Background: an optimization exercise with open tools, aiming at small area. Do not read the settings as production practice.
RTL that was checked went through simulation tests only; none was proved equivalent to the original.
Some runs may be left out. An edit can pass the tests and still lose a function that they never use.
Only the layout flow was run in runs 8 and 9; the RTL was not checked for function there.
Power is estimated from default activity; no workload was simulated.

===== design/flow/config.mk =====
export PLATFORM = sky130hd
export DESIGN_NAME = vga_status_overlay
export DESIGN_NICKNAME = vga_status_overlay
export VERILOG_FILES = /design/flow/design.v
export SDC_FILE = /design/flow/constraint.sdc
export NUM_CORES = 4
export LEC_CHECK = 0
export CAP_MARGIN = 20
export CORE_MARGIN = 2
export CORE_UTILIZATION = 40
export SLEW_MARGIN = 20

===== design/flow/constraint.sdc =====
create_clock -name core_clock -period 20.0 [get_ports {pix_clk}]
set_input_delay 4.0000 -clock core_clock [delete_from_list [all_inputs] [get_ports {pix_clk}]]
set_output_delay 4.0000 -clock core_clock [all_outputs]
set_load 0.01 [all_outputs]

===== design/flow/design.v =====
`timescale 1ns/1ps
module font8x8_basic (
    input  wire [7:0] char_code,    
    input  wire [2:0] row,          
    output reg  [7:0] row_bits      
);
    always @* begin
        row_bits = 8'b0000_0000;
        case (char_code)
            "0": begin
                case (row)
                    3'd1: row_bits = 8'b0011_1100;
                    3'd2: row_bits = 8'b0100_0010;
                    3'd3: row_bits = 8'b0100_0010;
                    3'd4: row_bits = 8'b0100_0010;
                    3'd5: row_bits = 8'b0100_0010;
                    3'd6: row_bits = 8'b0011_1100;
                    default: ;
                endcase
            end
            "1": begin
                case (row)
                    3'd1: row_bits = 8'b0001_1000;
                    3'd2: row_bits = 8'b0010_1000;
                    3'd3: row_bits = 8'b0000_1000;
                    3'd4: row_bits = 8'b0000_1000;
                    3'd5: row_bits = 8'b0000_1000;
                    3'd6: row_bits = 8'b0011_1110;
                    default: ;
                endcase
            end
            "2": begin
                case (row)
                    3'd1: row_bits = 8'b0011_1100;
                    3'd2: row_bits = 8'b0100_0010;
                    3'd3: row_bits = 8'b0000_0100;
                    3'd4: row_bits = 8'b0000_1000;
                    3'd5: row_bits = 8'b0001_0000;
                    3'd6: row_bits = 8'b0111_1110;
                    default: ;
                endcase
            end
            "3": begin
                case (row)
                    3'd1: row_bits = 8'b0011_1100;
                    3'd2: row_bits = 8'b0100_0010;
                    3'd3: row_bits = 8'b0000_1100;
                    3'd4: row_bits = 8'b0000_1100;
                    3'd5: row_bits = 8'b0100_0010;
                    3'd6: row_bits = 8'b0011_1100;
                    default: ;
                endcase
            end
            "5": begin
                case (row)
                    3'd1: row_bits = 8'b0111_1110;
                    3'd2: row_bits = 8'b0100_0000;
                    3'd3: row_bits = 8'b0111_1100;
                    3'd4: row_bits = 8'b0000_0010;
                    3'd5: row_bits = 8'b0100_0010;
                    3'd6: row_bits = 8'b0011_1100;
                    default: ;
                endcase
            end
            "6": begin
                case (row)
                    3'd1: row_bits = 8'b0011_1100;
                    3'd2: row_bits = 8'b0100_0000;
                    3'd3: row_bits = 8'b0111_1100;
                    3'd4: row_bits = 8'b0100_0010;
                    3'd5: row_bits = 8'b0100_0010;
                    3'd6: row_bits = 8'b0011_1100;
                    default: ;
                endcase
            end
            "7": begin
                case (row)
                    3'd1: row_bits = 8'b0111_1110;
                    3'd2: row_bits = 8'b0000_0010;
                    3'd3: row_bits = 8'b0000_0100;
                    3'd4: row_bits = 8'b0000_1000;
                    3'd5: row_bits = 8'b0001_0000;
                    3'd6: row_bits = 8'b0001_0000;
                    default: ;
                endcase
            end
            "8": begin
                case (row)
                    3'd1: row_bits = 8'b0011_1100;
                    3'd2: row_bits = 8'b0100_0010;
                    3'd3: row_bits = 8'b0011_1100;
                    3'd4: row_bits = 8'b0100_0010;
                    3'd5: row_bits = 8'b0100_0010;
                    3'd6: row_bits = 8'b0011_1100;
                    default: ;
                endcase
            end
            "9": begin
                case (row)
                    3'd1: row_bits = 8'b0011_1100;
                    3'd2: row_bits = 8'b0100_0010;
                    3'd3: row_bits = 8'b0100_0010;
                    3'd4: row_bits = 8'b0011_1110;
                    3'd5: row_bits = 8'b0000_0010;
                    3'd6: row_bits = 8'b0011_1100;
                    default: ;
                endcase
            end
            "T": begin
                case (row)
                    3'd1: row_bits = 8'b0111_1110;
                    3'd2: row_bits = 8'b0001_1000;
                    3'd3: row_bits = 8'b0001_1000;
                    3'd4: row_bits = 8'b0001_1000;
                    3'd5: row_bits = 8'b0001_1000;
                    3'd6: row_bits = 8'b0001_1000;
                    default: ;
                endcase
            end
            "E": begin
                case (row)
                    3'd1: row_bits = 8'b0111_1110;
                    3'd2: row_bits = 8'b0100_0000;
                    3'd3: row_bits = 8'b0111_1100;
                    3'd4: row_bits = 8'b0100_0000;
                    3'd5: row_bits = 8'b0100_0000;
                    3'd6: row_bits = 8'b0111_1110;
                    default: ;
                endcase
            end
            "M": begin
                case (row)
                    3'd1: row_bits = 8'b0100_0010;
                    3'd2: row_bits = 8'b0110_0110;
                    3'd3: row_bits = 8'b0101_1010;
                    3'd4: row_bits = 8'b0100_0010;
                    3'd5: row_bits = 8'b0100_0010;
                    3'd6: row_bits = 8'b0100_0010;
                    default: ;
                endcase
            end
            "P": begin
                case (row)
                    3'd1: row_bits = 8'b0111_1100;
                    3'd2: row_bits = 8'b0100_0010;
                    3'd3: row_bits = 8'b0111_1100;
                    3'd4: row_bits = 8'b0100_0000;
                    3'd5: row_bits = 8'b0100_0000;
                    3'd6: row_bits = 8'b0100_0000;
                    default: ;
                endcase
            end
            "A": begin
                case (row)
                    3'd1: row_bits = 8'b0011_1100;
                    3'd2: row_bits = 8'b0100_0010;
                    3'd3: row_bits = 8'b0100_0010;
                    3'd4: row_bits = 8'b0111_1110;
                    3'd5: row_bits = 8'b0100_0010;
                    3'd6: row_bits = 8'b0100_0010;
                    default: ;
                endcase
            end
            "N": begin
                case (row)
                    3'd1: row_bits = 8'b0100_0010;
                    3'd2: row_bits = 8'b0110_0010;
                    3'd3: row_bits = 8'b0101_0010;
                    3'd4: row_bits = 8'b0100_1010;
                    3'd5: row_bits = 8'b0100_0110;
                    3'd6: row_bits = 8'b0100_0010;
                    default: ;
                endcase
            end
            "I": begin
                case (row)
                    3'd1: row_bits = 8'b0011_1100;
                    3'd2: row_bits = 8'b0001_1000;
                    3'd3: row_bits = 8'b0001_1000;
                    3'd4: row_bits = 8'b0001_1000;
                    3'd5: row_bits = 8'b0001_1000;
                    3'd6: row_bits = 8'b0011_1100;
                    default: ;
                endcase
            end
            "R": begin
                case (row)
                    3'd1: row_bits = 8'b0111_1100;
                    3'd2: row_bits = 8'b0100_0010;
                    3'd3: row_bits = 8'b0111_1100;
                    3'd4: row_bits = 8'b0100_1000;
                    3'd5: row_bits = 8'b0100_0100;
                    3'd6: row_bits = 8'b0100_0010;
                    default: ;
                endcase
            end
            "F": begin
                case (row)
                    3'd1: row_bits = 8'b0111_1110;
                    3'd2: row_bits = 8'b0100_0000;
                    3'd3: row_bits = 8'b0111_1100;
                    3'd4: row_bits = 8'b0100_0000;
                    3'd5: row_bits = 8'b0100_0000;
                    3'd6: row_bits = 8'b0100_0000;
                    default: ;
                endcase
            end
            "O": begin
                case (row)
                    3'd1: row_bits = 8'b0011_1100;
                    3'd2: row_bits = 8'b0100_0010;
                    3'd3: row_bits = 8'b0100_0010;
                    3'd4: row_bits = 8'b0100_0010;
                    3'd5: row_bits = 8'b0100_0010;
                    3'd6: row_bits = 8'b0011_1100;
                    default: ;
                endcase
            end
            "S": begin
                case (row)
                    3'd1: row_bits = 8'b0011_1110;
                    3'd2: row_bits = 8'b0100_0000;
                    3'd3: row_bits = 8'b0011_1100;
                    3'd4: row_bits = 8'b0000_0010;
                    3'd5: row_bits = 8'b0000_0010;
                    3'd6: row_bits = 8'b0111_1100;
                    default: ;
                endcase
            end
            "V": begin
                case (row)
                    3'd1: row_bits = 8'b0100_0010;
                    3'd2: row_bits = 8'b0100_0010;
                    3'd3: row_bits = 8'b0100_0010;
                    3'd4: row_bits = 8'b0010_0100;
                    3'd5: row_bits = 8'b0010_0100;
                    3'd6: row_bits = 8'b0001_1000;
                    default: ;
                endcase
            end
            "Y": begin
                case (row)
                    3'd1: row_bits = 8'b0100_0010;
                    3'd2: row_bits = 8'b0010_0100;
                    3'd3: row_bits = 8'b0001_1000;
                    3'd4: row_bits = 8'b0001_1000;
                    3'd5: row_bits = 8'b0001_1000;
                    3'd6: row_bits = 8'b0001_1000;
                    default: ;
                endcase
            end
           "4": begin
                case (row)
                    3'd1: row_bits = 8'b0000_1100;
                    3'd2: row_bits = 8'b0001_0100;
                    3'd3: row_bits = 8'b0010_0100;
                    3'd4: row_bits = 8'b0111_1110;
                    3'd5: row_bits = 8'b0000_0100;
                    3'd6: row_bits = 8'b0000_0100;
                    default: ;
                endcase
            end
            " ": begin
            end
            default: begin
            end
        endcase
    end
endmodule
`timescale 1ns/1ps
module vga_char_glyph #(
    parameter integer CH_W = 8,
    parameter integer CH_H = 8
)(
    input  wire       clk_pix,
    input  wire       rst_pix,
    input  wire [9:0] hcount,        
    input  wire [9:0] vcount,
    input  wire       active_video,  
    input  wire [9:0] x0,            
    input  wire [9:0] y0,            
    input  wire [7:0] char_code,     
    output reg        pixel_on       
);
    wire in_box =
        active_video &&
        (hcount >= x0) && (hcount < x0 + CH_W) &&
        (vcount >= y0) && (vcount < y0 + CH_H);
    wire [9:0] rel_x = hcount - x0;
    wire [9:0] rel_y = vcount - y0;
    wire [2:0] col = rel_x[2:0];    
    wire [2:0] row = rel_y[2:0];    
    wire [7:0] row_bits;
    font8x8_basic u_font (
        .char_code(char_code),
        .row      (row),
        .row_bits (row_bits)
    );
    wire font_bit = row_bits[7 - col];
    always @(posedge clk_pix) begin
        if (rst_pix) begin
            pixel_on <= 1'b0;
        end else begin
            pixel_on <= in_box && font_bit;
        end
    end
endmodule
`timescale 1ns/1ps
module vga_status_overlay #(
    parameter signed [15:0] TEMP_Q15_COLD = 16'sd4096,    
    parameter signed [15:0] TEMP_Q15_HOT  = 16'sd16384    
)(
    input  wire        pix_clk,
    input  wire        rst,
    input  wire [9:0]  hcount,
    input  wire [9:0]  vcount,
    input  wire        active_video,
    input  wire        frame_tick,    
    input  wire [11:0] rgb_bg,
    input  wire  signed [15:0] sample_q15,    
    input  wire  signed [15:0] duty_q15,      
    input  wire         fan_temp_on,          
    input  wire         fan_manual_on,        
    input  wire         fan_pir_on,           
    input  wire         fan_on,               
    input  wire [7:0]   uart_tx_byte,         
    input  wire         uart_tx_vld,          
    input  wire         byte_accepted,        
    input  wire  signed [15:0] theta_q15,     
    input  wire         pir_active,           
    input  wire         pir_rise,             
    input  wire  signed [15:0] enc_pos,          
    input  wire                enc_step_pulse,   
    input  wire                enc_dir,          
    input  wire        sw_temp_en,       
    input  wire        sw_manual_en,     
    input  wire        sw_pir_en,        
    output reg  [11:0] rgb_out
);
    reg fan_temp_s0,   fan_temp_s1;
    reg fan_manual_s0, fan_manual_s1;
    reg fan_pir_s0,    fan_pir_s1;
    reg fan_on_s0,     fan_on_s1;
    reg sw_temp_s0,   sw_temp_s1,   sw_temp_pix;
    reg sw_manual_s0, sw_manual_s1, sw_manual_pix;
    reg sw_pir_s0,    sw_pir_s1,    sw_pir_pix;
    reg fan_temp_pix;
    reg fan_manual_pix;
    reg fan_pir_pix;
    reg fan_on_pix;
    reg signed [15:0] sample_s0;
    reg signed [15:0] sample_s1;
    reg signed [15:0] sample_q15_pix;
    reg signed [15:0] duty_s0;
    reg signed [15:0] duty_s1;
    reg signed [15:0] duty_q15_pix;
    reg        tx_vld_s0, tx_vld_s1;
    reg        tx_vld_prev;
    wire       tx_vld_sync;
    wire       tx_vld_rise;
    reg  [7:0] tx_byte_s0, tx_byte_s1;
    reg  [7:0] uart_byte_pix;             
    reg  [7:0] uart_byte_accepted_pix;    
    assign tx_vld_sync = tx_vld_s1;
    assign tx_vld_rise = tx_vld_sync & ~tx_vld_prev;   
    reg signed [15:0] theta_s0;
    reg signed [15:0] theta_s1;
    reg signed [15:0] theta_q15_pix;
    reg [8:0]        theta_deg_pix;
    reg pir_act_s0, pir_act_s1;
    reg pir_rise_s0, pir_rise_s1;
    reg pir_rise_prev;
    wire pir_rise_pix;
    assign pir_rise_pix = pir_rise_s1 & ~pir_rise_prev;
    reg ba_s0, ba_s1, ba_prev;
    wire ba_sync  = ba_s1;
    wire ba_rise  = ba_sync & ~ba_prev;
    reg [31:0] uart_byte_count;
    reg [7:0] temp_code_pix;
    reg [7:0] pir_level;
    reg  signed [15:0] enc_pos_s0, enc_pos_s1, enc_pos_pix, enc_pos_prev;
    reg                enc_dir_s0, enc_dir_s1, enc_dir_pix;
    reg                enc_step_s0, enc_step_s1, enc_step_prev;
    wire               enc_step_pix_pulse;
    assign enc_step_pix_pulse = enc_step_s1 & ~enc_step_prev;
    reg [7:0] rot_level;
    function [8:0] q15_to_deg;
        input signed [15:0] th_in;
        reg   signed [15:0] th_clamped;
        reg   [31:0]        mult;
        begin
            th_clamped = th_in;
            if (th_clamped < 0)
                th_clamped = 16'sd0;
            else if (th_clamped > 16'sh7FFF)
                th_clamped = 16'sh7FFF;
            mult       = th_clamped * 9'd360;    
            q15_to_deg = mult >> 15;             
        end
    endfunction
    always @(posedge pix_clk) begin
        if (rst) begin
            fan_temp_s0    <= 1'b0; fan_temp_s1    <= 1'b0;
            fan_manual_s0  <= 1'b0; fan_manual_s1  <= 1'b0;
            fan_pir_s0     <= 1'b0; fan_pir_s1     <= 1'b0;
            fan_on_s0      <= 1'b0; fan_on_s1      <= 1'b0;
            fan_temp_pix   <= 1'b0;
            fan_manual_pix <= 1'b0;
            fan_pir_pix    <= 1'b0;
            fan_on_pix     <= 1'b0;
            sample_s0       <= 16'sd0;
            sample_s1       <= 16'sd0;
            sample_q15_pix  <= 16'sd0;
            temp_code_pix   <= 8'd0;
            duty_s0         <= 16'sd0;
            duty_s1         <= 16'sd0;
            duty_q15_pix    <= 16'sd0;
            tx_vld_s0    <= 1'b0;
            tx_vld_s1    <= 1'b0;
            tx_vld_prev  <= 1'b0;
            tx_byte_s0   <= 8'h00;
            tx_byte_s1   <= 8'h00;
            uart_byte_pix<= 8'h00;
            theta_s0       <= 16'sd0;
            theta_s1       <= 16'sd0;
            theta_q15_pix  <= 16'sd0;
            theta_deg_pix  <= 9'd0;
            pir_act_s0     <= 1'b0;
            pir_act_s1     <= 1'b0;
            pir_rise_s0    <= 1'b0;
            pir_rise_s1    <= 1'b0;
            pir_rise_prev  <= 1'b0;
            pir_level      <= 8'd0;
            ba_s0          <= 1'b0;
            ba_s1          <= 1'b0;
            ba_prev        <= 1'b0;
            uart_byte_count<= 32'd0;
            uart_byte_accepted_pix <= 8'h00;
            enc_pos_s0     <= 16'sd0;
            enc_pos_s1     <= 16'sd0;
            enc_pos_pix    <= 16'sd0;
            enc_pos_prev   <= 16'sd0;
            enc_dir_s0     <= 1'b0;
            enc_dir_s1     <= 1'b0;
            enc_dir_pix    <= 1'b0;
            enc_step_s0    <= 1'b0;
            enc_step_s1    <= 1'b0;
            enc_step_prev  <= 1'b0;
            rot_level      <= 8'd0;
            sw_temp_s0     <= 1'b0; sw_temp_s1   <= 1'b0; sw_temp_pix   <= 1'b0;
            sw_manual_s0   <= 1'b0; sw_manual_s1 <= 1'b0; sw_manual_pix <= 1'b0;
            sw_pir_s0      <= 1'b0; sw_pir_s1    <= 1'b0; sw_pir_pix    <= 1'b0;
        end else begin
            fan_temp_s0   <= fan_temp_on;
            fan_temp_s1   <= fan_temp_s0;
            fan_manual_s0 <= fan_manual_on;
            fan_manual_s1 <= fan_manual_s0;
            fan_pir_s0    <= fan_pir_on;
            fan_pir_s1    <= fan_pir_s0;
            fan_on_s0     <= fan_on;
            fan_on_s1     <= fan_on_s0;
            if (frame_tick) begin
                fan_temp_pix   <= fan_temp_s1;
                fan_manual_pix <= fan_manual_s1;
                fan_pir_pix    <= fan_pir_s1;
                fan_on_pix     <= fan_on_s1;
            end
            sw_temp_s0   <= sw_temp_en;
            sw_temp_s1   <= sw_temp_s0;
            sw_manual_s0 <= sw_manual_en;
            sw_manual_s1 <= sw_manual_s0;
            sw_pir_s0    <= sw_pir_en;
            sw_pir_s1    <= sw_pir_s0;
            if (frame_tick) begin
                sw_temp_pix   <= sw_temp_s1;
                sw_manual_pix <= sw_manual_s1;
                sw_pir_pix    <= sw_pir_s1;
            end
            sample_s0 <= sample_q15;
            sample_s1 <= sample_s0;
            if (frame_tick) begin
                sample_q15_pix <= sample_s1;
                temp_code_pix  <= sample_s1[15:8];  
            end
            duty_s0 <= duty_q15;
            duty_s1 <= duty_s0;
            if (frame_tick) begin
                duty_q15_pix <= duty_s1;
            end
            tx_vld_s0   <= uart_tx_vld;
            tx_vld_s1   <= tx_vld_s0;
            tx_vld_prev <= tx_vld_sync;
            tx_byte_s0  <= uart_tx_byte;
            tx_byte_s1  <= tx_byte_s0;
            if (tx_vld_rise) begin
                uart_byte_pix <= tx_byte_s1;
            end
            theta_s0 <= theta_q15;
            theta_s1 <= theta_s0;
            if (frame_tick) begin
                theta_q15_pix <= theta_s1;
                theta_deg_pix <= q15_to_deg(theta_s1);
            end
            pir_act_s0    <= pir_active;
            pir_act_s1    <= pir_act_s0;
            pir_rise_s0   <= pir_rise;
            pir_rise_s1   <= pir_rise_s0;
            pir_rise_prev <= pir_rise_s1;
            if (pir_rise_pix) begin
                pir_level <= 8'hFF;
            end else if (frame_tick && pir_level != 8'd0) begin
                pir_level <= pir_level - 8'd4;  
            end
            ba_s0   <= byte_accepted;
            ba_s1   <= ba_s0;
            ba_prev <= ba_sync;
            if (ba_rise) begin
                uart_byte_count        <= uart_byte_count + 32'd1;
                uart_byte_accepted_pix <= tx_byte_s1;
            end
            enc_pos_s0    <= enc_pos;
            enc_pos_s1    <= enc_pos_s0;
            enc_pos_pix   <= enc_pos_s1;
            enc_dir_s0    <= enc_dir;
            enc_dir_s1    <= enc_dir_s0;
            enc_dir_pix   <= enc_dir_s1;
            enc_step_s0   <= enc_step_pulse;
            enc_step_s1   <= enc_step_s0;
            enc_step_prev <= enc_step_s1;
            if ((enc_pos_pix != enc_pos_prev) || enc_step_pix_pulse) begin
                rot_level <= 8'hFF;
            end else if (frame_tick && rot_level != 8'd0) begin
                rot_level <= rot_level - 8'd4;    
            end
            enc_pos_prev <= enc_pos_pix;
        end
    end
    localparam [11:0] COL_BLACK   = 12'h000;
    localparam [11:0] COL_RED     = 12'hF00;
    localparam [11:0] COL_DARKRED = 12'h400;
    localparam [11:0] COL_GREEN   = 12'h0F0;
    localparam [11:0] COL_DARKGRN = 12'h060;
    localparam [11:0] COL_GRAY    = 12'h444;
    localparam [11:0] COL_LIGHT   = 12'h888;
    localparam [11:0] COL_TEXT    = 12'hFFF;  
    localparam [11:0] COL_CYAN    = 12'h0FF;  
    localparam [11:0] COL_YELLOW  = 12'hFF0;
    localparam [11:0] COL_BLUE    = 12'h00F;
    localparam [11:0] COL_MAGENTA = 12'hF0F;
    localparam [11:0] COL_DIMGRAY   = 12'h222;
    localparam [11:0] COL_ORANGE    = 12'hF80;
    localparam [11:0] COL_DARKORNG  = 12'h630;
    localparam [11:0] COL_BLUEBRITE = 12'h04F;
    localparam [11:0] COL_BLUEDIM   = 12'h027;
    localparam [11:0] COL_GREENDIM  = 12'h050;
    localparam [9:0] PANEL_X_L = 10'd320;
    localparam [9:0] PANEL_X_R = 10'd639;
    localparam [9:0] PANEL_Y_T = 10'd16;
    localparam [9:0] CELL_H    = 10'd32;    
    localparam [9:0] LEGEND_H  = 10'd16;    
    localparam [9:0] CELL_W    = 10'd80;
    localparam [9:0] COL0_L = PANEL_X_L + 10'd0*CELL_W;
    localparam [9:0] COL0_R = PANEL_X_L + 10'd1*CELL_W - 1;
    localparam [9:0] COL1_L = PANEL_X_L + 10'd1*CELL_W;
    localparam [9:0] COL1_R = PANEL_X_L + 10'd2*CELL_W - 1;
    localparam [9:0] COL2_L = PANEL_X_L + 10'd2*CELL_W;
    localparam [9:0] COL2_R = PANEL_X_L + 10'd3*CELL_W - 1;
    localparam [9:0] COL3_L = PANEL_X_L + 10'd3*CELL_W;
    localparam [9:0] COL3_R = PANEL_X_L + 10'd4*CELL_W - 1;
    localparam [9:0] ROW0_T = PANEL_Y_T;
    localparam [9:0] ROW0_B = PANEL_Y_T + LEGEND_H - 1;   
    localparam [9:0] ROW1_T = ROW0_B + 1;
    localparam [9:0] ROW1_B = ROW1_T + CELL_H - 1;        
    localparam [9:0] ROW2_T = ROW1_B + 1;
    localparam [9:0] ROW2_B = ROW2_T + CELL_H - 1;        
    localparam [9:0] ROW3_T = ROW2_B + 1;
    localparam [9:0] ROW3_B = ROW3_T + CELL_H - 1;        
    localparam [9:0] ROW4_T = ROW3_B + 1;
    localparam [9:0] ROW4_B = ROW4_T + CELL_H - 1;        
    localparam [9:0] ROW5_T = ROW4_B + 1;
    localparam [9:0] ROW5_B = ROW5_T + CELL_H - 1;        
    localparam [9:0] ROW6_T = ROW5_B + 1;
    localparam [9:0] ROW6_B = ROW6_T + CELL_H - 1;        
    wire in_col0 = (hcount >= COL0_L) && (hcount <= COL0_R);
    wire in_col1 = (hcount >= COL1_L) && (hcount <= COL1_R);
    wire in_col2 = (hcount >= COL2_L) && (hcount <= COL2_R);
    wire in_col3 = (hcount >= COL3_L) && (hcount <= COL3_R);
    reg [7:0] uart_level;
    always @(posedge pix_clk) begin
        if (rst) begin
            uart_level <= 8'd0;
        end else begin
            if (tx_vld_rise) begin
                uart_level <= 8'hFF;
            end else if (frame_tick && (uart_level != 8'd0)) begin
                uart_level <= uart_level - 8'd1;
            end
        end
    end
    localparam [9:0] BAR_BOTTOM_Y = 10'd440;   
    localparam integer TEMP_BAR_H      = 10'd160;                
    localparam [9:0]   TEMP_AXIS_TOP_Y = BAR_BOTTOM_Y - TEMP_BAR_H + 1;
    wire signed [16:0] temp_range_q15 = TEMP_Q15_HOT - TEMP_Q15_COLD;
    wire signed [16:0] temp_delta_raw =
        $signed(sample_q15_pix) - $signed(TEMP_Q15_COLD);
    wire [16:0] temp_delta_clamped =
        (temp_delta_raw <= 0)              ? 17'd0 :
        (temp_delta_raw >= temp_range_q15) ? temp_range_q15[16:0] :
                                             temp_delta_raw[16:0];
    wire [31:0] temp_mult = temp_delta_clamped * TEMP_BAR_H;
    wire [7:0] temp_height_raw =
        (temp_range_q15 != 0) ? temp_mult / temp_range_q15[16:0] : 8'd0;
    wire [7:0] temp_height =
        (temp_height_raw > (TEMP_BAR_H-1)) ? (TEMP_BAR_H-1) : temp_height_raw;
    wire [9:0] temp_bar_top_y = BAR_BOTTOM_Y - temp_height;
    localparam integer TEMP_SEG = TEMP_BAR_H / 3;
    wire [7:0] temp_fraction = temp_height;   
    wire       temp_cold  = (temp_fraction < TEMP_SEG);
    wire       temp_mid   = (temp_fraction >= TEMP_SEG) &&
                            (temp_fraction < 2*TEMP_SEG);
    wire       temp_hot   = (temp_fraction >= 2*TEMP_SEG);
    wire signed [15:0] q15_duty_raw = duty_q15_pix;
    wire [15:0] q15_duty_clamped =
        q15_duty_raw[15]           ? 16'd0    :
        (q15_duty_raw > 16'h7FFF)  ? 16'h7FFF :
                                     q15_duty_raw;
    wire [7:0] duty_pix = q15_duty_clamped[14:7];
    wire [9:0] duty_bar_top_y = (BAR_BOTTOM_Y > {2'b00, duty_pix}) ?
                                (BAR_BOTTOM_Y - {2'b00, duty_pix}) :
                                TEMP_AXIS_TOP_Y;
    wire [7:0] duty_pct_raw = q15_duty_clamped[15:8];
    wire [6:0] duty_pct_0_100 =
        (duty_pct_raw > 8'd100) ? 7'd100 : duty_pct_raw[6:0];
    wire in_fan_row = (vcount >= ROW1_T) && (vcount <= ROW1_B);
    wire in_box_temp = in_fan_row && in_col1;    
    wire in_box_man  = in_fan_row && in_col0;    
    wire in_box_pir  = in_fan_row && in_col2;    
    wire in_box_fan  = in_fan_row && in_col3;    
    localparam [9:0] FAN_LABEL_Y = ROW1_T + 10'd8;
    wire temp_lbl_T, temp_lbl_E, temp_lbl_M, temp_lbl_P;
    vga_char_glyph u_lbl_temp_T (
        .clk_pix      (pix_clk),
        .rst_pix      (rst),
        .hcount       (hcount),
        .vcount       (vcount),
        .active_video (active_video),
        .x0           (COL1_L + 10'd8),
        .y0           (FAN_LABEL_Y),
        .char_code    ("T"),
        .pixel_on     (temp_lbl_T)
    );
    vga_char_glyph u_lbl_temp_E (
        .clk_pix      (pix_clk),
        .rst_pix      (rst),
        .hcount       (hcount),
        .vcount       (vcount),
        .active_video (active_video),
        .x0           (COL1_L + 10'd16),
        .y0           (FAN_LABEL_Y),
        .char_code    ("E"),
        .pixel_on     (temp_lbl_E)
    );
    vga_char_glyph u_lbl_temp_M (
        .clk_pix      (pix_clk),
        .rst_pix      (rst),
        .hcount       (hcount),
        .vcount       (vcount),
        .active_video (active_video),
        .x0           (COL1_L + 10'd24),
        .y0           (FAN_LABEL_Y),
        .char_code    ("M"),
        .pixel_on     (temp_lbl_M)
    );
    vga_char_glyph u_lbl_temp_P (
        .clk_pix      (pix_clk),
        .rst_pix      (rst),
        .hcount       (hcount),
        .vcount       (vcount),
        .active_video (active_video),
        .x0           (COL1_L + 10'd32),
        .y0           (FAN_LABEL_Y),
        .char_code    ("P"),
        .pixel_on     (temp_lbl_P)
    );
    wire man_lbl_M, man_lbl_A, man_lbl_N;
    vga_char_glyph u_lbl_man_M (
        .clk_pix      (pix_clk),
        .rst_pix      (rst),
        .hcount       (hcount),
        .vcount       (vcount),
        .active_video (active_video),
        .x0           (COL0_L + 10'd8),
        .y0           (FAN_LABEL_Y),
        .char_code    ("M"),
        .pixel_on     (man_lbl_M)
    );
    vga_char_glyph u_lbl_man_A (
        .clk_pix      (pix_clk),
        .rst_pix      (rst),
        .hcount       (hcount),
        .vcount       (vcount),
        .active_video (active_video),
        .x0           (COL0_L + 10'd16),
        .y0           (FAN_LABEL_Y),
        .char_code    ("A"),
        .pixel_on     (man_lbl_A)
    );
    vga_char_glyph u_lbl_man_N (
        .clk_pix      (pix_clk),
        .rst_pix      (rst),
        .hcount       (hcount),
        .vcount       (vcount),
        .active_video (active_video),
        .x0           (COL0_L + 10'd24),
        .y0           (FAN_LABEL_Y),
        .char_code    ("N"),
        .pixel_on     (man_lbl_N)
    );
    wire pir_lbl_P, pir_lbl_I, pir_lbl_R;
    vga_char_glyph u_lbl_pir_P (
        .clk_pix      (pix_clk),
        .rst_pix      (rst),
        .hcount       (hcount),
        .vcount       (vcount),
        .active_video (active_video),
        .x0           (COL2_L + 10'd8),
        .y0           (FAN_LABEL_Y),
        .char_code    ("P"),
        .pixel_on     (pir_lbl_P)
    );
    vga_char_glyph u_lbl_pir_I (
        .clk_pix      (pix_clk),
        .rst_pix      (rst),
        .hcount       (hcount),
        .vcount       (vcount),
        .active_video (active_video),
        .x0           (COL2_L + 10'd16),
        .y0           (FAN_LABEL_Y),
        .char_code    ("I"),
        .pixel_on     (pir_lbl_I)
    );
    vga_char_glyph u_lbl_pir_R (
        .clk_pix      (pix_clk),
        .rst_pix      (rst),
        .hcount       (hcount),
        .vcount       (vcount),
        .active_video (active_video),
        .x0           (COL2_L + 10'd24),
        .y0           (FAN_LABEL_Y),
        .char_code    ("R"),
        .pixel_on     (pir_lbl_R)
    );
    wire fan_lbl_F, fan_lbl_A, fan_lbl_N;
    vga_char_glyph u_lbl_fan_F (
        .clk_pix      (pix_clk),
        .rst_pix      (rst),
        .hcount       (hcount),
        .vcount       (vcount),
        .active_video (active_video),
        .x0           (COL3_L + 10'd8),
        .y0           (FAN_LABEL_Y),
        .char_code    ("F"),
        .pixel_on     (fan_lbl_F)
    );
    vga_char_glyph u_lbl_fan_A (
        .clk_pix      (pix_clk),
        .rst_pix      (rst),
        .hcount       (hcount),
        .vcount       (vcount),
        .active_video (active_video),
        .x0           (COL3_L + 10'd16),
        .y0           (FAN_LABEL_Y),
        .char_code    ("A"),
        .pixel_on     (fan_lbl_A)
    );
    vga_char_glyph u_lbl_fan_N (
        .clk_pix      (pix_clk),
        .rst_pix      (rst),
        .hcount       (hcount),
        .vcount       (vcount),
        .active_video (active_video),
        .x0           (COL3_L + 10'd24),
        .y0           (FAN_LABEL_Y),
        .char_code    ("N"),
        .pixel_on     (fan_lbl_N)
    );
    wire fan_text_on =
        temp_lbl_T | temp_lbl_E | temp_lbl_M | temp_lbl_P |
        man_lbl_M  | man_lbl_A  | man_lbl_N  |
        pir_lbl_P  | pir_lbl_I  | pir_lbl_R  |
        fan_lbl_F  | fan_lbl_A  | fan_lbl_N;
    localparam [9:0] UART_BAR_Y_TOP = ROW4_T + 10'd2;
    localparam [9:0] UART_BAR_Y_BOT = UART_BAR_Y_TOP + 10'd7;  
    localparam [9:0] UART_BAR_X_L   = PANEL_X_L;
    wire in_uart_bar_y =
        (vcount >= UART_BAR_Y_TOP) && (vcount <= UART_BAR_Y_BOT);
    wire [9:0] uart_bar_x_r =
        (UART_BAR_X_L + {2'b00, uart_level}) > (10'd639>>1) ?
        (10'd639>>1) : (UART_BAR_X_L + {2'b00, uart_level});
    wire in_uart_bar =
        in_uart_bar_y &&
        (hcount >= UART_BAR_X_L) &&
        (hcount <= uart_bar_x_r);
    localparam [9:0] TEMP_BAR_X_L = COL2_L + 10'd8;
    localparam [9:0] TEMP_BAR_X_R = COL2_L + 10'd27;
    wire in_temp_bar_x =
        (hcount >= TEMP_BAR_X_L) && (hcount <= TEMP_BAR_X_R);
    wire in_temp_bar_y =
        (vcount >= temp_bar_top_y) && (vcount <= BAR_BOTTOM_Y);
    wire in_temp_bar = in_temp_bar_x && in_temp_bar_y;
    localparam [9:0] DUTY_BAR_X_L = COL3_L + 10'd8;
    localparam [9:0] DUTY_BAR_X_R = COL3_L + 10'd27;
    wire in_duty_bar_x =
        (hcount >= DUTY_BAR_X_L) && (hcount <= DUTY_BAR_X_R);
    wire in_duty_bar_y =
        (vcount >= duty_bar_top_y) && (vcount <= BAR_BOTTOM_Y);
    wire in_duty_bar = in_duty_bar_x && in_duty_bar_y;
    localparam integer FAN_SEG_COUNT = 8;
    wire [3:0] fan_seg_limit = (duty_pct_0_100 * FAN_SEG_COUNT) / 7'd100;
    localparam [9:0] FAN_Y_TOP1 = ROW6_T + 10'd4;
    localparam [9:0] FAN_Y_BOT1 = FAN_Y_TOP1 + 10'd9;
    localparam [9:0] FAN_Y_TOP2 = FAN_Y_TOP1 + 10'd10;
    localparam [9:0] FAN_Y_BOT2 = FAN_Y_TOP2 + 10'd9;
    localparam [9:0] FAN_X0_L = COL3_L + 10'd24,  FAN_X0_R = FAN_X0_L + 10'd7;
    localparam [9:0] FAN_X1_L = FAN_X0_R + 10'd4, FAN_X1_R = FAN_X1_L + 10'd7;
    localparam [9:0] FAN_X2_L = FAN_X1_R + 10'd4, FAN_X2_R = FAN_X2_L + 10'd7;
    localparam [9:0] FAN_X3_L = FAN_X2_R + 10'd4, FAN_X3_R = FAN_X3_L + 10'd7;
    localparam [9:0] FAN_X4_L = FAN_X0_L;
    localparam [9:0] FAN_X4_R = FAN_X0_R;
    localparam [9:0] FAN_X5_L = FAN_X1_L;
    localparam [9:0] FAN_X5_R = FAN_X1_R;
    localparam [9:0] FAN_X6_L = FAN_X2_L;
    localparam [9:0] FAN_X6_R = FAN_X2_R;
    localparam [9:0] FAN_X7_L = FAN_X3_L;
    localparam [9:0] FAN_X7_R = FAN_X3_R;
    wire seg0_px = (vcount>=FAN_Y_TOP1 && vcount<=FAN_Y_BOT1 &&
                    hcount>=FAN_X0_L   && hcount<=FAN_X0_R);
    wire seg1_px = (vcount>=FAN_Y_TOP1 && vcount<=FAN_Y_BOT1 &&
                    hcount>=FAN_X1_L   && hcount<=FAN_X1_R);
    wire seg2_px = (vcount>=FAN_Y_TOP1 && vcount<=FAN_Y_BOT1 &&
                    hcount>=FAN_X2_L   && hcount<=FAN_X2_R);
    wire seg3_px = (vcount>=FAN_Y_TOP1 && vcount<=FAN_Y_BOT1 &&
                    hcount>=FAN_X3_L   && hcount<=FAN_X3_R);
    wire seg4_px = (vcount>=FAN_Y_TOP2 && vcount<=FAN_Y_BOT2 &&
                    hcount>=FAN_X4_L   && hcount<=FAN_X4_R);
    wire seg5_px = (vcount>=FAN_Y_TOP2 && vcount<=FAN_Y_BOT2 &&
                    hcount>=FAN_X5_L   && hcount<=FAN_X5_R);
    wire seg6_px = (vcount>=FAN_Y_TOP2 && vcount<=FAN_Y_BOT2 &&
                    hcount>=FAN_X6_L   && hcount<=FAN_X6_R);
    wire seg7_px = (vcount>=FAN_Y_TOP2 && vcount<=FAN_Y_BOT2 &&
                    hcount>=FAN_X7_L   && hcount<=FAN_X7_R);
    function [34:0] digit_5x7_bitmap;
        input [3:0] d;
        begin
            case (d)
                4'd0: digit_5x7_bitmap = 35'b01110_10001_10011_10101_11001_10001_01110;
                4'd1: digit_5x7_bitmap = 35'b00100_01100_00100_00100_00100_00100_01110;
                4'd2: digit_5x7_bitmap = 35'b01110_10001_00001_00010_00100_01000_11111;
                4'd3: digit_5x7_bitmap = 35'b01110_10001_00001_00110_00001_10001_01110;
                4'd4: digit_5x7_bitmap = 35'b00010_00110_01010_10010_11111_00010_00010;
                4'd5: digit_5x7_bitmap = 35'b11111_10000_11110_00001_00001_10001_01110;
                4'd6: digit_5x7_bitmap = 35'b00110_01000_10000_11110_10001_10001_01110;
                4'd7: digit_5x7_bitmap = 35'b11111_00001_00010_00100_01000_01000_01000;
                4'd8: digit_5x7_bitmap = 35'b01110_10001_10001_01110_10001_10001_01110;
                4'd9: digit_5x7_bitmap = 35'b01110_10001_10001_01111_00001_00010_01100;
                default: digit_5x7_bitmap = 35'b00000_00000_00000_00000_00000_00000_00000;
            endcase
        end
    endfunction
    function digit_pixel_on;
        input [3:0] d;
        input [2:0] row;    
        input [2:0] col;    
        reg [34:0] bits;
        integer idx;
        begin
            bits = digit_5x7_bitmap(d);
            idx  = (6 - row)*5 + (4 - col);   
            digit_pixel_on = bits[idx];
        end
    endfunction
    localparam integer DIG_W  = 5;
    localparam integer DIG_H  = 7;
    localparam integer DIG_SP = 1;
    localparam integer NUM_MARGIN    = 4;
    localparam [9:0]   TEMP_TX_X_L   = COL2_L + 10'd8;
    localparam [9:0]   TEMP_TX_Y_TOP = BAR_BOTTOM_Y - (DIG_H + NUM_MARGIN);
    wire in_temp_text_box =
        (hcount >= TEMP_TX_X_L) &&
        (hcount <  TEMP_TX_X_L + 3*DIG_W + 2*DIG_SP) &&
        (vcount >= TEMP_TX_Y_TOP) &&
        (vcount <  TEMP_TX_Y_TOP + DIG_H);
    reg  [3:0] temp_d2, temp_d1, temp_d0;
    reg        temp_digit_px_on;
    reg  [3:0] temp_digit_sel;
    reg  [2:0] temp_row, temp_col;
    integer t_val;
    integer temp_xw;
    integer temp_digit_idx;
    integer temp_col_in_digit;
    always @* begin
        t_val = temp_code_pix;
        if (t_val > 999) t_val = 999;
        temp_d2 = t_val / 100;
        t_val   = t_val % 100;
        temp_d1 = t_val / 10;
        temp_d0 = t_val % 10;
    end
    always @* begin
        temp_digit_px_on = 1'b0;
        temp_xw          = 0;
        temp_digit_idx   = -1;
        temp_col_in_digit = 0;
        temp_digit_sel   = 4'd0;
        temp_row         = 3'd0;
        temp_col         = 3'd0;
        if (in_temp_text_box) begin
            temp_row = vcount - TEMP_TX_Y_TOP;
            temp_xw  = hcount - TEMP_TX_X_L;
            if (temp_xw < DIG_W) begin
                temp_digit_idx    = 0;
                temp_col_in_digit = temp_xw;
            end else if (temp_xw < DIG_W + DIG_SP + DIG_W) begin
                if (temp_xw < DIG_W + DIG_SP) begin
                    temp_digit_idx    = -1;
                    temp_col_in_digit = 0;
                end else begin
                    temp_digit_idx    = 1;
                    temp_col_in_digit = temp_xw - (DIG_W + DIG_SP);
                end
            end else begin
                if (temp_xw < 2*DIG_W + 2*DIG_SP) begin
                    temp_digit_idx    = -1;
                    temp_col_in_digit = 0;
                end else begin
                    temp_digit_idx    = 2;
                    temp_col_in_digit = temp_xw - (2*DIG_W + 2*DIG_SP);
                end
            end
            if (temp_digit_idx == 0) begin
                temp_digit_sel   = temp_d2;
                temp_col         = temp_col_in_digit[2:0];
                temp_digit_px_on = digit_pixel_on(temp_digit_sel,
                                                  temp_row,
                                                  temp_col);
            end else if (temp_digit_idx == 1) begin
                temp_digit_sel   = temp_d1;
                temp_col         = temp_col_in_digit[2:0];
                temp_digit_px_on = digit_pixel_on(temp_digit_sel,
                                                  temp_row,
                                                  temp_col);
            end else if (temp_digit_idx == 2) begin
                temp_digit_sel   = temp_d0;
                temp_col         = temp_col_in_digit[2:0];
                temp_digit_px_on = digit_pixel_on(temp_digit_sel,
                                                  temp_row,
                                                  temp_col);
            end
        end
    end
    localparam [9:0] DUTY_TX_X_L   = COL3_L + 10'd8;
    localparam [9:0] DUTY_TX_Y_TOP = BAR_BOTTOM_Y - (DIG_H + NUM_MARGIN);
    wire in_duty_text_box =
        (hcount >= DUTY_TX_X_L) &&
        (hcount <  DUTY_TX_X_L + 3*DIG_W + 2*DIG_SP) &&
        (vcount >= DUTY_TX_Y_TOP) &&
        (vcount <  DUTY_TX_Y_TOP + DIG_H);
    reg  [3:0] duty_d2, duty_d1, duty_d0;
    reg        duty_digit_px_on;
    reg  [3:0] duty_digit_sel;
    reg  [2:0] duty_row, duty_col;
    integer d_val;
    integer duty_xw;
    integer duty_digit_idx;
    integer duty_col_in_digit;
    always @* begin
        d_val = duty_pct_0_100;
        if (d_val > 999) d_val = 999;
        duty_d2 = d_val / 100;
        d_val   = d_val % 100;
        duty_d1 = d_val / 10;
        duty_d0 = d_val % 10;
    end
    always @* begin
        duty_digit_px_on = 1'b0;
        duty_xw          = 0;
        duty_digit_idx   = -1;
        duty_col_in_digit = 0;
        duty_digit_sel   = 4'd0;
        duty_row         = 3'd0;
        duty_col         = 3'd0;
        if (in_duty_text_box) begin
            duty_row = vcount - DUTY_TX_Y_TOP;
            duty_xw  = hcount - DUTY_TX_X_L;
            if (duty_xw < DIG_W) begin
                duty_digit_idx    = 0;
                duty_col_in_digit = duty_xw;
            end else if (duty_xw < DIG_W + DIG_SP + DIG_W) begin
                if (duty_xw < DIG_W + DIG_SP) begin
                    duty_digit_idx    = -1;
                    duty_col_in_digit = 0;
                end else begin
                    duty_digit_idx    = 1;
                    duty_col_in_digit = duty_xw - (DIG_W + DIG_SP);
                end
            end else begin
                if (duty_xw < 2*DIG_W + 2*DIG_SP) begin
                    duty_digit_idx    = -1;
                    duty_col_in_digit = 0;
                end else begin
                    duty_digit_idx    = 2;
                    duty_col_in_digit = duty_xw - (2*DIG_W + 2*DIG_SP);
                end
            end
            if (duty_digit_idx == 0) begin
                duty_digit_sel   = duty_d2;
                duty_col         = duty_col_in_digit[2:0];
                duty_digit_px_on = digit_pixel_on(duty_digit_sel,
                                                  duty_row,
                                                  duty_col);
            end else if (duty_digit_idx == 1) begin
                duty_digit_sel   = duty_d1;
                duty_col         = duty_col_in_digit[2:0];
                duty_digit_px_on = digit_pixel_on(duty_digit_sel,
                                                  duty_row,
                                                  duty_col);
            end else if (duty_digit_idx == 2) begin
                duty_digit_sel   = duty_d0;
                duty_col         = duty_col_in_digit[2:0];
                duty_digit_px_on = digit_pixel_on(duty_digit_sel,
                                                  duty_row,
                                                  duty_col);
            end
        end
    end
    localparam [9:0] TICK_LABEL_X = TEMP_BAR_X_L - 10'd32;  
    localparam [9:0] TICK_BAR_X0  = TEMP_BAR_X_L - 10'd6;   
    localparam [9:0] TICK_BAR_X1  = TEMP_BAR_X_L - 10'd1;
    localparam [9:0] TICK_Y_60 = BAR_BOTTOM_Y - 10'd8;          
    localparam [9:0] TICK_Y_90 = TEMP_AXIS_TOP_Y + 10'd4;       
    localparam [9:0] TICK_Y_75 = (TICK_Y_60 + TICK_Y_90) >> 1;  
    wire tick60_c0, tick60_c1, tick60_c2;
    wire tick75_c0, tick75_c1, tick75_c2;
    wire tick90_c0, tick90_c1, tick90_c2;
    vga_char_glyph u_tick60_6 (
        .clk_pix      (pix_clk),
        .rst_pix      (rst),
        .hcount       (hcount),
        .vcount       (vcount),
        .active_video (active_video),
        .x0           (TICK_LABEL_X),
        .y0           (TICK_Y_60),
        .char_code    ("6"),
        .pixel_on     (tick60_c0)
    );
    vga_char_glyph u_tick60_0 (
        .clk_pix      (pix_clk),
        .rst_pix      (rst),
        .hcount       (hcount),
        .vcount       (vcount),
        .active_video (active_video),
        .x0           (TICK_LABEL_X + 10'd8),
        .y0           (TICK_Y_60),
        .char_code    ("0"),
        .pixel_on     (tick60_c1)
    );
    vga_char_glyph u_tick60_F (
        .clk_pix      (pix_clk),
        .rst_pix      (rst),
        .hcount       (hcount),
        .vcount       (vcount),
        .active_video (active_video),
        .x0           (TICK_LABEL_X + 10'd16),
        .y0           (TICK_Y_60),
        .char_code    ("F"),
        .pixel_on     (tick60_c2)
    );
    vga_char_glyph u_tick75_7 (
        .clk_pix      (pix_clk),
        .rst_pix      (rst),
        .hcount       (hcount),
        .vcount       (vcount),
        .active_video (active_video),
        .x0           (TICK_LABEL_X),
        .y0           (TICK_Y_75),
        .char_code    ("7"),
        .pixel_on     (tick75_c0)
    );
    vga_char_glyph u_tick75_5 (
        .clk_pix      (pix_clk),
        .rst_pix      (rst),
        .hcount       (hcount),
        .vcount       (vcount),
        .active_video (active_video),
        .x0           (TICK_LABEL_X + 10'd8),
        .y0           (TICK_Y_75),
        .char_code    ("5"),
        .pixel_on     (tick75_c1)
    );
    vga_char_glyph u_tick75_F (
        .clk_pix      (pix_clk),
        .rst_pix      (rst),
        .hcount       (hcount),
        .vcount       (vcount),
        .active_video (active_video),
        .x0           (TICK_LABEL_X + 10'd16),
        .y0           (TICK_Y_75),
        .char_code    ("F"),
        .pixel_on     (tick75_c2)
    );
    vga_char_glyph u_tick90_9 (
        .clk_pix      (pix_clk),
        .rst_pix      (rst),
        .hcount       (hcount),
        .vcount       (vcount),
        .active_video (active_video),
        .x0           (TICK_LABEL_X),
        .y0           (TICK_Y_90),
        .char_code    ("9"),
        .pixel_on     (tick90_c0)
    );
    vga_char_glyph u_tick90_0 (
        .clk_pix      (pix_clk),
        .rst_pix      (rst),
        .hcount       (hcount),
        .vcount       (vcount),
        .active_video (active_video),
        .x0           (TICK_LABEL_X + 10'd8),
        .y0           (TICK_Y_90),
        .char_code    ("0"),
        .pixel_on     (tick90_c1)
    );
    vga_char_glyph u_tick90_F (
        .clk_pix      (pix_clk),
        .rst_pix      (rst),
        .hcount       (hcount),
        .vcount       (vcount),
        .active_video (active_video),
        .x0           (TICK_LABEL_X + 10'd16),
        .y0           (TICK_Y_90),
        .char_code    ("F"),
        .pixel_on     (tick90_c2)
    );
    wire tick_text_on =
        tick60_c0 | tick60_c1 | tick60_c2 |
        tick75_c0 | tick75_c1 | tick75_c2 |
        tick90_c0 | tick90_c1 | tick90_c2;
    wire tick_bar_60 = active_video &&
                       (hcount >= TICK_BAR_X0) && (hcount <= TICK_BAR_X1) &&
                       (vcount >= TICK_Y_60 + 10'd3) && (vcount <= TICK_Y_60 + 10'd4);
    wire tick_bar_75 = active_video &&
                       (hcount >= TICK_BAR_X0) && (hcount <= TICK_BAR_X1) &&
                       (vcount >= TICK_Y_75 + 10'd3) && (vcount <= TICK_Y_75 + 10'd4);
    wire tick_bar_90 = active_video &&
                       (hcount >= TICK_BAR_X0) && (hcount <= TICK_BAR_X1) &&
                       (vcount >= TICK_Y_90 + 10'd3) && (vcount <= TICK_Y_90 + 10'd4);
    wire tick_bar_on = tick_bar_60 | tick_bar_75 | tick_bar_90;
    localparam [9:0] UART_BITS_X_L = COL0_L + 10'd4;
    localparam [9:0] UART_BITS_X_R = COL1_R - 10'd4;
    localparam [9:0] UART_BIT_W =
        (UART_BITS_X_R - UART_BITS_X_L + 1) / 8;
    localparam [9:0] UART_B7_X0 = UART_BITS_X_L + 10'd0*UART_BIT_W;
    localparam [9:0] UART_B6_X0 = UART_BITS_X_L + 10'd1*UART_BIT_W;
    localparam [9:0] UART_B5_X0 = UART_BITS_X_L + 10'd2*UART_BIT_W;
    localparam [9:0] UART_B4_X0 = UART_BITS_X_L + 10'd3*UART_BIT_W;
    localparam [9:0] UART_B3_X0 = UART_BITS_X_L + 10'd4*UART_BIT_W;
    localparam [9:0] UART_B2_X0 = UART_BITS_X_L + 10'd5*UART_BIT_W;
    localparam [9:0] UART_B1_X0 = UART_BITS_X_L + 10'd6*UART_BIT_W;
    localparam [9:0] UART_B0_X0 = UART_BITS_X_L + 10'd7*UART_BIT_W;
    localparam [9:0] UART_B7_X1 = UART_B7_X0 + UART_BIT_W - 1;
    localparam [9:0] UART_B6_X1 = UART_B6_X0 + UART_BIT_W - 1;
    localparam [9:0] UART_B5_X1 = UART_B5_X0 + UART_BIT_W - 1;
    localparam [9:0] UART_B4_X1 = UART_B4_X0 + UART_BIT_W - 1;
    localparam [9:0] UART_B3_X1 = UART_B3_X0 + UART_BIT_W - 1;
    localparam [9:0] UART_B2_X1 = UART_B2_X0 + UART_BIT_W - 1;
    localparam [9:0] UART_B1_X1 = UART_B1_X0 + UART_BIT_W - 1;
    localparam [9:0] UART_B0_X1 = UART_BITS_X_R;  
    wire [15:0] uart_cnt16 = uart_byte_count[15:0];
    wire [3:0] uart_hex3 = uart_cnt16[15:12];
    wire [3:0] uart_hex2 = uart_cnt16[11: 8];
    wire [3:0] uart_hex1 = uart_cnt16[ 7: 4];
    wire [3:0] uart_hex0 = uart_cnt16[ 3: 0];
    localparam integer UART_HEX_W = 4*DIG_W + 3*DIG_SP;
    localparam [9:0] UART_TX_X_L =
        UART_BITS_X_L +
        (((UART_BITS_X_R - UART_BITS_X_L + 10'd1) - UART_HEX_W) >> 1);
    localparam [9:0] UART_TX_Y_TOP = ROW3_T + 10'd18;
    wire in_uart_text_box =
        (hcount >= UART_TX_X_L) &&
        (hcount <  UART_TX_X_L + UART_HEX_W) &&
        (vcount >= UART_TX_Y_TOP) &&
        (vcount <  UART_TX_Y_TOP + DIG_H);
    reg  [3:0] uart_digit_sel;
    reg        uart_digit_px_on;
    integer uart_xw;
    integer uart_row;
    integer uart_digit_idx;
    integer uart_col_in_digit;
    always @* begin
        uart_digit_px_on = 1'b0;
        uart_xw          = 0;
        uart_row         = 0;
        uart_digit_idx   = 0;
        uart_col_in_digit = 0;
        uart_digit_sel   = 4'd0;
        if (in_uart_text_box) begin
            uart_xw  = hcount - UART_TX_X_L;
            uart_row = vcount - UART_TX_Y_TOP;
            uart_digit_idx    = uart_xw / (DIG_W + DIG_SP);
            uart_col_in_digit = uart_xw % (DIG_W + DIG_SP);
            if (uart_col_in_digit < DIG_W &&
                uart_digit_idx >= 0 &&
                uart_digit_idx < 4) begin
                case (uart_digit_idx)
                    0: uart_digit_sel = uart_hex3;
                    1: uart_digit_sel = uart_hex2;
                    2: uart_digit_sel = uart_hex1;
                    3: uart_digit_sel = uart_hex0;
                    default: uart_digit_sel = 4'd0;
                endcase
                uart_digit_px_on =
                    digit_pixel_on(uart_digit_sel,
                                   uart_row[2:0],
                                   uart_col_in_digit[2:0]);
            end
        end
    end
    wire dir_N = (theta_deg_pix <  9'd45) || (theta_deg_pix >= 9'd315);
    wire dir_E = (theta_deg_pix >= 9'd45) && (theta_deg_pix < 9'd135);
    wire dir_S = (theta_deg_pix >= 9'd135)&& (theta_deg_pix < 9'd225);
    wire dir_W = (theta_deg_pix >= 9'd225)&& (theta_deg_pix < 9'd315);
    localparam [9:0] THETA_TX_X_L   = COL0_L + 10'd8;
    localparam [9:0] THETA_TX_Y_TOP = ROW4_T + 10'd4;
    wire in_theta_text_box =
        (hcount >= THETA_TX_X_L) &&
        (hcount <  THETA_TX_X_L + 3*DIG_W + 2*DIG_SP) &&
        (vcount >= THETA_TX_Y_TOP) &&
        (vcount <  THETA_TX_Y_TOP + DIG_H);
    reg  [3:0] th_d2, th_d1, th_d0;
    reg        theta_digit_px_on;
    reg  [3:0] theta_digit_sel;
    reg  [2:0] theta_row, theta_col;
    integer th_val;
    integer theta_xw;
    integer theta_digit_idx;
    integer theta_col_in_digit;
    always @* begin
        th_val = theta_deg_pix;        
        if (th_val > 999) th_val = 999;
        th_d2 = th_val / 100;
        th_val= th_val % 100;
        th_d1 = th_val / 10;
        th_d0 = th_val % 10;
    end
    always @* begin
        theta_digit_px_on = 1'b0;
        theta_xw          = 0;
        theta_digit_idx   = -1;
        theta_col_in_digit = 0;
        theta_digit_sel   = 4'd0;
        theta_row         = 3'd0;
        theta_col         = 3'd0;
        if (in_theta_text_box) begin
            theta_row = vcount - THETA_TX_Y_TOP;
            theta_xw  = hcount - THETA_TX_X_L;
            if (theta_xw < DIG_W) begin
                theta_digit_idx    = 0;
                theta_col_in_digit = theta_xw;
            end else if (theta_xw < DIG_W + DIG_SP + DIG_W) begin
                if (theta_xw < DIG_W + DIG_SP) begin
                    theta_digit_idx    = -1;
                    theta_col_in_digit = 0;
                end else begin
                    theta_digit_idx    = 1;
                    theta_col_in_digit = theta_xw - (DIG_W + DIG_SP);
                end
            end else begin
                if (theta_xw < 2*DIG_W + 2*DIG_SP) begin
                    theta_digit_idx    = -1;
                    theta_col_in_digit = 0;
                end else begin
                    theta_digit_idx    = 2;
                    theta_col_in_digit = theta_xw - (2*DIG_W + 2*DIG_SP);
                end
            end
            if (theta_digit_idx == 0) begin
                theta_digit_sel   = th_d2;
                theta_col         = theta_col_in_digit[2:0];
                theta_digit_px_on = digit_pixel_on(theta_digit_sel,
                                                   theta_row,
                                                   theta_col);
            end else if (theta_digit_idx == 1) begin
                theta_digit_sel   = th_d1;
                theta_col         = theta_col_in_digit[2:0];
                theta_digit_px_on = digit_pixel_on(theta_digit_sel,
                                                   theta_row,
                                                   theta_col);
            end else if (theta_digit_idx == 2) begin
                theta_digit_sel   = th_d0;
                theta_col         = theta_col_in_digit[2:0];
                theta_digit_px_on = digit_pixel_on(theta_digit_sel,
                                                   theta_row,
                                                   theta_col);
            end
        end
    end
    localparam integer COMP_TILE_W = 6;
    localparam integer COMP_TILE_H = 6;
    localparam integer COMP_GAP    = 2;
    localparam [9:0] COMP_CENTER_X_L =
        COL3_L + ((CELL_W - COMP_TILE_W) >> 1);
    localparam [9:0] COMP_CENTER_X_R =
        COMP_CENTER_X_L + COMP_TILE_W - 1;
    localparam [9:0] COMP_CENTER_Y_T =
        ROW4_T + ((CELL_H - COMP_TILE_H) >> 1);
    localparam [9:0] COMP_CENTER_Y_B =
        COMP_CENTER_Y_T + COMP_TILE_H - 1;
    localparam [9:0] COMP_N_X_L = COMP_CENTER_X_L;
    localparam [9:0] COMP_N_X_R = COMP_CENTER_X_R;
    localparam [9:0] COMP_N_Y_T = COMP_CENTER_Y_T - (COMP_TILE_H + COMP_GAP);
    localparam [9:0] COMP_N_Y_B = COMP_N_Y_T + COMP_TILE_H - 1;
    localparam [9:0] COMP_S_X_L = COMP_CENTER_X_L;
    localparam [9:0] COMP_S_X_R = COMP_CENTER_X_R;
    localparam [9:0] COMP_S_Y_T = COMP_CENTER_Y_B + COMP_GAP + 1;
    localparam [9:0] COMP_S_Y_B = COMP_S_Y_T + COMP_TILE_H - 1;
    localparam [9:0] COMP_W_X_L = COMP_CENTER_X_L - (COMP_TILE_W + COMP_GAP);
    localparam [9:0] COMP_W_X_R = COMP_W_X_L + COMP_TILE_W - 1;
    localparam [9:0] COMP_W_Y_T = COMP_CENTER_Y_T;
    localparam [9:0] COMP_W_Y_B = COMP_CENTER_Y_B;
    localparam [9:0] COMP_E_X_L = COMP_CENTER_X_R + COMP_GAP + 1;
    localparam [9:0] COMP_E_X_R = COMP_E_X_L + COMP_TILE_W - 1;
    localparam [9:0] COMP_E_Y_T = COMP_CENTER_Y_T;
    localparam [9:0] COMP_E_Y_B = COMP_CENTER_Y_B;
    wire comp_N_px = (hcount >= COMP_N_X_L) && (hcount <= COMP_N_X_R) &&
                     (vcount >= COMP_N_Y_T) && (vcount <= COMP_N_Y_B);
    wire comp_E_px = (hcount >= COMP_E_X_L) && (hcount <= COMP_E_X_R) &&
                     (vcount >= COMP_E_Y_T) && (vcount <= COMP_E_Y_B);
    wire comp_S_px = (hcount >= COMP_S_X_L) && (hcount <= COMP_S_X_R) &&
                     (vcount >= COMP_S_Y_T) && (vcount <= COMP_S_Y_B);
    wire comp_W_px = (hcount >= COMP_W_X_L) && (hcount <= COMP_W_X_R) &&
                     (vcount >= COMP_W_Y_T) && (vcount <= COMP_W_Y_B);
    wire comp_C_px = (hcount >= COMP_CENTER_X_L) && (hcount <= COMP_CENTER_X_R) &&
                     (vcount >= COMP_CENTER_Y_T) && (vcount <= COMP_CENTER_Y_B);
    wire any_comp_px = comp_N_px | comp_E_px | comp_S_px | comp_W_px | comp_C_px;
    wire in_pir_band_y = (vcount >= ROW3_T) && (vcount <= ROW3_B);
    wire [9:0] pir_x_r =
        (COL2_L + {2'b00, pir_level}) > COL3_R ?
        COL3_R : (COL2_L + {2'b00, pir_level});
    wire in_pir_streak =
        in_pir_band_y &&
        (hcount >= COL2_L) &&
        (hcount <= pir_x_r);
    localparam [9:0] UART_BITS_Y_T = ROW3_T + 10'd6;
    localparam [9:0] UART_BITS_Y_B = ROW3_B - 10'd6;
    wire in_uart_bits_y =
        (vcount >= UART_BITS_Y_T) && (vcount <= UART_BITS_Y_B);
    wire uart_bit7_px = in_uart_bits_y &&
                        (hcount >= UART_B7_X0) && (hcount <= UART_B7_X1);
    wire uart_bit6_px = in_uart_bits_y &&
                        (hcount >= UART_B6_X0) && (hcount <= UART_B6_X1);
    wire uart_bit5_px = in_uart_bits_y &&
                        (hcount >= UART_B5_X0) && (hcount <= UART_B5_X1);
    wire uart_bit4_px = in_uart_bits_y &&
                        (hcount >= UART_B4_X0) && (hcount <= UART_B4_X1);
    wire uart_bit3_px = in_uart_bits_y &&
                        (hcount >= UART_B3_X0) && (hcount <= UART_B3_X1);
    wire uart_bit2_px = in_uart_bits_y &&
                        (hcount >= UART_B2_X0) && (hcount <= UART_B2_X1);
    wire uart_bit1_px = in_uart_bits_y &&
                        (hcount >= UART_B1_X0) && (hcount <= UART_B1_X1);
    wire uart_bit0_px = in_uart_bits_y &&
                        (hcount >= UART_B0_X0) && (hcount <= UART_B0_X1);
    wire uart_bit7_val = uart_byte_accepted_pix[7];
    wire uart_bit6_val = uart_byte_accepted_pix[6];
    wire uart_bit5_val = uart_byte_accepted_pix[5];
    wire uart_bit4_val = uart_byte_accepted_pix[4];
    wire uart_bit3_val = uart_byte_accepted_pix[3];
    wire uart_bit2_val = uart_byte_accepted_pix[2];
    wire uart_bit1_val = uart_byte_accepted_pix[1];
    wire uart_bit0_val = uart_byte_accepted_pix[0];
    localparam [9:0] ROT_X_L        = COL3_R - 10'd15;
    localparam [9:0] ROT_X_R        = COL3_R;
    localparam [9:0] ROT_Y_BOTTOM   = 10'd430;
    localparam [7:0] ROT_MAX_HEIGHT = 8'd200;
    wire [15:0] enc_pos_abs =
        enc_pos_pix[15] ? (~enc_pos_pix + 16'sd1) : enc_pos_pix;
    wire [7:0] enc_pos_mag      = enc_pos_abs[15:8];
    wire [7:0] enc_pos_mag_clip =
        (enc_pos_mag > ROT_MAX_HEIGHT) ? ROT_MAX_HEIGHT : enc_pos_mag;
    wire [7:0] rot_height = enc_pos_mag_clip;
    wire [9:0] rot_bar_top_y =
        (ROT_Y_BOTTOM > {2'b00, rot_height}) ?
        (ROT_Y_BOTTOM - {2'b00, rot_height}) :
        ROW1_T;   
    wire in_rot_bar =
        (hcount >= ROT_X_L) && (hcount <= ROT_X_R) &&
        (vcount >= rot_bar_top_y) && (vcount <= ROT_Y_BOTTOM);
    wire in_stat_row = (vcount >= ROW2_T) && (vcount <= ROW2_B);
    wire in_stat_tof = in_stat_row && in_col0;   
    wire in_stat_tmp = in_stat_row && in_col1;   
    wire in_stat_srv = in_stat_row && in_col2;   
    wire in_stat_sys = in_stat_row && in_col3;   
    wire stat_tof_ok = (uart_level != 8'd0);        
    wire stat_tmp_ok = ~temp_hot;                   
    wire stat_srv_on = (rot_level != 8'd0);         
    wire stat_sys_ok = fan_on_pix | pir_act_s1 | ba_sync;  
    localparam [9:0] LEG_H   = 10'd12;                  
    localparam [9:0] LEG_Y_T = ROW0_T;                  
    localparam [9:0] LEG_Y_B = ROW0_T + LEG_H - 1;      
    localparam [9:0] LEG_TEXT_W   = 10'd24;             
    localparam [9:0] LEG_TEXT_PAD = (CELL_W - LEG_TEXT_W) >> 1;
    wire in_legend_band = (vcount >= LEG_Y_T) && (vcount <= LEG_Y_B);
    wire in_leg_temp = in_legend_band && in_col0;
    wire in_leg_duty = in_legend_band && in_col1;
    wire in_leg_uart = in_legend_band && in_col2;
    wire in_leg_rot  = in_legend_band && in_col3;
    function [9:0] stat_label_x;
        input [1:0] col;
        begin
            case (col)
                2'd0: stat_label_x = COL0_L + LEG_TEXT_PAD;
                2'd1: stat_label_x = COL1_L + LEG_TEXT_PAD;
                2'd2: stat_label_x = COL2_L + LEG_TEXT_PAD;
                2'd3: stat_label_x = COL3_L + LEG_TEXT_PAD;
                default: stat_label_x = COL0_L + LEG_TEXT_PAD;
            endcase
        end
    endfunction
    localparam [9:0] STATUS_LEG_Y = ROW0_T + 10'd4;
    wire tof_T_px, tof_O_px, tof_F_px;
    wire tmp_T_px, tmp_M_px, tmp_P_px;
    wire srv_S_px, srv_R_px, srv_V_px;
    wire sys_S_px, sys_Y_px, sys_S2_px;
    vga_char_glyph u_leg_tof_T (
        .clk_pix      (pix_clk),
        .rst_pix      (rst),
        .hcount       (hcount),
        .vcount       (vcount),
        .active_video (active_video),
        .x0           (stat_label_x(2'd0)),
        .y0           (STATUS_LEG_Y),
        .char_code    ("T"),
        .pixel_on     (tof_T_px)
    );
    vga_char_glyph u_leg_tof_O (
        .clk_pix      (pix_clk),
        .rst_pix      (rst),
        .hcount       (hcount),
        .vcount       (vcount),
        .active_video (active_video),
        .x0           (stat_label_x(2'd0) + 10'd8),
        .y0           (STATUS_LEG_Y),
        .char_code    ("O"),
        .pixel_on     (tof_O_px)
    );
    vga_char_glyph u_leg_tof_F (
        .clk_pix      (pix_clk),
        .rst_pix      (rst),
        .hcount       (hcount),
        .vcount       (vcount),
        .active_video (active_video),
        .x0           (stat_label_x(2'd0) + 10'd16),
        .y0           (STATUS_LEG_Y),
        .char_code    ("F"),
        .pixel_on     (tof_F_px)
    );
    vga_char_glyph u_leg_tmp_T (
        .clk_pix      (pix_clk),
        .rst_pix      (rst),
        .hcount       (hcount),
        .vcount       (vcount),
        .active_video (active_video),
        .x0           (stat_label_x(2'd1)),
        .y0           (STATUS_LEG_Y),
        .char_code    ("T"),
        .pixel_on     (tmp_T_px)
    );
    vga_char_glyph u_leg_tmp_M (
        .clk_pix      (pix_clk),
        .rst_pix      (rst),
        .hcount       (hcount),
        .vcount       (vcount),
        .active_video (active_video),
        .x0           (stat_label_x(2'd1) + 10'd8),
        .y0           (STATUS_LEG_Y),
        .char_code    ("M"),
        .pixel_on     (tmp_M_px)
    );
    vga_char_glyph u_leg_tmp_P (
        .clk_pix      (pix_clk),
        .rst_pix      (rst),
        .hcount       (hcount),
        .vcount       (vcount),
        .active_video (active_video),
        .x0           (stat_label_x(2'd1) + 10'd16),
        .y0           (STATUS_LEG_Y),
        .char_code    ("P"),
        .pixel_on     (tmp_P_px)
    );
    vga_char_glyph u_leg_srv_S (
        .clk_pix      (pix_clk),
        .rst_pix      (rst),
        .hcount       (hcount),
        .vcount       (vcount),
        .active_video (active_video),
        .x0           (stat_label_x(2'd2)),
        .y0           (STATUS_LEG_Y),
        .char_code    ("S"),
        .pixel_on     (srv_S_px)
    );
    vga_char_glyph u_leg_srv_R (
        .clk_pix      (pix_clk),
        .rst_pix      (rst),
        .hcount       (hcount),
        .vcount       (vcount),
        .active_video (active_video),
        .x0           (stat_label_x(2'd2) + 10'd8),
        .y0           (STATUS_LEG_Y),
        .char_code    ("R"),
        .pixel_on     (srv_R_px)
    );
    vga_char_glyph u_leg_srv_V (
        .clk_pix      (pix_clk),
        .rst_pix      (rst),
        .hcount       (hcount),
        .vcount       (vcount),
        .active_video (active_video),
        .x0           (stat_label_x(2'd2) + 10'd16),
        .y0           (STATUS_LEG_Y),
        .char_code    ("V"),
        .pixel_on     (srv_V_px)
    );
    vga_char_glyph u_leg_sys_S0 (
        .clk_pix      (pix_clk),
        .rst_pix      (rst),
        .hcount       (hcount),
        .vcount       (vcount),
        .active_video (active_video),
        .x0           (stat_label_x(2'd3)),
        .y0           (STATUS_LEG_Y),
        .char_code    ("S"),
        .pixel_on     (sys_S_px)
    );
    vga_char_glyph u_leg_sys_Y (
        .clk_pix      (pix_clk),
        .rst_pix      (rst),
        .hcount       (hcount),
        .vcount       (vcount),
        .active_video (active_video),
        .x0           (stat_label_x(2'd3) + 10'd8),
        .y0           (STATUS_LEG_Y),
        .char_code    ("Y"),
        .pixel_on     (sys_Y_px)
    );
    vga_char_glyph u_leg_sys_S1 (
        .clk_pix      (pix_clk),
        .rst_pix      (rst),
        .hcount       (hcount),
        .vcount       (vcount),
        .active_video (active_video),
        .x0           (stat_label_x(2'd3) + 10'd16),
        .y0           (STATUS_LEG_Y),
        .char_code    ("S"),
        .pixel_on     (sys_S2_px)
    );
    wire status_legend_on =
        tof_T_px | tof_O_px | tof_F_px |
        tmp_T_px | tmp_M_px | tmp_P_px |
        srv_S_px | srv_R_px | srv_V_px |
        sys_S_px | sys_Y_px | sys_S2_px;
    always @* begin
        if (!active_video) begin
            rgb_out = COL_BLACK;
        end else begin
            rgb_out = rgb_bg;
            if (in_leg_temp) rgb_out = COL_BLUE;      
            if (in_leg_duty) rgb_out = COL_GREEN;     
            if (in_leg_uart) rgb_out = COL_CYAN;      
            if (in_leg_rot)  rgb_out = COL_MAGENTA;   
            if (in_box_man) begin
                if (!sw_manual_pix) begin
                    rgb_out = COL_DIMGRAY;
                end else if (fan_manual_pix) begin
                    rgb_out = COL_BLUEBRITE;
                end else begin
                    rgb_out = COL_BLUEDIM;
                end
            end
            if (in_box_temp) begin
                if (!sw_temp_pix) begin
                    rgb_out = COL_DIMGRAY;
                end else if (fan_temp_pix) begin
                    rgb_out = COL_ORANGE;
                end else begin
                    rgb_out = COL_DARKORNG;
                end
            end
            if (in_box_pir) begin
                if (!sw_pir_pix) begin
                    rgb_out = COL_DIMGRAY;
                end else if (fan_pir_pix) begin
                    rgb_out = COL_GREEN;
                end else begin
                    rgb_out = COL_GREENDIM;
                end
            end
            if (in_box_fan) begin
                rgb_out = fan_on_pix ? COL_TEXT : COL_MAGENTA;
            end
            if (in_stat_tof) begin
                rgb_out = stat_tof_ok ? COL_CYAN : COL_DIMGRAY;
            end
            if (in_stat_tmp) begin
                if (!stat_tmp_ok) begin
                    rgb_out = COL_RED;
                end else if (temp_cold) begin
                    rgb_out = COL_BLUE;
                end else begin
                    rgb_out = COL_GREEN;
                end
            end
            if (in_stat_srv) begin
                rgb_out = stat_srv_on ? COL_GREEN : COL_DIMGRAY;
            end
            if (in_stat_sys) begin
                rgb_out = stat_sys_ok ? COL_MAGENTA : COL_DIMGRAY;
            end
            if (in_uart_bar) begin
                rgb_out = { uart_byte_pix[7:4], uart_byte_pix[3:0], 4'h4 };
            end
            if (in_pir_streak) begin
                rgb_out = pir_act_s1 ? COL_GREEN : COL_YELLOW;
            end
            if (uart_bit7_px) rgb_out = uart_bit7_val ? COL_CYAN : COL_DIMGRAY;
            if (uart_bit6_px) rgb_out = uart_bit6_val ? COL_CYAN : COL_DIMGRAY;
            if (uart_bit5_px) rgb_out = uart_bit5_val ? COL_CYAN : COL_DIMGRAY;
            if (uart_bit4_px) rgb_out = uart_bit4_val ? COL_CYAN : COL_DIMGRAY;
            if (uart_bit3_px) rgb_out = uart_bit3_val ? COL_CYAN : COL_DIMGRAY;
            if (uart_bit2_px) rgb_out = uart_bit2_val ? COL_CYAN : COL_DIMGRAY;
            if (uart_bit1_px) rgb_out = uart_bit1_val ? COL_CYAN : COL_DIMGRAY;
            if (uart_bit0_px) rgb_out = uart_bit0_val ? COL_CYAN : COL_DIMGRAY;
            if (seg0_px) rgb_out = (fan_seg_limit > 4'd0) ? COL_GREEN : COL_DARKGRN;
            if (seg1_px) rgb_out = (fan_seg_limit > 4'd1) ? COL_GREEN : COL_DARKGRN;
            if (seg2_px) rgb_out = (fan_seg_limit > 4'd2) ? COL_GREEN : COL_DARKGRN;
            if (seg3_px) rgb_out = (fan_seg_limit > 4'd3) ? COL_GREEN : COL_DARKGRN;
            if (seg4_px) rgb_out = (fan_seg_limit > 4'd4) ? COL_GREEN : COL_DARKGRN;
            if (seg5_px) rgb_out = (fan_seg_limit > 4'd5) ? COL_GREEN : COL_DARKGRN;
            if (seg6_px) rgb_out = (fan_seg_limit > 4'd6) ? COL_GREEN : COL_DARKGRN;
            if (seg7_px) rgb_out = (fan_seg_limit > 4'd7) ? COL_GREEN : COL_DARKGRN;
            if (in_temp_bar) begin
                if (temp_cold) begin
                    rgb_out = 12'h04F;  
                end else if (temp_mid) begin
                    rgb_out = COL_GREEN;
                end else begin
                    rgb_out = COL_RED;
                end
            end
            if (in_duty_bar) begin
                rgb_out = { 4'h0, duty_pix[7:4], 4'h0 };
            end
            if (temp_digit_px_on) begin
                rgb_out = COL_TEXT;
            end
            if (duty_digit_px_on) begin
                rgb_out = COL_TEXT;
            end
            if (uart_digit_px_on) begin
                rgb_out = COL_CYAN;
            end
            if (theta_digit_px_on) begin
                rgb_out = COL_TEXT;
            end
            if (tick_bar_on) begin
                rgb_out = COL_TEXT;
            end
            if (tick_text_on) begin
                rgb_out = COL_TEXT;
            end
            if (any_comp_px) begin
                rgb_out = COL_LIGHT;
            end
            if (comp_N_px && dir_N) rgb_out = COL_TEXT;
            if (comp_E_px && dir_E) rgb_out = COL_TEXT;
            if (comp_S_px && dir_S) rgb_out = COL_TEXT;
            if (comp_W_px && dir_W) rgb_out = COL_TEXT;
            if (in_rot_bar) begin
                case (enc_dir_pix)
                    1'b1: begin
                        rgb_out = { rot_level[7:4] >> 1,   
                                    rot_level[7:4],        
                                    4'h0 };
                    end
                    1'b0: begin
                        rgb_out = { rot_level[7:4],        
                                    4'h0,
                                    rot_level[7:4] >> 1 };  
                    end
                endcase
            end
            if (status_legend_on) begin
                rgb_out = COL_TEXT;
            end
            if (fan_text_on) begin
                rgb_out = COL_TEXT;
            end
        end
    end
endmodule

===== design/flow/run.sh =====
#!/bin/bash
# synth_recipe.tcl (not shown) runs the flow's synth.tcl, then flattens the netlist and writes it again
# the make line also repeats each setting of config.mk as NAME=value (left out here)
make -C /OpenROAD-flow-scripts/flow DESIGN_CONFIG=/design/flow/config.mk WORK_HOME=/design/flow/orfs CLKGATE_MAP_FILE= SYNTH_SCRIPT=/design/flow/synth_recipe.tcl finish

Run 1, supply voltage drop heat map:
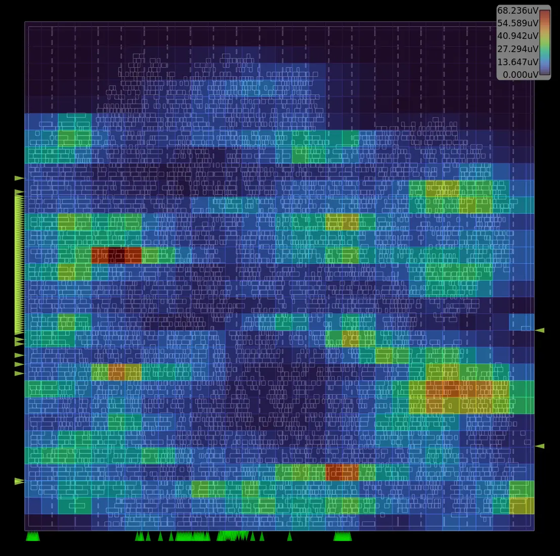
switching pwr: 1.38 mW
PwrDens: 79.2 nW/µm²
Int Power: 1.77 mW

Run 1, the metal 4 layer:
Drawn at 1.5 px/µm. Cells faint in the background.
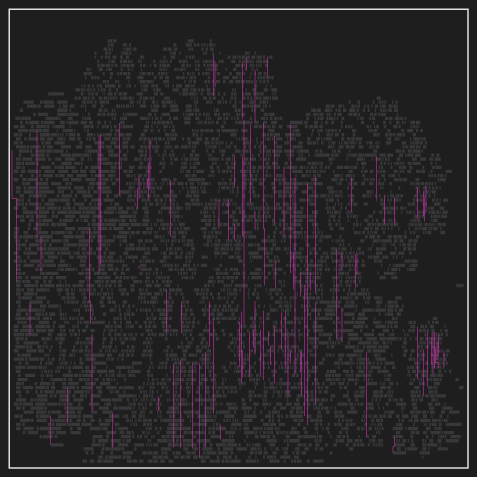
- wire length on this layer: 3,610 µm
- nets with wire on the layer: 86

==> impl_metrics.csv, run 1 <==
group,metric,value,unit
floorplanning,start_util,0.403,
global_routing,grt_pass1_wl,188,mm
global_routing,grt_pass1_vias,34800,
timing,max_freq,0.0529,GHz
drt,routed_via_density,6.07,
placement,numPortBuffers,125,
clock_tree,path_clk_slew,0.07,ns
layout,final_nets,5468,
clock_tree,clock_latency,0.57,ns
flow_run,max_cap_violations,0,
floorplanning,io_pins,133,
clock_tree,cts_root_buffer,"clkbuf_16",
worst_setup_path,path_class,"in2out",
synth,synthCells,5033,
drt,routed_wl,118,mm
timing,period_share,0.945,
timing,drv_slew,0,
clock_tree,hold_buffers,0,
timing,fin_setup_tns,0,ns
clock_tree,postCtsSetupBuffers,0,
timing,clock_skew,0.0251,ns
power,seqPwrFrac,0.223,
floorplanning,die_w,305,µm
timing,rsz0062_at_grt,"false",
synth,synth_cell_types,112,
layout,nFillCells,9297,
power,p_comb_frac,0.534,
placement,dpl_cell_area,38300,µm²
synth,synth_top_area_cell,"dfxtp_1",
timing,fin_crit,18.89,ns
timing,holdWs,0.427,ns
clock_tree,clock_sinks,322,
clock_tree,clock_path_buffers,3,
layout,drive_gt1_frac,0.0540,
worst_setup_path,end_kind,"primary output",
layout,syn2layout_area_growth,9.76,%
global_routing,track_usage,0.241,
worst_setup_path,crit_arrival,14.89,ns
power,ir_drop,68.8,µV
worst_setup_path,slowest_delay,0.72,ns
global_routing,antenna_found_initial,1,
synth,ys_async_sr_fraction,0,
worst_setup_path,cp_num_buf_inv,7,
worst_setup_path,crit_fanout,15,
layout,utilization,0.442,
synth,avgSynthCellArea,7.19,µm²
power,leakage,16.0,nW
drt,num_vias,37600,
worst_hold_path,hold_class,"reg2reg",
global_routing,grt_max_degree,129,
floorplanning,core_area,89900,µm²
drt,dr.pass1.iters,6,
clock_tree,htree_levels,2,
synth,yosysTopAreaCellShare,0.178,
synth,seq_area_frac_synth,0.178,
floorplanning,die_area,92900,µm²
power,power.share.clock,0.244,
synth,synth_most_common_cell,"nand2_1",
drt,ant_nets,0,
worst_setup_path,slowest_stage,"xor2_1",
placement,gp_congestion,0.961,
synth,ys_ff_latch,322,
run_status,status,"timing/DRC/antenna clean",
layout,final_area,39700,µm²
clock_tree,cts_tree,"built",
worst_setup_path,cp_data_required_time,16.00,ns
synth,syn-cell-area,36200,µm²
floorplanning,rows,110,
timing,worstMarginPinSlew,1.18,ns
synth,synth_warnings,3,
synth,synthFlopType,"dfxtp_1",
synth,synthTopCellsByCount,"nand2_1 (499), nor2_1 (469), a21oi_1 (400)",
worst_setup_path,start_kind,"input pin",
timing,relSlewSlack,0.206,
worst_setup_path,cp_top_family,"compound AO/OA/AOI/OAI gates",
power,p_sw_frac,0.437,
synth,synth_area_leaders,"dfxtp_1 (18%), ha_1 (11%), a21oi_1 (5.5%)",
timing,setup_viol,0,
clock_tree,post_cts_resize_count,0,
synth,synth_edf_count,0,
worst_setup_path,cpMostUsedCell,"a21oi_1",
timing,hold_violations,0,
layout,antenna_cells,0,
global_routing,grt_overflow,0,
drt,drc_errors,0,
floorplanning,die_h,305,µm
drt,wire_per_inst,19.0,µm
drt,drt_iter0_drc,4265,
placement,place_hpwl,87.4,mm
clock_tree,cts_made_buffers,37,
Run 1, cells colored by class:
Drawn at 1 px/µm.
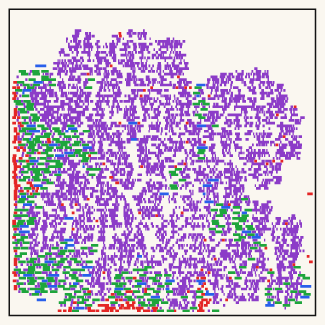
- green: flip-flops (cells 322)
- purple: all other logic (cells 4,425)
- blue: clock drivers and dummy loads (cells 66)
- red: other buffers and delay cells (cells 201)

==> run 1: routing by layer <==
metal | global-route usage | up-vias | wire length (µm)
met5 | 0 | - | 13
met4 | 0.0763 | 2 | 3610
met3 | 0.0305 | 223 | 7760
met2 | 0.395 | 1515 | 53300
met1 | 0.328 | 17600 | 52800
li1 | - | 18300 | -
==> run 1: layout by cell type (no fill, tap or decap), types with 118 or more instances in the layout <==
| cell | count |
|---|---|
| nor3_1 | 156 |
| nand3_1 | 160 |
| inv_1 | 216 |
| clkdlybuf4s50_1 | 120 |
| a21oi_1 | 399 |
| xnor2_1 | 118 |
| o21ai_0 | 331 |
| dfxtp_1 | 322 |
| nor2b_1 | 260 |
| ha_1 | 327 |
| nand2_1 | 499 |
| nor2_1 | 469 |
==> run 1: power groups by stage <==
stage | combinational, mW | clock (mW) | sequential, mW
finish | 1.68 | 0.768 | 0.700
global route | 1.86 | 0.810 | 0.705
CTS | 1.65 | 0.788 | 0.700
detailed placement | 1.64 | 0 | 0.714
global placement | 1.64 | 0 | 0.714
floorplan | 1.25 | 0 | 0.701
==> run 1: state kept, by name, indices dropped and copies added (netlist names), 8 cells and up <==
register,cells
enc_pos_pix,16
theta_s0,16
theta_s1,16
uart_level,8
uart_byte_accepted_pix,8
uart_byte_count,16
sample_s1,16
duty_q15_pix,9
tx_byte_s1,8
tx_byte_s0,8
enc_pos_s1,16
uart_byte_pix,8
sample_q15_pix,16
enc_pos_s0,16
sample_s0,16
duty_s0,9
theta_deg_pix,9
enc_pos_prev,16
duty_s1,9
==> run 1: cell type report <==
type	instances	area [µm²]	share of cell area
clock buffer	44	1020	0.0258
multi-input combinational	4197	27800	0.699
sequential	322	6450	0.162
tap	1176	1470	0.0370
timing repair buffer	201	1810	0.0455
clock inverter	22	369	0.00929
inverter	228	856	0.0215
==> run 1: kinds of logic after synthesis <==
family | Yosys count | share of synthesized area
simple gates | 1997 | 0.273
compound gates | 1521 | 0.279
buf+inv | 521 | 0.0565
fa+ha+maj | 362 | 0.132
flops | 322 | 0.178
xor+xnor | 198 | 0.0490
mux | 110 | 0.0324
other cells | 2 | 0.000207
==> run 1: stage by stage <==
stage | instances | total power [mW] | setup WS [ns]
floorplan | 5040 | 1.95 | 3.13
global placement | 6124 | 2.35 | 1.35
detailed placement | 6124 | 2.36 | 1.28
CTS | 6190 | 3.14 | 1.25
global route | 6190 | 3.38 | 0.167
finish | 6190 | 3.15 | 1.11
==> run 1: worst register-to-register path, delay by kind of cell, from the launching register on <==
kind,cells,cell delay [ns]
multiplexers,1,0.15
adder cells (fa/ha/maj),4,1.43
buffers and inverters,3,0.15
XOR/XNOR,1,0.28
AND/OR/NAND/NOR,6,0.66
flip-flops,1,0.63
AO/OA/AOI/OAI,13,2.42
==> run 1: path summary, 6_finish.rpt <==
| check | start | endpoint | slack, ns | depth (start not counted) |
|---|---|---|---|---|
| worst min register to register | duty_s0[9] | duty_s1[9] | 0.43 | 1 |
| worst max-delay path | hcount[3] | rgb_out[6] | 1.11 | 42 |
| worst max register to register | theta_s1[15] | theta_deg_pix[8] | 14.19 | 28 |
| worst min-delay path | duty_s0[9] | duty_s1[9] | 0.43 | 1 |
--- run 2 (changed files replaced; the others as in run 1) ---
==> design/flow/design.v <==
`timescale 1ns/1ps
module font8x8_basic (
    input  wire [7:0] char_code,    
    input  wire [2:0] row,          
    output reg  [7:0] row_bits      
);
    always @* begin
        row_bits = 8'b0000_0000;
        case (char_code)
            "0": begin
                case (row)
                    3'd1: row_bits = 8'b0011_1100;
                    3'd2: row_bits = 8'b0100_0010;
                    3'd3: row_bits = 8'b0100_0010;
                    3'd4: row_bits = 8'b0100_0010;
                    3'd5: row_bits = 8'b0100_0010;
                    3'd6: row_bits = 8'b0011_1100;
                    default: ;
                endcase
            end
            "1": begin
                case (row)
                    3'd1: row_bits = 8'b0001_1000;
                    3'd2: row_bits = 8'b0010_1000;
                    3'd3: row_bits = 8'b0000_1000;
                    3'd4: row_bits = 8'b0000_1000;
                    3'd5: row_bits = 8'b0000_1000;
                    3'd6: row_bits = 8'b0011_1110;
                    default: ;
                endcase
            end
            "2": begin
                case (row)
                    3'd1: row_bits = 8'b0011_1100;
                    3'd2: row_bits = 8'b0100_0010;
                    3'd3: row_bits = 8'b0000_0100;
                    3'd4: row_bits = 8'b0000_1000;
                    3'd5: row_bits = 8'b0001_0000;
                    3'd6: row_bits = 8'b0111_1110;
                    default: ;
                endcase
            end
            "3": begin
                case (row)
                    3'd1: row_bits = 8'b0011_1100;
                    3'd2: row_bits = 8'b0100_0010;
                    3'd3: row_bits = 8'b0000_1100;
                    3'd4: row_bits = 8'b0000_1100;
                    3'd5: row_bits = 8'b0100_0010;
                    3'd6: row_bits = 8'b0011_1100;
                    default: ;
                endcase
            end
            "5": begin
                case (row)
                    3'd1: row_bits = 8'b0111_1110;
                    3'd2: row_bits = 8'b0100_0000;
                    3'd3: row_bits = 8'b0111_1100;
                    3'd4: row_bits = 8'b0000_0010;
                    3'd5: row_bits = 8'b0100_0010;
                    3'd6: row_bits = 8'b0011_1100;
                    default: ;
                endcase
            end
            "6": begin
                case (row)
                    3'd1: row_bits = 8'b0011_1100;
                    3'd2: row_bits = 8'b0100_0000;
                    3'd3: row_bits = 8'b0111_1100;
                    3'd4: row_bits = 8'b0100_0010;
                    3'd5: row_bits = 8'b0100_0010;
                    3'd6: row_bits = 8'b0011_1100;
                    default: ;
                endcase
            end
            "7": begin
                case (row)
                    3'd1: row_bits = 8'b0111_1110;
                    3'd2: row_bits = 8'b0000_0010;
                    3'd3: row_bits = 8'b0000_0100;
                    3'd4: row_bits = 8'b0000_1000;
                    3'd5: row_bits = 8'b0001_0000;
                    3'd6: row_bits = 8'b0001_0000;
                    default: ;
                endcase
            end
            "8": begin
                case (row)
                    3'd1: row_bits = 8'b0011_1100;
                    3'd2: row_bits = 8'b0100_0010;
                    3'd3: row_bits = 8'b0011_1100;
                    3'd4: row_bits = 8'b0100_0010;
                    3'd5: row_bits = 8'b0100_0010;
                    3'd6: row_bits = 8'b0011_1100;
                    default: ;
                endcase
            end
            "9": begin
                case (row)
                    3'd1: row_bits = 8'b0011_1100;
                    3'd2: row_bits = 8'b0100_0010;
                    3'd3: row_bits = 8'b0100_0010;
                    3'd4: row_bits = 8'b0011_1110;
                    3'd5: row_bits = 8'b0000_0010;
                    3'd6: row_bits = 8'b0011_1100;
                    default: ;
                endcase
            end
            "T": begin
                case (row)
                    3'd1: row_bits = 8'b0111_1110;
                    3'd2: row_bits = 8'b0001_1000;
                    3'd3: row_bits = 8'b0001_1000;
                    3'd4: row_bits = 8'b0001_1000;
                    3'd5: row_bits = 8'b0001_1000;
                    3'd6: row_bits = 8'b0001_1000;
                    default: ;
                endcase
            end
            "E": begin
                case (row)
                    3'd1: row_bits = 8'b0111_1110;
                    3'd2: row_bits = 8'b0100_0000;
                    3'd3: row_bits = 8'b0111_1100;
                    3'd4: row_bits = 8'b0100_0000;
                    3'd5: row_bits = 8'b0100_0000;
                    3'd6: row_bits = 8'b0111_1110;
                    default: ;
                endcase
            end
            "M": begin
                case (row)
                    3'd1: row_bits = 8'b0100_0010;
                    3'd2: row_bits = 8'b0110_0110;
                    3'd3: row_bits = 8'b0101_1010;
                    3'd4: row_bits = 8'b0100_0010;
                    3'd5: row_bits = 8'b0100_0010;
                    3'd6: row_bits = 8'b0100_0010;
                    default: ;
                endcase
            end
            "P": begin
                case (row)
                    3'd1: row_bits = 8'b0111_1100;
                    3'd2: row_bits = 8'b0100_0010;
                    3'd3: row_bits = 8'b0111_1100;
                    3'd4: row_bits = 8'b0100_0000;
                    3'd5: row_bits = 8'b0100_0000;
                    3'd6: row_bits = 8'b0100_0000;
                    default: ;
                endcase
            end
            "A": begin
                case (row)
                    3'd1: row_bits = 8'b0011_1100;
                    3'd2: row_bits = 8'b0100_0010;
                    3'd3: row_bits = 8'b0100_0010;
                    3'd4: row_bits = 8'b0111_1110;
                    3'd5: row_bits = 8'b0100_0010;
                    3'd6: row_bits = 8'b0100_0010;
                    default: ;
                endcase
            end
            "N": begin
                case (row)
                    3'd1: row_bits = 8'b0100_0010;
                    3'd2: row_bits = 8'b0110_0010;
                    3'd3: row_bits = 8'b0101_0010;
                    3'd4: row_bits = 8'b0100_1010;
                    3'd5: row_bits = 8'b0100_0110;
                    3'd6: row_bits = 8'b0100_0010;
                    default: ;
                endcase
            end
            "I": begin
                case (row)
                    3'd1: row_bits = 8'b0011_1100;
                    3'd2: row_bits = 8'b0001_1000;
                    3'd3: row_bits = 8'b0001_1000;
                    3'd4: row_bits = 8'b0001_1000;
                    3'd5: row_bits = 8'b0001_1000;
                    3'd6: row_bits = 8'b0011_1100;
                    default: ;
                endcase
            end
            "R": begin
                case (row)
                    3'd1: row_bits = 8'b0111_1100;
                    3'd2: row_bits = 8'b0100_0010;
                    3'd3: row_bits = 8'b0111_1100;
                    3'd4: row_bits = 8'b0100_1000;
                    3'd5: row_bits = 8'b0100_0100;
                    3'd6: row_bits = 8'b0100_0010;
                    default: ;
                endcase
            end
            "F": begin
                case (row)
                    3'd1: row_bits = 8'b0111_1110;
                    3'd2: row_bits = 8'b0100_0000;
                    3'd3: row_bits = 8'b0111_1100;
                    3'd4: row_bits = 8'b0100_0000;
                    3'd5: row_bits = 8'b0100_0000;
                    3'd6: row_bits = 8'b0100_0000;
                    default: ;
                endcase
            end
            "O": begin
                case (row)
                    3'd1: row_bits = 8'b0011_1100;
                    3'd2: row_bits = 8'b0100_0010;
                    3'd3: row_bits = 8'b0100_0010;
                    3'd4: row_bits = 8'b0100_0010;
                    3'd5: row_bits = 8'b0100_0010;
                    3'd6: row_bits = 8'b0011_1100;
                    default: ;
                endcase
            end
            "S": begin
                case (row)
                    3'd1: row_bits = 8'b0011_1110;
                    3'd2: row_bits = 8'b0100_0000;
                    3'd3: row_bits = 8'b0011_1100;
                    3'd4: row_bits = 8'b0000_0010;
                    3'd5: row_bits = 8'b0000_0010;
                    3'd6: row_bits = 8'b0111_1100;
                    default: ;
                endcase
            end
            "V": begin
                case (row)
                    3'd1: row_bits = 8'b0100_0010;
                    3'd2: row_bits = 8'b0100_0010;
                    3'd3: row_bits = 8'b0100_0010;
                    3'd4: row_bits = 8'b0010_0100;
                    3'd5: row_bits = 8'b0010_0100;
                    3'd6: row_bits = 8'b0001_1000;
                    default: ;
                endcase
            end
            "Y": begin
                case (row)
                    3'd1: row_bits = 8'b0100_0010;
                    3'd2: row_bits = 8'b0010_0100;
                    3'd3: row_bits = 8'b0001_1000;
                    3'd4: row_bits = 8'b0001_1000;
                    3'd5: row_bits = 8'b0001_1000;
                    3'd6: row_bits = 8'b0001_1000;
                    default: ;
                endcase
            end
           "4": begin
                case (row)
                    3'd1: row_bits = 8'b0000_1100;
                    3'd2: row_bits = 8'b0001_0100;
                    3'd3: row_bits = 8'b0010_0100;
                    3'd4: row_bits = 8'b0111_1110;
                    3'd5: row_bits = 8'b0000_0100;
                    3'd6: row_bits = 8'b0000_0100;
                    default: ;
                endcase
            end
            " ": begin
            end
            default: begin
            end
        endcase
    end
endmodule
`timescale 1ns/1ps
module vga_char_glyph #(
    parameter integer CH_W = 8,
    parameter integer CH_H = 8
)(
    input  wire       clk_pix,
    input  wire       rst_pix,
    input  wire [9:0] hcount,        
    input  wire [9:0] vcount,
    input  wire       active_video,  
    input  wire [9:0] x0,            
    input  wire [9:0] y0,            
    input  wire [7:0] char_code,     
    output reg        pixel_on       
);
    wire in_box =
        active_video &&
        (hcount >= x0) && (hcount < x0 + CH_W) &&
        (vcount >= y0) && (vcount < y0 + CH_H);
    wire [9:0] rel_x = hcount - x0;
    wire [9:0] rel_y = vcount - y0;
    wire [2:0] col = rel_x[2:0];    
    wire [2:0] row = rel_y[2:0];    
    wire [7:0] row_bits;
    font8x8_basic u_font (
        .char_code(char_code),
        .row      (row),
        .row_bits (row_bits)
    );
    wire font_bit = row_bits[7 - col];
    always @(posedge clk_pix) begin
        if (rst_pix) begin
            pixel_on <= 1'b0;
        end else begin
            pixel_on <= in_box && font_bit;
        end
    end
endmodule
`timescale 1ns/1ps
module vga_status_overlay #(
    parameter signed [15:0] TEMP_Q15_COLD = 16'sd4096,
    parameter signed [15:0] TEMP_Q15_HOT  = 16'sd16384
)(
    input  wire        pix_clk,
    input  wire        rst,
    input  wire [9:0]  hcount,
    input  wire [9:0]  vcount,
    input  wire        active_video,
    input  wire        frame_tick,
    input  wire [11:0] rgb_bg,
    input  wire  signed [15:0] sample_q15,
    input  wire  signed [15:0] duty_q15,
    input  wire         fan_temp_on,
    input  wire         fan_manual_on,
    input  wire         fan_pir_on,
    input  wire         fan_on,
    input  wire [7:0]   uart_tx_byte,
    input  wire         uart_tx_vld,
    input  wire         byte_accepted,
    input  wire  signed [15:0] theta_q15,
    input  wire         pir_active,
    input  wire         pir_rise,
    input  wire  signed [15:0] enc_pos,
    input  wire                enc_step_pulse,
    input  wire                enc_dir,
    input  wire        sw_temp_en,
    input  wire        sw_manual_en,
    input  wire        sw_pir_en,
    output reg  [11:0] rgb_out
);
    wire [9:0] h = hcount;
    wire [9:0] v = vcount;
    reg rst_q, rst_qq;
    always @(posedge pix_clk) begin
        rst_q  <= rst;
        rst_qq <= rst_q;
    end
    wire s1_clr = rst_q | rst_qq;         
    wire ld     = frame_tick & ~rst;      
    wire ld_v   = ld & ~s1_clr;           
    reg [6:0]  st_s0, st_s1;       
    reg [15:0] smp_s0, smp_s1;
    reg [8:0]  dty_s0;             
    reg [7:0]  dty_s1;             
    reg [15:0] th_s0;
    reg [8:0]  th_s1;              
    reg        th_s1_neg;
    reg [7:0]  txb_s0, txb_s1;
    reg [4:0]  ev_s0, ev_s1;       
    reg        dir_s0, dir_s1;
    reg [15:0] enc_s0, enc_s1;
    reg [17:0] th_y;
    reg [8:0]  th_deg;
    reg        th_c, th_a;
    integer    tci;
    always @* begin
        th_c = 1'b0;
        for (tci = 0; tci < 18; tci = tci + 1) begin
            th_a = (tci >= 2 && tci < 17) ? th_s0[tci-2] : 1'b0;
            th_y[tci] = (tci < 15 ? th_s0[tci] : 1'b0) ^ th_a ^ th_c;
            th_c = ((tci < 15 ? th_s0[tci] : 1'b0) & th_a) |
                   (th_c & ((tci < 15 ? th_s0[tci] : 1'b0) ^ th_a));
        end
        th_c = 1'b0;
        for (tci = 3; tci < 12; tci = tci + 1)
            th_c = (th_y[tci] & th_y[tci-3]) | (th_c & (th_y[tci] ^ th_y[tci-3]));
        for (tci = 12; tci < 21; tci = tci + 1) begin
            th_a = (tci < 18) ? th_y[tci] : 1'b0;
            th_deg[tci-12] = th_a ^ th_y[tci-3] ^ th_c;
            th_c = (th_a & th_y[tci-3]) | (th_c & (th_a ^ th_y[tci-3]));
        end
    end
    always @(posedge pix_clk) begin
        st_s0  <= {fan_temp_on, fan_manual_on, fan_pir_on, fan_on,
                   sw_temp_en, sw_manual_en, sw_pir_en};
        st_s1  <= st_s0;
        smp_s0 <= sample_q15;
        smp_s1 <= smp_s0;
        dty_s0 <= duty_q15[15:7];
        dty_s1 <= dty_s0[8] ? 8'd0 : dty_s0[7:0];
        th_s0  <= theta_q15;
        th_s1  <= th_deg;
        th_s1_neg <= th_s0[15];
        txb_s0 <= uart_tx_byte;
        txb_s1 <= txb_s0;
        ev_s0  <= {uart_tx_vld, byte_accepted, pir_rise, enc_step_pulse, pir_active};
        ev_s1  <= ev_s0;
        dir_s0 <= enc_dir;
        dir_s1 <= dir_s0;
        enc_s1 <= enc_s0;
    end
    always @(posedge pix_clk)
        enc_s0 <= rst ? 16'd0 : enc_pos;
    wire [4:0] ev = ev_s1 & {5{~s1_clr}};    
    wire tx_vld_sync = ev[4];
    wire ba_sync     = ev[3];
    wire pir_rise_s1 = ev[2];
    wire enc_step_s1 = ev[1];
    wire pir_act_s1  = ev[0];
    reg [3:0] ev_prev;    
    always @(posedge pix_clk)
        ev_prev <= ev[4:1];
    wire tx_vld_rise = tx_vld_sync & ~ev_prev[3];
    wire ba_rise     = ba_sync     & ~ev_prev[2];
    wire pir_rise_px = pir_rise_s1 & ~ev_prev[1];
    wire enc_step_px = enc_step_s1 & ~ev_prev[0];
    reg [6:0] st_pix;
    reg [7:0] temp_code;       
    reg [7:0] temp_h;          
    reg [7:0] duty_pix;        
    reg [8:0] deg;             
    wire [15:0] smp = smp_s1;
    wire        smp_lo = smp[15] | (smp[15:12] == 4'd0) |
                         (smp[15:0] == 16'd4096);
    wire        smp_hi = (smp[15:14] != 2'b00);
    wire [13:0] t_delta = {smp[13] ~^ smp[12], ~smp[12], smp[11:0]};   
    reg  [8:0]  t_q128;
    reg         t_c, t_a;
    integer     tqi;
    always @* begin
        t_c = 1'b0;
        for (tqi = 2; tqi < 7; tqi = tqi + 1)
            t_c = (t_delta[tqi] & t_delta[tqi-2]) | (t_c & (t_delta[tqi] ^ t_delta[tqi-2]));
        for (tqi = 7; tqi < 16; tqi = tqi + 1) begin
            t_a = (tqi < 14) ? t_delta[tqi] : 1'b0;
            t_q128[tqi-7] = t_a ^ t_delta[tqi-2] ^ t_c;
            t_c = (t_a & t_delta[tqi-2]) | (t_c & (t_a ^ t_delta[tqi-2]));
        end
    end
    reg  [7:0]  t_div3;
    reg  [1:0]  t_rem;
    reg  [2:0]  t_x;
    integer     ti;
    always @* begin
        t_rem = 2'd0;
        t_div3 = 8'd0;
        for (ti = 8; ti >= 0; ti = ti - 1) begin
            t_x = {t_rem, t_q128[ti]};
            case (t_x)
                3'd0: begin t_rem = 2'd0; if (ti < 8) t_div3[ti] = 1'b0; end
                3'd1: begin t_rem = 2'd1; if (ti < 8) t_div3[ti] = 1'b0; end
                3'd2: begin t_rem = 2'd2; if (ti < 8) t_div3[ti] = 1'b0; end
                3'd3: begin t_rem = 2'd0; if (ti < 8) t_div3[ti] = 1'b1; end
                3'd4: begin t_rem = 2'd1; if (ti < 8) t_div3[ti] = 1'b1; end
                default: begin t_rem = 2'd2; if (ti < 8) t_div3[ti] = 1'b1; end
            endcase
        end
    end
    wire [7:0]  t_height = smp_lo ? 8'd0 : smp_hi ? 8'd159 : t_div3;
    always @(posedge pix_clk) begin
        if (rst) begin
            st_pix    <= 7'd0;
            temp_code <= 8'd0;
            temp_h    <= 8'd0;
            duty_pix  <= 8'd0;
            deg       <= 9'd0;
        end else if (frame_tick) begin
            st_pix    <= s1_clr ? 7'd0 : st_s1;
            temp_code <= s1_clr ? 8'd0 : smp[15:8];
            temp_h    <= s1_clr ? 8'd0 : t_height;
            duty_pix  <= s1_clr ? 8'd0 : dty_s1;
            deg       <= (s1_clr | th_s1_neg) ? 9'd0 : th_s1;
        end
    end
    wire fan_temp_pix   = st_pix[6];
    wire fan_manual_pix = st_pix[5];
    wire fan_pir_pix    = st_pix[4];
    wire fan_on_pix     = st_pix[3];
    wire sw_temp_pix    = st_pix[2];
    wire sw_manual_pix  = st_pix[1];
    wire sw_pir_pix     = st_pix[0];
    reg [7:0] rot_h;           
    reg       enc_chg_d1, enc_chg;
    reg       enc_dir_pix;
    wire [7:0] enc_mag = enc_s1[15] ? (~enc_s1[15:8] + {7'd0, enc_s1[7:0] == 8'd0})
                                    : enc_s1[15:8];
    always @(posedge pix_clk) begin
        rot_h       <= (rst | rst_q) ? 8'd10 : enc_mag + 8'd10;
        enc_dir_pix <= (rst | s1_clr) ? 1'b0 : dir_s1;
        enc_chg_d1  <= (rst | rst_q) ? 1'b0 : (enc_s0 != enc_s1);
        enc_chg     <= rst ? 1'b0 : enc_chg_d1;
    end
    reg [5:0] pir_cnt;  reg pir_nz;
    reg [5:0] rot_cnt;  reg rot_nz;
    reg [7:0] ul;        
    reg [15:0] ucount;
    reg [7:0]  uart_acc;
    localparam [7:0] UL_SEED = 8'h01;
    function [7:0] ul_step;    
        input [7:0] s;
        ul_step = {s[6:0], s[7] ^ s[5] ^ s[4] ^ s[3]};
    endfunction
    localparam [7:0] UL_LAST = 8'h80;    
    always @(posedge pix_clk) begin
        if (rst) begin
            pir_cnt <= 6'd0; pir_nz <= 1'b0;
            rot_cnt <= 6'd0; rot_nz <= 1'b0;
            ul      <= 8'd0;
            ucount  <= 16'd0;
            uart_acc <= 8'd0;
        end else begin
            if (pir_rise_px) begin
                pir_cnt <= 6'd63; pir_nz <= 1'b1;
            end else if (frame_tick && pir_nz)
                pir_cnt <= pir_cnt - 6'd1;
            if (enc_chg || enc_step_px) begin
                rot_cnt <= 6'd63; rot_nz <= 1'b1;
            end else if (frame_tick && rot_nz)
                rot_cnt <= rot_cnt - 6'd1;
            if (tx_vld_rise)
                ul <= UL_SEED;
            else if (frame_tick && ul != 8'd0)
                ul <= (ul == UL_LAST) ? 8'd0 : ul_step(ul);
            if (ba_rise) begin
                ucount   <= ucount + 16'd1;
                uart_acc <= txb_s1;
            end
        end
    end
    function [7:0] leg_rom;
        input [6:0] hb;
        input [2:0] vr;
        begin
            case ({hb, vr})
                {7'd43, 3'd0}: leg_rom = 8'b00000001;
                {7'd43, 3'd1}: leg_rom = 8'b00000001;
                {7'd43, 3'd2}: leg_rom = 8'b00000001;
                {7'd43, 3'd5}: leg_rom = 8'b00000111;
                {7'd43, 3'd6}: leg_rom = 8'b00000001;
                {7'd43, 3'd7}: leg_rom = 8'b00000001;
                {7'd44, 3'd0}: leg_rom = 8'b10000100;
                {7'd44, 3'd1}: leg_rom = 8'b10000100;
                {7'd44, 3'd2}: leg_rom = 8'b10000011;
                {7'd44, 3'd5}: leg_rom = 8'b11100011;
                {7'd44, 3'd6}: leg_rom = 8'b10000100;
                {7'd44, 3'd7}: leg_rom = 8'b10000100;
                {7'd45, 3'd0}: leg_rom = 8'b00100100;
                {7'd45, 3'd1}: leg_rom = 8'b00100100;
                {7'd45, 3'd2}: leg_rom = 8'b11000100;
                {7'd45, 3'd5}: leg_rom = 8'b11000111;
                {7'd45, 3'd6}: leg_rom = 8'b00100100;
                {7'd45, 3'd7}: leg_rom = 8'b00100111;
                {7'd46, 3'd5}: leg_rom = 8'b11100000;
                {7'd46, 3'd7}: leg_rom = 8'b11000000;
                {7'd53, 3'd0}: leg_rom = 8'b00000001;
                {7'd53, 3'd1}: leg_rom = 8'b00000001;
                {7'd53, 3'd2}: leg_rom = 8'b00000001;
                {7'd53, 3'd5}: leg_rom = 8'b00000111;
                {7'd53, 3'd6}: leg_rom = 8'b00000001;
                {7'd53, 3'd7}: leg_rom = 8'b00000001;
                {7'd54, 3'd0}: leg_rom = 8'b10000100;
                {7'd54, 3'd1}: leg_rom = 8'b10000100;
                {7'd54, 3'd2}: leg_rom = 8'b10000100;
                {7'd54, 3'd5}: leg_rom = 8'b11100100;
                {7'd54, 3'd6}: leg_rom = 8'b10000110;
                {7'd54, 3'd7}: leg_rom = 8'b10000101;
                {7'd55, 3'd0}: leg_rom = 8'b00100100;
                {7'd55, 3'd1}: leg_rom = 8'b00100100;
                {7'd55, 3'd2}: leg_rom = 8'b00100100;
                {7'd55, 3'd5}: leg_rom = 8'b00100111;
                {7'd55, 3'd6}: leg_rom = 8'b01100100;
                {7'd55, 3'd7}: leg_rom = 8'b10100111;
                {7'd56, 3'd5}: leg_rom = 8'b11000000;
                {7'd56, 3'd6}: leg_rom = 8'b00100000;
                {7'd56, 3'd7}: leg_rom = 8'b11000000;
                {7'd63, 3'd2}: leg_rom = 8'b00000111;
                {7'd63, 3'd5}: leg_rom = 8'b00000011;
                {7'd63, 3'd6}: leg_rom = 8'b00000100;
                {7'd63, 3'd7}: leg_rom = 8'b00000011;
                {7'd64, 3'd0}: leg_rom = 8'b00100100;
                {7'd64, 3'd1}: leg_rom = 8'b00100100;
                {7'd64, 3'd2}: leg_rom = 8'b11000100;
                {7'd64, 3'd5}: leg_rom = 8'b11100111;
                {7'd64, 3'd6}: leg_rom = 8'b00000100;
                {7'd64, 3'd7}: leg_rom = 8'b11000111;
                {7'd65, 3'd0}: leg_rom = 8'b10000010;
                {7'd65, 3'd1}: leg_rom = 8'b01000010;
                {7'd65, 3'd2}: leg_rom = 8'b00100001;
                {7'd65, 3'd5}: leg_rom = 8'b11000100;
                {7'd65, 3'd6}: leg_rom = 8'b00100100;
                {7'd65, 3'd7}: leg_rom = 8'b11000100;
                {7'd66, 3'd0}: leg_rom = 8'b01000000;
                {7'd66, 3'd1}: leg_rom = 8'b01000000;
                {7'd66, 3'd2}: leg_rom = 8'b10000000;
                {7'd66, 3'd5}: leg_rom = 8'b00100000;
                {7'd66, 3'd6}: leg_rom = 8'b00100000;
                {7'd66, 3'd7}: leg_rom = 8'b00100000;
                {7'd73, 3'd2}: leg_rom = 8'b00000111;
                {7'd73, 3'd5}: leg_rom = 8'b00000011;
                {7'd73, 3'd6}: leg_rom = 8'b00000100;
                {7'd73, 3'd7}: leg_rom = 8'b00000011;
                {7'd74, 3'd0}: leg_rom = 8'b00100001;
                {7'd74, 3'd1}: leg_rom = 8'b00100001;
                {7'd74, 3'd2}: leg_rom = 8'b11000001;
                {7'd74, 3'd5}: leg_rom = 8'b11100100;
                {7'd74, 3'd6}: leg_rom = 8'b00000010;
                {7'd74, 3'd7}: leg_rom = 8'b11000001;
                {7'd75, 3'd0}: leg_rom = 8'b10000000;
                {7'd75, 3'd1}: leg_rom = 8'b10000000;
                {7'd75, 3'd2}: leg_rom = 8'b10000111;
                {7'd75, 3'd5}: leg_rom = 8'b00100011;
                {7'd75, 3'd6}: leg_rom = 8'b01000100;
                {7'd75, 3'd7}: leg_rom = 8'b10000011;
                {7'd76, 3'd0}: leg_rom = 8'b00100000;
                {7'd76, 3'd1}: leg_rom = 8'b00100000;
                {7'd76, 3'd2}: leg_rom = 8'b11000000;
                {7'd76, 3'd5}: leg_rom = 8'b11100000;
                {7'd76, 3'd7}: leg_rom = 8'b11000000;
                default: leg_rom = 8'b0;
            endcase
        end
    endfunction
    function [7:0] fan_rom;
        input [6:0] hb;
        input [2:0] vr;
        begin
            case ({hb, vr})
                {7'd41, 3'd1}: fan_rom = 8'b01000010;
                {7'd41, 3'd2}: fan_rom = 8'b01100110;
                {7'd41, 3'd3}: fan_rom = 8'b01011010;
                {7'd41, 3'd4}: fan_rom = 8'b01000010;
                {7'd41, 3'd5}: fan_rom = 8'b01000010;
                {7'd41, 3'd6}: fan_rom = 8'b01000010;
                {7'd42, 3'd1}: fan_rom = 8'b00111100;
                {7'd42, 3'd2}: fan_rom = 8'b01000010;
                {7'd42, 3'd3}: fan_rom = 8'b01000010;
                {7'd42, 3'd4}: fan_rom = 8'b01111110;
                {7'd42, 3'd5}: fan_rom = 8'b01000010;
                {7'd42, 3'd6}: fan_rom = 8'b01000010;
                {7'd43, 3'd1}: fan_rom = 8'b01000010;
                {7'd43, 3'd2}: fan_rom = 8'b01100010;
                {7'd43, 3'd3}: fan_rom = 8'b01010010;
                {7'd43, 3'd4}: fan_rom = 8'b01001010;
                {7'd43, 3'd5}: fan_rom = 8'b01000110;
                {7'd43, 3'd6}: fan_rom = 8'b01000010;
                {7'd51, 3'd1}: fan_rom = 8'b01111110;
                {7'd51, 3'd2}: fan_rom = 8'b00011000;
                {7'd51, 3'd3}: fan_rom = 8'b00011000;
                {7'd51, 3'd4}: fan_rom = 8'b00011000;
                {7'd51, 3'd5}: fan_rom = 8'b00011000;
                {7'd51, 3'd6}: fan_rom = 8'b00011000;
                {7'd52, 3'd1}: fan_rom = 8'b01111110;
                {7'd52, 3'd2}: fan_rom = 8'b01000000;
                {7'd52, 3'd3}: fan_rom = 8'b01111100;
                {7'd52, 3'd4}: fan_rom = 8'b01000000;
                {7'd52, 3'd5}: fan_rom = 8'b01000000;
                {7'd52, 3'd6}: fan_rom = 8'b01111110;
                {7'd53, 3'd1}: fan_rom = 8'b01000010;
                {7'd53, 3'd2}: fan_rom = 8'b01100110;
                {7'd53, 3'd3}: fan_rom = 8'b01011010;
                {7'd53, 3'd4}: fan_rom = 8'b01000010;
                {7'd53, 3'd5}: fan_rom = 8'b01000010;
                {7'd53, 3'd6}: fan_rom = 8'b01000010;
                {7'd54, 3'd1}: fan_rom = 8'b01111100;
                {7'd54, 3'd2}: fan_rom = 8'b01000010;
                {7'd54, 3'd3}: fan_rom = 8'b01111100;
                {7'd54, 3'd4}: fan_rom = 8'b01000000;
                {7'd54, 3'd5}: fan_rom = 8'b01000000;
                {7'd54, 3'd6}: fan_rom = 8'b01000000;
                {7'd61, 3'd1}: fan_rom = 8'b01111100;
                {7'd61, 3'd2}: fan_rom = 8'b01000010;
                {7'd61, 3'd3}: fan_rom = 8'b01111100;
                {7'd61, 3'd4}: fan_rom = 8'b01000000;
                {7'd61, 3'd5}: fan_rom = 8'b01000000;
                {7'd61, 3'd6}: fan_rom = 8'b01000000;
                {7'd62, 3'd1}: fan_rom = 8'b00111100;
                {7'd62, 3'd2}: fan_rom = 8'b00011000;
                {7'd62, 3'd3}: fan_rom = 8'b00011000;
                {7'd62, 3'd4}: fan_rom = 8'b00011000;
                {7'd62, 3'd5}: fan_rom = 8'b00011000;
                {7'd62, 3'd6}: fan_rom = 8'b00111100;
                {7'd63, 3'd1}: fan_rom = 8'b01111100;
                {7'd63, 3'd2}: fan_rom = 8'b01000010;
                {7'd63, 3'd3}: fan_rom = 8'b01111100;
                {7'd63, 3'd4}: fan_rom = 8'b01001000;
                {7'd63, 3'd5}: fan_rom = 8'b01000100;
                {7'd63, 3'd6}: fan_rom = 8'b01000010;
                {7'd71, 3'd1}: fan_rom = 8'b01111110;
                {7'd71, 3'd2}: fan_rom = 8'b01000000;
                {7'd71, 3'd3}: fan_rom = 8'b01111100;
                {7'd71, 3'd4}: fan_rom = 8'b01000000;
                {7'd71, 3'd5}: fan_rom = 8'b01000000;
                {7'd71, 3'd6}: fan_rom = 8'b01000000;
                {7'd72, 3'd1}: fan_rom = 8'b00111100;
                {7'd72, 3'd2}: fan_rom = 8'b01000010;
                {7'd72, 3'd3}: fan_rom = 8'b01000010;
                {7'd72, 3'd4}: fan_rom = 8'b01111110;
                {7'd72, 3'd5}: fan_rom = 8'b01000010;
                {7'd72, 3'd6}: fan_rom = 8'b01000010;
                {7'd73, 3'd1}: fan_rom = 8'b01000010;
                {7'd73, 3'd2}: fan_rom = 8'b01100010;
                {7'd73, 3'd3}: fan_rom = 8'b01010010;
                {7'd73, 3'd4}: fan_rom = 8'b01001010;
                {7'd73, 3'd5}: fan_rom = 8'b01000110;
                {7'd73, 3'd6}: fan_rom = 8'b01000010;
                default: fan_rom = 8'b0;
            endcase
        end
    endfunction
    function [7:0] t60_rom;
        input [6:0] hb;
        input [2:0] vr;
        begin
            case ({hb, vr})
                {7'd57, 3'd1}: t60_rom = 8'b00111100;
                {7'd57, 3'd2}: t60_rom = 8'b01000000;
                {7'd57, 3'd3}: t60_rom = 8'b01111100;
                {7'd57, 3'd4}: t60_rom = 8'b01000010;
                {7'd57, 3'd5}: t60_rom = 8'b01000010;
                {7'd57, 3'd6}: t60_rom = 8'b00111100;
                {7'd58, 3'd1}: t60_rom = 8'b00111100;
                {7'd58, 3'd2}: t60_rom = 8'b01000010;
                {7'd58, 3'd3}: t60_rom = 8'b01000010;
                {7'd58, 3'd4}: t60_rom = 8'b01000010;
                {7'd58, 3'd5}: t60_rom = 8'b01000010;
                {7'd58, 3'd6}: t60_rom = 8'b00111100;
                {7'd59, 3'd1}: t60_rom = 8'b01111110;
                {7'd59, 3'd2}: t60_rom = 8'b01000000;
                {7'd59, 3'd3}: t60_rom = 8'b01111100;
                {7'd59, 3'd4}: t60_rom = 8'b01000000;
                {7'd59, 3'd5}: t60_rom = 8'b01000000;
                {7'd59, 3'd6}: t60_rom = 8'b01000000;
                default: t60_rom = 8'b0;
            endcase
        end
    endfunction
    function [7:0] t75_rom;
        input [6:0] hb;
        input [2:0] vr;
        begin
            case ({hb, vr})
                {7'd57, 3'd0}: t75_rom = 8'b00000010;
                {7'd57, 3'd1}: t75_rom = 8'b00000100;
                {7'd57, 3'd2}: t75_rom = 8'b00001000;
                {7'd57, 3'd3}: t75_rom = 8'b00010000;
                {7'd57, 3'd4}: t75_rom = 8'b00010000;
                {7'd57, 3'd7}: t75_rom = 8'b01111110;
                {7'd58, 3'd0}: t75_rom = 8'b01000000;
                {7'd58, 3'd1}: t75_rom = 8'b01111100;
                {7'd58, 3'd2}: t75_rom = 8'b00000010;
                {7'd58, 3'd3}: t75_rom = 8'b01000010;
                {7'd58, 3'd4}: t75_rom = 8'b00111100;
                {7'd58, 3'd7}: t75_rom = 8'b01111110;
                {7'd59, 3'd0}: t75_rom = 8'b01000000;
                {7'd59, 3'd1}: t75_rom = 8'b01111100;
                {7'd59, 3'd2}: t75_rom = 8'b01000000;
                {7'd59, 3'd3}: t75_rom = 8'b01000000;
                {7'd59, 3'd4}: t75_rom = 8'b01000000;
                {7'd59, 3'd7}: t75_rom = 8'b01111110;
                default: t75_rom = 8'b0;
            endcase
        end
    endfunction
    function [7:0] t90_rom;
        input [6:0] hb;
        input [2:0] vr;
        begin
            case ({hb, vr})
                {7'd57, 3'd0}: t90_rom = 8'b01000010;
                {7'd57, 3'd1}: t90_rom = 8'b00111110;
                {7'd57, 3'd2}: t90_rom = 8'b00000010;
                {7'd57, 3'd3}: t90_rom = 8'b00111100;
                {7'd57, 3'd6}: t90_rom = 8'b00111100;
                {7'd57, 3'd7}: t90_rom = 8'b01000010;
                {7'd58, 3'd0}: t90_rom = 8'b01000010;
                {7'd58, 3'd1}: t90_rom = 8'b01000010;
                {7'd58, 3'd2}: t90_rom = 8'b01000010;
                {7'd58, 3'd3}: t90_rom = 8'b00111100;
                {7'd58, 3'd6}: t90_rom = 8'b00111100;
                {7'd58, 3'd7}: t90_rom = 8'b01000010;
                {7'd59, 3'd0}: t90_rom = 8'b01111100;
                {7'd59, 3'd1}: t90_rom = 8'b01000000;
                {7'd59, 3'd2}: t90_rom = 8'b01000000;
                {7'd59, 3'd3}: t90_rom = 8'b01000000;
                {7'd59, 3'd6}: t90_rom = 8'b01111110;
                {7'd59, 3'd7}: t90_rom = 8'b01000000;
                default: t90_rom = 8'b0;
            endcase
        end
    endfunction
    function ge10;    
        input [9:0] a;
        input [9:0] b;
        integer i;
        reg r;
        begin
            r = 1'b1;
            for (i = 0; i < 10; i = i + 1)
                r = b[i] ? (a[i] & r) : (a[i] | r);
            ge10 = r;
        end
    endfunction
    function inr;     
        input [9:0] a;
        input [9:0] lo;
        input [9:0] hi;
        inr = ge10(a, lo) & ge10(hi, a);
    endfunction
    wire in_leg_txt = inr(v, 10'd20, 10'd27);
    wire in_fan_txt = inr(v, 10'd40, 10'd47);
    wire in_t60     = inr(v, 10'd432, 10'd439);
    wire in_t75     = inr(v, 10'd358, 10'd365);
    wire in_t90     = inr(v, 10'd285, 10'd292);
    wire [7:0] txt_bits  = (in_leg_txt ? leg_rom(h[9:3], v[2:0]) : 8'd0) |
                           (in_fan_txt ? fan_rom(h[9:3], v[2:0]) : 8'd0);
    wire [7:0] tick_bits = (in_t60 ? t60_rom(h[9:3], v[2:0]) : 8'd0) |
                           (in_t75 ? t75_rom(h[9:3], v[2:0]) : 8'd0) |
                           (in_t90 ? t90_rom(h[9:3], v[2:0]) : 8'd0);
    reg text_q, tick_q;
    always @(posedge pix_clk) begin
        if (rst) begin
            text_q <= 1'b0;
            tick_q <= 1'b0;
        end else begin
            text_q <= active_video & txt_bits[~h[2:0]];
            tick_q <= active_video & tick_bits[~h[2:0]];
        end
    end
    wire vb_td = inr(v, 10'd429, 10'd435);
    wire box_t = vb_td && inr(h, 10'd488, 10'd504);
    wire box_d = vb_td && inr(h, 10'd568, 10'd584);
    wire box_h = inr(v, 10'd132, 10'd138) && inr(h, 10'd328, 10'd344);
    wire box_u = inr(v, 10'd114, 10'd120) && inr(h, 10'd388, 10'd410);
    wire [6:0] pct = ge10({3'd0, duty_pix[7:1]}, 10'd101) ? 7'd100 : duty_pix[7:1];
    wire [8:0] dval = box_t ? {1'b0, temp_code} :
                      box_d ? {2'b00, pct} : deg;
    function [3:0] add3;
        input [3:0] x;
        case (x)
            4'd5: add3 = 4'd8;
            4'd6: add3 = 4'd9;
            4'd7: add3 = 4'd10;
            4'd8: add3 = 4'd11;
            4'd9: add3 = 4'd12;
            default: add3 = x;
        endcase
    endfunction
    reg [11:0] bcd;
    integer bi;
    always @* begin
        bcd = 12'd0;
        for (bi = 8; bi >= 0; bi = bi - 1) begin
            bcd = {add3(bcd[11:8]), add3(bcd[7:4]), add3(bcd[3:0])};
            bcd = {bcd[10:0], dval[bi]};
        end
    end
    wire [4:0] xw = h[4:0] - (box_u ? 5'd4 : box_d ? 5'd24 : 5'd8);
    reg [1:0] didx;
    reg [2:0] dcol;
    always @* begin
        case (xw)
            5'd0, 5'd1, 5'd2, 5'd3, 5'd4, 5'd5:       didx = 2'd0;
            5'd6, 5'd7, 5'd8, 5'd9, 5'd10, 5'd11:     didx = 2'd1;
            5'd12, 5'd13, 5'd14, 5'd15, 5'd16, 5'd17: didx = 2'd2;
            default:                                  didx = 2'd3;
        endcase
        case (xw)
            5'd0, 5'd6, 5'd12, 5'd18: dcol = 3'd0;
            5'd1, 5'd7, 5'd13, 5'd19: dcol = 3'd1;
            5'd2, 5'd8, 5'd14, 5'd20: dcol = 3'd2;
            5'd3, 5'd9, 5'd15, 5'd21: dcol = 3'd3;
            5'd4, 5'd10, 5'd16, 5'd22: dcol = 3'd4;
            default:                  dcol = 3'd5;
        endcase
    end
    wire [2:0] drow = v[2:0] - (box_u ? 3'd2 : box_h ? 3'd4 : 3'd5);
    reg [3:0] dsel;
    always @* begin
        if (box_u) begin
            case (didx)
                2'd0: dsel = ucount[15:12];
                2'd1: dsel = ucount[11:8];
                2'd2: dsel = ucount[7:4];
                default: dsel = ucount[3:0];
            endcase
        end else begin
            case (didx)
                2'd0: dsel = bcd[11:8];
                2'd1: dsel = bcd[7:4];
                default: dsel = bcd[3:0];
            endcase
        end
    end
    function [34:0] digit_5x7_bitmap;
        input [3:0] d;
        begin
            case (d)
                4'd0: digit_5x7_bitmap = 35'b01110_10001_10011_10101_11001_10001_01110;
                4'd1: digit_5x7_bitmap = 35'b00100_01100_00100_00100_00100_00100_01110;
                4'd2: digit_5x7_bitmap = 35'b01110_10001_00001_00010_00100_01000_11111;
                4'd3: digit_5x7_bitmap = 35'b01110_10001_00001_00110_00001_10001_01110;
                4'd4: digit_5x7_bitmap = 35'b00010_00110_01010_10010_11111_00010_00010;
                4'd5: digit_5x7_bitmap = 35'b11111_10000_11110_00001_00001_10001_01110;
                4'd6: digit_5x7_bitmap = 35'b00110_01000_10000_11110_10001_10001_01110;
                4'd7: digit_5x7_bitmap = 35'b11111_00001_00010_00100_01000_01000_01000;
                4'd8: digit_5x7_bitmap = 35'b01110_10001_10001_01110_10001_10001_01110;
                4'd9: digit_5x7_bitmap = 35'b01110_10001_10001_01111_00001_00010_01100;
                default: digit_5x7_bitmap = 35'd0;
            endcase
        end
    endfunction
    wire [34:0] dbits = digit_5x7_bitmap(dsel);
    reg  [4:0]  drow_bits;
    always @* begin
        case (drow)
            3'd0: drow_bits = dbits[34:30];
            3'd1: drow_bits = dbits[29:25];
            3'd2: drow_bits = dbits[24:20];
            3'd3: drow_bits = dbits[19:15];
            3'd4: drow_bits = dbits[14:10];
            3'd5: drow_bits = dbits[9:5];
            default: drow_bits = dbits[4:0];
        endcase
    end
    reg dpix;
    always @* begin
        case (dcol)
            3'd0: dpix = drow_bits[4];
            3'd1: dpix = drow_bits[3];
            3'd2: dpix = drow_bits[2];
            3'd3: dpix = drow_bits[1];
            3'd4: dpix = drow_bits[0];
            default: dpix = 1'b0;
        endcase
    end
    wire digit_on = (box_t | box_d | box_h | box_u) && dpix;
    wire in_col0 = inr(h, 10'd320, 10'd399);
    wire in_col1 = inr(h, 10'd400, 10'd479);
    wire in_col2 = inr(h, 10'd480, 10'd559);
    wire in_col3 = inr(h, 10'd560, 10'd639);
    wire in_legend = inr(v, 10'd16, 10'd27);
    wire in_fanrow = inr(v, 10'd32, 10'd63);
    wire in_statrow = inr(v, 10'd64, 10'd95);
    wire temp_cold = ~ge10({2'd0, temp_h}, 10'd53);
    wire temp_hot  = ge10({2'd0, temp_h}, 10'd106);
    wire [2:0] hp_hi = h[9:5] == 5'd15 ? 3'd0 : h[9:5] == 5'd16 ? 3'd1 :
                       h[9:5] == 5'd17 ? 3'd2 : h[9:5] == 5'd18 ? 3'd3 : 3'd4;
    wire in_pir = inr(v, 10'd96, 10'd127) && inr(h, 10'd480, 10'd639) &&
                  (pir_nz ? ge10({4'd0, pir_cnt}, {4'd0, hp_hi, h[4:2]}) : (h == 10'd480));
    wire in_ubits = inr(v, 10'd102, 10'd121) && inr(h, 10'd324, 10'd475);
    reg ubit;
    always @* begin
        if (ge10(10'd342, h)) ubit = uart_acc[7];
        else if (ge10(10'd361, h)) ubit = uart_acc[6];
        else if (ge10(10'd380, h)) ubit = uart_acc[5];
        else if (ge10(10'd399, h)) ubit = uart_acc[4];
        else if (ge10(10'd418, h)) ubit = uart_acc[3];
        else if (ge10(10'd437, h)) ubit = uart_acc[2];
        else if (ge10(10'd456, h)) ubit = uart_acc[1];
        else                   ubit = uart_acc[0];
    end
    wire segr1 = inr(v, 10'd196, 10'd205);
    wire segr2 = inr(v, 10'd206, 10'd215);
    wire segc0 = inr(h, 10'd584, 10'd591);
    wire segc1 = inr(h, 10'd595, 10'd602);
    wire segc2 = inr(h, 10'd606, 10'd613);
    wire segc3 = inr(h, 10'd617, 10'd624);
    wire in_seg = (segr1 | segr2) & (segc0 | segc1 | segc2 | segc3);
    wire [6:0] dp = duty_pix[7:1];
    wire [9:0] dpx = {3'd0, dp};
    wire seg_lit = segr1 ? (segc0 ? ge10(dpx, 10'd13) : segc1 ? ge10(dpx, 10'd25) :
                            segc2 ? ge10(dpx, 10'd38) : ge10(dpx, 10'd50))
                         : (segc0 ? ge10(dpx, 10'd63) : segc1 ? ge10(dpx, 10'd75) :
                            segc2 ? ge10(dpx, 10'd88) : ge10(dpx, 10'd100));
    reg [8:0] vu;
    reg       vu_b;
    integer   vui;
    always @* begin
        vu_b = 1'b0;
        for (vui = 0; vui < 9; vui = vui + 1) begin
            vu[vui] = v[vui] ^ vu_b ^ ((9'd440 >> vui) & 1'b1);
            vu_b = ((9'd440 >> vui) & 1'b1) ? (v[vui] & vu_b) : (v[vui] | vu_b);
        end
    end
    wire v_le440 = ge10(10'd440, v);
    wire in_tbar = inr(h, 10'd488, 10'd507) && v_le440 && ge10({2'd0, temp_h}, {1'b0, vu});
    wire in_dbar = inr(h, 10'd568, 10'd587) && v_le440 && ge10({2'd0, duty_pix}, {1'b0, vu});
    wire in_rbar = inr(h, 10'd624, 10'd639) && ge10(10'd430, v) && ge10({2'd0, rot_h}, {1'b0, vu});
    wire in_tick = inr(h, 10'd482, 10'd487) &&
                   ((v == 10'd435) || (v == 10'd436) || (v == 10'd361) ||
                    (v == 10'd362) || (v == 10'd288) || (v == 10'd289));
    wire cx_mid = inr(h, 10'd597, 10'd602);
    wire cy_mid = inr(v, 10'd141, 10'd146);
    wire comp_N = cx_mid && inr(v, 10'd133, 10'd138);
    wire comp_S = cx_mid && inr(v, 10'd149, 10'd154);
    wire comp_W = cy_mid && inr(h, 10'd589, 10'd594);
    wire comp_E = cy_mid && inr(h, 10'd605, 10'd610);
    wire comp_C = cx_mid && cy_mid;
    wire [9:0] degx = {1'b0, deg};
    wire d45 = ge10(degx, 10'd45), d135 = ge10(degx, 10'd135);
    wire d225 = ge10(degx, 10'd225), d315 = ge10(degx, 10'd315);
    wire dir_N = ~d45 | d315;
    wire dir_E = d45 & ~d135;
    wire dir_S = d135 & ~d225;
    wire dir_W = d225 & ~d315;
    wire [3:0] rl = rot_nz ? rot_cnt[5:2] : 4'd0;
    wire stat_sys_ok = fan_on_pix | pir_act_s1 | ba_sync;
    always @* begin
        if (!active_video)
            rgb_out = 12'h000;
        else if (text_q)
            rgb_out = 12'hFFF;
        else if (in_rbar)
            rgb_out = enc_dir_pix ? {1'b0, rl[3:1], rl, 4'h0} : {rl, 4'h0, 1'b0, rl[3:1]};
        else if ((comp_N && dir_N) || (comp_E && dir_E) || (comp_S && dir_S) || (comp_W && dir_W))
            rgb_out = 12'hFFF;
        else if (comp_N | comp_E | comp_S | comp_W | comp_C)
            rgb_out = 12'h888;
        else if (tick_q | in_tick)
            rgb_out = 12'hFFF;
        else if (digit_on)
            rgb_out = box_u ? 12'h0FF : 12'hFFF;
        else if (in_dbar)
            rgb_out = {4'h0, duty_pix[7:4], 4'h0};
        else if (in_tbar)
            rgb_out = temp_cold ? 12'h04F : temp_hot ? 12'hF00 : 12'h0F0;
        else if (in_seg)
            rgb_out = seg_lit ? 12'h0F0 : 12'h060;
        else if (in_ubits)
            rgb_out = ubit ? 12'h0FF : 12'h222;
        else if (in_pir)
            rgb_out = pir_act_s1 ? 12'h0F0 : 12'hFF0;
        else if (in_statrow && in_col0)
            rgb_out = (ul != 8'd0) ? 12'h0FF : 12'h222;
        else if (in_statrow && in_col1)
            rgb_out = temp_hot ? 12'hF00 : temp_cold ? 12'h00F : 12'h0F0;
        else if (in_statrow && in_col2)
            rgb_out = rot_nz ? 12'h0F0 : 12'h222;
        else if (in_statrow && in_col3)
            rgb_out = stat_sys_ok ? 12'hF0F : 12'h222;
        else if (in_fanrow && in_col0)
            rgb_out = !sw_manual_pix ? 12'h222 : fan_manual_pix ? 12'h04F : 12'h027;
        else if (in_fanrow && in_col1)
            rgb_out = !sw_temp_pix ? 12'h222 : fan_temp_pix ? 12'hF80 : 12'h630;
        else if (in_fanrow && in_col2)
            rgb_out = !sw_pir_pix ? 12'h222 : fan_pir_pix ? 12'h0F0 : 12'h050;
        else if (in_fanrow && in_col3)
            rgb_out = fan_on_pix ? 12'hFFF : 12'hF0F;
        else if (in_legend && in_col0)
            rgb_out = 12'h00F;
        else if (in_legend && in_col1)
            rgb_out = 12'h0F0;
        else if (in_legend && in_col2)
            rgb_out = 12'h0FF;
        else if (in_legend && in_col3)
            rgb_out = 12'hF0F;
        else
            rgb_out = rgb_bg;
    end
endmodule
Run 2, supply voltage drop heat map:
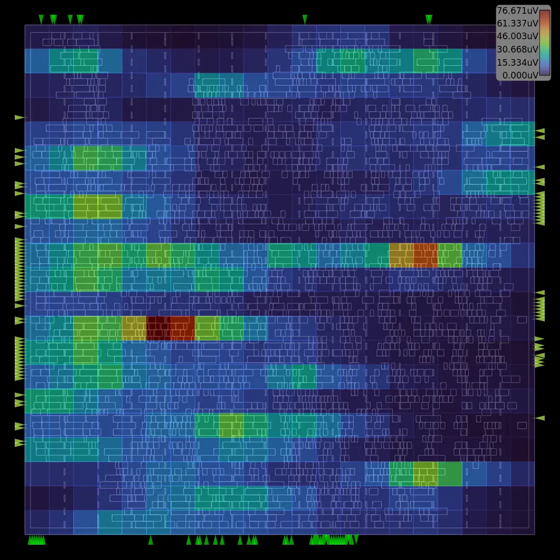
PwrDens: 73.0 nW/µm²
Total Power: 1.43 mW
Int Power: 998 µW
switching pwr: 427 µW

==> run 2 against run 1 <==
Non-clock buffer count decreased by 57. Clock power is 26% lower. Critical path depth down 8. Global-route usage up 0.31 points. Wire length fell by 53%. Utilization is 2.4 points higher. First-iteration DRC count decreased by 64%. Sequential share of layout area increased by 9.8 points. Sequential power shrank 21%. Critical path type unchanged. Highest routed layer is now met4.
==> impl_metrics.csv, run 2 <==
group,metric,value,unit
timing,layout_setup_ws,2.25,ns
synth,synthFlopType,"dfxtp_1",
worst_setup_path,r2r_end,"th_s1[7]",
timing,rsz0062_at_grt,"false",
global_routing,grt_max_degree,89,
timing,hold_violations,0,
timing,holdWs,0.303,ns
synth,ys_async_sr_fraction,0,
placement,dpl_cell_area,18500,µm²
layout,syn2layout_area_growth,15.2,%
synth,ys_ff_latch,254,
layout,drive_gt1_frac,0.0536,
layout,final_nets,2477,
synth,synth_cell_types,108,
clock_tree,post_cts_resize_count,0,
floorplanning,die_h,210,µm
clock_tree,cts_tree,"built",
clock_tree,cts_root_buffer,"clkbuf_16",
timing,clock_skew,0.0279,ns
placement,place_hpwl,41.1,mm
worst_hold_path,min_from,"ev_s0[3]",
synth,synth_top_area_cell,"dfxtp_1",
timing,setup_viol,0,
placement,dp_cells,2780,
clock_tree,clock_sinks,254,
synth,yosysTopAreaCellShare,0.300,
placement,numPortBuffers,125,
layout,utilization,0.466,
global_routing,grt_pass1_wl,87.4,mm
clock_tree,clock_latency,0.60,ns
timing,period_share,0.888,
global_routing,grt_overflow,0,
layout,final_cell_mix,"nand2_1 (255), dfxtp_1 (254), nor2_1 (226), a21oi_1 (178), o21ai_0 (130)",
synth,synth_warnings,1,
clock_tree,clock_path_buffers,3,
clock_tree,hold_buffers,0,
worst_setup_path,r2r_setup_slack,12.42,ns
drt,routed_wl,55.5,mm
global_routing,grt_pass1_vias,16100,
synth,seq_area_frac_synth,0.300,
run_status,status,"timing/DRC/antenna clean",
power,leakage,7.30,nW
timing,max_freq,0.0563,GHz
timing,relSlewSlack,0.247,
worst_setup_path,crit_arrival,13.75,ns
clock_tree,cts_made_buffers,29,
worst_setup_path,end_kind,"primary output",
drt,num_vias,17000,
timing,drv_slew,0,
timing,fin_setup_tns,0,ns
floorplanning,core_area,41900,µm²
clock_tree,htree_levels,1,
worst_setup_path,cp_data_required_time,16.00,ns
power,p_comb_frac,0.211,
synth,avgSynthCellArea,7.62,µm²
placement,gp_congestion,1.02,
global_routing,track_usage,0.245,
synth,synth_edf_count,0,
power,seqPwrFrac,0.390,
floorplanning,die_area,44000,µm²
worst_setup_path,worst_r2r_path_depth,25,
clock_tree,path_clk_slew,0.07,ns
timing,fin_crit,17.75,ns
power,power.share.clock,0.399,
synth,synth_most_common_cell,"nand2_1",
floorplanning,die_w,210,µm
power,ir_drop,62.7,µV
Run 2, cells colored by class:
Drawn at 2 px/µm.
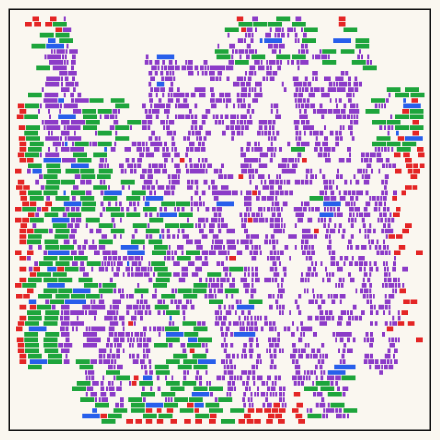
- green: flip-flops (cells 254)
- blue: clock drivers and dummy loads (cells 54)
- red: other buffers and delay cells (cells 144)
- purple: all other logic (cells 1,843)

run 2: layout make-up:
class	instances	area, µm²	share of cell area
Multi-Input combinational cell	1740	10900	0.561
Sequential cell	254	5080	0.261
Timing Repair Buffer	144	1390	0.0713
Clock buffer	38	810	0.0415
Tap cell	539	674	0.0346
Inverter	103	387	0.0198
Clock inverter	16	223	0.0114
Antenna cell	1	2.50	0.000128
run 2: worst max path at each step:
stage                    from     endpoint  slack (ns)
floorplan           vcount[2]  rgb_out[10]        5.33
finish              vcount[0]   rgb_out[1]        2.25
global route        vcount[0]   rgb_out[6]        1.61
global placement    vcount[0]   rgb_out[4]        2.63
detailed placement  vcount[0]   rgb_out[4]        2.53
CTS                 vcount[1]   rgb_out[4]        2.51
run 2: routing by layer:
layer  vias to the layer above  GRT usage  wire, µm
met5                         -          0         0
met4                         0     0.0829      1810
met3                       135     0.0459      4320
met2                       731      0.395     24800
met1                      7965      0.328     24600
li1                       8162          -         -
run 2: kinds of logic (layout without fill, tap and decap cells):
logic type      Yosys count  count (layout)  synth area share
flops                   254             254             0.300
fa+ha+maj               104             104            0.0863
compound gates          661             661             0.260
xor+xnor                 64              64            0.0331
mux                      22              22            0.0138
buf+inv                 229             301            0.0544
simple gates            889             889             0.252
other cells               0               1                 0
run 2: worst max-delay path, delay by kind of cell:
kind                       cells  cell delay, ns
adders and majority gates      6            2.26
AOI/OAI and AO/OA             12            2.88
buffers and inverters          6            1.88
and+or+nand+nor               10            2.69
run 2: power groups by stage:
stage               clock, mW  combinational (mW)  sequential [mW]
floorplan                   0               0.209            0.559
global placement            0               0.290            0.566
detailed placement          0               0.294            0.567
CTS                     0.586               0.296            0.556
global route            0.605               0.333            0.559
finish                  0.569               0.300            0.556
## Run 3: files that changed since run 2, shown whole
removed: design/flow/run.sh
==> design/flow/design.v <==
`timescale 1ns/1ps
module font8x8_basic (
    input  wire [7:0] char_code,    
    input  wire [2:0] row,          
    output reg  [7:0] row_bits      
);
    always @* begin
        row_bits = 8'b0000_0000;
        case (char_code)
            "0": begin
                case (row)
                    3'd1: row_bits = 8'b0011_1100;
                    3'd2: row_bits = 8'b0100_0010;
                    3'd3: row_bits = 8'b0100_0010;
                    3'd4: row_bits = 8'b0100_0010;
                    3'd5: row_bits = 8'b0100_0010;
                    3'd6: row_bits = 8'b0011_1100;
                    default: ;
                endcase
            end
            "1": begin
                case (row)
                    3'd1: row_bits = 8'b0001_1000;
                    3'd2: row_bits = 8'b0010_1000;
                    3'd3: row_bits = 8'b0000_1000;
                    3'd4: row_bits = 8'b0000_1000;
                    3'd5: row_bits = 8'b0000_1000;
                    3'd6: row_bits = 8'b0011_1110;
                    default: ;
                endcase
            end
            "2": begin
                case (row)
                    3'd1: row_bits = 8'b0011_1100;
                    3'd2: row_bits = 8'b0100_0010;
                    3'd3: row_bits = 8'b0000_0100;
                    3'd4: row_bits = 8'b0000_1000;
                    3'd5: row_bits = 8'b0001_0000;
                    3'd6: row_bits = 8'b0111_1110;
                    default: ;
                endcase
            end
            "3": begin
                case (row)
                    3'd1: row_bits = 8'b0011_1100;
                    3'd2: row_bits = 8'b0100_0010;
                    3'd3: row_bits = 8'b0000_1100;
                    3'd4: row_bits = 8'b0000_1100;
                    3'd5: row_bits = 8'b0100_0010;
                    3'd6: row_bits = 8'b0011_1100;
                    default: ;
                endcase
            end
            "5": begin
                case (row)
                    3'd1: row_bits = 8'b0111_1110;
                    3'd2: row_bits = 8'b0100_0000;
                    3'd3: row_bits = 8'b0111_1100;
                    3'd4: row_bits = 8'b0000_0010;
                    3'd5: row_bits = 8'b0100_0010;
                    3'd6: row_bits = 8'b0011_1100;
                    default: ;
                endcase
            end
            "6": begin
                case (row)
                    3'd1: row_bits = 8'b0011_1100;
                    3'd2: row_bits = 8'b0100_0000;
                    3'd3: row_bits = 8'b0111_1100;
                    3'd4: row_bits = 8'b0100_0010;
                    3'd5: row_bits = 8'b0100_0010;
                    3'd6: row_bits = 8'b0011_1100;
                    default: ;
                endcase
            end
            "7": begin
                case (row)
                    3'd1: row_bits = 8'b0111_1110;
                    3'd2: row_bits = 8'b0000_0010;
                    3'd3: row_bits = 8'b0000_0100;
                    3'd4: row_bits = 8'b0000_1000;
                    3'd5: row_bits = 8'b0001_0000;
                    3'd6: row_bits = 8'b0001_0000;
                    default: ;
                endcase
            end
            "8": begin
                case (row)
                    3'd1: row_bits = 8'b0011_1100;
                    3'd2: row_bits = 8'b0100_0010;
                    3'd3: row_bits = 8'b0011_1100;
                    3'd4: row_bits = 8'b0100_0010;
                    3'd5: row_bits = 8'b0100_0010;
                    3'd6: row_bits = 8'b0011_1100;
                    default: ;
                endcase
            end
            "9": begin
                case (row)
                    3'd1: row_bits = 8'b0011_1100;
                    3'd2: row_bits = 8'b0100_0010;
                    3'd3: row_bits = 8'b0100_0010;
                    3'd4: row_bits = 8'b0011_1110;
                    3'd5: row_bits = 8'b0000_0010;
                    3'd6: row_bits = 8'b0011_1100;
                    default: ;
                endcase
            end
            "T": begin
                case (row)
                    3'd1: row_bits = 8'b0111_1110;
                    3'd2: row_bits = 8'b0001_1000;
                    3'd3: row_bits = 8'b0001_1000;
                    3'd4: row_bits = 8'b0001_1000;
                    3'd5: row_bits = 8'b0001_1000;
                    3'd6: row_bits = 8'b0001_1000;
                    default: ;
                endcase
            end
            "E": begin
                case (row)
                    3'd1: row_bits = 8'b0111_1110;
                    3'd2: row_bits = 8'b0100_0000;
                    3'd3: row_bits = 8'b0111_1100;
                    3'd4: row_bits = 8'b0100_0000;
                    3'd5: row_bits = 8'b0100_0000;
                    3'd6: row_bits = 8'b0111_1110;
                    default: ;
                endcase
            end
            "M": begin
                case (row)
                    3'd1: row_bits = 8'b0100_0010;
                    3'd2: row_bits = 8'b0110_0110;
                    3'd3: row_bits = 8'b0101_1010;
                    3'd4: row_bits = 8'b0100_0010;
                    3'd5: row_bits = 8'b0100_0010;
                    3'd6: row_bits = 8'b0100_0010;
                    default: ;
                endcase
            end
            "P": begin
                case (row)
                    3'd1: row_bits = 8'b0111_1100;
                    3'd2: row_bits = 8'b0100_0010;
                    3'd3: row_bits = 8'b0111_1100;
                    3'd4: row_bits = 8'b0100_0000;
                    3'd5: row_bits = 8'b0100_0000;
                    3'd6: row_bits = 8'b0100_0000;
                    default: ;
                endcase
            end
            "A": begin
                case (row)
                    3'd1: row_bits = 8'b0011_1100;
                    3'd2: row_bits = 8'b0100_0010;
                    3'd3: row_bits = 8'b0100_0010;
                    3'd4: row_bits = 8'b0111_1110;
                    3'd5: row_bits = 8'b0100_0010;
                    3'd6: row_bits = 8'b0100_0010;
                    default: ;
                endcase
            end
            "N": begin
                case (row)
                    3'd1: row_bits = 8'b0100_0010;
                    3'd2: row_bits = 8'b0110_0010;
                    3'd3: row_bits = 8'b0101_0010;
                    3'd4: row_bits = 8'b0100_1010;
                    3'd5: row_bits = 8'b0100_0110;
                    3'd6: row_bits = 8'b0100_0010;
                    default: ;
                endcase
            end
            "I": begin
                case (row)
                    3'd1: row_bits = 8'b0011_1100;
                    3'd2: row_bits = 8'b0001_1000;
                    3'd3: row_bits = 8'b0001_1000;
                    3'd4: row_bits = 8'b0001_1000;
                    3'd5: row_bits = 8'b0001_1000;
                    3'd6: row_bits = 8'b0011_1100;
                    default: ;
                endcase
            end
            "R": begin
                case (row)
                    3'd1: row_bits = 8'b0111_1100;
                    3'd2: row_bits = 8'b0100_0010;
                    3'd3: row_bits = 8'b0111_1100;
                    3'd4: row_bits = 8'b0100_1000;
                    3'd5: row_bits = 8'b0100_0100;
                    3'd6: row_bits = 8'b0100_0010;
                    default: ;
                endcase
            end
            "F": begin
                case (row)
                    3'd1: row_bits = 8'b0111_1110;
                    3'd2: row_bits = 8'b0100_0000;
                    3'd3: row_bits = 8'b0111_1100;
                    3'd4: row_bits = 8'b0100_0000;
                    3'd5: row_bits = 8'b0100_0000;
                    3'd6: row_bits = 8'b0100_0000;
                    default: ;
                endcase
            end
            "O": begin
                case (row)
                    3'd1: row_bits = 8'b0011_1100;
                    3'd2: row_bits = 8'b0100_0010;
                    3'd3: row_bits = 8'b0100_0010;
                    3'd4: row_bits = 8'b0100_0010;
                    3'd5: row_bits = 8'b0100_0010;
                    3'd6: row_bits = 8'b0011_1100;
                    default: ;
                endcase
            end
            "S": begin
                case (row)
                    3'd1: row_bits = 8'b0011_1110;
                    3'd2: row_bits = 8'b0100_0000;
                    3'd3: row_bits = 8'b0011_1100;
                    3'd4: row_bits = 8'b0000_0010;
                    3'd5: row_bits = 8'b0000_0010;
                    3'd6: row_bits = 8'b0111_1100;
                    default: ;
                endcase
            end
            "V": begin
                case (row)
                    3'd1: row_bits = 8'b0100_0010;
                    3'd2: row_bits = 8'b0100_0010;
                    3'd3: row_bits = 8'b0100_0010;
                    3'd4: row_bits = 8'b0010_0100;
                    3'd5: row_bits = 8'b0010_0100;
                    3'd6: row_bits = 8'b0001_1000;
                    default: ;
                endcase
            end
            "Y": begin
                case (row)
                    3'd1: row_bits = 8'b0100_0010;
                    3'd2: row_bits = 8'b0010_0100;
                    3'd3: row_bits = 8'b0001_1000;
                    3'd4: row_bits = 8'b0001_1000;
                    3'd5: row_bits = 8'b0001_1000;
                    3'd6: row_bits = 8'b0001_1000;
                    default: ;
                endcase
            end
           "4": begin
                case (row)
                    3'd1: row_bits = 8'b0000_1100;
                    3'd2: row_bits = 8'b0001_0100;
                    3'd3: row_bits = 8'b0010_0100;
                    3'd4: row_bits = 8'b0111_1110;
                    3'd5: row_bits = 8'b0000_0100;
                    3'd6: row_bits = 8'b0000_0100;
                    default: ;
                endcase
            end
            " ": begin
            end
            default: begin
            end
        endcase
    end
endmodule
`timescale 1ns/1ps
module vga_char_glyph #(
    parameter integer CH_W = 8,
    parameter integer CH_H = 8
)(
    input  wire       clk_pix,
    input  wire       rst_pix,
    input  wire [9:0] hcount,        
    input  wire [9:0] vcount,
    input  wire       active_video,  
    input  wire [9:0] x0,            
    input  wire [9:0] y0,            
    input  wire [7:0] char_code,     
    output reg        pixel_on       
);
    wire in_box =
        active_video &&
        (hcount >= x0) && (hcount < x0 + CH_W) &&
        (vcount >= y0) && (vcount < y0 + CH_H);
    wire [9:0] rel_x = hcount - x0;
    wire [9:0] rel_y = vcount - y0;
    wire [2:0] col = rel_x[2:0];    
    wire [2:0] row = rel_y[2:0];    
    wire [7:0] row_bits;
    font8x8_basic u_font (
        .char_code(char_code),
        .row      (row),
        .row_bits (row_bits)
    );
    wire font_bit = row_bits[7 - col];
    always @(posedge clk_pix) begin
        if (rst_pix) begin
            pixel_on <= 1'b0;
        end else begin
            pixel_on <= in_box && font_bit;
        end
    end
endmodule
`timescale 1ns/1ps
module vga_status_overlay #(
    parameter signed [15:0] TEMP_Q15_COLD = 16'sd4096,
    parameter signed [15:0] TEMP_Q15_HOT  = 16'sd16384
)(
    input  wire        pix_clk,
    input  wire        rst,
    input  wire [9:0]  hcount,
    input  wire [9:0]  vcount,
    input  wire        active_video,
    input  wire        frame_tick,
    input  wire [11:0] rgb_bg,
    input  wire  signed [15:0] sample_q15,
    input  wire  signed [15:0] duty_q15,
    input  wire         fan_temp_on,
    input  wire         fan_manual_on,
    input  wire         fan_pir_on,
    input  wire         fan_on,
    input  wire [7:0]   uart_tx_byte,
    input  wire         uart_tx_vld,
    input  wire         byte_accepted,
    input  wire  signed [15:0] theta_q15,
    input  wire         pir_active,
    input  wire         pir_rise,
    input  wire  signed [15:0] enc_pos,
    input  wire                enc_step_pulse,
    input  wire                enc_dir,
    input  wire        sw_temp_en,
    input  wire        sw_manual_en,
    input  wire        sw_pir_en,
    output reg  [11:0] rgb_out
);
    wire [9:0] h = hcount;
    wire [9:0] v = vcount;
    reg rst_q, rst_qq;
    always @(posedge pix_clk) begin
        rst_q  <= rst;
        rst_qq <= rst_q;
    end
    wire s1_clr = rst_q | rst_qq;         
    wire ld     = frame_tick & ~rst;      
    wire ld_v   = ld & ~s1_clr;           
    reg [6:0]  st_s0, st_s1;       
    reg [15:0] smp_s0, smp_s1;
    reg [8:0]  dty_s0;             
    reg [7:0]  dty_s1;             
    reg [15:0] th_s0;
    reg [8:0]  th_s1;              
    reg        th_s1_neg;
    reg [7:0]  txb_s0, txb_s1;
    reg [4:0]  ev_s0, ev_s1;       
    reg        dir_s0, dir_s1;
    reg [15:0] enc_s0, enc_s1;
    reg [17:0] th_y;
    reg [8:0]  th_deg;
    reg        th_c, th_a;
    integer    tci;
    always @* begin
        th_c = 1'b0;
        for (tci = 0; tci < 18; tci = tci + 1) begin
            th_a = (tci >= 2 && tci < 17) ? th_s0[tci-2] : 1'b0;
            th_y[tci] = (tci < 15 ? th_s0[tci] : 1'b0) ^ th_a ^ th_c;
            th_c = ((tci < 15 ? th_s0[tci] : 1'b0) & th_a) |
                   (th_c & ((tci < 15 ? th_s0[tci] : 1'b0) ^ th_a));
        end
        th_c = 1'b0;
        for (tci = 3; tci < 12; tci = tci + 1)
            th_c = (th_y[tci] & th_y[tci-3]) | (th_c & (th_y[tci] ^ th_y[tci-3]));
        for (tci = 12; tci < 21; tci = tci + 1) begin
            th_a = (tci < 18) ? th_y[tci] : 1'b0;
            th_deg[tci-12] = th_a ^ th_y[tci-3] ^ th_c;
            th_c = (th_a & th_y[tci-3]) | (th_c & (th_a ^ th_y[tci-3]));
        end
    end
    always @(posedge pix_clk) begin
        st_s0  <= {fan_temp_on, fan_manual_on, fan_pir_on, fan_on,
                   sw_temp_en, sw_manual_en, sw_pir_en};
        st_s1  <= st_s0;
        smp_s0 <= sample_q15;
        smp_s1 <= smp_s0;
        dty_s0 <= duty_q15[15:7];
        dty_s1 <= dty_s0[8] ? 8'd0 : dty_s0[7:0];
        th_s0  <= theta_q15;
        th_s1  <= th_deg;
        th_s1_neg <= th_s0[15];
        txb_s0 <= uart_tx_byte;
        txb_s1 <= txb_s0;
        ev_s0  <= {uart_tx_vld, byte_accepted, pir_rise, enc_step_pulse, pir_active};
        ev_s1  <= ev_s0;
        dir_s0 <= enc_dir;
        dir_s1 <= dir_s0;
        enc_s1 <= enc_s0;
    end
    always @(posedge pix_clk)
        enc_s0 <= rst ? 16'd0 : enc_pos;
    wire [4:0] ev = ev_s1 & {5{~s1_clr}};    
    wire tx_vld_sync = ev[4];
    wire ba_sync     = ev[3];
    wire pir_rise_s1 = ev[2];
    wire enc_step_s1 = ev[1];
    wire pir_act_s1  = ev[0];
    reg [3:0] ev_prev;    
    always @(posedge pix_clk)
        ev_prev <= ev[4:1];
    wire tx_vld_rise = tx_vld_sync & ~ev_prev[3];
    wire ba_rise     = ba_sync     & ~ev_prev[2];
    wire pir_rise_px = pir_rise_s1 & ~ev_prev[1];
    wire enc_step_px = enc_step_s1 & ~ev_prev[0];
    reg [6:0] st_pix;
    reg [7:0] temp_code;       
    reg [7:0] temp_h;          
    reg [7:0] duty_pix;        
    reg [8:0] deg;             
    wire [15:0] smp = smp_s1;
    wire        smp_lo = smp[15] | (smp[15:12] == 4'd0) |
                         (smp[15:0] == 16'd4096);
    wire        smp_hi = (smp[15:14] != 2'b00);
    wire [13:0] t_delta = {smp[13] ~^ smp[12], ~smp[12], smp[11:0]};   
    reg  [8:0]  t_q128;
    reg         t_c, t_a;
    integer     tqi;
    always @* begin
        t_c = 1'b0;
        for (tqi = 2; tqi < 7; tqi = tqi + 1)
            t_c = (t_delta[tqi] & t_delta[tqi-2]) | (t_c & (t_delta[tqi] ^ t_delta[tqi-2]));
        for (tqi = 7; tqi < 16; tqi = tqi + 1) begin
            t_a = (tqi < 14) ? t_delta[tqi] : 1'b0;
            t_q128[tqi-7] = t_a ^ t_delta[tqi-2] ^ t_c;
            t_c = (t_a & t_delta[tqi-2]) | (t_c & (t_a ^ t_delta[tqi-2]));
        end
    end
    reg  [7:0]  t_div3;
    reg  [1:0]  t_rem;
    reg  [2:0]  t_x;
    integer     ti;
    always @* begin
        t_rem = 2'd0;
        t_div3 = 8'd0;
        for (ti = 8; ti >= 0; ti = ti - 1) begin
            t_x = {t_rem, t_q128[ti]};
            case (t_x)
                3'd0: begin t_rem = 2'd0; if (ti < 8) t_div3[ti] = 1'b0; end
                3'd1: begin t_rem = 2'd1; if (ti < 8) t_div3[ti] = 1'b0; end
                3'd2: begin t_rem = 2'd2; if (ti < 8) t_div3[ti] = 1'b0; end
                3'd3: begin t_rem = 2'd0; if (ti < 8) t_div3[ti] = 1'b1; end
                3'd4: begin t_rem = 2'd1; if (ti < 8) t_div3[ti] = 1'b1; end
                default: begin t_rem = 2'd2; if (ti < 8) t_div3[ti] = 1'b1; end
            endcase
        end
    end
    wire [7:0]  t_height = smp_lo ? 8'd0 : smp_hi ? 8'd159 : t_div3;
    always @(posedge pix_clk) begin
        if (rst) begin
            st_pix    <= 7'd0;
            temp_code <= 8'd0;
            temp_h    <= 8'd0;
            duty_pix  <= 8'd0;
            deg       <= 9'd0;
        end else if (frame_tick) begin
            st_pix    <= s1_clr ? 7'd0 : st_s1;
            temp_code <= s1_clr ? 8'd0 : smp[15:8];
            temp_h    <= s1_clr ? 8'd0 : t_height;
            duty_pix  <= s1_clr ? 8'd0 : dty_s1;
            deg       <= (s1_clr | th_s1_neg) ? 9'd0 : th_s1;
        end
    end
    wire fan_temp_pix   = st_pix[6];
    wire fan_manual_pix = st_pix[5];
    wire fan_pir_pix    = st_pix[4];
    wire fan_on_pix     = st_pix[3];
    wire sw_temp_pix    = st_pix[2];
    wire sw_manual_pix  = st_pix[1];
    wire sw_pir_pix     = st_pix[0];
    reg [7:0] rot_h;           
    reg       enc_chg_d1, enc_chg;
    reg       enc_dir_pix;
    wire [7:0] enc_mag = enc_s1[15] ? (~enc_s1[15:8] + {7'd0, enc_s1[7:0] == 8'd0})
                                    : enc_s1[15:8];
    always @(posedge pix_clk) begin
        rot_h       <= (rst | rst_q) ? 8'd10 : enc_mag + 8'd10;
        enc_dir_pix <= (rst | s1_clr) ? 1'b0 : dir_s1;
        enc_chg_d1  <= (rst | rst_q) ? 1'b0 : (enc_s0 != enc_s1);
        enc_chg     <= rst ? 1'b0 : enc_chg_d1;
    end
    reg [5:0] pir_cnt;  reg pir_nz;
    reg [5:0] rot_cnt;  reg rot_nz;
    reg [7:0] ul;        
    reg [15:0] ucount;
    reg [7:0]  uart_acc;
    localparam [7:0] UL_SEED = 8'h01;
    function [7:0] ul_step;    
        input [7:0] s;
        ul_step = {s[6:0], s[7] ^ s[5] ^ s[4] ^ s[3]};
    endfunction
    localparam [7:0] UL_LAST = 8'h80;    
    always @(posedge pix_clk) begin
        if (rst) begin
            pir_cnt <= 6'd0; pir_nz <= 1'b0;
            rot_cnt <= 6'd0; rot_nz <= 1'b0;
            ul      <= 8'd0;
            ucount  <= 16'd0;
            uart_acc <= 8'd0;
        end else begin
            if (pir_rise_px) begin
                pir_cnt <= 6'd63; pir_nz <= 1'b1;
            end else if (frame_tick && pir_nz)
                pir_cnt <= pir_cnt - 6'd1;
            if (enc_chg || enc_step_px) begin
                rot_cnt <= 6'd63; rot_nz <= 1'b1;
            end else if (frame_tick && rot_nz)
                rot_cnt <= rot_cnt - 6'd1;
            if (tx_vld_rise)
                ul <= UL_SEED;
            else if (frame_tick && ul != 8'd0)
                ul <= (ul == UL_LAST) ? 8'd0 : ul_step(ul);
            if (ba_rise) begin
                ucount   <= ucount + 16'd1;
                uart_acc <= txb_s1;
            end
        end
    end
    function [7:0] font8;
        input [4:0] c;
        input [2:0] r;
        begin
            case ({c, r})
                {5'd1, 3'd1}: font8 = 8'b00111100;  
                {5'd1, 3'd2}: font8 = 8'b01000010;  
                {5'd1, 3'd3}: font8 = 8'b01000010;  
                {5'd1, 3'd4}: font8 = 8'b01000010;  
                {5'd1, 3'd5}: font8 = 8'b01000010;  
                {5'd1, 3'd6}: font8 = 8'b00111100;  
                {5'd2, 3'd1}: font8 = 8'b01111110;  
                {5'd2, 3'd2}: font8 = 8'b01000000;  
                {5'd2, 3'd3}: font8 = 8'b01111100;  
                {5'd2, 3'd4}: font8 = 8'b00000010;  
                {5'd2, 3'd5}: font8 = 8'b01000010;  
                {5'd2, 3'd6}: font8 = 8'b00111100;  
                {5'd3, 3'd1}: font8 = 8'b00111100;  
                {5'd3, 3'd2}: font8 = 8'b01000000;  
                {5'd3, 3'd3}: font8 = 8'b01111100;  
                {5'd3, 3'd4}: font8 = 8'b01000010;  
                {5'd3, 3'd5}: font8 = 8'b01000010;  
                {5'd3, 3'd6}: font8 = 8'b00111100;  
                {5'd4, 3'd1}: font8 = 8'b01111110;  
                {5'd4, 3'd2}: font8 = 8'b00000010;  
                {5'd4, 3'd3}: font8 = 8'b00000100;  
                {5'd4, 3'd4}: font8 = 8'b00001000;  
                {5'd4, 3'd5}: font8 = 8'b00010000;  
                {5'd4, 3'd6}: font8 = 8'b00010000;  
                {5'd5, 3'd1}: font8 = 8'b00111100;  
                {5'd5, 3'd2}: font8 = 8'b01000010;  
                {5'd5, 3'd3}: font8 = 8'b01000010;  
                {5'd5, 3'd4}: font8 = 8'b00111110;  
                {5'd5, 3'd5}: font8 = 8'b00000010;  
                {5'd5, 3'd6}: font8 = 8'b00111100;  
                {5'd6, 3'd1}: font8 = 8'b00111100;  
                {5'd6, 3'd2}: font8 = 8'b01000010;  
                {5'd6, 3'd3}: font8 = 8'b01000010;  
                {5'd6, 3'd4}: font8 = 8'b01111110;  
                {5'd6, 3'd5}: font8 = 8'b01000010;  
                {5'd6, 3'd6}: font8 = 8'b01000010;  
                {5'd7, 3'd1}: font8 = 8'b01111110;  
                {5'd7, 3'd2}: font8 = 8'b01000000;  
                {5'd7, 3'd3}: font8 = 8'b01111100;  
                {5'd7, 3'd4}: font8 = 8'b01000000;  
                {5'd7, 3'd5}: font8 = 8'b01000000;  
                {5'd7, 3'd6}: font8 = 8'b01111110;  
                {5'd8, 3'd1}: font8 = 8'b01111110;  
                {5'd8, 3'd2}: font8 = 8'b01000000;  
                {5'd8, 3'd3}: font8 = 8'b01111100;  
                {5'd8, 3'd4}: font8 = 8'b01000000;  
                {5'd8, 3'd5}: font8 = 8'b01000000;  
                {5'd8, 3'd6}: font8 = 8'b01000000;  
                {5'd9, 3'd1}: font8 = 8'b00111100;  
                {5'd9, 3'd2}: font8 = 8'b00011000;  
                {5'd9, 3'd3}: font8 = 8'b00011000;  
                {5'd9, 3'd4}: font8 = 8'b00011000;  
                {5'd9, 3'd5}: font8 = 8'b00011000;  
                {5'd9, 3'd6}: font8 = 8'b00111100;  
                {5'd10, 3'd1}: font8 = 8'b01000010;  
                {5'd10, 3'd2}: font8 = 8'b01100110;  
                {5'd10, 3'd3}: font8 = 8'b01011010;  
                {5'd10, 3'd4}: font8 = 8'b01000010;  
                {5'd10, 3'd5}: font8 = 8'b01000010;  
                {5'd10, 3'd6}: font8 = 8'b01000010;  
                {5'd11, 3'd1}: font8 = 8'b01000010;  
                {5'd11, 3'd2}: font8 = 8'b01100010;  
                {5'd11, 3'd3}: font8 = 8'b01010010;  
                {5'd11, 3'd4}: font8 = 8'b01001010;  
                {5'd11, 3'd5}: font8 = 8'b01000110;  
                {5'd11, 3'd6}: font8 = 8'b01000010;  
                {5'd12, 3'd1}: font8 = 8'b00111100;  
                {5'd12, 3'd2}: font8 = 8'b01000010;  
                {5'd12, 3'd3}: font8 = 8'b01000010;  
                {5'd12, 3'd4}: font8 = 8'b01000010;  
                {5'd12, 3'd5}: font8 = 8'b01000010;  
                {5'd12, 3'd6}: font8 = 8'b00111100;  
                {5'd13, 3'd1}: font8 = 8'b01111100;  
                {5'd13, 3'd2}: font8 = 8'b01000010;  
                {5'd13, 3'd3}: font8 = 8'b01111100;  
                {5'd13, 3'd4}: font8 = 8'b01000000;  
                {5'd13, 3'd5}: font8 = 8'b01000000;  
                {5'd13, 3'd6}: font8 = 8'b01000000;  
                {5'd14, 3'd1}: font8 = 8'b01111100;  
                {5'd14, 3'd2}: font8 = 8'b01000010;  
                {5'd14, 3'd3}: font8 = 8'b01111100;  
                {5'd14, 3'd4}: font8 = 8'b01001000;  
                {5'd14, 3'd5}: font8 = 8'b01000100;  
                {5'd14, 3'd6}: font8 = 8'b01000010;  
                {5'd15, 3'd1}: font8 = 8'b00111110;  
                {5'd15, 3'd2}: font8 = 8'b01000000;  
                {5'd15, 3'd3}: font8 = 8'b00111100;  
                {5'd15, 3'd4}: font8 = 8'b00000010;  
                {5'd15, 3'd5}: font8 = 8'b00000010;  
                {5'd15, 3'd6}: font8 = 8'b01111100;  
                {5'd16, 3'd1}: font8 = 8'b01111110;  
                {5'd16, 3'd2}: font8 = 8'b00011000;  
                {5'd16, 3'd3}: font8 = 8'b00011000;  
                {5'd16, 3'd4}: font8 = 8'b00011000;  
                {5'd16, 3'd5}: font8 = 8'b00011000;  
                {5'd16, 3'd6}: font8 = 8'b00011000;  
                {5'd17, 3'd1}: font8 = 8'b01000010;  
                {5'd17, 3'd2}: font8 = 8'b01000010;  
                {5'd17, 3'd3}: font8 = 8'b01000010;  
                {5'd17, 3'd4}: font8 = 8'b00100100;  
                {5'd17, 3'd5}: font8 = 8'b00100100;  
                {5'd17, 3'd6}: font8 = 8'b00011000;  
                {5'd18, 3'd1}: font8 = 8'b01000010;  
                {5'd18, 3'd2}: font8 = 8'b00100100;  
                {5'd18, 3'd3}: font8 = 8'b00011000;  
                {5'd18, 3'd4}: font8 = 8'b00011000;  
                {5'd18, 3'd5}: font8 = 8'b00011000;  
                {5'd18, 3'd6}: font8 = 8'b00011000;  
                default: font8 = 8'd0;
            endcase
        end
    endfunction
    function [4:0] leg_char;
        input [7:0] q;
        case (q)
            8'd87: leg_char = 5'd16;
            8'd88: leg_char = 5'd16;
            8'd89: leg_char = 5'd12;
            8'd90: leg_char = 5'd12;
            8'd91: leg_char = 5'd8;
            8'd92: leg_char = 5'd8;
            8'd107: leg_char = 5'd16;
            8'd108: leg_char = 5'd16;
            8'd109: leg_char = 5'd10;
            8'd110: leg_char = 5'd10;
            8'd111: leg_char = 5'd13;
            8'd112: leg_char = 5'd13;
            8'd127: leg_char = 5'd15;
            8'd128: leg_char = 5'd15;
            8'd129: leg_char = 5'd14;
            8'd130: leg_char = 5'd14;
            8'd131: leg_char = 5'd17;
            8'd132: leg_char = 5'd17;
            8'd147: leg_char = 5'd15;
            8'd148: leg_char = 5'd15;
            8'd149: leg_char = 5'd18;
            8'd150: leg_char = 5'd18;
            8'd151: leg_char = 5'd15;
            8'd152: leg_char = 5'd15;
            default: leg_char = 5'd0;
        endcase
    endfunction
    function [4:0] fan_char;
        input [6:0] q;
        case (q)
            7'd41: fan_char = 5'd10;
            7'd42: fan_char = 5'd6;
            7'd43: fan_char = 5'd11;
            7'd51: fan_char = 5'd16;
            7'd52: fan_char = 5'd7;
            7'd53: fan_char = 5'd10;
            7'd54: fan_char = 5'd13;
            7'd61: fan_char = 5'd13;
            7'd62: fan_char = 5'd9;
            7'd63: fan_char = 5'd14;
            7'd71: fan_char = 5'd8;
            7'd72: fan_char = 5'd6;
            7'd73: fan_char = 5'd11;
            default: fan_char = 5'd0;
        endcase
    endfunction
    function [4:0] t60_char;
        input [6:0] q;
        case (q)
            7'd57: t60_char = 5'd3;
            7'd58: t60_char = 5'd1;
            7'd59: t60_char = 5'd8;
            default: t60_char = 5'd0;
        endcase
    endfunction
    function [4:0] t75_char;
        input [6:0] q;
        case (q)
            7'd57: t75_char = 5'd4;
            7'd58: t75_char = 5'd2;
            7'd59: t75_char = 5'd8;
            default: t75_char = 5'd0;
        endcase
    endfunction
    function [4:0] t90_char;
        input [6:0] q;
        case (q)
            7'd57: t90_char = 5'd5;
            7'd58: t90_char = 5'd1;
            7'd59: t90_char = 5'd8;
            default: t90_char = 5'd0;
        endcase
    endfunction
    function ge10;    
        input [9:0] a;
        input [9:0] b;
        integer i;
        reg r;
        begin
            r = 1'b1;
            for (i = 0; i < 10; i = i + 1)
                r = b[i] ? (a[i] & r) : (a[i] | r);
            ge10 = r;
        end
    endfunction
    function inr;     
        input [9:0] a;
        input [9:0] lo;
        input [9:0] hi;
        inr = ge10(a, lo) & ge10(hi, a);
    endfunction
    wire in_leg_txt = inr(v, 10'd20, 10'd27);
    wire in_fan_txt = inr(v, 10'd40, 10'd47);
    wire in_t60     = inr(v, 10'd432, 10'd439);
    wire in_t75     = inr(v, 10'd358, 10'd365);
    wire in_t90     = inr(v, 10'd285, 10'd292);
    wire [4:0] tch = (in_leg_txt ? leg_char(h[9:2]) : 5'd0) |
                     (in_fan_txt ? fan_char(h[9:3]) : 5'd0) |
                     (in_t60     ? t60_char(h[9:3]) : 5'd0) |
                     (in_t75     ? t75_char(h[9:3]) : 5'd0) |
                     (in_t90     ? t90_char(h[9:3]) : 5'd0);
    wire [2:0] trow = v[2:0] - (in_leg_txt ? 3'd4 : in_t75 ? 3'd6 : in_t90 ? 3'd5 : 3'd0);
    wire [2:0] tcol = {h[2] ^ in_leg_txt, h[1:0]};
    wire [7:0] tbits = font8(tch, trow);
    wire       tpix  = active_video & tbits[~tcol];
    reg text_q, tick_q;
    always @(posedge pix_clk) begin
        if (rst) begin
            text_q <= 1'b0;
            tick_q <= 1'b0;
        end else begin
            text_q <= tpix & (in_leg_txt | in_fan_txt);
            tick_q <= tpix & (in_t60 | in_t75 | in_t90);
        end
    end
    wire vb_td = inr(v, 10'd429, 10'd435);
    wire box_t = vb_td && inr(h, 10'd488, 10'd504);
    wire box_d = vb_td && inr(h, 10'd568, 10'd584);
    wire box_h = inr(v, 10'd132, 10'd138) && inr(h, 10'd328, 10'd344);
    wire box_u = inr(v, 10'd114, 10'd120) && inr(h, 10'd388, 10'd410);
    wire [6:0] pct = ge10({3'd0, duty_pix[7:1]}, 10'd101) ? 7'd100 : duty_pix[7:1];
    wire [8:0] dval = box_t ? {1'b0, temp_code} :
                      box_d ? {2'b00, pct} : deg;
    function [3:0] add3;
        input [3:0] x;
        case (x)
            4'd5: add3 = 4'd8;
            4'd6: add3 = 4'd9;
            4'd7: add3 = 4'd10;
            4'd8: add3 = 4'd11;
            4'd9: add3 = 4'd12;
            default: add3 = x;
        endcase
    endfunction
    reg [11:0] bcd;
    integer bi;
    always @* begin
        bcd = 12'd0;
        for (bi = 8; bi >= 0; bi = bi - 1) begin
            bcd = {add3(bcd[11:8]), add3(bcd[7:4]), add3(bcd[3:0])};
            bcd = {bcd[10:0], dval[bi]};
        end
    end
    wire [4:0] xw = h[4:0] - (box_u ? 5'd4 : box_d ? 5'd24 : 5'd8);
    reg [1:0] didx;
    reg [2:0] dcol;
    always @* begin
        case (xw)
            5'd0, 5'd1, 5'd2, 5'd3, 5'd4, 5'd5:       didx = 2'd0;
            5'd6, 5'd7, 5'd8, 5'd9, 5'd10, 5'd11:     didx = 2'd1;
            5'd12, 5'd13, 5'd14, 5'd15, 5'd16, 5'd17: didx = 2'd2;
            default:                                  didx = 2'd3;
        endcase
        case (xw)
            5'd0, 5'd6, 5'd12, 5'd18: dcol = 3'd0;
            5'd1, 5'd7, 5'd13, 5'd19: dcol = 3'd1;
            5'd2, 5'd8, 5'd14, 5'd20: dcol = 3'd2;
            5'd3, 5'd9, 5'd15, 5'd21: dcol = 3'd3;
            5'd4, 5'd10, 5'd16, 5'd22: dcol = 3'd4;
            default:                  dcol = 3'd5;
        endcase
    end
    wire [2:0] drow = v[2:0] - (box_u ? 3'd2 : box_h ? 3'd4 : 3'd5);
    reg [3:0] dsel;
    always @* begin
        if (box_u) begin
            case (didx)
                2'd0: dsel = ucount[15:12];
                2'd1: dsel = ucount[11:8];
                2'd2: dsel = ucount[7:4];
                default: dsel = ucount[3:0];
            endcase
        end else begin
            case (didx)
                2'd0: dsel = bcd[11:8];
                2'd1: dsel = bcd[7:4];
                default: dsel = bcd[3:0];
            endcase
        end
    end
    function [34:0] digit_5x7_bitmap;
        input [3:0] d;
        begin
            case (d)
                4'd0: digit_5x7_bitmap = 35'b01110_10001_10011_10101_11001_10001_01110;
                4'd1: digit_5x7_bitmap = 35'b00100_01100_00100_00100_00100_00100_01110;
                4'd2: digit_5x7_bitmap = 35'b01110_10001_00001_00010_00100_01000_11111;
                4'd3: digit_5x7_bitmap = 35'b01110_10001_00001_00110_00001_10001_01110;
                4'd4: digit_5x7_bitmap = 35'b00010_00110_01010_10010_11111_00010_00010;
                4'd5: digit_5x7_bitmap = 35'b11111_10000_11110_00001_00001_10001_01110;
                4'd6: digit_5x7_bitmap = 35'b00110_01000_10000_11110_10001_10001_01110;
                4'd7: digit_5x7_bitmap = 35'b11111_00001_00010_00100_01000_01000_01000;
                4'd8: digit_5x7_bitmap = 35'b01110_10001_10001_01110_10001_10001_01110;
                4'd9: digit_5x7_bitmap = 35'b01110_10001_10001_01111_00001_00010_01100;
                default: digit_5x7_bitmap = 35'd0;
            endcase
        end
    endfunction
    wire [34:0] dbits = digit_5x7_bitmap(dsel);
    reg  [4:0]  drow_bits;
    always @* begin
        case (drow)
            3'd0: drow_bits = dbits[34:30];
            3'd1: drow_bits = dbits[29:25];
            3'd2: drow_bits = dbits[24:20];
            3'd3: drow_bits = dbits[19:15];
            3'd4: drow_bits = dbits[14:10];
            3'd5: drow_bits = dbits[9:5];
            default: drow_bits = dbits[4:0];
        endcase
    end
    reg dpix;
    always @* begin
        case (dcol)
            3'd0: dpix = drow_bits[4];
            3'd1: dpix = drow_bits[3];
            3'd2: dpix = drow_bits[2];
            3'd3: dpix = drow_bits[1];
            3'd4: dpix = drow_bits[0];
            default: dpix = 1'b0;
        endcase
    end
    wire digit_on = (box_t | box_d | box_h | box_u) && dpix;
    wire in_col0 = inr(h, 10'd320, 10'd399);
    wire in_col1 = inr(h, 10'd400, 10'd479);
    wire in_col2 = inr(h, 10'd480, 10'd559);
    wire in_col3 = inr(h, 10'd560, 10'd639);
    wire in_legend = inr(v, 10'd16, 10'd27);
    wire in_fanrow = inr(v, 10'd32, 10'd63);
    wire in_statrow = inr(v, 10'd64, 10'd95);
    wire temp_cold = ~ge10({2'd0, temp_h}, 10'd53);
    wire temp_hot  = ge10({2'd0, temp_h}, 10'd106);
    wire [2:0] hp_hi = h[9:5] == 5'd15 ? 3'd0 : h[9:5] == 5'd16 ? 3'd1 :
                       h[9:5] == 5'd17 ? 3'd2 : h[9:5] == 5'd18 ? 3'd3 : 3'd4;
    wire in_pir = inr(v, 10'd96, 10'd127) && inr(h, 10'd480, 10'd639) &&
                  (pir_nz ? ge10({4'd0, pir_cnt}, {4'd0, hp_hi, h[4:2]}) : (h == 10'd480));
    wire in_ubits = inr(v, 10'd102, 10'd121) && inr(h, 10'd324, 10'd475);
    reg ubit;
    always @* begin
        if (ge10(10'd342, h)) ubit = uart_acc[7];
        else if (ge10(10'd361, h)) ubit = uart_acc[6];
        else if (ge10(10'd380, h)) ubit = uart_acc[5];
        else if (ge10(10'd399, h)) ubit = uart_acc[4];
        else if (ge10(10'd418, h)) ubit = uart_acc[3];
        else if (ge10(10'd437, h)) ubit = uart_acc[2];
        else if (ge10(10'd456, h)) ubit = uart_acc[1];
        else                   ubit = uart_acc[0];
    end
    wire segr1 = inr(v, 10'd196, 10'd205);
    wire segr2 = inr(v, 10'd206, 10'd215);
    wire segc0 = inr(h, 10'd584, 10'd591);
    wire segc1 = inr(h, 10'd595, 10'd602);
    wire segc2 = inr(h, 10'd606, 10'd613);
    wire segc3 = inr(h, 10'd617, 10'd624);
    wire in_seg = (segr1 | segr2) & (segc0 | segc1 | segc2 | segc3);
    wire [6:0] dp = duty_pix[7:1];
    wire [9:0] dpx = {3'd0, dp};
    wire seg_lit = segr1 ? (segc0 ? ge10(dpx, 10'd13) : segc1 ? ge10(dpx, 10'd25) :
                            segc2 ? ge10(dpx, 10'd38) : ge10(dpx, 10'd50))
                         : (segc0 ? ge10(dpx, 10'd63) : segc1 ? ge10(dpx, 10'd75) :
                            segc2 ? ge10(dpx, 10'd88) : ge10(dpx, 10'd100));
    reg [8:0] vu;
    reg       vu_b;
    integer   vui;
    always @* begin
        vu_b = 1'b0;
        for (vui = 0; vui < 9; vui = vui + 1) begin
            vu[vui] = v[vui] ^ vu_b ^ ((9'd440 >> vui) & 1'b1);
            vu_b = ((9'd440 >> vui) & 1'b1) ? (v[vui] & vu_b) : (v[vui] | vu_b);
        end
    end
    wire v_le440 = ge10(10'd440, v);
    wire in_tbar = inr(h, 10'd488, 10'd507) && v_le440 && ge10({2'd0, temp_h}, {1'b0, vu});
    wire in_dbar = inr(h, 10'd568, 10'd587) && v_le440 && ge10({2'd0, duty_pix}, {1'b0, vu});
    wire in_rbar = inr(h, 10'd624, 10'd639) && ge10(10'd430, v) && ge10({2'd0, rot_h}, {1'b0, vu});
    wire in_tick = inr(h, 10'd482, 10'd487) &&
                   ((v == 10'd435) || (v == 10'd436) || (v == 10'd361) ||
                    (v == 10'd362) || (v == 10'd288) || (v == 10'd289));
    wire cx_mid = inr(h, 10'd597, 10'd602);
    wire cy_mid = inr(v, 10'd141, 10'd146);
    wire comp_N = cx_mid && inr(v, 10'd133, 10'd138);
    wire comp_S = cx_mid && inr(v, 10'd149, 10'd154);
    wire comp_W = cy_mid && inr(h, 10'd589, 10'd594);
    wire comp_E = cy_mid && inr(h, 10'd605, 10'd610);
    wire comp_C = cx_mid && cy_mid;
    wire [9:0] degx = {1'b0, deg};
    wire d45 = ge10(degx, 10'd45), d135 = ge10(degx, 10'd135);
    wire d225 = ge10(degx, 10'd225), d315 = ge10(degx, 10'd315);
    wire dir_N = ~d45 | d315;
    wire dir_E = d45 & ~d135;
    wire dir_S = d135 & ~d225;
    wire dir_W = d225 & ~d315;
    wire [3:0] rl = rot_nz ? rot_cnt[5:2] : 4'd0;
    wire stat_sys_ok = fan_on_pix | pir_act_s1 | ba_sync;
    always @* begin
        if (!active_video)
            rgb_out = 12'h000;
        else if (text_q)
            rgb_out = 12'hFFF;
        else if (in_rbar)
            rgb_out = enc_dir_pix ? {1'b0, rl[3:1], rl, 4'h0} : {rl, 4'h0, 1'b0, rl[3:1]};
        else if ((comp_N && dir_N) || (comp_E && dir_E) || (comp_S && dir_S) || (comp_W && dir_W))
            rgb_out = 12'hFFF;
        else if (comp_N | comp_E | comp_S | comp_W | comp_C)
            rgb_out = 12'h888;
        else if (tick_q | in_tick)
            rgb_out = 12'hFFF;
        else if (digit_on)
            rgb_out = box_u ? 12'h0FF : 12'hFFF;
        else if (in_dbar)
            rgb_out = {4'h0, duty_pix[7:4], 4'h0};
        else if (in_tbar)
            rgb_out = temp_cold ? 12'h04F : temp_hot ? 12'hF00 : 12'h0F0;
        else if (in_seg)
            rgb_out = seg_lit ? 12'h0F0 : 12'h060;
        else if (in_ubits)
            rgb_out = ubit ? 12'h0FF : 12'h222;
        else if (in_pir)
            rgb_out = pir_act_s1 ? 12'h0F0 : 12'hFF0;
        else if (in_statrow && in_col0)
            rgb_out = (ul != 8'd0) ? 12'h0FF : 12'h222;
        else if (in_statrow && in_col1)
            rgb_out = temp_hot ? 12'hF00 : temp_cold ? 12'h00F : 12'h0F0;
        else if (in_statrow && in_col2)
            rgb_out = rot_nz ? 12'h0F0 : 12'h222;
        else if (in_statrow && in_col3)
            rgb_out = stat_sys_ok ? 12'hF0F : 12'h222;
        else if (in_fanrow && in_col0)
            rgb_out = !sw_manual_pix ? 12'h222 : fan_manual_pix ? 12'h04F : 12'h027;
        else if (in_fanrow && in_col1)
            rgb_out = !sw_temp_pix ? 12'h222 : fan_temp_pix ? 12'hF80 : 12'h630;
        else if (in_fanrow && in_col2)
            rgb_out = !sw_pir_pix ? 12'h222 : fan_pir_pix ? 12'h0F0 : 12'h050;
        else if (in_fanrow && in_col3)
            rgb_out = fan_on_pix ? 12'hFFF : 12'hF0F;
        else if (in_legend && in_col0)
            rgb_out = 12'h00F;
        else if (in_legend && in_col1)
            rgb_out = 12'h0F0;
        else if (in_legend && in_col2)
            rgb_out = 12'h0FF;
        else if (in_legend && in_col3)
            rgb_out = 12'hF0F;
        else
            rgb_out = rgb_bg;
    end
endmodule
==> design/flow/flow/run.sh <==
#!/bin/bash
# Layout flow: the standard ORFS flow (standard.sh), with
#  - plain buf_1 cells as the port buffers (every input and output port still
#    gets its own buffer; repair_design resizes them where needed), and
#  - clock tree synthesis without dummy loads.
# Each tool's full output goes to a log file in this folder (ORFS also keeps
# its per-step logs under orfs/logs).
set -euo pipefail
export BUFFER_PORTS_ARGS="-buffer_cell sky130_fd_sc_hd__buf_1"
export CTS_ARGS="-sink_clustering_enable -repair_clock_nets -dont_use_dummy_load"
bash standard.sh > flow_standard.log 2>&1
==> design/flow/standard.sh <==
#!/bin/bash
# synth_recipe.tcl (not shown) runs the flow's synth.tcl, then flattens the netlist and writes it again
# the make line also repeats each setting of config.mk as NAME=value (left out here)
make -C /OpenROAD-flow-scripts/flow DESIGN_CONFIG=/design/flow/config.mk WORK_HOME=/design/flow/orfs CLKGATE_MAP_FILE= SYNTH_SCRIPT=/design/flow/synth_recipe.tcl "${@:-finish}"
==> design/flow/config.mk <==
export PLATFORM = sky130hd
export DESIGN_NAME = vga_status_overlay
export DESIGN_NICKNAME = vga_status_overlay
export VERILOG_FILES = /design/flow/design.v
export SDC_FILE = /design/flow/constraint.sdc
export NUM_CORES = 4
export LEC_CHECK = 0
export ABC_AREA = 1
export CAP_MARGIN = 20
export CORE_MARGIN = 2
export CORE_UTILIZATION = 40
export SLEW_MARGIN = 20
Run 3, supply voltage drop heat map:
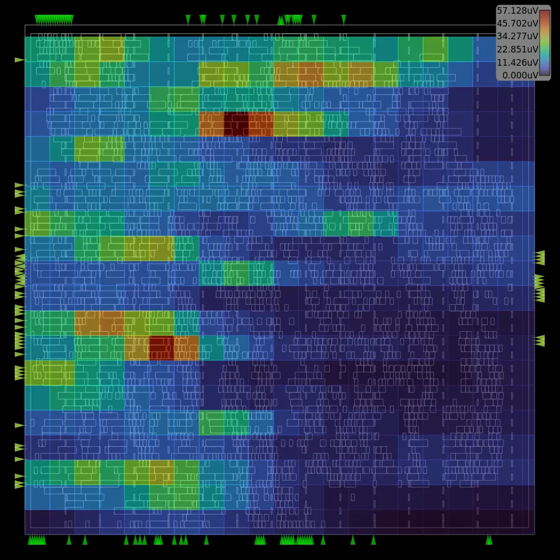
Int Power: 866 µW
switching pwr: 384 µW

==> run 3 against run 2 <==
Worst setup slack improved by 2.5 ns. Register-to-register slack is essentially flat. Area after synthesis shrank 4.8%. Critical path depth is 5 higher. Synthesized cell count grew 8.1%.
==> impl_metrics.csv, run 3 <==
group,metric,value,unit
floorplanning,rows,73,
synth,synthCells,2403,
clock_tree,postCtsSetupBuffers,0,
timing,layout_setup_ws,4.75,ns
synth,yosysTopAreaCellShare,0.315,
floorplanning,start_util,0.406,
worst_setup_path,slowest_stage,"nor2_1",
synth,avgSynthCellArea,6.71,µm²
global_routing,grt_pass1_vias,15000,
run_status,status,"timing/DRC/antenna clean",
layout,final_nets,2734,
synth,synth_area_leaders,"dfxtp_1 (32%), nand2_1 (11%), inv_1 (9.0%)",
drt,dr.pass1.iters,5,
drt,ant_nets,0,
layout,final_area,17800,µm²
timing,drv_slew,0,
drt,drt_iter0_drc,1233,
clock_tree,path_clk_slew,0.06,ns
global_routing,grt_max_degree,78,
drt,drc_errors,0,
synth,synth_warnings,1,
floorplanning,core_area,39700,µm²
worst_setup_path,crit_fanout,12,
timing,hold_violations,0,
power,leakage,8.06,nW
drt,routed_wl,47.7,mm
layout,final_cell_mix,"nand2_1 (487), inv_1 (387), nor2_1 (268), dfxtp_1 (254), a21oi_1 (210)",
floorplanning,die_h,205,µm
synth,syn-cell-area,16100,µm²
timing,max_freq,0.0656,GHz
timing,clock_skew,0.0208,ns
timing,period_share,0.762,
layout,utilization,0.447,
drt,wire_per_inst,15.7,µm
drt,num_vias,15900,
placement,numPortBuffers,125,
timing,fin_crit,15.25,ns
synth,seq_area_frac_synth,0.315,
power,power.density,70.4,nW/µm²
synth,synthTopCellsByCount,"nand2_1 (487), inv_1 (387), nor2_1 (268)",
synth,synth_top_area_cell,"dfxtp_1",
layout,final_common_cell,"nand2_1",
floorplanning,die_area,41900,µm²
timing,setup_viol,0,
worst_setup_path,path_class,"in2out",
placement,gp_congestion,0.966,
floorplanning,die_w,205,µm
drt,routed_via_density,5.24,
timing,rsz0062_at_grt,"false",
clock_tree,htree_levels,1,
layout,syn2layout_area_growth,10.2,%
layout,drive_gt1_frac,0.0560,
timing,worstMarginPinSlew,1.05,ns
worst_hold_path,hold_class,"reg2reg",
worst_setup_path,cpMostUsedCell,"nand2_1",
synth,ys_ff_latch,254,
timing,relSlewSlack,0.281,
clock_tree,cts_tree,"built",
placement,dpl_cell_area,17100,µm²
worst_setup_path,end_kind,"primary output",
synth,ys_async_sr_fraction,0,
layout,seqCellArea,5080,µm²
worst_setup_path,crit_arrival,11.25,ns
worst_setup_path,slowest_delay,0.54,ns
placement,place_hpwl,38.4,mm
synth,synth_most_common_cell,"nand2_1",
worst_setup_path,cp_data_required_time,16.00,ns
floorplanning,io_pins,133,
global_routing,grt_overflow,0,
layout,multiInputGateArea,9270,µm²
global_routing,antenna_found_initial,0,
synth,synth_cell_types,70,
clock_tree,cts_root_buffer,"clkbuf_16",
flow_run,max_cap_violations,0,
layout,nFillCells,4196,
synth,synthFlopType,"dfxtp_1",
clock_tree,post_cts_resize_count,0,
clock_tree,cts_made_buffers,26,
clock_tree,clock_latency,0.53,ns
global_routing,grt_pass1_wl,75.7,mm
placement,pre_cts_ws,4.99,ns
clock_tree,clock_path_buffers,3,
layout,antenna_cells,0,
clock_tree,hold_buffers,0,
power,ir_drop,73.9,µV
worst_setup_path,start_kind,"input pin",
synth,synth_edf_count,0,
clock_tree,clock_sinks,254,
global_routing,track_usage,0.224,
power,finalPower,1.25,mW
timing,fin_setup_tns,0,ns
Run 3, signal metal coverage by tile:
Drawn at 2 px/µm. The die is cut into 20 by 20 equal tiles; dark blue is low, red is high, scaled to the fullest tile. Values are wire area over tile area, all layers added.
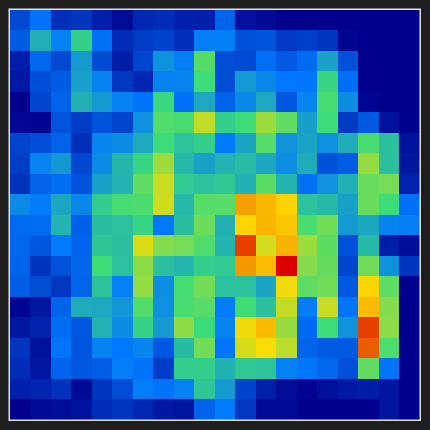
- densest ninth of the die: center
- tiles over half the peak: 20%
- mean over tiles: 0.18

[run 3: changes by cell type after synthesis, sizes merged, moves of 32 or more]
cell    before  now
a21oi      182  214
clkbuf      93   33
inv         99  408
nand2      256  515
nor2       228  281
nor2b       46    0
xnor2       38    6
[run 3: cell families (layout without fill, tap and decap cells)]
family                     after synthesis  in the layout  share of synthesized area
xor gates and xnor gates                22             22                     0.0119
AOI/OAI and AO/OA                      527            527                      0.190
and+or+nand+nor                       1042           1042                      0.284
DFF                                    254            254                      0.315
buffers and inverters                  462            577                      0.111
adders and majority gates               96             96                     0.0875
[run 3: report_power, final]
part | switching, mW | internal [mW] | leakage, nW | total [mW]
Clock | 0.174 | 0.227 | 0.320 | 0.401
Sequential | 0.0201 | 0.543 | 2.11 | 0.563
Combinational | 0.190 | 0.0964 | 5.63 | 0.286
Total | 0.384 | 0.866 | 8.06 | 1.25
[run 3: through the flow]
stage | cells | hold WS (ns)
final | 3043 | 0.323
after global routing | 3043 | 0.325
after CTS | 3042 | 0.324
after detailed placement | 3016 | 0.312
after global placement | 3016 | 0.312
after floorplan | 2403 | 0.310
[run 3: routing by layer]
metal | share of wire | wire length, µm | vias to the layer above | global-route usage
li1 | - | - | 8057 | -
met1 | 0.44 | 20800 | 7346 | 0.284
met2 | 0.48 | 22800 | 449 | 0.388
met3 | 0.051 | 2430 | 90 | 0.0278
met4 | 0.034 | 1610 | 0 | 0.0846
met5 | 0 | 0 | - | 0
[run 3: area by class of cell]
cell class | instances | area share
flip-flops and latches | 254 | 0.286
repair buffers | 135 | 0.0306
clock buffers | 26 | 0.0366
multi-input cells | 1687 | 0.522
well taps | 525 | 0.0370
inverters | 416 | 0.0882
[run 3: path summary, 6_finish.rpt]
check	from	to	slack, ns	cells after the start
max reg2reg	th_s0[2]	th_s1[7]	12.42	25
min reg2reg	st_s0[2]	st_s1[2]	0.32	0
max	hcount[7]	rgb_out[11]	4.75	39
min	st_s0[2]	st_s1[2]	0.32	0
[run 3: worst max-delay path: cells and delay by family]
kind                       cells  cell delay, ns
and+or+nand+nor               21            3.32
xor gates and xnor gates       1            0.16
AOI/OAI and AO/OA              5            1.19
buffers and inverters          9            1.78
adders and majority gates      3            0.76
==> run 4: changes to the inputs <==
==> design/flow/run.sh (new file) <==
#!/bin/bash
# synth_recipe.tcl (not shown) runs the flow's synth.tcl, then flattens the netlist and writes it again
# the make line also repeats each setting of config.mk as NAME=value (left out here)
make -C /OpenROAD-flow-scripts/flow DESIGN_CONFIG=/design/flow/config.mk WORK_HOME=/design/flow/orfs CLKGATE_MAP_FILE= SYNTH_SCRIPT=/design/flow/synth_recipe.tcl finish
removed: design/flow/flow/run.sh
removed: design/flow/standard.sh
Run 4, the metal 4 layer:
Drawn at 2 px/µm. Cells faint in the background.
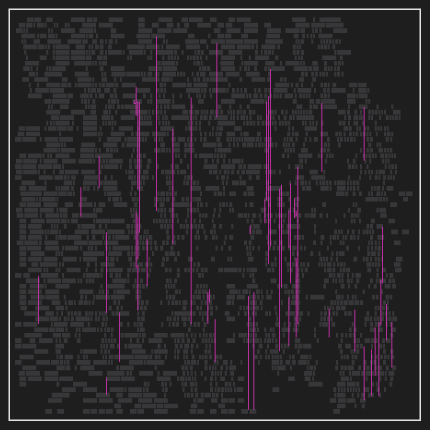
- longest straight run: 113 µm
- nets with wire on the layer: 43

==> run 4 against run 3 <==
Utilization increased by 2.6 points. Clock-buffer cell count increased by 7. Largest power group unchanged. Largest cell class unchanged. Worst hold slack about the same. Sequential cell count unchanged. Area after synthesis unchanged. Sequential share of layout area decreased by 1.6 points. Fmax decreased by 6.3%. Clock power increased by 24%. Worst setup slack got worse by 1.0 ns.
==> impl_metrics.csv, run 4 <==
group,metric,value,unit
floorplanning,die_area,41900,µm²
timing,fin_setup_tns,0,ns
layout,syn2layout_area_growth,16.6,%
worst_setup_path,cpMostUsedCell,"nand2_1",
worst_setup_path,end_kind,"primary output",
clock_tree,clock_path_buffers,3,
synth,synth_most_common_cell,"nand2_1",
layout,final_cell_mix,"nand2_1 (487), inv_1 (387), nor2_1 (268), dfxtp_1 (254), a21oi_1 (210)",
synth,yosysTopAreaCellShare,0.315,
synth,seq_area_frac_synth,0.315,
drt,wire_per_inst,15.7,µm
timing,fin_crit,16.28,ns
worst_hold_path,holdPathStages,0,
placement,place_hpwl,39.0,mm
synth,synth_area_leaders,"dfxtp_1 (32%), nand2_1 (11%), inv_1 (9.0%)",
drt,drt_iter0_drc,1171,
floorplanning,die_w,205,µm
synth,avgSynthCellArea,6.71,µm²
global_routing,grt_overflow,0,
clock_tree,hold_buffers,0,
flow_run,max_cap_violations,0,
global_routing,antenna_found_initial,0,
synth,synth_warnings,1,
placement,numPortBuffers,125,
synth,synth_top_area_cell,"dfxtp_1",
worst_setup_path,r2r_end,"th_s1[7]",
floorplanning,start_util,0.406,
drt,routed_via_density,5.18,
drt,dr.pass1.iters,5,
worst_setup_path,path_class,"in2out",
layout,final_common_cell,"nand2_1",
worst_setup_path,slowest_stage,"clkdlybuf4s50_1",
clock_tree,clock_sinks,254,
layout,final_nets,2735,
power,power.density,72.4,nW/µm²
synth,synth_cell_types,70,
synth,syn-cell-area,16100,µm²
synth,ys_async_sr_fraction,0,
worst_setup_path,cp_data_required_time,16.00,ns
drt,routed_wl,48.2,mm
worst_setup_path,crit_arrival,12.28,ns
synth,synthCells,2403,
worst_hold_path,min_from,"ev_s0[4]",
clock_tree,postCtsSetupBuffers,0,
global_routing,grt_pass1_wl,76.9,mm
layout,drive_gt1_frac,0.0626,
drt,ant_nets,0,
power,leakage,8.52,nW
synth,synthFlopType,"dfxtp_1",
timing,setup_viol,0,
timing,relSlewSlack,0.232,
global_routing,grt_max_degree,78,
synth,synth_edf_count,0,
timing,period_share,0.814,
timing,clock_skew,0.0176,ns
synth,ys_ff_latch,254,
worst_setup_path,start_kind,"input pin",
clock_tree,clock_latency,0.54,ns
power,ir_drop,103,µV
placement,gp_congestion,0.970,
timing,rsz0062_at_grt,"false",
clock_tree,cts_tree,"built",
timing,max_freq,0.0614,GHz
run_status,status,"timing/DRC/antenna clean",
clock_tree,htree_levels,1,
layout,antenna_cells,0,
floorplanning,core_area,39700,µm²
global_routing,grt_pass1_vias,15000,
worst_hold_path,min_to,"ev_s1[4]",
clock_tree,path_clk_slew,0.06,ns
drt,num_vias,15900,
power,finalPower,1.36,mW
clock_tree,post_cts_resize_count,0,
worst_setup_path,worst_r2r_path_depth,25,
worst_hold_path,hold_class,"reg2reg",
floorplanning,rows,73,
floorplanning,die_h,205,µm
clock_tree,cts_made_buffers,26,
Run 4, cells colored by class:
Drawn at 2 px/µm.
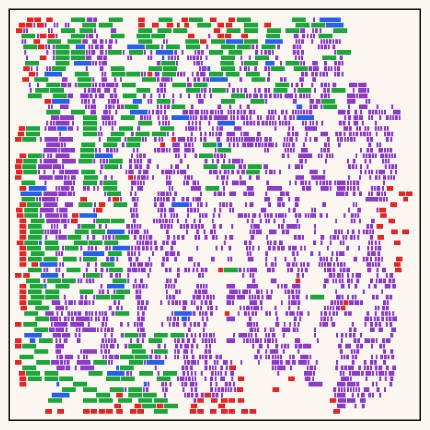
- purple: all other logic (cells 2,103)
- red: other buffers and delay cells (cells 136)
- blue: clock drivers and dummy loads (cells 46)
- green: flip-flops (cells 254)

run 4: cell counts after synthesis:
No cell type changed its count.
run 4: cells by family after synthesis:
group                    count (synthesis)  share of synthesized area
AND/OR/NAND/NOR                       1042                      0.284
AO/OA/AOI/OAI                          527                      0.190
buffers and inverters                  462                      0.111
flip-flops                             254                      0.315
adder cells (fa/ha/maj)                 96                     0.0875
XOR/XNOR                                22                     0.0119
run 4: stage by stage:
step | util | instances | hold WS [ns] | worst slack, ns | instance area (µm²)
5_1_grt | 0.473 | 3064 | 0.333 | 3.24 | 18800
2_1_floorplan | - | 2403 | 0.310 | 5.94 | 16100
4_1_cts | 0.473 | 3063 | 0.326 | 4.00 | 18800
3_3_place_gp | 0.450 | 3017 | 0.310 | 4.01 | 17900
3_5_place_dp | 0.450 | 3017 | 0.312 | 4.03 | 17900
6_report | 0.473 | 3064 | 0.322 | 3.72 | 18800
run 4: cell type report:
cell class | count | area [µm²]
Fill cell | 4145 | 20900
Multi-Input combinational cell | 1687 | 9260
Sequential cell | 254 | 5080
Inverter | 416 | 1570
Timing Repair Buffer | 136 | 1330
Clock buffer | 33 | 738
Tap cell | 525 | 657
Clock inverter | 13 | 156
run 4: how the worst max path moves through the flow:
stage	to	cells past startpoint
finish	rgb_out[11]	38
floorplan	rgb_out[10]	40
global placement	rgb_out[11]	39
global route	rgb_out[11]	39
detailed placement	rgb_out[11]	38
CTS	rgb_out[11]	38
run 4: worst max-delay path, delay by kind of cell:
kind | cells | cell delay [ns]
and+or+nand+nor | 20 | 3.43
adders and majority gates | 3 | 0.76
xor gates and xnor gates | 1 | 0.16
buffers and inverters | 9 | 2.66
AOI/OAI and AO/OA | 5 | 1.25
run 4: layer usage:
layer | part of all wire | GRT usage
met5 | 0 | 0
met1 | 0.45 | 0.295
met4 | 0.035 | 0.0815
met2 | 0.46 | 0.383
met3 | 0.059 | 0.0360
run 4: where the power goes:
| group | total (mW) | internal [mW] | switching, mW |
|---|---|---|---|
| logic | 0.301 | 0.112 | 0.189 |
| clock network | 0.497 | 0.300 | 0.197 |
| registers | 0.563 | 0.543 | 0.0199 |
| total | 1.36 | 0.955 | 0.406 |
==> run 5: changes to the inputs <==
==> design/flow/flow/run.sh (new file) <==
#!/bin/bash
# Layout flow: the standard ORFS flow (standard.sh) with three changes:
#  - synthesis maps with an area-oriented ABC script (dc2; dch -f; map -a).
#    Everything else in synthesis is the standard script, so the registers
#    and their names are those of the standard synthesis;
#  - plain buf_1 cells as port buffers (every input and output port still
#    gets its own buffer; repair_design resizes them where needed);
#  - clock tree synthesis with small clock buffers and no dummy loads.
# Each tool's full output goes to a log file in this folder (ORFS also keeps
# its per-step logs under orfs/logs).
set -euo pipefail
here=$(pwd)
rm -rf "$here/scripts_area"
cp -r "$FLOW_HOME/scripts" "$here/scripts_area"
printf 'strash\ndc2\ndch -f\nmap -a\ntopo\nstime -c\n' > "$here/scripts_area/abc_area.script"
cp "$here/scripts_area/abc_area.script" "$here/scripts_area/abc_speed.script"
SCRIPTS_DIR="$here/scripts_area" bash standard.sh synth > flow_synth.log 2>&1
export BUFFER_PORTS_ARGS="-buffer_cell sky130_fd_sc_hd__buf_1"
export CTS_ARGS="-sink_clustering_enable -repair_clock_nets -dont_use_dummy_load -buf_list sky130_fd_sc_hd__clkbuf_16 -sink_clustering_size 20 -sink_clustering_max_diameter 80"
bash standard.sh > flow_layout.log 2>&1
==> design/flow/standard.sh (new file) <==
#!/bin/bash
# synth_recipe.tcl (not shown) runs the flow's synth.tcl, then flattens the netlist and writes it again
# the make line also repeats each setting of config.mk as NAME=value (left out here)
make -C /OpenROAD-flow-scripts/flow DESIGN_CONFIG=/design/flow/config.mk WORK_HOME=/design/flow/orfs CLKGATE_MAP_FILE= SYNTH_SCRIPT=/design/flow/synth_recipe.tcl "${@:-finish}"
removed: design/flow/run.sh
Run 5, signal metal coverage by tile:
Drawn at 2 px/µm. The die is cut into 39 by 39 equal tiles; dark blue is low, red is high, scaled to the fullest tile. Values are wire area over tile area, all layers added.
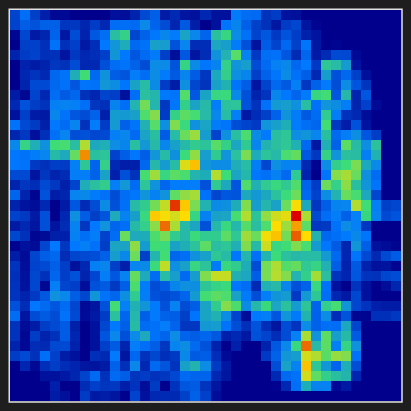
- fullest tile: 0.78
- nearly empty tiles: 13%
- mean over tiles: 0.18
- densest ninth of the die: center
- tiles over half the peak: 8.7%

==> run 5 against run 4 <==
Largest cell class unchanged. Clock-buffer cell count down 14. Critical path depth up 5. Via count down 9.0%. Synthesized cell count is 13% lower. Register-to-register slack lost 0.05 ns.
==> impl_metrics.csv, run 5 <==
group,metric,value,unit
placement,gp_congestion,0.970,
worst_setup_path,slowest_delay,0.55,ns
global_routing,grt_max_degree,55,
synth,synth_most_common_cell,"clkinv_1",
timing,holdWs,0.307,ns
clock_tree,cts_made_buffers,19,
global_routing,track_usage,0.218,
clock_tree,cts_root_buffer,"clkbuf_16",
synth,synth_compound_area_frac,0.227,
clock_tree,postCtsSetupBuffers,0,
worst_setup_path,cp_data_required_time,16.00,ns
layout,drive_gt1_frac,0.0245,
clock_tree,clock_latency,0.51,ns
clock_tree,path_clk_slew,0.08,ns
synth,yosysTopAreaCellShare,0.346,
synth,synth_xor_area_frac,0.0143,
timing,clock_skew,0.0385,ns
floorplanning,die_w,196,µm
clock_tree,clock_path_buffers,3,
synth,synth_cell_types,48,
synth,synth_area_leaders,"dfxtp_1 (35%), clkinv_1 (9.8%), nor2_1 (9.2%)",
synth,ys_ff_latch,254,
layout,final_common_cell,"clkinv_1",
timing,worstMarginPinSlew,1.07,ns
timing,rsz0062_at_grt,"false",
clock_tree,htree_levels,1,
floorplanning,rows,70,
worst_setup_path,start_kind,"input pin",
timing,period_share,0.910,
timing,fin_crit,18.20,ns
clock_tree,hold_buffers,0,
synth,synthMuxAreaShare,0.000766,
power,power.density,70.3,nW/µm²
power,power.share.clock,0.288,
synth,synth_warnings,1,
synth,synthTopCellsByCount,"clkinv_1 (385), nor2_1 (359), dfxtp_1 (254)",
drt,drt_iter0_drc,1108,
floorplanning,start_util,0.404,
synth,synth-simple-area-share,0.220,
global_routing,grt_pass1_wl,68.3,mm
floorplanning,core_area,36300,µm²
worst_setup_path,crit_arrival,14.20,ns
layout,final_nets,2459,
layout,syn2layout_area_growth,10.8,%
run_status,status,"timing/DRC/antenna clean",
placement,numPortBuffers,125,
layout,nFillCells,3803,
worst_setup_path,end_kind,"primary output",
worst_setup_path,crit_fanout,14,
layout,fin_cells,2711,
synth,seq_area_frac_synth,0.346,
timing,relSlewSlack,0.281,
timing,setup_viol,0,
synth,synthCells,2092,
drt,num_vias,14400,
power,seqPwrFrac,0.489,
synth,synth_edf_count,0,
drt,wire_per_inst,15.6,µm
worst_setup_path,slowest_stage,"buf_1",
flow_run,max_cap_violations,0,
layout,utilization,0.448,
worst_setup_path,cpMostUsedCell,"nor2_1",
power,p_switching,347,µW
floorplanning,io_pins,133,
power,ir_drop,58.3,µV
power,p_comb_frac,0.222,
placement,place_hpwl,34.2,mm
power,internal_power,797,µW
placement,dp_cells,2692,
synth,ys_async_sr_fraction,0,
floorplanning,die_h,196,µm
synth,synth_top_family_by_area,"compound AO/OA/AOI/OAI gates",
synth,synthFlopType,"dfxtp_1",
global_routing,grt_overflow,0,
synth,avgSynthCellArea,7.02,µm²
layout,final_cell_mix,"clkinv_1 (385), nor2_1 (359), dfxtp_1 (254), nand2_1 (231), a21oi_1 (186)",
power,leakage,6.02,nW
synth,synth_fa_ha_area_frac,0.0940,
power,p_sw_frac,0.303,
global_routing,antenna_found_initial,1,
drt,routed_wl,42.2,mm
clock_tree,cts_tree,"built",
timing,max_freq,0.0550,GHz
floorplanning,die_area,38300,µm²
timing,fin_setup_tns,0,ns
drt,ant_nets,0,
drt,dr.pass1.iters,6,
drt,drc_errors,0,
worst_hold_path,hold_class,"reg2reg",
synth,syn-cell-area,14700,µm²
drt,routed_via_density,5.33,
synth,synth_top_area_cell,"dfxtp_1",
worst_setup_path,path_class,"in2out",
timing,drv_slew,0,
global_routing,grt_pass1_vias,13400,
timing,hold_violations,0,
layout,antenna_cells,0,
clock_tree,clock_sinks,254,
clock_tree,post_cts_resize_count,0,
Run 5, gate families picked out:
Drawn at 3 px/µm.
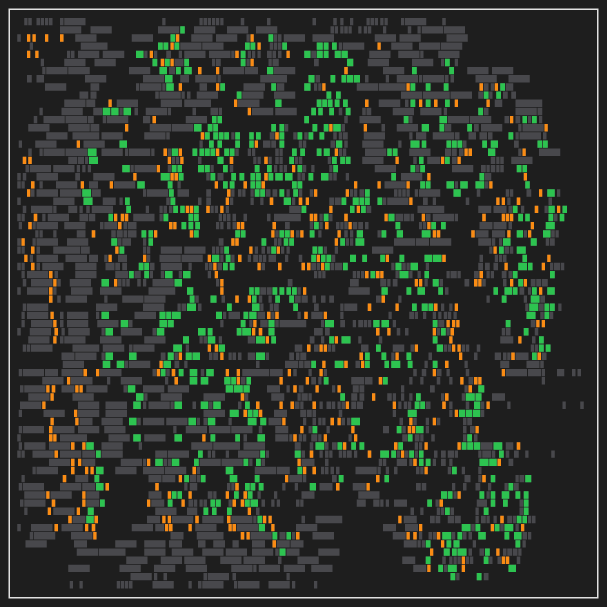
- orange: inverters (cells 385; where spread over the die)
- green: inverting AOI/OAI gates (cells 543)

-- run 5: cell count changes in the layout (fill, tap and decap cells not counted), sizes merged, moves of 55 or more --
cell / before / now
buf: 11 / 132
nand2: 515 / 231
nand3: 124 / 69
inv: 410 / 0
clkdlybuf4s50: 124 / 0
nor2: 281 / 359
clkinv: 14 / 385
-- run 5: area by class of cell --
cell class | instances | area [µm²] | area share
clock buffers | 19 | 475 | 0.0292
multi-input cells | 1453 | 8170 | 0.502
well taps | 468 | 586 | 0.0360
flip-flops and latches | 254 | 5080 | 0.312
repair buffers | 132 | 523 | 0.0321
inverters | 385 | 1450 | 0.0888
-- run 5: cell families after synthesis --
logic type | Yosys count
AOI/OAI and AO/OA | 560
buffers and inverters | 385
xor gates and xnor gates | 24
and+or+nand+nor | 775
adders and majority gates | 93
muxes | 1
DFF | 254
-- run 5: routing by layer --
metal,part of all wire,global-route usage,vias up
met5,0.00021,0,-
met4,0.023,0.0570,2
met3,0.059,0.0258,54
met2,0.47,0.378,436
met1,0.45,0.289,6589
li1,-,-,7367
-- run 5: critical path, delay by kind of cell --
family | cells | cell delay, ns
AND/OR/NAND/NOR | 18 | 4.11
AO/OA/AOI/OAI | 15 | 3.32
buffers and inverters | 10 | 2.73
-- run 5: worst paths after layout --
| check | start | to | slack (ns) | depth (start not counted) |
|---|---|---|---|---|
| setup / recovery | hcount[5] | rgb_out[9] | 1.80 | 43 |
| hold / removal | smp_s0[11] | smp_s1[11] | 0.31 | 0 |
| setup reg to reg | th_s0[2] | th_s1[7] | 12.41 | 25 |
| hold reg to reg | smp_s0[11] | smp_s1[11] | 0.31 | 0 |
-- run 5: stage by stage --
step	worst slack [ns]	cell area [µm²]	total power [mW]
finish	1.80	16300	1.14
detailed placement	2.02	15800	0.825
global route	0.438	16300	1.22
global placement	2.02	15800	0.820
CTS	2.01	16300	1.16
floorplan	5.04	14700	0.748
-- run 5: power by group through the flow --
| stage | Clock [mW] | Sequential [mW] | Combinational [mW] |
|---|---|---|---|
| final | 0.330 | 0.560 | 0.254 |
| after global routing | 0.364 | 0.564 | 0.292 |
| after CTS | 0.343 | 0.560 | 0.254 |
| after detailed placement | 0 | 0.572 | 0.253 |
| after global placement | 0 | 0.571 | 0.249 |
| after floorplan | 0 | 0.566 | 0.182 |
==> run 6: changes to the inputs <==
--- a/design/flow/flow/run.sh
+++ b/design/flow/flow/run.sh
@@ -16,5 +16,5 @@
 cp "$here/scripts_area/abc_area.script" "$here/scripts_area/abc_speed.script"
 SCRIPTS_DIR="$here/scripts_area" bash standard.sh synth > flow_synth.log 2>&1
 export BUFFER_PORTS_ARGS="-buffer_cell sky130_fd_sc_hd__buf_1"
-export CTS_ARGS="-sink_clustering_enable -repair_clock_nets -dont_use_dummy_load -buf_list sky130_fd_sc_hd__clkbuf_16 -sink_clustering_size 20 -sink_clustering_max_diameter 80"
+export CTS_ARGS="-sink_clustering_enable -repair_clock_nets -dont_use_dummy_load -buf_list sky130_fd_sc_hd__clkbuf_8 -sink_clustering_size 12 -sink_clustering_max_diameter 60"
 bash standard.sh > flow_layout.log 2>&1
Run 6, gate families picked out:
Drawn at 3 px/µm.
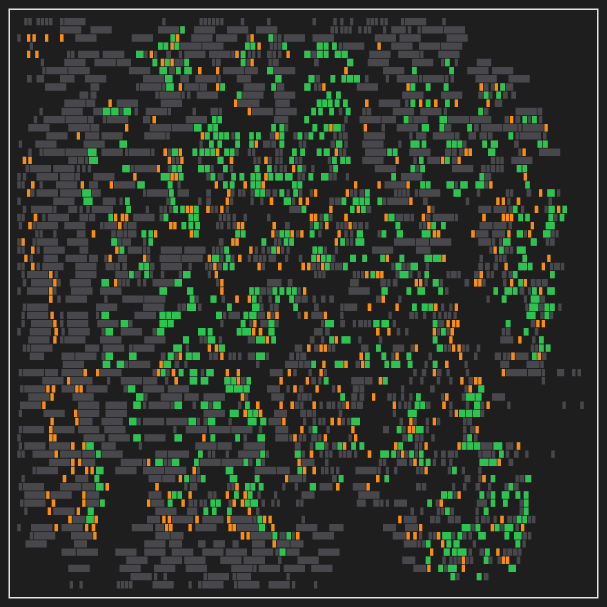
- orange: inverters (cells 385; where spread over the die)
- green: inverting AOI/OAI gates (cells 543)

==> run 6 against run 5 <==
Die area unchanged. Utilization is 0.29 points lower. Critical path depth is the same. Register-to-register slack better by 0.02 ns. Wire length is 0.26% lower. Combinational power about the same. Sequential share of layout area grew 0.20 points. First-iteration DRC count decreased by 9.2%. Synthesized cell count did not move. Sequential cell count is the same. Highest routed layer unchanged.
==> impl_metrics.csv, run 6 <==
group,metric,value,unit
run_status,status,"timing/DRC/antenna clean",
worst_setup_path,cp_data_required_time,16.00,ns
synth,synthCells,2092,
synth,yosysTopAreaCellShare,0.346,
worst_setup_path,slowest_stage,"clkinv_1",
worst_setup_path,crit_arrival,14.31,ns
layout,final_common_cell,"clkinv_1",
drt,drt_iter0_drc,1006,
placement,gp_congestion,0.970,
synth,synth_warnings,1,
layout,final_cell_mix,"clkinv_1 (385), nor2_1 (359), dfxtp_1 (254), nand2_1 (231), a21oi_1 (186)",
timing,fin_crit,18.31,ns
clock_tree,clock_path_buffers,3,
clock_tree,path_clk_slew,0.05,ns
worst_setup_path,start_kind,"input pin",
floorplanning,core_area,36300,µm²
placement,pre_cts_ws,2.02,ns
synth,synth_most_common_cell,"clkinv_1",
placement,place_hpwl,34.2,mm
clock_tree,cts_made_buffers,27,
clock_tree,post_cts_resize_count,0,
floorplanning,io_pins,133,
global_routing,track_usage,0.218,
timing,drv_slew,0,
worst_hold_path,hold_class,"reg2reg",
timing,holdWs,0.324,ns
clock_tree,htree_levels,1,
global_routing,grt_pass1_vias,13500,
worst_setup_path,cpMostUsedCell,"nor2_1",
synth,syn-cell-area,14700,µm²
layout,final_area,16200,µm²
drt,ant_nets,0,
synth,synth_top_area_cell,"dfxtp_1",
drt,routed_via_density,5.30,
layout,final_nets,2467,
global_routing,grt_max_degree,55,
clock_tree,clock_latency,0.57,ns
clock_tree,postCtsSetupBuffers,0,
clock_tree,clock_sinks,254,
global_routing,grt_pass1_wl,68.1,mm
floorplanning,die_area,38300,µm²
synth,synth_edf_count,0,
layout,seqCellArea,5080,µm²
timing,setup_viol,0,
synth,ys_ff_latch,254,
global_routing,antenna_found_initial,1,
power,ir_drop,64.9,µV
layout,drive_gt1_frac,0.0280,
clock_tree,hold_buffers,0,
synth,seq_area_frac_synth,0.346,
floorplanning,start_util,0.404,
worst_setup_path,slowest_delay,0.53,ns
clock_tree,cts_root_buffer,"clkbuf_8",
timing,hold_violations,0,
timing,worstMarginPinSlew,1.03,ns
layout,nFillCells,3810,
flow_run,max_cap_violations,0,
power,leakage,5.98,nW
floorplanning,die_w,196,µm
layout,multiInputGateArea,8170,µm²
global_routing,grt_overflow,0,
timing,period_share,0.915,
timing,layout_setup_ws,1.69,ns
synth,ys_async_sr_fraction,0,
worst_setup_path,crit_fanout,14,
synth,synth_cell_types,48,
synth,synthFlopType,"dfxtp_1",
placement,dpl_cell_area,15800,µm²
layout,antenna_cells,0,
power,power.density,67.3,nW/µm²
floorplanning,die_h,196,µm
synth,synth_area_leaders,"dfxtp_1 (35%), clkinv_1 (9.8%), nor2_1 (9.2%)",
drt,wire_per_inst,15.5,µm
timing,relSlewSlack,0.305,
placement,numPortBuffers,125,
synth,avgSynthCellArea,7.02,µm²
layout,syn2layout_area_growth,10.1,%
timing,rsz0062_at_grt,"false",
worst_setup_path,end_kind,"primary output",
drt,drc_errors,0,
floorplanning,rows,70,
timing,clock_skew,0.0465,ns
timing,max_freq,0.0546,GHz
timing,fin_setup_tns,0,ns
synth,synthTopCellsByCount,"clkinv_1 (385), nor2_1 (359), dfxtp_1 (254)",
worst_setup_path,path_class,"in2out",
clock_tree,cts_tree,"built",
drt,dr.pass1.iters,8,
Run 6, the metal 4 layer:
Drawn at 2 px/µm. Cells faint in the background.
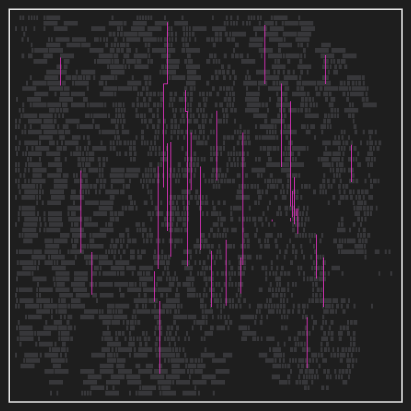
vias post-DR: 14,400
final WL: 42.1 mm

run 6: power by group:
part           total, mW  internal (mW)  switching [mW]  leakage (nW)
Clock              0.275          0.119           0.156         0.194
Combinational      0.254         0.0885           0.165          3.68
Sequential         0.560          0.541          0.0192          2.11
Total               1.09          0.749           0.340          5.98
run 6: stage by stage:
stage | instances | total power [mW] | util
2_1_floorplan | 2092 | 0.748 | -
3_3_place_gp | 2692 | 0.820 | 0.435
3_5_place_dp | 2692 | 0.825 | 0.435
4_1_cts | 2719 | 1.10 | 0.445
5_1_grt | 2719 | 1.17 | 0.445
6_report | 2719 | 1.09 | 0.445
run 6: worst max-delay path, delay by kind of cell:
family	cells	cell delay [ns]
compound gates	15	3.35
buf+inv	10	2.73
simple gates	18	4.20
run 6: per-layer routing:
layer | up-vias | track usage | wire [µm]
li1 | 7380 | - | -
met1 | 6525 | 0.287 | 18800
met2 | 444 | 0.378 | 19800
met3 | 64 | 0.0268 | 2480
met4 | 2 | 0.0589 | 980
met5 | - | 0 | 9
run 6: worst paths after layout:
path	startpoint	endpoint	slack, ns	cells past startpoint
setup / recovery	hcount[6]	rgb_out[9]	1.69	43
hold / removal	smp_s0[5]	smp_s1[5]	0.32	0
setup reg to reg	th_s0[2]	th_s1[7]	12.43	25
hold reg to reg	smp_s0[5]	smp_s1[5]	0.32	0
run 6: cell families (layout without fill, tap and decap cells):
| kind of cell | count (synthesis) | count (layout) | synth area share |
|---|---|---|---|
| buffers and inverters | 385 | 544 | 0.0984 |
| muxes | 1 | 1 | 0.000766 |
| adders and majority gates | 93 | 93 | 0.0940 |
| and+or+nand+nor | 775 | 775 | 0.220 |
| DFF | 254 | 254 | 0.346 |
| xor gates and xnor gates | 24 | 24 | 0.0143 |
| AOI/OAI and AO/OA | 560 | 560 | 0.227 |
run 6: layout make-up:
cell class | count | share of cell area
repair buffers | 132 | 0.0323
flip-flops and latches | 254 | 0.314
multi-input cells | 1453 | 0.505
clock buffers | 27 | 0.0230
inverters | 385 | 0.0893
well taps | 468 | 0.0362
==> run 7: changes to the inputs <==
--- a/design/flow/design.v
+++ b/design/flow/design.v
@@ -351,6 +351,7 @@
     reg [15:0] smp_s0, smp_s1;
     reg [8:0]  dty_s0;             
     reg [7:0]  dty_s1;             
+    reg        dty_s1_neg;
     reg [15:0] th_s0;
     reg [8:0]  th_s1;              
     reg        th_s1_neg;
@@ -386,7 +387,8 @@
         smp_s0 <= sample_q15;
         smp_s1 <= smp_s0;
         dty_s0 <= duty_q15[15:7];
-        dty_s1 <= dty_s0[8] ? 8'd0 : dty_s0[7:0];
+        dty_s1 <= dty_s0[7:0];
+        dty_s1_neg <= dty_s0[8];
         th_s0  <= theta_q15;
         th_s1  <= th_deg;
         th_s1_neg <= th_s0[15];
@@ -396,10 +398,9 @@
         ev_s1  <= ev_s0;
         dir_s0 <= enc_dir;
         dir_s1 <= dir_s0;
+        enc_s0 <= enc_pos;
         enc_s1 <= enc_s0;
     end
-    always @(posedge pix_clk)
-        enc_s0 <= rst ? 16'd0 : enc_pos;
     wire [4:0] ev = ev_s1 & {5{~s1_clr}};    
     wire tx_vld_sync = ev[4];
     wire ba_sync     = ev[3];
@@ -467,7 +468,7 @@
             st_pix    <= s1_clr ? 7'd0 : st_s1;
             temp_code <= s1_clr ? 8'd0 : smp[15:8];
             temp_h    <= s1_clr ? 8'd0 : t_height;
-            duty_pix  <= s1_clr ? 8'd0 : dty_s1;
+            duty_pix  <= (s1_clr | dty_s1_neg) ? 8'd0 : dty_s1;
             deg       <= (s1_clr | th_s1_neg) ? 9'd0 : th_s1;
         end
     end
@@ -481,12 +482,22 @@
     reg [7:0] rot_h;           
     reg       enc_chg_d1, enc_chg;
     reg       enc_dir_pix;
-    wire [7:0] enc_mag = enc_s1[15] ? (~enc_s1[15:8] + {7'd0, enc_s1[7:0] == 8'd0})
-                                    : enc_s1[15:8];
+    reg [7:0] enc_h10;
+    reg       enc_c, enc_a;
+    integer   ei;
+    always @* begin
+        enc_c = enc_s1[15] & (enc_s1[7:0] == 8'd0);
+        for (ei = 0; ei < 8; ei = ei + 1) begin
+            enc_a = enc_s1[8+ei] ^ enc_s1[15];
+            enc_h10[ei] = enc_a ^ enc_c ^ ((8'd10 >> ei) & 1'b1);
+            enc_c = ((8'd10 >> ei) & 1'b1) ? (enc_a | enc_c) : (enc_a & enc_c);
+        end
+    end
     always @(posedge pix_clk) begin
-        rot_h       <= (rst | rst_q) ? 8'd10 : enc_mag + 8'd10;
+        rot_h       <= (rst | s1_clr) ? 8'd10 : enc_h10;
         enc_dir_pix <= (rst | s1_clr) ? 1'b0 : dir_s1;
-        enc_chg_d1  <= (rst | rst_q) ? 1'b0 : (enc_s0 != enc_s1);
+        enc_chg_d1  <= (rst | rst_q) ? 1'b0 :
+                       rst_qq ? (enc_s0 != 16'd0) : (enc_s0 != enc_s1);
         enc_chg     <= rst ? 1'b0 : enc_chg_d1;
     end
     reg [5:0] pir_cnt;  reg pir_nz;
==> design/flow/flow/run.sh (replaced) <==
#!/bin/bash
# Layout flow: the standard ORFS flow (standard.sh) with these changes:
#  - synthesis: no adder/half-adder cell extraction (ADDER_MAP_FILE empty),
#    and an area-oriented ABC mapping script (five rounds of
#    dc2; &dch -f; &nf -a). The rest of synthesis is the standard script
#    (synth_recipe.tcl), so the registers and their names are those of the
#    standard synthesis;
#  - plain buf_1 cells as port buffers (every input and output port still
#    gets its own buffer; repair_design resizes them where needed);
#  - clock tree synthesis with clkbuf_8 cells, small clusters and no dummy
#    loads.
# Each tool's full output goes to a log file in this folder (ORFS also keeps
# its per-step logs under orfs/logs).
set -euo pipefail
here=$(pwd)
rm -rf "$here/scripts_area"
cp -r "$FLOW_HOME/scripts" "$here/scripts_area"
round='strash\ndc2\n&get -n\n&st\n&dch -f\n&nf -R 1000 -a\n&put\n'
printf "${round}${round}${round}${round}${round}topo\nstime -c\n" > "$here/scripts_area/abc_area.script"
cp "$here/scripts_area/abc_area.script" "$here/scripts_area/abc_speed.script"
SCRIPTS_DIR="$here/scripts_area" ADDER_MAP_FILE= bash standard.sh synth > flow_synth.log 2>&1
export BUFFER_PORTS_ARGS="-buffer_cell sky130_fd_sc_hd__buf_1"
export CTS_ARGS="-sink_clustering_enable -repair_clock_nets -dont_use_dummy_load -buf_list sky130_fd_sc_hd__clkbuf_8 -sink_clustering_size 12 -sink_clustering_max_diameter 60"
bash standard.sh > flow_layout.log 2>&1
--- a/design/flow/config.mk
+++ b/design/flow/config.mk
@@ -8,5 +8,5 @@
 export ABC_AREA = 1
 export CAP_MARGIN = 20
 export CORE_MARGIN = 2
-export CORE_UTILIZATION = 40
+export CORE_UTILIZATION = 30
 export SLEW_MARGIN = 20
Run 7, cells colored by class:
Drawn at 1.5 px/µm.
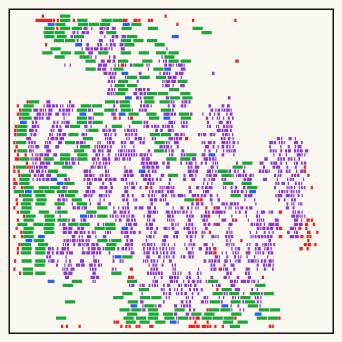
- red: other buffers and delay cells (cells 150)
- blue: cells driving clock nets (cells 27)
- green: flip-flops (cells 255)
- purple: all other logic (cells 1,496)

==> run 7 against run 6 <==
Largest power group unchanged. Critical endpoint is now rgb_out[11]. Register-to-register slack improved by 0.84 ns. First-iteration DRC count grew 44%. Clock skew decreased by 0.012 ns. Via count shrank 4.2%. Sequential power hardly changed. Total power decreased by 3.3%. Global-route usage decreased by 4.1 points. Utilization decreased by 10 points.
==> impl_metrics.csv, run 7 <==
group,metric,value,unit
global_routing,grt_max_degree,62,
worst_setup_path,timing.rr.start,"th_s0[2]",
layout,drive_gt1_frac,0.0301,
synth,ys_async_sr_fraction,0,
floorplanning,core_area,44000,µm²
floorplanning,start_util,0.303,
synth,ys_ff_latch,255,
clock_tree,cts_root_buffer,"clkbuf_8",
layout,antenna_cells,0,
drt,dr.pass1.iters,6,
power,ir_drop,70.7,µV
floorplanning,rows,77,
layout,syn2layout_area_growth,13.5,%
layout,final_common_cell,"dfxtp_1",
synth,synth_area_leaders,"dfxtp_1 (38%), nand2_1 (7.0%), nor2_1 (6.5%)",
worst_setup_path,r2r_setup_slack,13.27,ns
placement,numPortBuffers,125,
synth,synth_top_area_cell,"dfxtp_1",
timing,rsz0062_at_grt,"false",
global_routing,antenna_found_initial,0,
synth,syn-cell-area,13300,µm²
global_routing,grt_overflow,0,
placement,gp_congestion,0.953,
global_routing,track_usage,0.177,
worst_setup_path,crit_arrival,13.68,ns
drt,drc_errors,0,
timing,relSlewSlack,0.329,
synth,synth_warnings,1,
clock_tree,cts_made_buffers,27,
drt,wire_per_inst,16.8,µm
placement,place_hpwl,32.8,mm
clock_tree,path_clk_slew,0.08,ns
timing,worstMarginPinSlew,1.00,ns
clock_tree,htree_levels,1,
layout,final_nets,2051,
floorplanning,die_area,46200,µm²
floorplanning,io_pins,133,
drt,ant_nets,0,
timing,period_share,0.884,
timing,drv_slew,0,
synth,synthFlopType,"dfxtp_1",
clock_tree,post_cts_resize_count,0,
timing,clock_skew,0.0344,ns
worst_setup_path,crit_fanout,18,
flow_run,max_cap_violations,0,
worst_setup_path,cp_data_required_time,16.00,ns
global_routing,grt_pass1_wl,67.5,mm
timing,hold_violations,0,
clock_tree,clock_sinks,255,
synth,synthTopCellsByCount,"dfxtp_1 (255), nand2_1 (248), nor2_1 (232)",
floorplanning,die_w,215,µm
run_status,status,"timing/DRC/antenna clean",
synth,seq_area_frac_synth,0.382,
worst_setup_path,worst_r2r_path_depth,30,
worst_setup_path,slowest_delay,0.73,ns
global_routing,grt_pass1_vias,13000,
drt,routed_wl,42.3,mm
drt,routed_via_density,5.48,
layout,nFillCells,4730,
power,power.share.clock,0.265,
timing,fin_crit,17.68,ns
worst_hold_path,min_from,"ev_s0[1]",
worst_setup_path,r2r_end,"th_s1[7]",
power,internal_power,740,µW
power,seqPwrFrac,0.530,
power,p_comb_frac,0.204,
timing,holdWs,0.311,ns
synth,avgSynthCellArea,7.62,µm²
clock_tree,clock_path_buffers,3,
timing,max_freq,0.0566,GHz
clock_tree,cts_tree,"built",
timing,fin_setup_tns,0,ns
worst_setup_path,cpMostUsedCell,"nand2_1",
worst_hold_path,holdPathStages,0,
synth,synth_edf_count,0,
power,p_sw_frac,0.298,
floorplanning,die_h,215,µm
worst_setup_path,end_kind,"primary output",
worst_setup_path,start_kind,"input pin",
power,leakage,5.42,nW
clock_tree,clock_latency,0.58,ns
Run 7, supply voltage drop heat map:
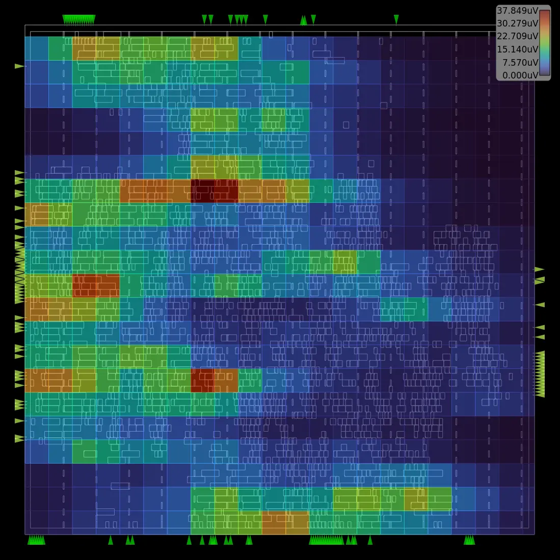
switching pwr: 313 µW
PwrDens: 69.5 nW/µm²

[run 7: cells by family (layout without fill, tap and decap cells)]
logic type	after synthesis	after routing	synth area share
xor gates and xnor gates	78	78	0.0512
AOI/OAI and AO/OA	565	565	0.265
adders and majority gates	19	19	0.0142
DFF	255	255	0.382
buffers and inverters	50	227	0.0141
muxes	13	13	0.00994
and+or+nand+nor	771	771	0.263
[run 7: area by class of cell]
cell class                      instances  area, µm²  share of cell area
Sequential cell                       255       5100               0.337
Clock buffer                           27        372              0.0245
Inverter                               50        188              0.0124
Multi-Input combinational cell       1446       8080               0.534
Timing Repair Buffer                  150        658              0.0434
Tap cell                              592        741              0.0489
[run 7: stage by stage]
step	setup slack, ns	power [mW]	utilization	area, µm²
6_report	2.32	1.05	0.344	15100
5_1_grt	1.52	1.12	0.344	15100
4_1_cts	2.70	1.07	0.344	15100
3_5_place_dp	2.78	0.782	0.335	14800
3_3_place_gp	2.86	0.779	0.335	14800
2_1_floorplan	4.38	0.712	-	13300
[run 7: power groups by stage]
stage / logic (mW) / registers (mW) / clock network (mW)
after global placement: 0.210 / 0.569 / 0
after CTS: 0.213 / 0.558 / 0.295
after detailed placement: 0.212 / 0.570 / 0
after global routing: 0.241 / 0.562 / 0.315
final: 0.215 / 0.558 / 0.279
after floorplan: 0.149 / 0.563 / 0
[run 7: critical path: cells and delay by family]
kind	cells	cell delay [ns]
buffers and inverters	5	1.09
muxes	1	0.13
and+or+nand+nor	24	4.05
AOI/OAI and AO/OA	16	4.41
[run 7: how the worst max path moves through the flow]
stage / from / end / slack [ns] / depth (start not counted)
after CTS: vcount[1] / rgb_out[11] / 2.70 / 46
final: vcount[1] / rgb_out[11] / 2.32 / 46
after global routing: vcount[1] / rgb_out[11] / 1.52 / 46
after detailed placement: vcount[1] / rgb_out[11] / 2.78 / 46
after global placement: vcount[1] / rgb_out[11] / 2.86 / 46
after floorplan: vcount[1] / rgb_out[11] / 4.38 / 42
[run 7: routing by layer]
| layer | vias to the layer above | share of wire | routed length, µm | track usage |
|---|---|---|---|---|
| met5 | - | 0 | 0 | 0 |
| met4 | 0 | 0.041 | 1730 | 0.0752 |
| met3 | 101 | 0.063 | 2660 | 0.0219 |
| met2 | 483 | 0.44 | 18800 | 0.289 |
| met1 | 6461 | 0.45 | 19100 | 0.236 |
| li1 | 6758 | - | - | - |
==> run 8: changes to the inputs <==
--- a/design/flow/design.v
+++ b/design/flow/design.v
@@ -951,55 +951,56 @@
     wire dir_W = d225 & ~d315;
     wire [3:0] rl = rot_nz ? rot_cnt[5:2] : 4'd0;
     wire stat_sys_ok = fan_on_pix | pir_act_s1 | ba_sync;
+    wire comp_dir = (comp_N && dir_N) || (comp_E && dir_E) ||
+                    (comp_S && dir_S) || (comp_W && dir_W);
+    wire comp_any = comp_N | comp_E | comp_S | comp_W | comp_C;
+    wire [11:0] rot_c = enc_dir_pix ? {1'b0, rl[3:1], rl, 4'h0} : {rl, 4'h0, 1'b0, rl[3:1]};
+    wire        grp_b = in_rbar | comp_any;
+    wire [11:0] col_b = ({12{in_rbar}} & rot_c) |
+                        ({12{comp_any}} & (comp_dir ? 12'hFFF : 12'h888));
+    wire st0 = in_statrow && in_col0, st1 = in_statrow && in_col1;
+    wire st2 = in_statrow && in_col2, st3 = in_statrow && in_col3;
+    wire fn0 = in_fanrow && in_col0,  fn1 = in_fanrow && in_col1;
+    wire fn2 = in_fanrow && in_col2,  fn3 = in_fanrow && in_col3;
+    wire lg0 = in_legend && in_col0,  lg1 = in_legend && in_col1;
+    wire lg2 = in_legend && in_col2,  lg3 = in_legend && in_col3;
+    wire [11:0] c_tbar = temp_cold ? 12'h04F : temp_hot ? 12'hF00 : 12'h0F0;
+    wire [11:0] c_seg  = seg_lit ? 12'h0F0 : 12'h060;
+    wire [11:0] c_ubit = ubit ? 12'h0FF : 12'h222;
+    wire [11:0] c_pir  = pir_act_s1 ? 12'h0F0 : 12'hFF0;
+    wire [11:0] c_st0  = (ul != 8'd0) ? 12'h0FF : 12'h222;
+    wire [11:0] c_st1  = temp_hot ? 12'hF00 : temp_cold ? 12'h00F : 12'h0F0;
+    wire [11:0] c_st2  = rot_nz ? 12'h0F0 : 12'h222;
+    wire [11:0] c_st3  = stat_sys_ok ? 12'hF0F : 12'h222;
+    wire [11:0] c_fn0  = !sw_manual_pix ? 12'h222 : fan_manual_pix ? 12'h04F : 12'h027;
+    wire [11:0] c_fn1  = !sw_temp_pix ? 12'h222 : fan_temp_pix ? 12'hF80 : 12'h630;
+    wire [11:0] c_fn2  = !sw_pir_pix ? 12'h222 : fan_pir_pix ? 12'h0F0 : 12'h050;
+    wire [11:0] c_fn3  = fan_on_pix ? 12'hFFF : 12'hF0F;
+    wire low_any = in_tbar | in_seg | in_ubits | in_pir |
+                   st0 | st1 | st2 | st3 | fn0 | fn1 | fn2 | fn3 |
+                   lg0 | lg1 | lg2 | lg3;
+    wire [11:0] low_c = ({12{in_tbar}}  & c_tbar) | ({12{in_seg}} & c_seg) |
+                        ({12{in_ubits}} & c_ubit) | ({12{in_pir}} & c_pir) |
+                        ({12{st0}} & c_st0) | ({12{st1}} & c_st1) |
+                        ({12{st2}} & c_st2) | ({12{st3}} & c_st3) |
+                        ({12{fn0}} & c_fn0) | ({12{fn1}} & c_fn1) |
+                        ({12{fn2}} & c_fn2) | ({12{fn3}} & c_fn3) |
+                        ({12{lg0}} & 12'h00F) | ({12{lg1}} & 12'h0F0) |
+                        ({12{lg2}} & 12'h0FF) | ({12{lg3}} & 12'hF0F);
+    wire        grp_d = digit_on | in_dbar | low_any;
+    wire [11:0] col_d = digit_on ? (box_u ? 12'h0FF : 12'hFFF) :
+                        in_dbar  ? {4'h0, duty_pix[7:4], 4'h0} : low_c;
     always @* begin
         if (!active_video)
             rgb_out = 12'h000;
         else if (text_q)
             rgb_out = 12'hFFF;
-        else if (in_rbar)
-            rgb_out = enc_dir_pix ? {1'b0, rl[3:1], rl, 4'h0} : {rl, 4'h0, 1'b0, rl[3:1]};
-        else if ((comp_N && dir_N) || (comp_E && dir_E) || (comp_S && dir_S) || (comp_W && dir_W))
-            rgb_out = 12'hFFF;
-        else if (comp_N | comp_E | comp_S | comp_W | comp_C)
-            rgb_out = 12'h888;
+        else if (grp_b)
+            rgb_out = col_b;
         else if (tick_q | in_tick)
             rgb_out = 12'hFFF;
-        else if (digit_on)
-            rgb_out = box_u ? 12'h0FF : 12'hFFF;
-        else if (in_dbar)
-            rgb_out = {4'h0, duty_pix[7:4], 4'h0};
-        else if (in_tbar)
-            rgb_out = temp_cold ? 12'h04F : temp_hot ? 12'hF00 : 12'h0F0;
-        else if (in_seg)
-            rgb_out = seg_lit ? 12'h0F0 : 12'h060;
-        else if (in_ubits)
-            rgb_out = ubit ? 12'h0FF : 12'h222;
-        else if (in_pir)
-            rgb_out = pir_act_s1 ? 12'h0F0 : 12'hFF0;
-        else if (in_statrow && in_col0)
-            rgb_out = (ul != 8'd0) ? 12'h0FF : 12'h222;
-        else if (in_statrow && in_col1)
-            rgb_out = temp_hot ? 12'hF00 : temp_cold ? 12'h00F : 12'h0F0;
-        else if (in_statrow && in_col2)
-            rgb_out = rot_nz ? 12'h0F0 : 12'h222;
-        else if (in_statrow && in_col3)
-            rgb_out = stat_sys_ok ? 12'hF0F : 12'h222;
-        else if (in_fanrow && in_col0)
-            rgb_out = !sw_manual_pix ? 12'h222 : fan_manual_pix ? 12'h04F : 12'h027;
-        else if (in_fanrow && in_col1)
-            rgb_out = !sw_temp_pix ? 12'h222 : fan_temp_pix ? 12'hF80 : 12'h630;
-        else if (in_fanrow && in_col2)
-            rgb_out = !sw_pir_pix ? 12'h222 : fan_pir_pix ? 12'h0F0 : 12'h050;
-        else if (in_fanrow && in_col3)
-            rgb_out = fan_on_pix ? 12'hFFF : 12'hF0F;
-        else if (in_legend && in_col0)
-            rgb_out = 12'h00F;
-        else if (in_legend && in_col1)
-            rgb_out = 12'h0F0;
-        else if (in_legend && in_col2)
-            rgb_out = 12'h0FF;
-        else if (in_legend && in_col3)
-            rgb_out = 12'hF0F;
+        else if (grp_d)
+            rgb_out = col_d;
         else
             rgb_out = rgb_bg;
     end
Run 8, gate families picked out:
Drawn at 3 px/µm.
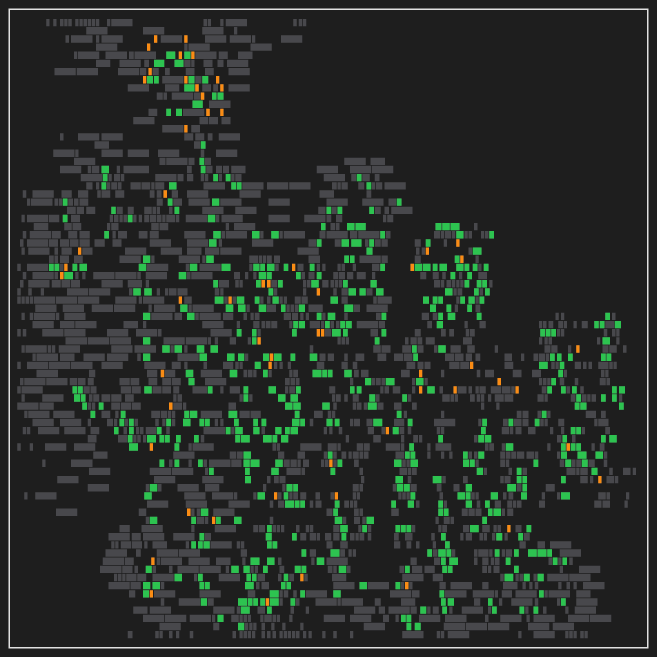
- orange: inverters (cells 58)
- green: inverting AOI/OAI gates (cells 469)

==> run 8 against run 7 <==
Synthesized cell count fell by 3.4%. Clock power rose by 5%. Combinational power fell by 3%. Total power rose by 0.65%. Worst setup slack got worse by 0.22 ns. Final cell count fell by 2.7%. Global-route usage fell by 0.45 points. Wire length fell by 5.3%. Critical path type unchanged. Critical endpoint is now rgb_out[9]. Highest routed layer is now met5.
==> impl_metrics.csv, run 8 <==
group,metric,value,unit
run_status,status,"timing/DRC/antenna clean",
synth,synth_area_leaders,"dfxtp_1 (39%), nor2_1 (7.0%), nand2_1 (6.5%)",
layout,nFillCells,4653,
clock_tree,cts_made_buffers,29,
timing,relSlewSlack,0.320,
global_routing,grt_max_degree,67,
synth,synthTopCellsByCount,"dfxtp_1 (255), nor2_1 (243), nand2_1 (224)",
global_routing,grt_pass1_vias,12000,
floorplanning,die_w,212,µm
timing,fin_setup_tns,0,ns
placement,place_hpwl,31.3,mm
worst_setup_path,endpoint,"rgb_out[9]",
clock_tree,clock_sinks,255,
timing,max_freq,0.0559,GHz
worst_setup_path,crit_fanout,14,
power,power.density,71.7,nW/µm²
worst_setup_path,timing.rr.start,"smp_s1[1]",
synth,synth_fa_ha_area_frac,0.0169,
timing,hold_violations,0,
synth,synth_compound_area_frac,0.248,
layout,syn2layout_area_growth,13.5,%
layout,final_common_cell,"dfxtp_1",
floorplanning,io_pins,133,
worst_setup_path,r2r_end,"temp_h[0]",
power,leakage,5.34,nW
timing,drv_slew,0,
worst_setup_path,crit_arrival,13.89,ns
drt,drc_errors,0,
drt,dr.pass1.iters,7,
floorplanning,core_area,43000,µm²
clock_tree,cts_tree,"built",
drt,routed_via_density,5.36,
timing,worstMarginPinSlew,1.02,ns
worst_setup_path,cp_data_required_time,16.00,ns
floorplanning,die_h,212,µm
synth,syn-cell-area,13000,µm²
synth,synth_edf_count,0,
synth,synthFlopType,"dfxtp_1",
clock_tree,htree_levels,1,
layout,final_nets,1988,
Run 8, the metal 4 layer:
Drawn at 2 px/µm. Cells faint in the background.
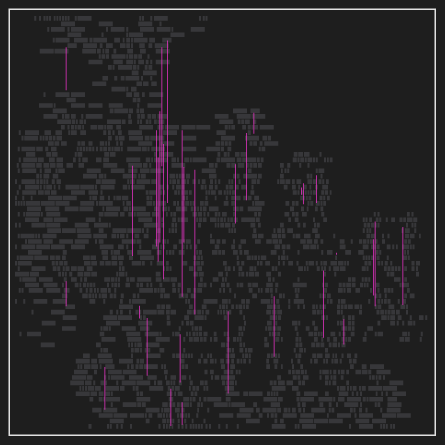
- longest straight run: 83.0 µm
- share of all routed wire: 2.7%
- nets with wire on the layer: 24

-- run 8: kinds of logic (layout without fill, tap and decap cells) --
kind of cell,Yosys count,after routing
other,0,1
multiplexers,12,12
adder cells (fa/ha/maj),22,22
AND/OR/NAND/NOR,750,750
buffers and inverters,58,231
flip-flops,255,255
XOR/XNOR,79,79
AO/OA/AOI/OAI,516,516
-- run 8: final cells by class --
cell class,instances,area (µm²),share of cell area
Inverter,58,218,0.0147
Clock buffer,29,399,0.0270
Tap cell,585,732,0.0495
Timing Repair Buffer,144,613,0.0415
Antenna cell,1,2.50,0.000169
Sequential cell,255,5100,0.346
Multi-Input combinational cell,1379,7700,0.522
-- run 8: routing by layer --
| layer | track usage | wire (µm) | part of all wire |
|---|---|---|---|
| met1 | 0.240 | 18400 | 0.46 |
| met2 | 0.278 | 18200 | 0.45 |
| met3 | 0.0230 | 2390 | 0.060 |
| met4 | 0.0540 | 1090 | 0.027 |
| met5 | 0 | 13 | 0.00032 |
-- run 8: worst min path at each step --
| stage | startpoint | to | cells after the start |
|---|---|---|---|
| after global placement | smp_s0[2] | smp_s1[2] | 0 |
| after detailed placement | smp_s0[0] | smp_s1[0] | 0 |
| after CTS | smp_s0[2] | smp_s1[2] | 0 |
| final | smp_s0[2] | smp_s1[2] | 0 |
| after floorplan | dir_s0 | dir_s1 | 0 |
| after global routing | smp_s0[2] | smp_s1[2] | 0 |
-- run 8: worst max-delay path: cells and delay by family --
| kind | cells | cell delay [ns] |
|---|---|---|
| AOI/OAI and AO/OA | 20 | 5.68 |
| and+or+nand+nor | 15 | 2.76 |
| buffers and inverters | 6 | 1.42 |
-- run 8: metrics by stage --
stage / util / area (µm²) / instances / hold slack (ns) / total power, mW
after global routing: 0.344 / 14800 / 2450 / 0.289 / 1.12
after detailed placement: 0.334 / 14400 / 2421 / 0.312 / 0.777
after global placement: 0.334 / 14400 / 2421 / 0.312 / 0.774
after floorplan: - / 13000 / 1692 / 0.310 / 0.711
after CTS: 0.344 / 14800 / 2450 / 0.268 / 1.07
final: 0.344 / 14800 / 2451 / 0.289 / 1.06
-- run 8: where the power goes --
part	internal, mW	switching, mW
logic	0.0784	0.130
registers	0.539	0.0210
clock network	0.127	0.165
==> run 9: changes to the inputs <==
--- a/design/flow/flow/run.sh
+++ b/design/flow/flow/run.sh
@@ -20,5 +20,5 @@
 cp "$here/scripts_area/abc_area.script" "$here/scripts_area/abc_speed.script"
 SCRIPTS_DIR="$here/scripts_area" ADDER_MAP_FILE= bash standard.sh synth > flow_synth.log 2>&1
 export BUFFER_PORTS_ARGS="-buffer_cell sky130_fd_sc_hd__buf_1"
-export CTS_ARGS="-sink_clustering_enable -repair_clock_nets -dont_use_dummy_load -buf_list sky130_fd_sc_hd__clkbuf_8 -sink_clustering_size 12 -sink_clustering_max_diameter 60"
+export CTS_ARGS="-sink_clustering_enable -repair_clock_nets -dont_use_dummy_load -buf_list sky130_fd_sc_hd__clkbuf_8 -sink_clustering_size 16 -sink_clustering_max_diameter 60"
 bash standard.sh > flow_layout.log 2>&1
--- a/design/flow/config.mk
+++ b/design/flow/config.mk
@@ -8,5 +8,5 @@
 export ABC_AREA = 1
 export CAP_MARGIN = 20
 export CORE_MARGIN = 2
-export CORE_UTILIZATION = 30
+export CORE_UTILIZATION = 40
 export SLEW_MARGIN = 20
Run 9, signal metal coverage by tile:
Drawn at 2 px/µm. The die is cut into 37 by 37 equal tiles; dark blue is low, red is high, scaled to the fullest tile. Values are wire area over tile area, all layers added.
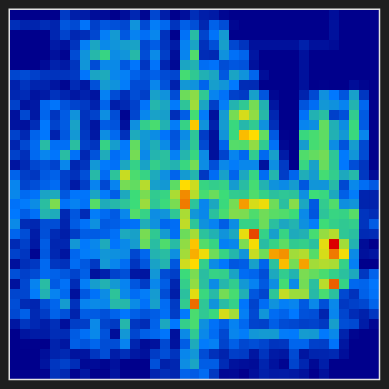
- densest ninth of the die: center
- mean over tiles: 0.19
- nearly empty tiles: 14%
- tiles over half the peak: 9.9%
- emptiest ninth of the die: upper right

==> run 9 against run 8 <==
Final area down 1.7%. Register-to-register slack improved by 0.02 ns. Clock skew up 0.038 ns. Area after synthesis did not move. Wire length down 1.4%. Sequential share of layout area is 0.59 points higher. Clock power decreased by 9.9%. Combinational power about the same. Largest power group unchanged.
==> impl_metrics.csv, run 9 <==
group,metric,value,unit
placement,gp_congestion,0.982,
clock_tree,cts_root_buffer,"clkbuf_8",
placement,dpl_cell_area,14200,µm²
timing,period_share,0.889,
synth,synth_edf_count,0,
clock_tree,hold_buffers,0,
floorplanning,start_util,0.403,
synth,avgSynthCellArea,7.69,µm²
synth,synth_compound_area_frac,0.248,
worst_setup_path,slowest_stage,"nor2_1",
layout,final_common_cell,"dfxtp_1",
timing,rsz0062_at_grt,"false",
worst_setup_path,end_kind,"primary output",
power,leakage,5.30,nW
synth,synthTopCellsByCount,"dfxtp_1 (255), nor2_1 (243), nand2_1 (224)",
timing,hold_violations,0,
worst_setup_path,crit_fanout,19,
synth,synth_top_area_cell,"dfxtp_1",
synth,syn-cell-area,13000,µm²
floorplanning,die_area,34000,µm²
floorplanning,die_w,184,µm
clock_tree,cts_made_buffers,24,
worst_setup_path,slowest_delay,0.76,ns
drt,num_vias,13100,
synth,synthFlopType,"dfxtp_1",
placement,place_hpwl,30.4,mm
timing,setup_viol,0,
clock_tree,postCtsSetupBuffers,0,
timing,drv_slew,0,
worst_setup_path,cpMostUsedCell,"nand2_1",
timing,max_freq,0.0562,GHz
synth,synth_most_common_cell,"dfxtp_1",
floorplanning,rows,66,
drt,wire_per_inst,17.1,µm
worst_setup_path,r2r_setup_slack,13.83,ns
worst_setup_path,crit_arrival,13.79,ns
power,finalPower,1.03,mW
global_routing,grt_pass1_wl,61.8,mm
power,power.density,71.0,nW/µm²
drt,drt_iter0_drc,1129,
global_routing,grt_pass1_vias,12000,
timing,clock_skew,0.116,ns
floorplanning,core_area,32300,µm²
placement,numPortBuffers,125,
worst_setup_path,cp_data_required_time,16.00,ns
worst_setup_path,start_kind,"input pin",
clock_tree,clock_sinks,255,
synth,synthMuxAreaShare,0.00932,
drt,routed_via_density,5.68,
worst_setup_path,path_class,"in2out",
synth,synth_warnings,1,
clock_tree,cts_tree,"built",
clock_tree,clock_latency,0.60,ns
clock_tree,post_cts_resize_count,0,
global_routing,track_usage,0.227,
layout,nFillCells,3339,
timing,fin_crit,17.79,ns
run_status,status,"timing/DRC/antenna clean",
synth,synth_fa_ha_area_frac,0.0169,
worst_hold_path,hold_class,"reg2reg",
drt,drc_errors,0,
layout,final_area,14500,µm²
synth,yosysTopAreaCellShare,0.392,
clock_tree,path_clk_slew,0.09,ns
clock_tree,htree_levels,1,
flow_run,max_cap_violations,0,
synth,ys_ff_latch,255,
global_routing,grt_overflow,0,
layout,final_cell_mix,"dfxtp_1 (255), nor2_1 (243), nand2_1 (224), a21oi_1 (136)",
global_routing,grt_max_degree,64,
synth,synth_xor_area_frac,0.0543,
clock_tree,clock_path_buffers,3,
timing,fin_setup_tns,0,ns
layout,final_nets,1983,
power,ir_drop,59.5,µV
synth,synth_top_family_by_area,"simple AND/OR/NAND/NOR gates",
drt,dr.pass1.iters,7,
synth,synth-simple-area-share,0.262,
synth,ys_async_sr_fraction,0,
timing,worstMarginPinSlew,1.03,ns
placement,pre_cts_ws,2.56,ns
synth,synth_area_leaders,"dfxtp_1 (39%), nor2_1 (7.0%), nand2_1 (6.5%)",
synth,seq_area_frac_synth,0.392,
drt,ant_nets,0,
floorplanning,die_h,184,µm
timing,layout_setup_ws,2.21,ns
timing,relSlewSlack,0.304,
floorplanning,io_pins,133,
layout,syn2layout_area_growth,11.6,%
layout,drive_gt1_frac,0.0247,
Run 9, cells colored by class:
Drawn at 2 px/µm.
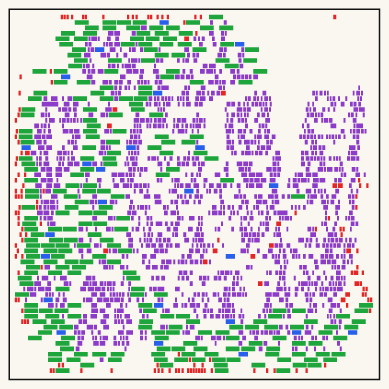
- green: flip-flops (cells 255)
- blue: cells driving clock nets (cells 24)
- purple: all other logic (cells 1,437)
- red: other buffers and delay cells (cells 144)

run 9: cell count changes in the layout (fill, tap and decap cells not counted), sizes merged:
cell    previous run  this run
buf              143       144
clkbuf            30        24
run 9: cell type report:
type	instances	area, µm²	area share
antenna	1	2.50	0.000172
clock buffer	24	330	0.0227
inverter	58	218	0.0150
multi-input combinational	1379	7700	0.530
sequential	255	5100	0.351
tap	442	553	0.0381
timing repair buffer	144	613	0.0422
run 9: power breakdown:
part	total [mW]	internal, mW	leakage [nW]	switching, mW
Combinational	0.210	0.0786	3.01	0.131
Sequential	0.559	0.538	2.12	0.0203
Clock	0.263	0.106	0.173	0.157
Total	1.03	0.723	5.30	0.308
run 9: final timing paths:
check	end	cells after the start	start
min reg2reg	st_s1[2]	0	st_s0[2]
max	rgb_out[9]	43	hcount[5]
max reg2reg	th_s1[8]	30	th_s0[3]
min	st_s1[2]	0	st_s0[2]
run 9: metrics by stage:
stage               cells  utilization  hold slack (ns)
detailed placement   2278        0.440            0.312
global placement     2278        0.440            0.312
finish               2303        0.450            0.326
CTS                  2302        0.450            0.329
floorplan            1692            -            0.310
global route         2303        0.450            0.333
run 9: layer usage:
metal,share of wire,vias to the layer above,wire [µm],track usage
met5,0,-,0,0
met1,0.45,6036,17700,0.301
li1,-,6499,-,-
met4,0.035,0,1360,0.0858
met3,0.066,79,2590,0.0342
met2,0.45,468,17800,0.373
run 9: logic make-up (layout without fill, tap and decap cells):
kind of cell | Yosys count | after routing
buffers and inverters | 58 | 226
other | 0 | 1
AO/OA/AOI/OAI | 516 | 516
adder cells (fa/ha/maj) | 22 | 22
flip-flops | 255 | 255
XOR/XNOR | 79 | 79
AND/OR/NAND/NOR | 750 | 750
multiplexers | 12 | 12
run 9: critical path, delay by kind of cell:
family	cells	cell delay [ns]
and+or+nand+nor	15	2.61
AOI/OAI and AO/OA	21	5.65
buffers and inverters	7	1.47
==> run 10: changes to the inputs <==
--- a/design/flow/design.v
+++ b/design/flow/design.v
@@ -348,7 +348,9 @@
     wire ld     = frame_tick & ~rst;      
     wire ld_v   = ld & ~s1_clr;           
     reg [6:0]  st_s0, st_s1;       
-    reg [15:0] smp_s0, smp_s1;
+    reg [15:0] smp_s0;
+    reg [7:0]  smp_s1;             
+    reg [3:0]  smp_s1_fb;          
     reg [8:0]  dty_s0;             
     reg [7:0]  dty_s1;             
     reg        dty_s1_neg;
@@ -380,12 +382,27 @@
             th_c = (th_a & th_y[tci-3]) | (th_c & (th_a ^ th_y[tci-3]));
         end
     end
+    reg [3:0] smp_fb;
+    reg       fb_c, fb_a;
+    integer   fbi;
+    always @* begin
+        fb_c = 1'b0;
+        for (fbi = 2; fbi < 7; fbi = fbi + 1)
+            fb_c = (smp_s0[fbi] & smp_s0[fbi-2]) | (fb_c & (smp_s0[fbi] ^ smp_s0[fbi-2]));
+        for (fbi = 7; fbi < 11; fbi = fbi + 1) begin
+            fb_a = (fbi < 8) ? smp_s0[fbi] : 1'b0;
+            smp_fb[fbi-7] = fb_a ^ ((fbi - 2 < 8) ? smp_s0[fbi-2] : 1'b0) ^ fb_c;
+            fb_c = (fb_a & ((fbi - 2 < 8) ? smp_s0[fbi-2] : 1'b0)) |
+                   (fb_c & (fb_a ^ ((fbi - 2 < 8) ? smp_s0[fbi-2] : 1'b0)));
+        end
+    end
     always @(posedge pix_clk) begin
         st_s0  <= {fan_temp_on, fan_manual_on, fan_pir_on, fan_on,
                    sw_temp_en, sw_manual_en, sw_pir_en};
         st_s1  <= st_s0;
         smp_s0 <= sample_q15;
-        smp_s1 <= smp_s0;
+        smp_s1 <= smp_s0[15:8];
+        smp_s1_fb <= smp_fb;
         dty_s0 <= duty_q15[15:7];
         dty_s1 <= dty_s0[7:0];
         dty_s1_neg <= dty_s0[8];
@@ -416,37 +433,38 @@
     wire enc_step_px = enc_step_s1 & ~ev_prev[0];
     reg [6:0] st_pix;
     reg [7:0] temp_code;       
-    reg [7:0] temp_h;          
+    reg [3:0] temp_fb;         
     reg [7:0] duty_pix;        
     reg [8:0] deg;             
-    wire [15:0] smp = smp_s1;
-    wire        smp_lo = smp[15] | (smp[15:12] == 4'd0) |
-                         (smp[15:0] == 16'd4096);
-    wire        smp_hi = (smp[15:14] != 2'b00);
-    wire [13:0] t_delta = {smp[13] ~^ smp[12], ~smp[12], smp[11:0]};   
-    reg  [8:0]  t_q128;
-    reg         t_c, t_a;
-    integer     tqi;
-    always @* begin
-        t_c = 1'b0;
-        for (tqi = 2; tqi < 7; tqi = tqi + 1)
-            t_c = (t_delta[tqi] & t_delta[tqi-2]) | (t_c & (t_delta[tqi] ^ t_delta[tqi-2]));
-        for (tqi = 7; tqi < 16; tqi = tqi + 1) begin
-            t_a = (tqi < 14) ? t_delta[tqi] : 1'b0;
-            t_q128[tqi-7] = t_a ^ t_delta[tqi-2] ^ t_c;
-            t_c = (t_a & t_delta[tqi-2]) | (t_c & (t_a ^ t_delta[tqi-2]));
+    always @(posedge pix_clk) begin
+        if (rst) begin
+            st_pix    <= 7'd0;
+            temp_code <= 8'd0;
+            temp_fb   <= 4'd0;
+            duty_pix  <= 8'd0;
+            deg       <= 9'd0;
+        end else if (frame_tick) begin
+            st_pix    <= s1_clr ? 7'd0 : st_s1;
+            temp_code <= s1_clr ? 8'd0 : smp_s1;
+            temp_fb   <= s1_clr ? 4'd0 : smp_s1_fb;
+            duty_pix  <= (s1_clr | dty_s1_neg) ? 8'd0 : dty_s1;
+            deg       <= (s1_clr | th_s1_neg) ? 9'd0 : th_s1;
         end
     end
+    wire        t_lo = temp_code[7] | (temp_code[6:4] == 3'd0);
+    wire        t_hi = temp_code[6];
+    wire [5:0]  t_c6 = {temp_code[5:4] - 2'd1, temp_code[3:0]};    
+    wire [8:0]  t_x  = {t_c6, 3'd0} + {2'd0, t_c6, 1'b0} + {5'd0, temp_fb};
     reg  [7:0]  t_div3;
     reg  [1:0]  t_rem;
-    reg  [2:0]  t_x;
+    reg  [2:0]  t_xx;
     integer     ti;
     always @* begin
         t_rem = 2'd0;
         t_div3 = 8'd0;
         for (ti = 8; ti >= 0; ti = ti - 1) begin
-            t_x = {t_rem, t_q128[ti]};
-            case (t_x)
+            t_xx = {t_rem, t_x[ti]};
+            case (t_xx)
                 3'd0: begin t_rem = 2'd0; if (ti < 8) t_div3[ti] = 1'b0; end
                 3'd1: begin t_rem = 2'd1; if (ti < 8) t_div3[ti] = 1'b0; end
                 3'd2: begin t_rem = 2'd2; if (ti < 8) t_div3[ti] = 1'b0; end
@@ -456,22 +474,7 @@
             endcase
         end
     end
-    wire [7:0]  t_height = smp_lo ? 8'd0 : smp_hi ? 8'd159 : t_div3;
-    always @(posedge pix_clk) begin
-        if (rst) begin
-            st_pix    <= 7'd0;
-            temp_code <= 8'd0;
-            temp_h    <= 8'd0;
-            duty_pix  <= 8'd0;
-            deg       <= 9'd0;
-        end else if (frame_tick) begin
-            st_pix    <= s1_clr ? 7'd0 : st_s1;
-            temp_code <= s1_clr ? 8'd0 : smp[15:8];
-            temp_h    <= s1_clr ? 8'd0 : t_height;
-            duty_pix  <= (s1_clr | dty_s1_neg) ? 8'd0 : dty_s1;
-            deg       <= (s1_clr | th_s1_neg) ? 9'd0 : th_s1;
-        end
-    end
+    wire [7:0]  temp_h = t_lo ? 8'd0 : t_hi ? 8'd159 : t_div3;
     wire fan_temp_pix   = st_pix[6];
     wire fan_manual_pix = st_pix[5];
     wire fan_pir_pix    = st_pix[4];
--- a/design/flow/config.mk
+++ b/design/flow/config.mk
@@ -9,4 +9,5 @@
 export CAP_MARGIN = 20
 export CORE_MARGIN = 2
 export CORE_UTILIZATION = 40
+export GPL_TIMING_DRIVEN = 0
 export SLEW_MARGIN = 20
Run 10, signal metal coverage by tile:
Drawn at 2 px/µm. The die is cut into 37 by 37 equal tiles; dark blue is low, red is high, scaled to the fullest tile. Values are wire area over tile area, all layers added.
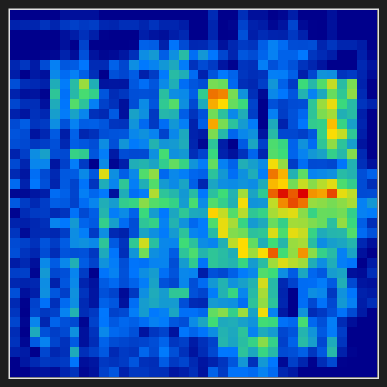
- tiles over half the peak: 10%
- nearly empty tiles: 11%
- mean over tiles: 0.19

==> run 10 against run 9 <==
Combinational power is 24% higher. Area after synthesis is 0.76% lower. Critical path depth is 3 higher. Clock-buffer cell count is 1 lower. Worst setup slack worse by 1.1 ns. Sequential cell count is 8 lower. Wire length is 1.4% lower. Still clean on timing, DRC and antenna.
==> impl_metrics.csv, run 10 <==
group,metric,value,unit
drt,top_layer,"met4",
drt,wl_met3,2.47,mm
drt,wire_per_inst,17.2,µm
clock_tree,clock_sinks,247,
drt,routed_via_density,5.79,
worst_hold_path,min_from,"txb_s0[7]",
run_status,status,"timing/DRC/antenna clean",
layout,utilization,0.452,
worst_setup_path,end_kind,"primary output",
drt,dr.pass1.iters,8,
worst_setup_path,start_kind,"input pin",
drt,drt-met1-wl,17.6,mm
clock_tree,cts_made_buffers,23,
floorplanning,start_util,0.407,
clock_tree,postCtsSetupBuffers,0,
layout,syn2layout_area_growth,10.9,%
power,seqPwrFrac,0.513,
timing,hold_violations,0,
clock_tree,cts_root_buffer,"clkbuf_8",
synth,synth_warnings,1,
drt,drt_iter0_drc,963,
drt,num_vias,13100,
placement,gp_congestion,0.972,
power,finalPower,1.07,mW
global_routing,grt_pass1_vias,12200,
worst_setup_path,cpMostUsedCell,"o21ai_0",
layout,nFillCells,3314,
global_routing,track_usage,0.227,
flow_run,max_cap_violations,0,
global_routing,grt_overflow,0,
synth,syn-cell-area,12900,µm²
power,ir_drop,54.9,µV
synth,synthFlopType,"dfxtp_1",
power,leakage,5.16,nW
synth,synthTopCellsByCount,"nand2_1 (251), dfxtp_1 (247), nor2_1 (229)",
power,power.share.clock,0.243,
timing,relSlewSlack,0.225,
placement,numPortBuffers,125,
worst_setup_path,timing.rr.start,"th_s0[3]",
layout,final_cell_mix,"nand2_1 (251), dfxtp_1 (247), nor2_1 (228), a21oi_1 (142), buf_1 (122)",
power,p_sw_frac,0.323,
placement,place_hpwl,30.1,mm
floorplanning,rows,65,
timing,worstMarginPinSlew,1.15,ns
clock_tree,htree_levels,1,
clock_tree,hold_buffers,0,
global_routing,grt_max_degree,49,
synth,seq_area_frac_synth,0.383,
placement,dpl_cell_area,14000,µm²
layout,drive_gt1_frac,0.0193,
clock_tree,clock_path_buffers,3,
clock_tree,clock_latency,0.56,ns
worst_setup_path,slowest_delay,0.81,ns
synth,ys_async_sr_fraction,0,
Run 10, supply voltage drop heat map:
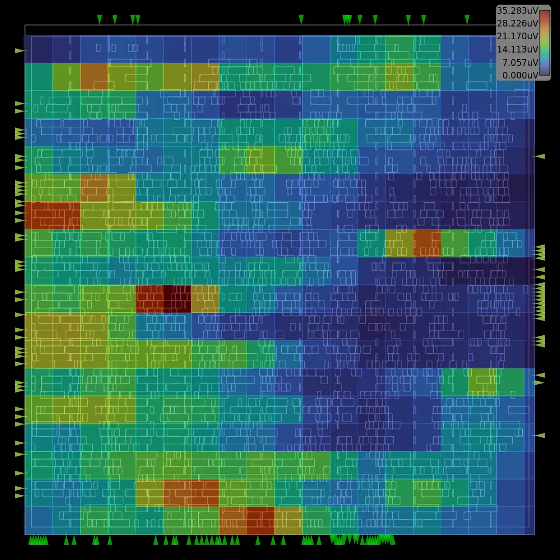
switching pwr: 344 µW
PwrDens: 74.4 nW/µm²

==> run 10: cell count changes in the layout (fill, tap and decap cells not counted), sizes merged, moves of 7 or more <==
cell	change
nor2	-14
a211oi	+26
nor3	+13
buf	-14
nor4	-10
clkinv	+21
maj3	-13
a31oi	-18
nand2	+27
o21ai	-8
a22oi	-29
o32ai	+7
dfxtp	-8
==> run 10: timing repair <==
action | in CTS | in global routing
endpoints found under the setup margin | 0 | 1
resized for setup | 0 | 1
hold endpoints to repair | 0 | 0
==> run 10: final cells by class <==
class                      count  area [µm²]  share of cell area
clock buffer                  23         317              0.0221
antenna                        1        2.50            0.000175
tap                          402         503              0.0351
timing repair buffer         131         558              0.0390
multi-input combinational   1381        7700               0.538
sequential                   247        4940               0.345
inverter                      79         297              0.0207
==> run 10: path summary, 6_finish.rpt <==
path / end / slack [ns] / cells after the start
min: txb_s1[7] / 0.33 / 0
min reg2reg: txb_s1[7] / 0.33 / 0
max reg2reg: th_s1[8] / 13.92 / 29
max: rgb_out[5] / 1.10 / 46
==> run 10: layer usage <==
layer	global-route usage	vias up
li1	-	6522
met5	0	-
met4	0.0800	0
met2	0.372	463
met3	0.0363	75
met1	0.303	6039
==> run 10: power by group through the flow <==
stage / clock [mW] / combinational (mW) / sequential (mW)
2_1_floorplan: 0 / 0.187 / 0.550
3_3_place_gp: 0 / 0.252 / 0.558
3_5_place_dp: 0 / 0.255 / 0.558
4_1_cts: 0.272 / 0.256 / 0.547
5_1_grt: 0.291 / 0.291 / 0.551
6_report: 0.259 / 0.260 / 0.547
==> run 10: stage by stage <==
step           std cells  hold slack, ns
6_report            2264           0.326
5_1_grt             2264           0.330
4_1_cts             2263           0.327
3_5_place_dp        2240           0.312
3_3_place_gp        2234           0.312
2_1_floorplan       1707           0.310
==> run 10: cells by family (layout without fill, tap and decap cells) <==
logic type      after synthesis  in the layout  share of synthesized area
simple gates                768            768                      0.271
compound gates              514            514                      0.254
flops                       247            247                      0.383
buf+inv                      79            233                     0.0230
xor+xnor                     76             76                     0.0515
mux                          14             14                     0.0108
fa+ha+maj                     9              9                    0.00697
other cells                   0              1                          0
==> run 10: worst max-delay path, delay by kind of cell <==
kind                   cells  cell delay, ns
AND/OR/NAND/NOR           24            4.99
AO/OA/AOI/OAI             16            3.99
buffers and inverters      5            1.58
multiplexers               1            0.26
==> run 11: changes to the inputs <==
--- a/design/flow/config.mk
+++ b/design/flow/config.mk
@@ -9,5 +9,4 @@
 export CAP_MARGIN = 20
 export CORE_MARGIN = 2
 export CORE_UTILIZATION = 40
-export GPL_TIMING_DRIVEN = 0
 export SLEW_MARGIN = 20
Run 11, signal metal coverage by tile:
Drawn at 2 px/µm. The die is cut into 37 by 37 equal tiles; dark blue is low, red is high, scaled to the fullest tile. Values are wire area over tile area, all layers added.
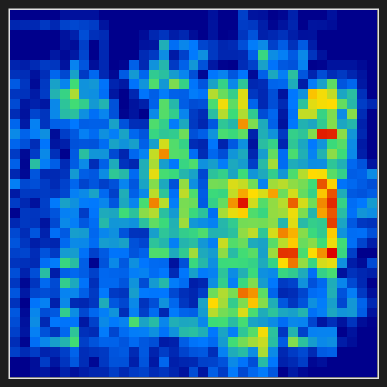
vias post-DR: 13,000
final WL: 38.2 mm
All-Layer GR Usage: 0.221
WL per Instance: 16.8 µm

==> run 11 against run 10 <==
Final area rose by 0.22%. Sequential share of layout area fell by 0.075 points. First-iteration DRC count fell by 1.1%. Critical endpoint is now rgb_out[2]. Wire length fell by 1.9%. Area after synthesis did not move. Clock skew rose by 0.054 ns. Clock-buffer cell count did not move. Total power rose by 0.40%. Worst setup slack improved by 0.88 ns. Synthesized cell count did not move. Critical path depth fell by 2.
==> impl_metrics.csv, run 11 <==
group,metric,value,unit
synth,avgSynthCellArea,7.57,µm²
worst_setup_path,crit_fanout,13,
clock_tree,postCtsSetupBuffers,0,
floorplanning,io_pins,133,
floorplanning,core_area,31700,µm²
placement,numPortBuffers,125,
power,ir_drop,77.8,µV
worst_setup_path,path_class,"in2out",
flow_run,max_cap_violations,0,
layout,syn2layout_area_growth,11.1,%
synth,synth_area_leaders,"dfxtp_1 (38%), nand2_1 (7.3%), nor2_1 (6.7%)",
layout,utilization,0.453,
worst_hold_path,min_from,"st_s0[5]",
synth,seq_area_frac_synth,0.383,
timing,setup_viol,0,
synth,synth_edf_count,0,
synth,ys_async_sr_fraction,0,
timing,clock_skew,0.0903,ns
drt,ant_nets,0,
worst_setup_path,cp_data_required_time,16.00,ns
clock_tree,path_clk_slew,0.05,ns
synth,synth_cell_types,62,
layout,nFillCells,3247,
timing,relSlewSlack,0.283,
worst_setup_path,cp_top_family,"compound AO/OA/AOI/OAI gates",
clock_tree,htree_levels,1,
layout,drive_gt1_frac,0.0240,
worst_setup_path,path_depth,44,
worst_hold_path,hold_class,"reg2reg",
worst_setup_path,crit_arrival,14.01,ns
timing,fin_crit,18.01,ns
worst_setup_path,cpMostUsedCell,"o21ai_0",
clock_tree,cts_made_buffers,23,
synth,syn-cell-area,12900,µm²
timing,rsz0062_at_grt,"false",
timing,fin_setup_tns,0,ns
clock_tree,cts_root_buffer,"clkbuf_8",
placement,dp_cells,2251,
floorplanning,rows,65,
worst_hold_path,holdPathStages,0,
power,leakage,5.20,nW
global_routing,grt_max_degree,86,
timing,max_freq,0.0555,GHz
global_routing,antenna_found_initial,0,
worst_setup_path,end_kind,"primary output",
worst_setup_path,worst_r2r_path_depth,29,
clock_tree,clock_sinks,247,
layout,final_nets,1995,
floorplanning,die_h,184,µm
floorplanning,start_util,0.407,
drt,routed_via_density,5.70,
floorplanning,die_area,33700,µm²
clock_tree,clock_latency,0.60,ns
placement,place_hpwl,29.2,mm
drt,dr.pass1.iters,6,
timing,drv_slew,0,
synth,synthFlopType,"dfxtp_1",
worst_setup_path,cp_num_buf_inv,4,
clock_tree,clock_path_buffers,3,
timing,holdWs,0.325,ns
synth,synthTopCellsByCount,"nand2_1 (251), dfxtp_1 (247), nor2_1 (229)",
timing,hold_violations,0,
clock_tree,post_cts_resize_count,0,
synth,synth_most_common_cell,"nand2_1",
floorplanning,die_w,184,µm
clock_tree,hold_buffers,0,
synth,synth_warnings,1,
layout,fin_cells,2274,
timing,worstMarginPinSlew,1.07,ns
layout,antenna_cells,0,
worst_setup_path,timing.rr.start,"th_s0[3]",
global_routing,grt_overflow,0,
worst_setup_path,start_kind,"input pin",
layout,final_cell_mix,"nand2_1 (251), dfxtp_1 (247), nor2_1 (229), a21oi_1 (142), buf_1 (123)",
worst_setup_path,r2r_setup_slack,13.82,ns
worst_setup_path,slowest_stage,"buf_1",
worst_setup_path,slowest_delay,0.54,ns
synth,synthCells,1707,
synth,ys_ff_latch,247,
placement,gp_congestion,0.980,
global_routing,grt_pass1_wl,60.6,mm
global_routing,grt_pass1_vias,11900,
drt,drt_iter0_drc,952,
run_status,status,"timing/DRC/antenna clean",
synth,synth_top_area_cell,"dfxtp_1",
Run 11, supply voltage drop heat map:
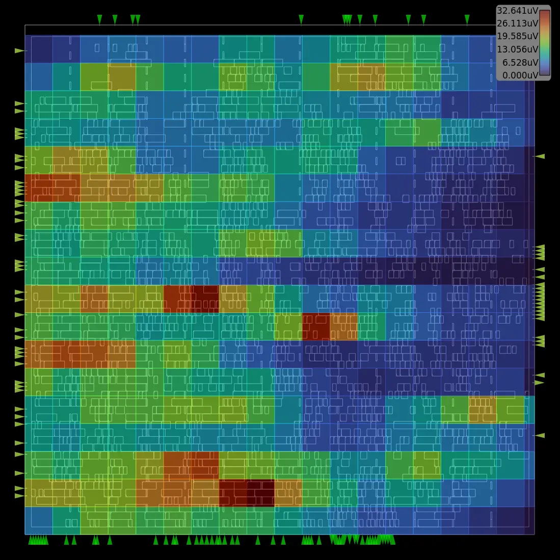
Total Power: 1.07 mW
PwrDens: 74.5 nW/µm²

## run 11: logic make-up after synthesis
family          Yosys count  share of synthesized area
compound gates          514                      0.254
xor+xnor                 76                     0.0515
fa+ha+maj                 9                    0.00697
buf+inv                  79                     0.0230
flops                   247                      0.383
mux                      14                     0.0108
simple gates            768                      0.271
## run 11: worst paths after layout
path                 to
max reg2reg    th_s1[7]
min            st_s1[5]
max          rgb_out[2]
min reg2reg    st_s1[5]
## run 11: area by class of cell
class	instances	area, µm²	share of cell area
Timing Repair Buffer	142	599	0.0418
Clock buffer	23	317	0.0221
Sequential cell	247	4940	0.345
Inverter	79	297	0.0207
Tap cell	402	503	0.0350
Multi-Input combinational cell	1381	7690	0.536
## run 11: where the power goes
| part | internal [mW] | total (mW) | switching [mW] |
|---|---|---|---|
| combinational | 0.0958 | 0.261 | 0.165 |
| clock | 0.102 | 0.262 | 0.160 |
| sequential | 0.524 | 0.547 | 0.0229 |
## run 11: metal layers
metal / GRT usage / vias to the layer above / wire length [µm]
met5: 0 / - / 0
met4: 0.0813 / 0 / 1320
met3: 0.0258 / 67 / 2490
met2: 0.362 / 459 / 17100
met1: 0.300 / 5921 / 17300
li1: - / 6524 / -
## run 11: worst reg2reg max path, delay by kind of cell (launching register included)
kind	cells	cell delay, ns
adder cells (fa/ha/maj)	3	1.23
multiplexers	1	0.22
AND/OR/NAND/NOR	12	1.45
AO/OA/AOI/OAI	11	2.21
flip-flops	1	0.46
XOR/XNOR	2	0.56
## run 11: through the flow
step	power (mW)	worst slack (ns)	area, µm²
6_report	1.07	1.99	14400
5_1_grt	1.13	1.09	14400
4_1_cts	1.08	2.08	14300
3_5_place_dp	0.815	2.14	14000
3_3_place_gp	0.812	2.33	14000
2_1_floorplan	0.737	4.10	12900
==> run 12: changes to the inputs <==
--- a/design/flow/flow/run.sh
+++ b/design/flow/flow/run.sh
@@ -2,7 +2,7 @@
 # Layout flow: the standard ORFS flow (standard.sh) with these changes:
 #  - synthesis: no adder/half-adder cell extraction (ADDER_MAP_FILE empty),
 #    and an area-oriented ABC mapping script (five rounds of
-#    dc2; &dch -f; &nf -a). The rest of synthesis is the standard script
+#    dc2; &dch -f; &nf -a -R 3000 -F 12 -A 12). The rest of synthesis is the standard script
 #    (synth_recipe.tcl), so the registers and their names are those of the
 #    standard synthesis;
 #  - plain buf_1 cells as port buffers (every input and output port still
@@ -15,7 +15,7 @@
 here=$(pwd)
 rm -rf "$here/scripts_area"
 cp -r "$FLOW_HOME/scripts" "$here/scripts_area"
-round='strash\ndc2\n&get -n\n&st\n&dch -f\n&nf -R 1000 -a\n&put\n'
+round='strash\ndc2\n&get -n\n&st\n&dch -f\n&nf -R 3000 -a -F 12 -A 12\n&put\n'
 printf "${round}${round}${round}${round}${round}topo\nstime -c\n" > "$here/scripts_area/abc_area.script"
 cp "$here/scripts_area/abc_area.script" "$here/scripts_area/abc_speed.script"
 SCRIPTS_DIR="$here/scripts_area" ADDER_MAP_FILE= bash standard.sh synth > flow_synth.log 2>&1
Run 12, supply voltage drop heat map:
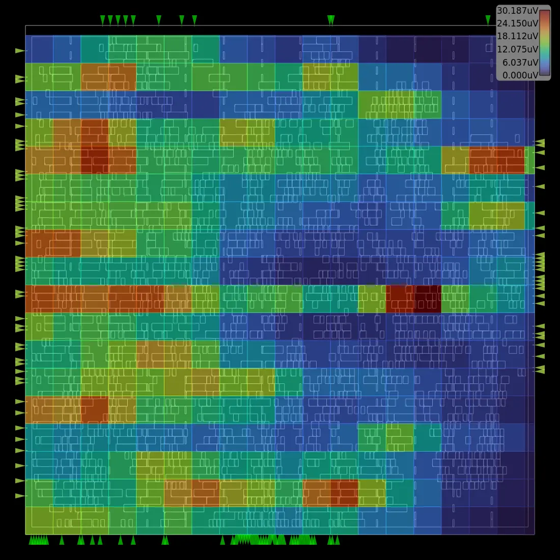
Int Power: 730 µW
PwrDens: 74.4 nW/µm²
switching pwr: 343 µW

==> run 12 against run 11 <==
Fmax grew 1.7%. Non-clock buffer count grew 6. Clock-buffer cell count grew 2. Critical path depth grew 5. Sequential power is essentially flat. Final area grew 0.40%. Area after synthesis shrank 0.18%. Utilization grew 0.30 points. Sequential share of layout area shrank 0.14 points.
==> impl_metrics.csv, run 12 <==
group,metric,value,unit
drt,num_vias,13100,
clock_tree,cts_root_buffer,"clkbuf_8",
clock_tree,path_clk_slew,0.09,ns
run_status,status,"timing/DRC/antenna clean",
worst_setup_path,start_kind,"input pin",
floorplanning,start_util,0.408,
worst_setup_path,crit_fanout,19,
drt,ant_nets,0,
timing,rsz0062_at_grt,"false",
global_routing,antenna_found_initial,1,
clock_tree,clock_sinks,247,
worst_setup_path,cpMostUsedCell,"o21ai_0",
synth,synth_most_common_cell,"nand2_1",
global_routing,grt.busiest_layer,"met2",
synth,synthCells,1690,
worst_setup_path,timing.rr.start,"th_s0[3]",
clock_tree,clock_path_buffers,3,
clock_tree,postCtsSetupBuffers,0,
floorplanning,die_w,184,µm
power,leakage,5.20,nW
layout,syn2layout_area_growth,11.8,%
synth,seq_area_frac_synth,0.384,
synth,synthTopCellsByCount,"nand2_1 (252), dfxtp_1 (247), nor2_1 (200)",
timing,fin_setup_tns,0,ns
synth,avgSynthCellArea,7.63,µm²
synth,synth_area_leaders,"dfxtp_1 (38%), nand2_1 (7.3%), nor2_1 (5.8%)",
layout,drive_gt1_frac,0.0290,
synth,synthFlopType,"dfxtp_1",
timing,setup_viol,0,
global_routing,track_usage,0.217,
timing,clock_skew,0.0846,ns
drt,routed_wl,37.7,mm
worst_setup_path,crit_arrival,13.72,ns
timing,relSlewSlack,0.335,
layout,nFillCells,3249,
worst_hold_path,min_from,"txb_s0[2]",
flow_run,max_cap_violations,0,
timing,fin_crit,17.72,ns
layout,fin_cells,2266,
placement,gp_congestion,0.982,
floorplanning,core_area,31600,µm²
synth,syn-cell-area,12900,µm²
worst_setup_path,slowest_stage,"nor2_1",
global_routing,grt_use_met2,0.363,
worst_setup_path,slowest_delay,0.64,ns
placement,dp_cells,2240,
clock_tree,clock_latency,0.61,ns
synth,ys_async_sr_fraction,0,
global_routing,grt_pass1_wl,59.9,mm
clock_tree,cts_made_buffers,25,
drt,routed_via_density,5.79,
floorplanning,io_pins,133,
timing,drv_slew,0,
clock_tree,hold_buffers,0,
floorplanning,die_h,184,µm
layout,final_cell_mix,"nand2_1 (252), dfxtp_1 (247), nor2_1 (200), a21oi_1 (143), o21ai_0 (129)",
worst_setup_path,path_class,"in2out",
worst_setup_path,cp_data_required_time,16.00,ns
global_routing,met3_usage,0.0382,
synth,synth_top_area_cell,"dfxtp_1",
power,ir_drop,52.8,µV
clock_tree,htree_levels,1,
worst_setup_path,end_kind,"primary output",
worst_hold_path,hold_class,"reg2reg",
synth,ys_ff_latch,247,
global_routing,grt_max_degree,86,
timing,hold_violations,0,
clock_tree,post_cts_resize_count,0,
global_routing,grt_overflow,0,
synth,synth_warnings,1,
drt,drt_iter0_drc,1010,
timing,period_share,0.886,
timing,worstMarginPinSlew,0.988,ns
Run 12, gate families picked out:
Drawn at 4 px/µm.
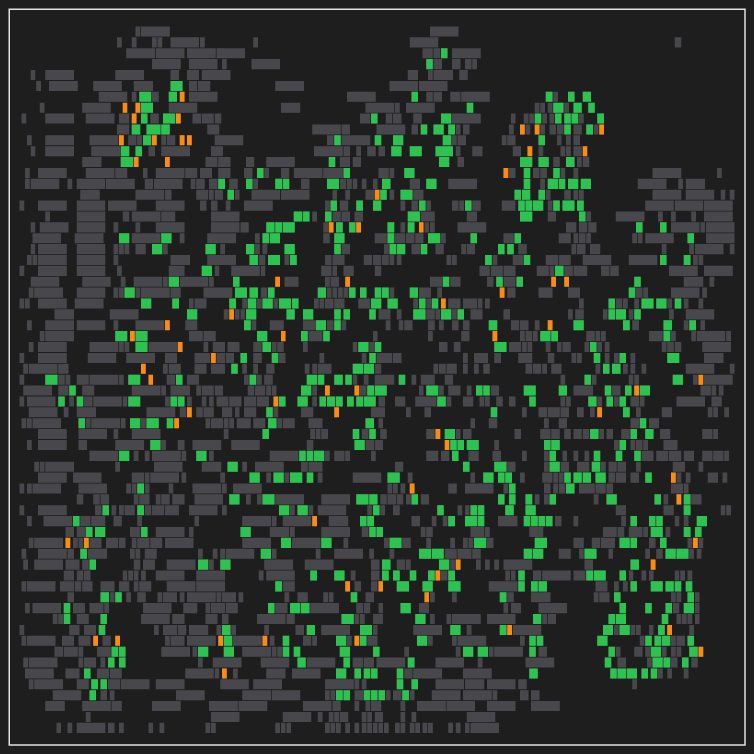
- green: inverting AOI/OAI gates (cells 483; where spread over the die)
- orange: inverters (cells 70; where spread over the die)

==> run 12: cell type report <==
| type | instances | area, µm² | area share |
|---|---|---|---|
| Inverter | 70 | 263 | 0.0182 |
| Tap cell | 402 | 503 | 0.0349 |
| Antenna cell | 1 | 2.50 | 0.000174 |
| Multi-Input combinational cell | 1373 | 7710 | 0.535 |
| Clock buffer | 25 | 344 | 0.0239 |
| Timing Repair Buffer | 148 | 644 | 0.0447 |
| Sequential cell | 247 | 4940 | 0.343 |
==> run 12: kinds of logic after synthesis <==
family,after synthesis,share of synthesized area
xor+xnor,74,0.0503
mux,14,0.0110
compound gates,542,0.266
simple gates,730,0.259
flops,247,0.384
fa+ha+maj,13,0.0101
buf+inv,70,0.0204
==> run 12: worst paths after layout <==
check	endpoint	slack (ns)	cells after the start
hold reg to reg	txb_s1[2]	0.31	0
setup reg to reg	th_s1[8]	13.80	30
hold / removal	txb_s1[2]	0.31	0
setup / recovery	rgb_out[2]	2.28	49
==> run 12: worst max-delay path, delay by kind of cell <==
| kind | cells | cell delay [ns] |
|---|---|---|
| simple gates | 18 | 3.84 |
| mux | 1 | 0.21 |
| compound gates | 24 | 4.60 |
| buf+inv | 6 | 1.06 |
==> run 12: routing by layer <==
layer	wire, µm	part of all wire
met1	16600	0.44
met2	17000	0.45
met3	2800	0.074
met4	1220	0.032
met5	0	0
==> run 12: per-stage QoR <==
step | setup WS [ns] | instance area, µm² | hold WS (ns) | util | power [mW]
4_1_cts | 2.58 | 14400 | 0.317 | 0.455 | 1.08
6_report | 2.28 | 14400 | 0.313 | 0.455 | 1.07
3_3_place_gp | 2.71 | 14100 | 0.312 | 0.444 | 0.809
2_1_floorplan | 3.92 | 12900 | 0.310 | - | 0.734
5_1_grt | 1.32 | 14400 | 0.310 | 0.455 | 1.14
3_5_place_dp | 2.61 | 14100 | 0.313 | 0.444 | 0.811
==> run 12: power breakdown <==
group	internal, mW	switching [mW]	leakage, nW
logic	0.0958	0.162	2.96
clock network	0.110	0.158	0.180
registers	0.524	0.0228	2.06
total	0.730	0.343	5.20

[what the ideal ports hide]
The flow's constraints put no driver on any port. The routed layouts listed below were extracted and timed again, unchanged, in two steps.
Step 1, drivers: a clkbuf_16 drives pix_clk and a buf_2 each remaining input, both assumed.
Step 2, shift: input delay + t, output delay - t, t = (earliest + latest rising clock arrival at the registers) / 2. This alone moves slack from input paths to output paths.
Slacks: ideal ports / drivers / drivers and shift; pairs: ideal ports / drivers.
| run | shift t [ns] | setup WS [ns] | clock arrival spread, ns | worst slew at a driven data input, ns |
|---|---|---|---|---|
| run 1 | 0.630 | 1.108 / 1.085 / 1.085 | 0.032 / 0.032 | 0.10 |
| run 2 | 0.630 | 2.248 / 2.217 / 2.217 | 0.032 / 0.032 | 0.08 |
| run 3 | 0.572 | 4.751 / 4.682 / 4.682 | 0.026 / 0.026 | 0.07 |
| run 4 | 0.584 | 3.718 / 3.689 / 3.689 | 0.020 / 0.020 | 0.05 |
| run 5 | 0.551 | 1.803 / 1.769 / 1.769 | 0.042 / 0.043 | 0.08 |
| run 6 | 0.593 | 1.691 / 1.665 / 1.665 | 0.047 / 0.047 | 0.08 |
| run 7 | 0.617 | 2.323 / 2.291 / 2.291 | 0.040 / 0.040 | 0.11 |
| run 8 | 0.623 | 2.105 / 2.030 / 2.030 | 0.079 / 0.078 | 0.08 |
| run 9 | 0.594 | 2.214 / 2.184 / 2.185 | 0.116 / 0.116 | 0.07 |
| run 10 | 0.603 | 1.103 / 1.067 / 1.067 | 0.065 / 0.065 | 0.09 |
| run 11 | 0.598 | 1.987 / 1.951 / 1.951 | 0.095 / 0.095 | 0.06 |
| run 12 | 0.615 | 2.284 / 2.260 / 2.260 | 0.090 / 0.089 | 0.08 |
After both steps setup and hold are still met in every run listed. For run 8, which loses most, drivers alone change the setup slack by -0.075 ns; drivers and shift together by -0.075 ns.
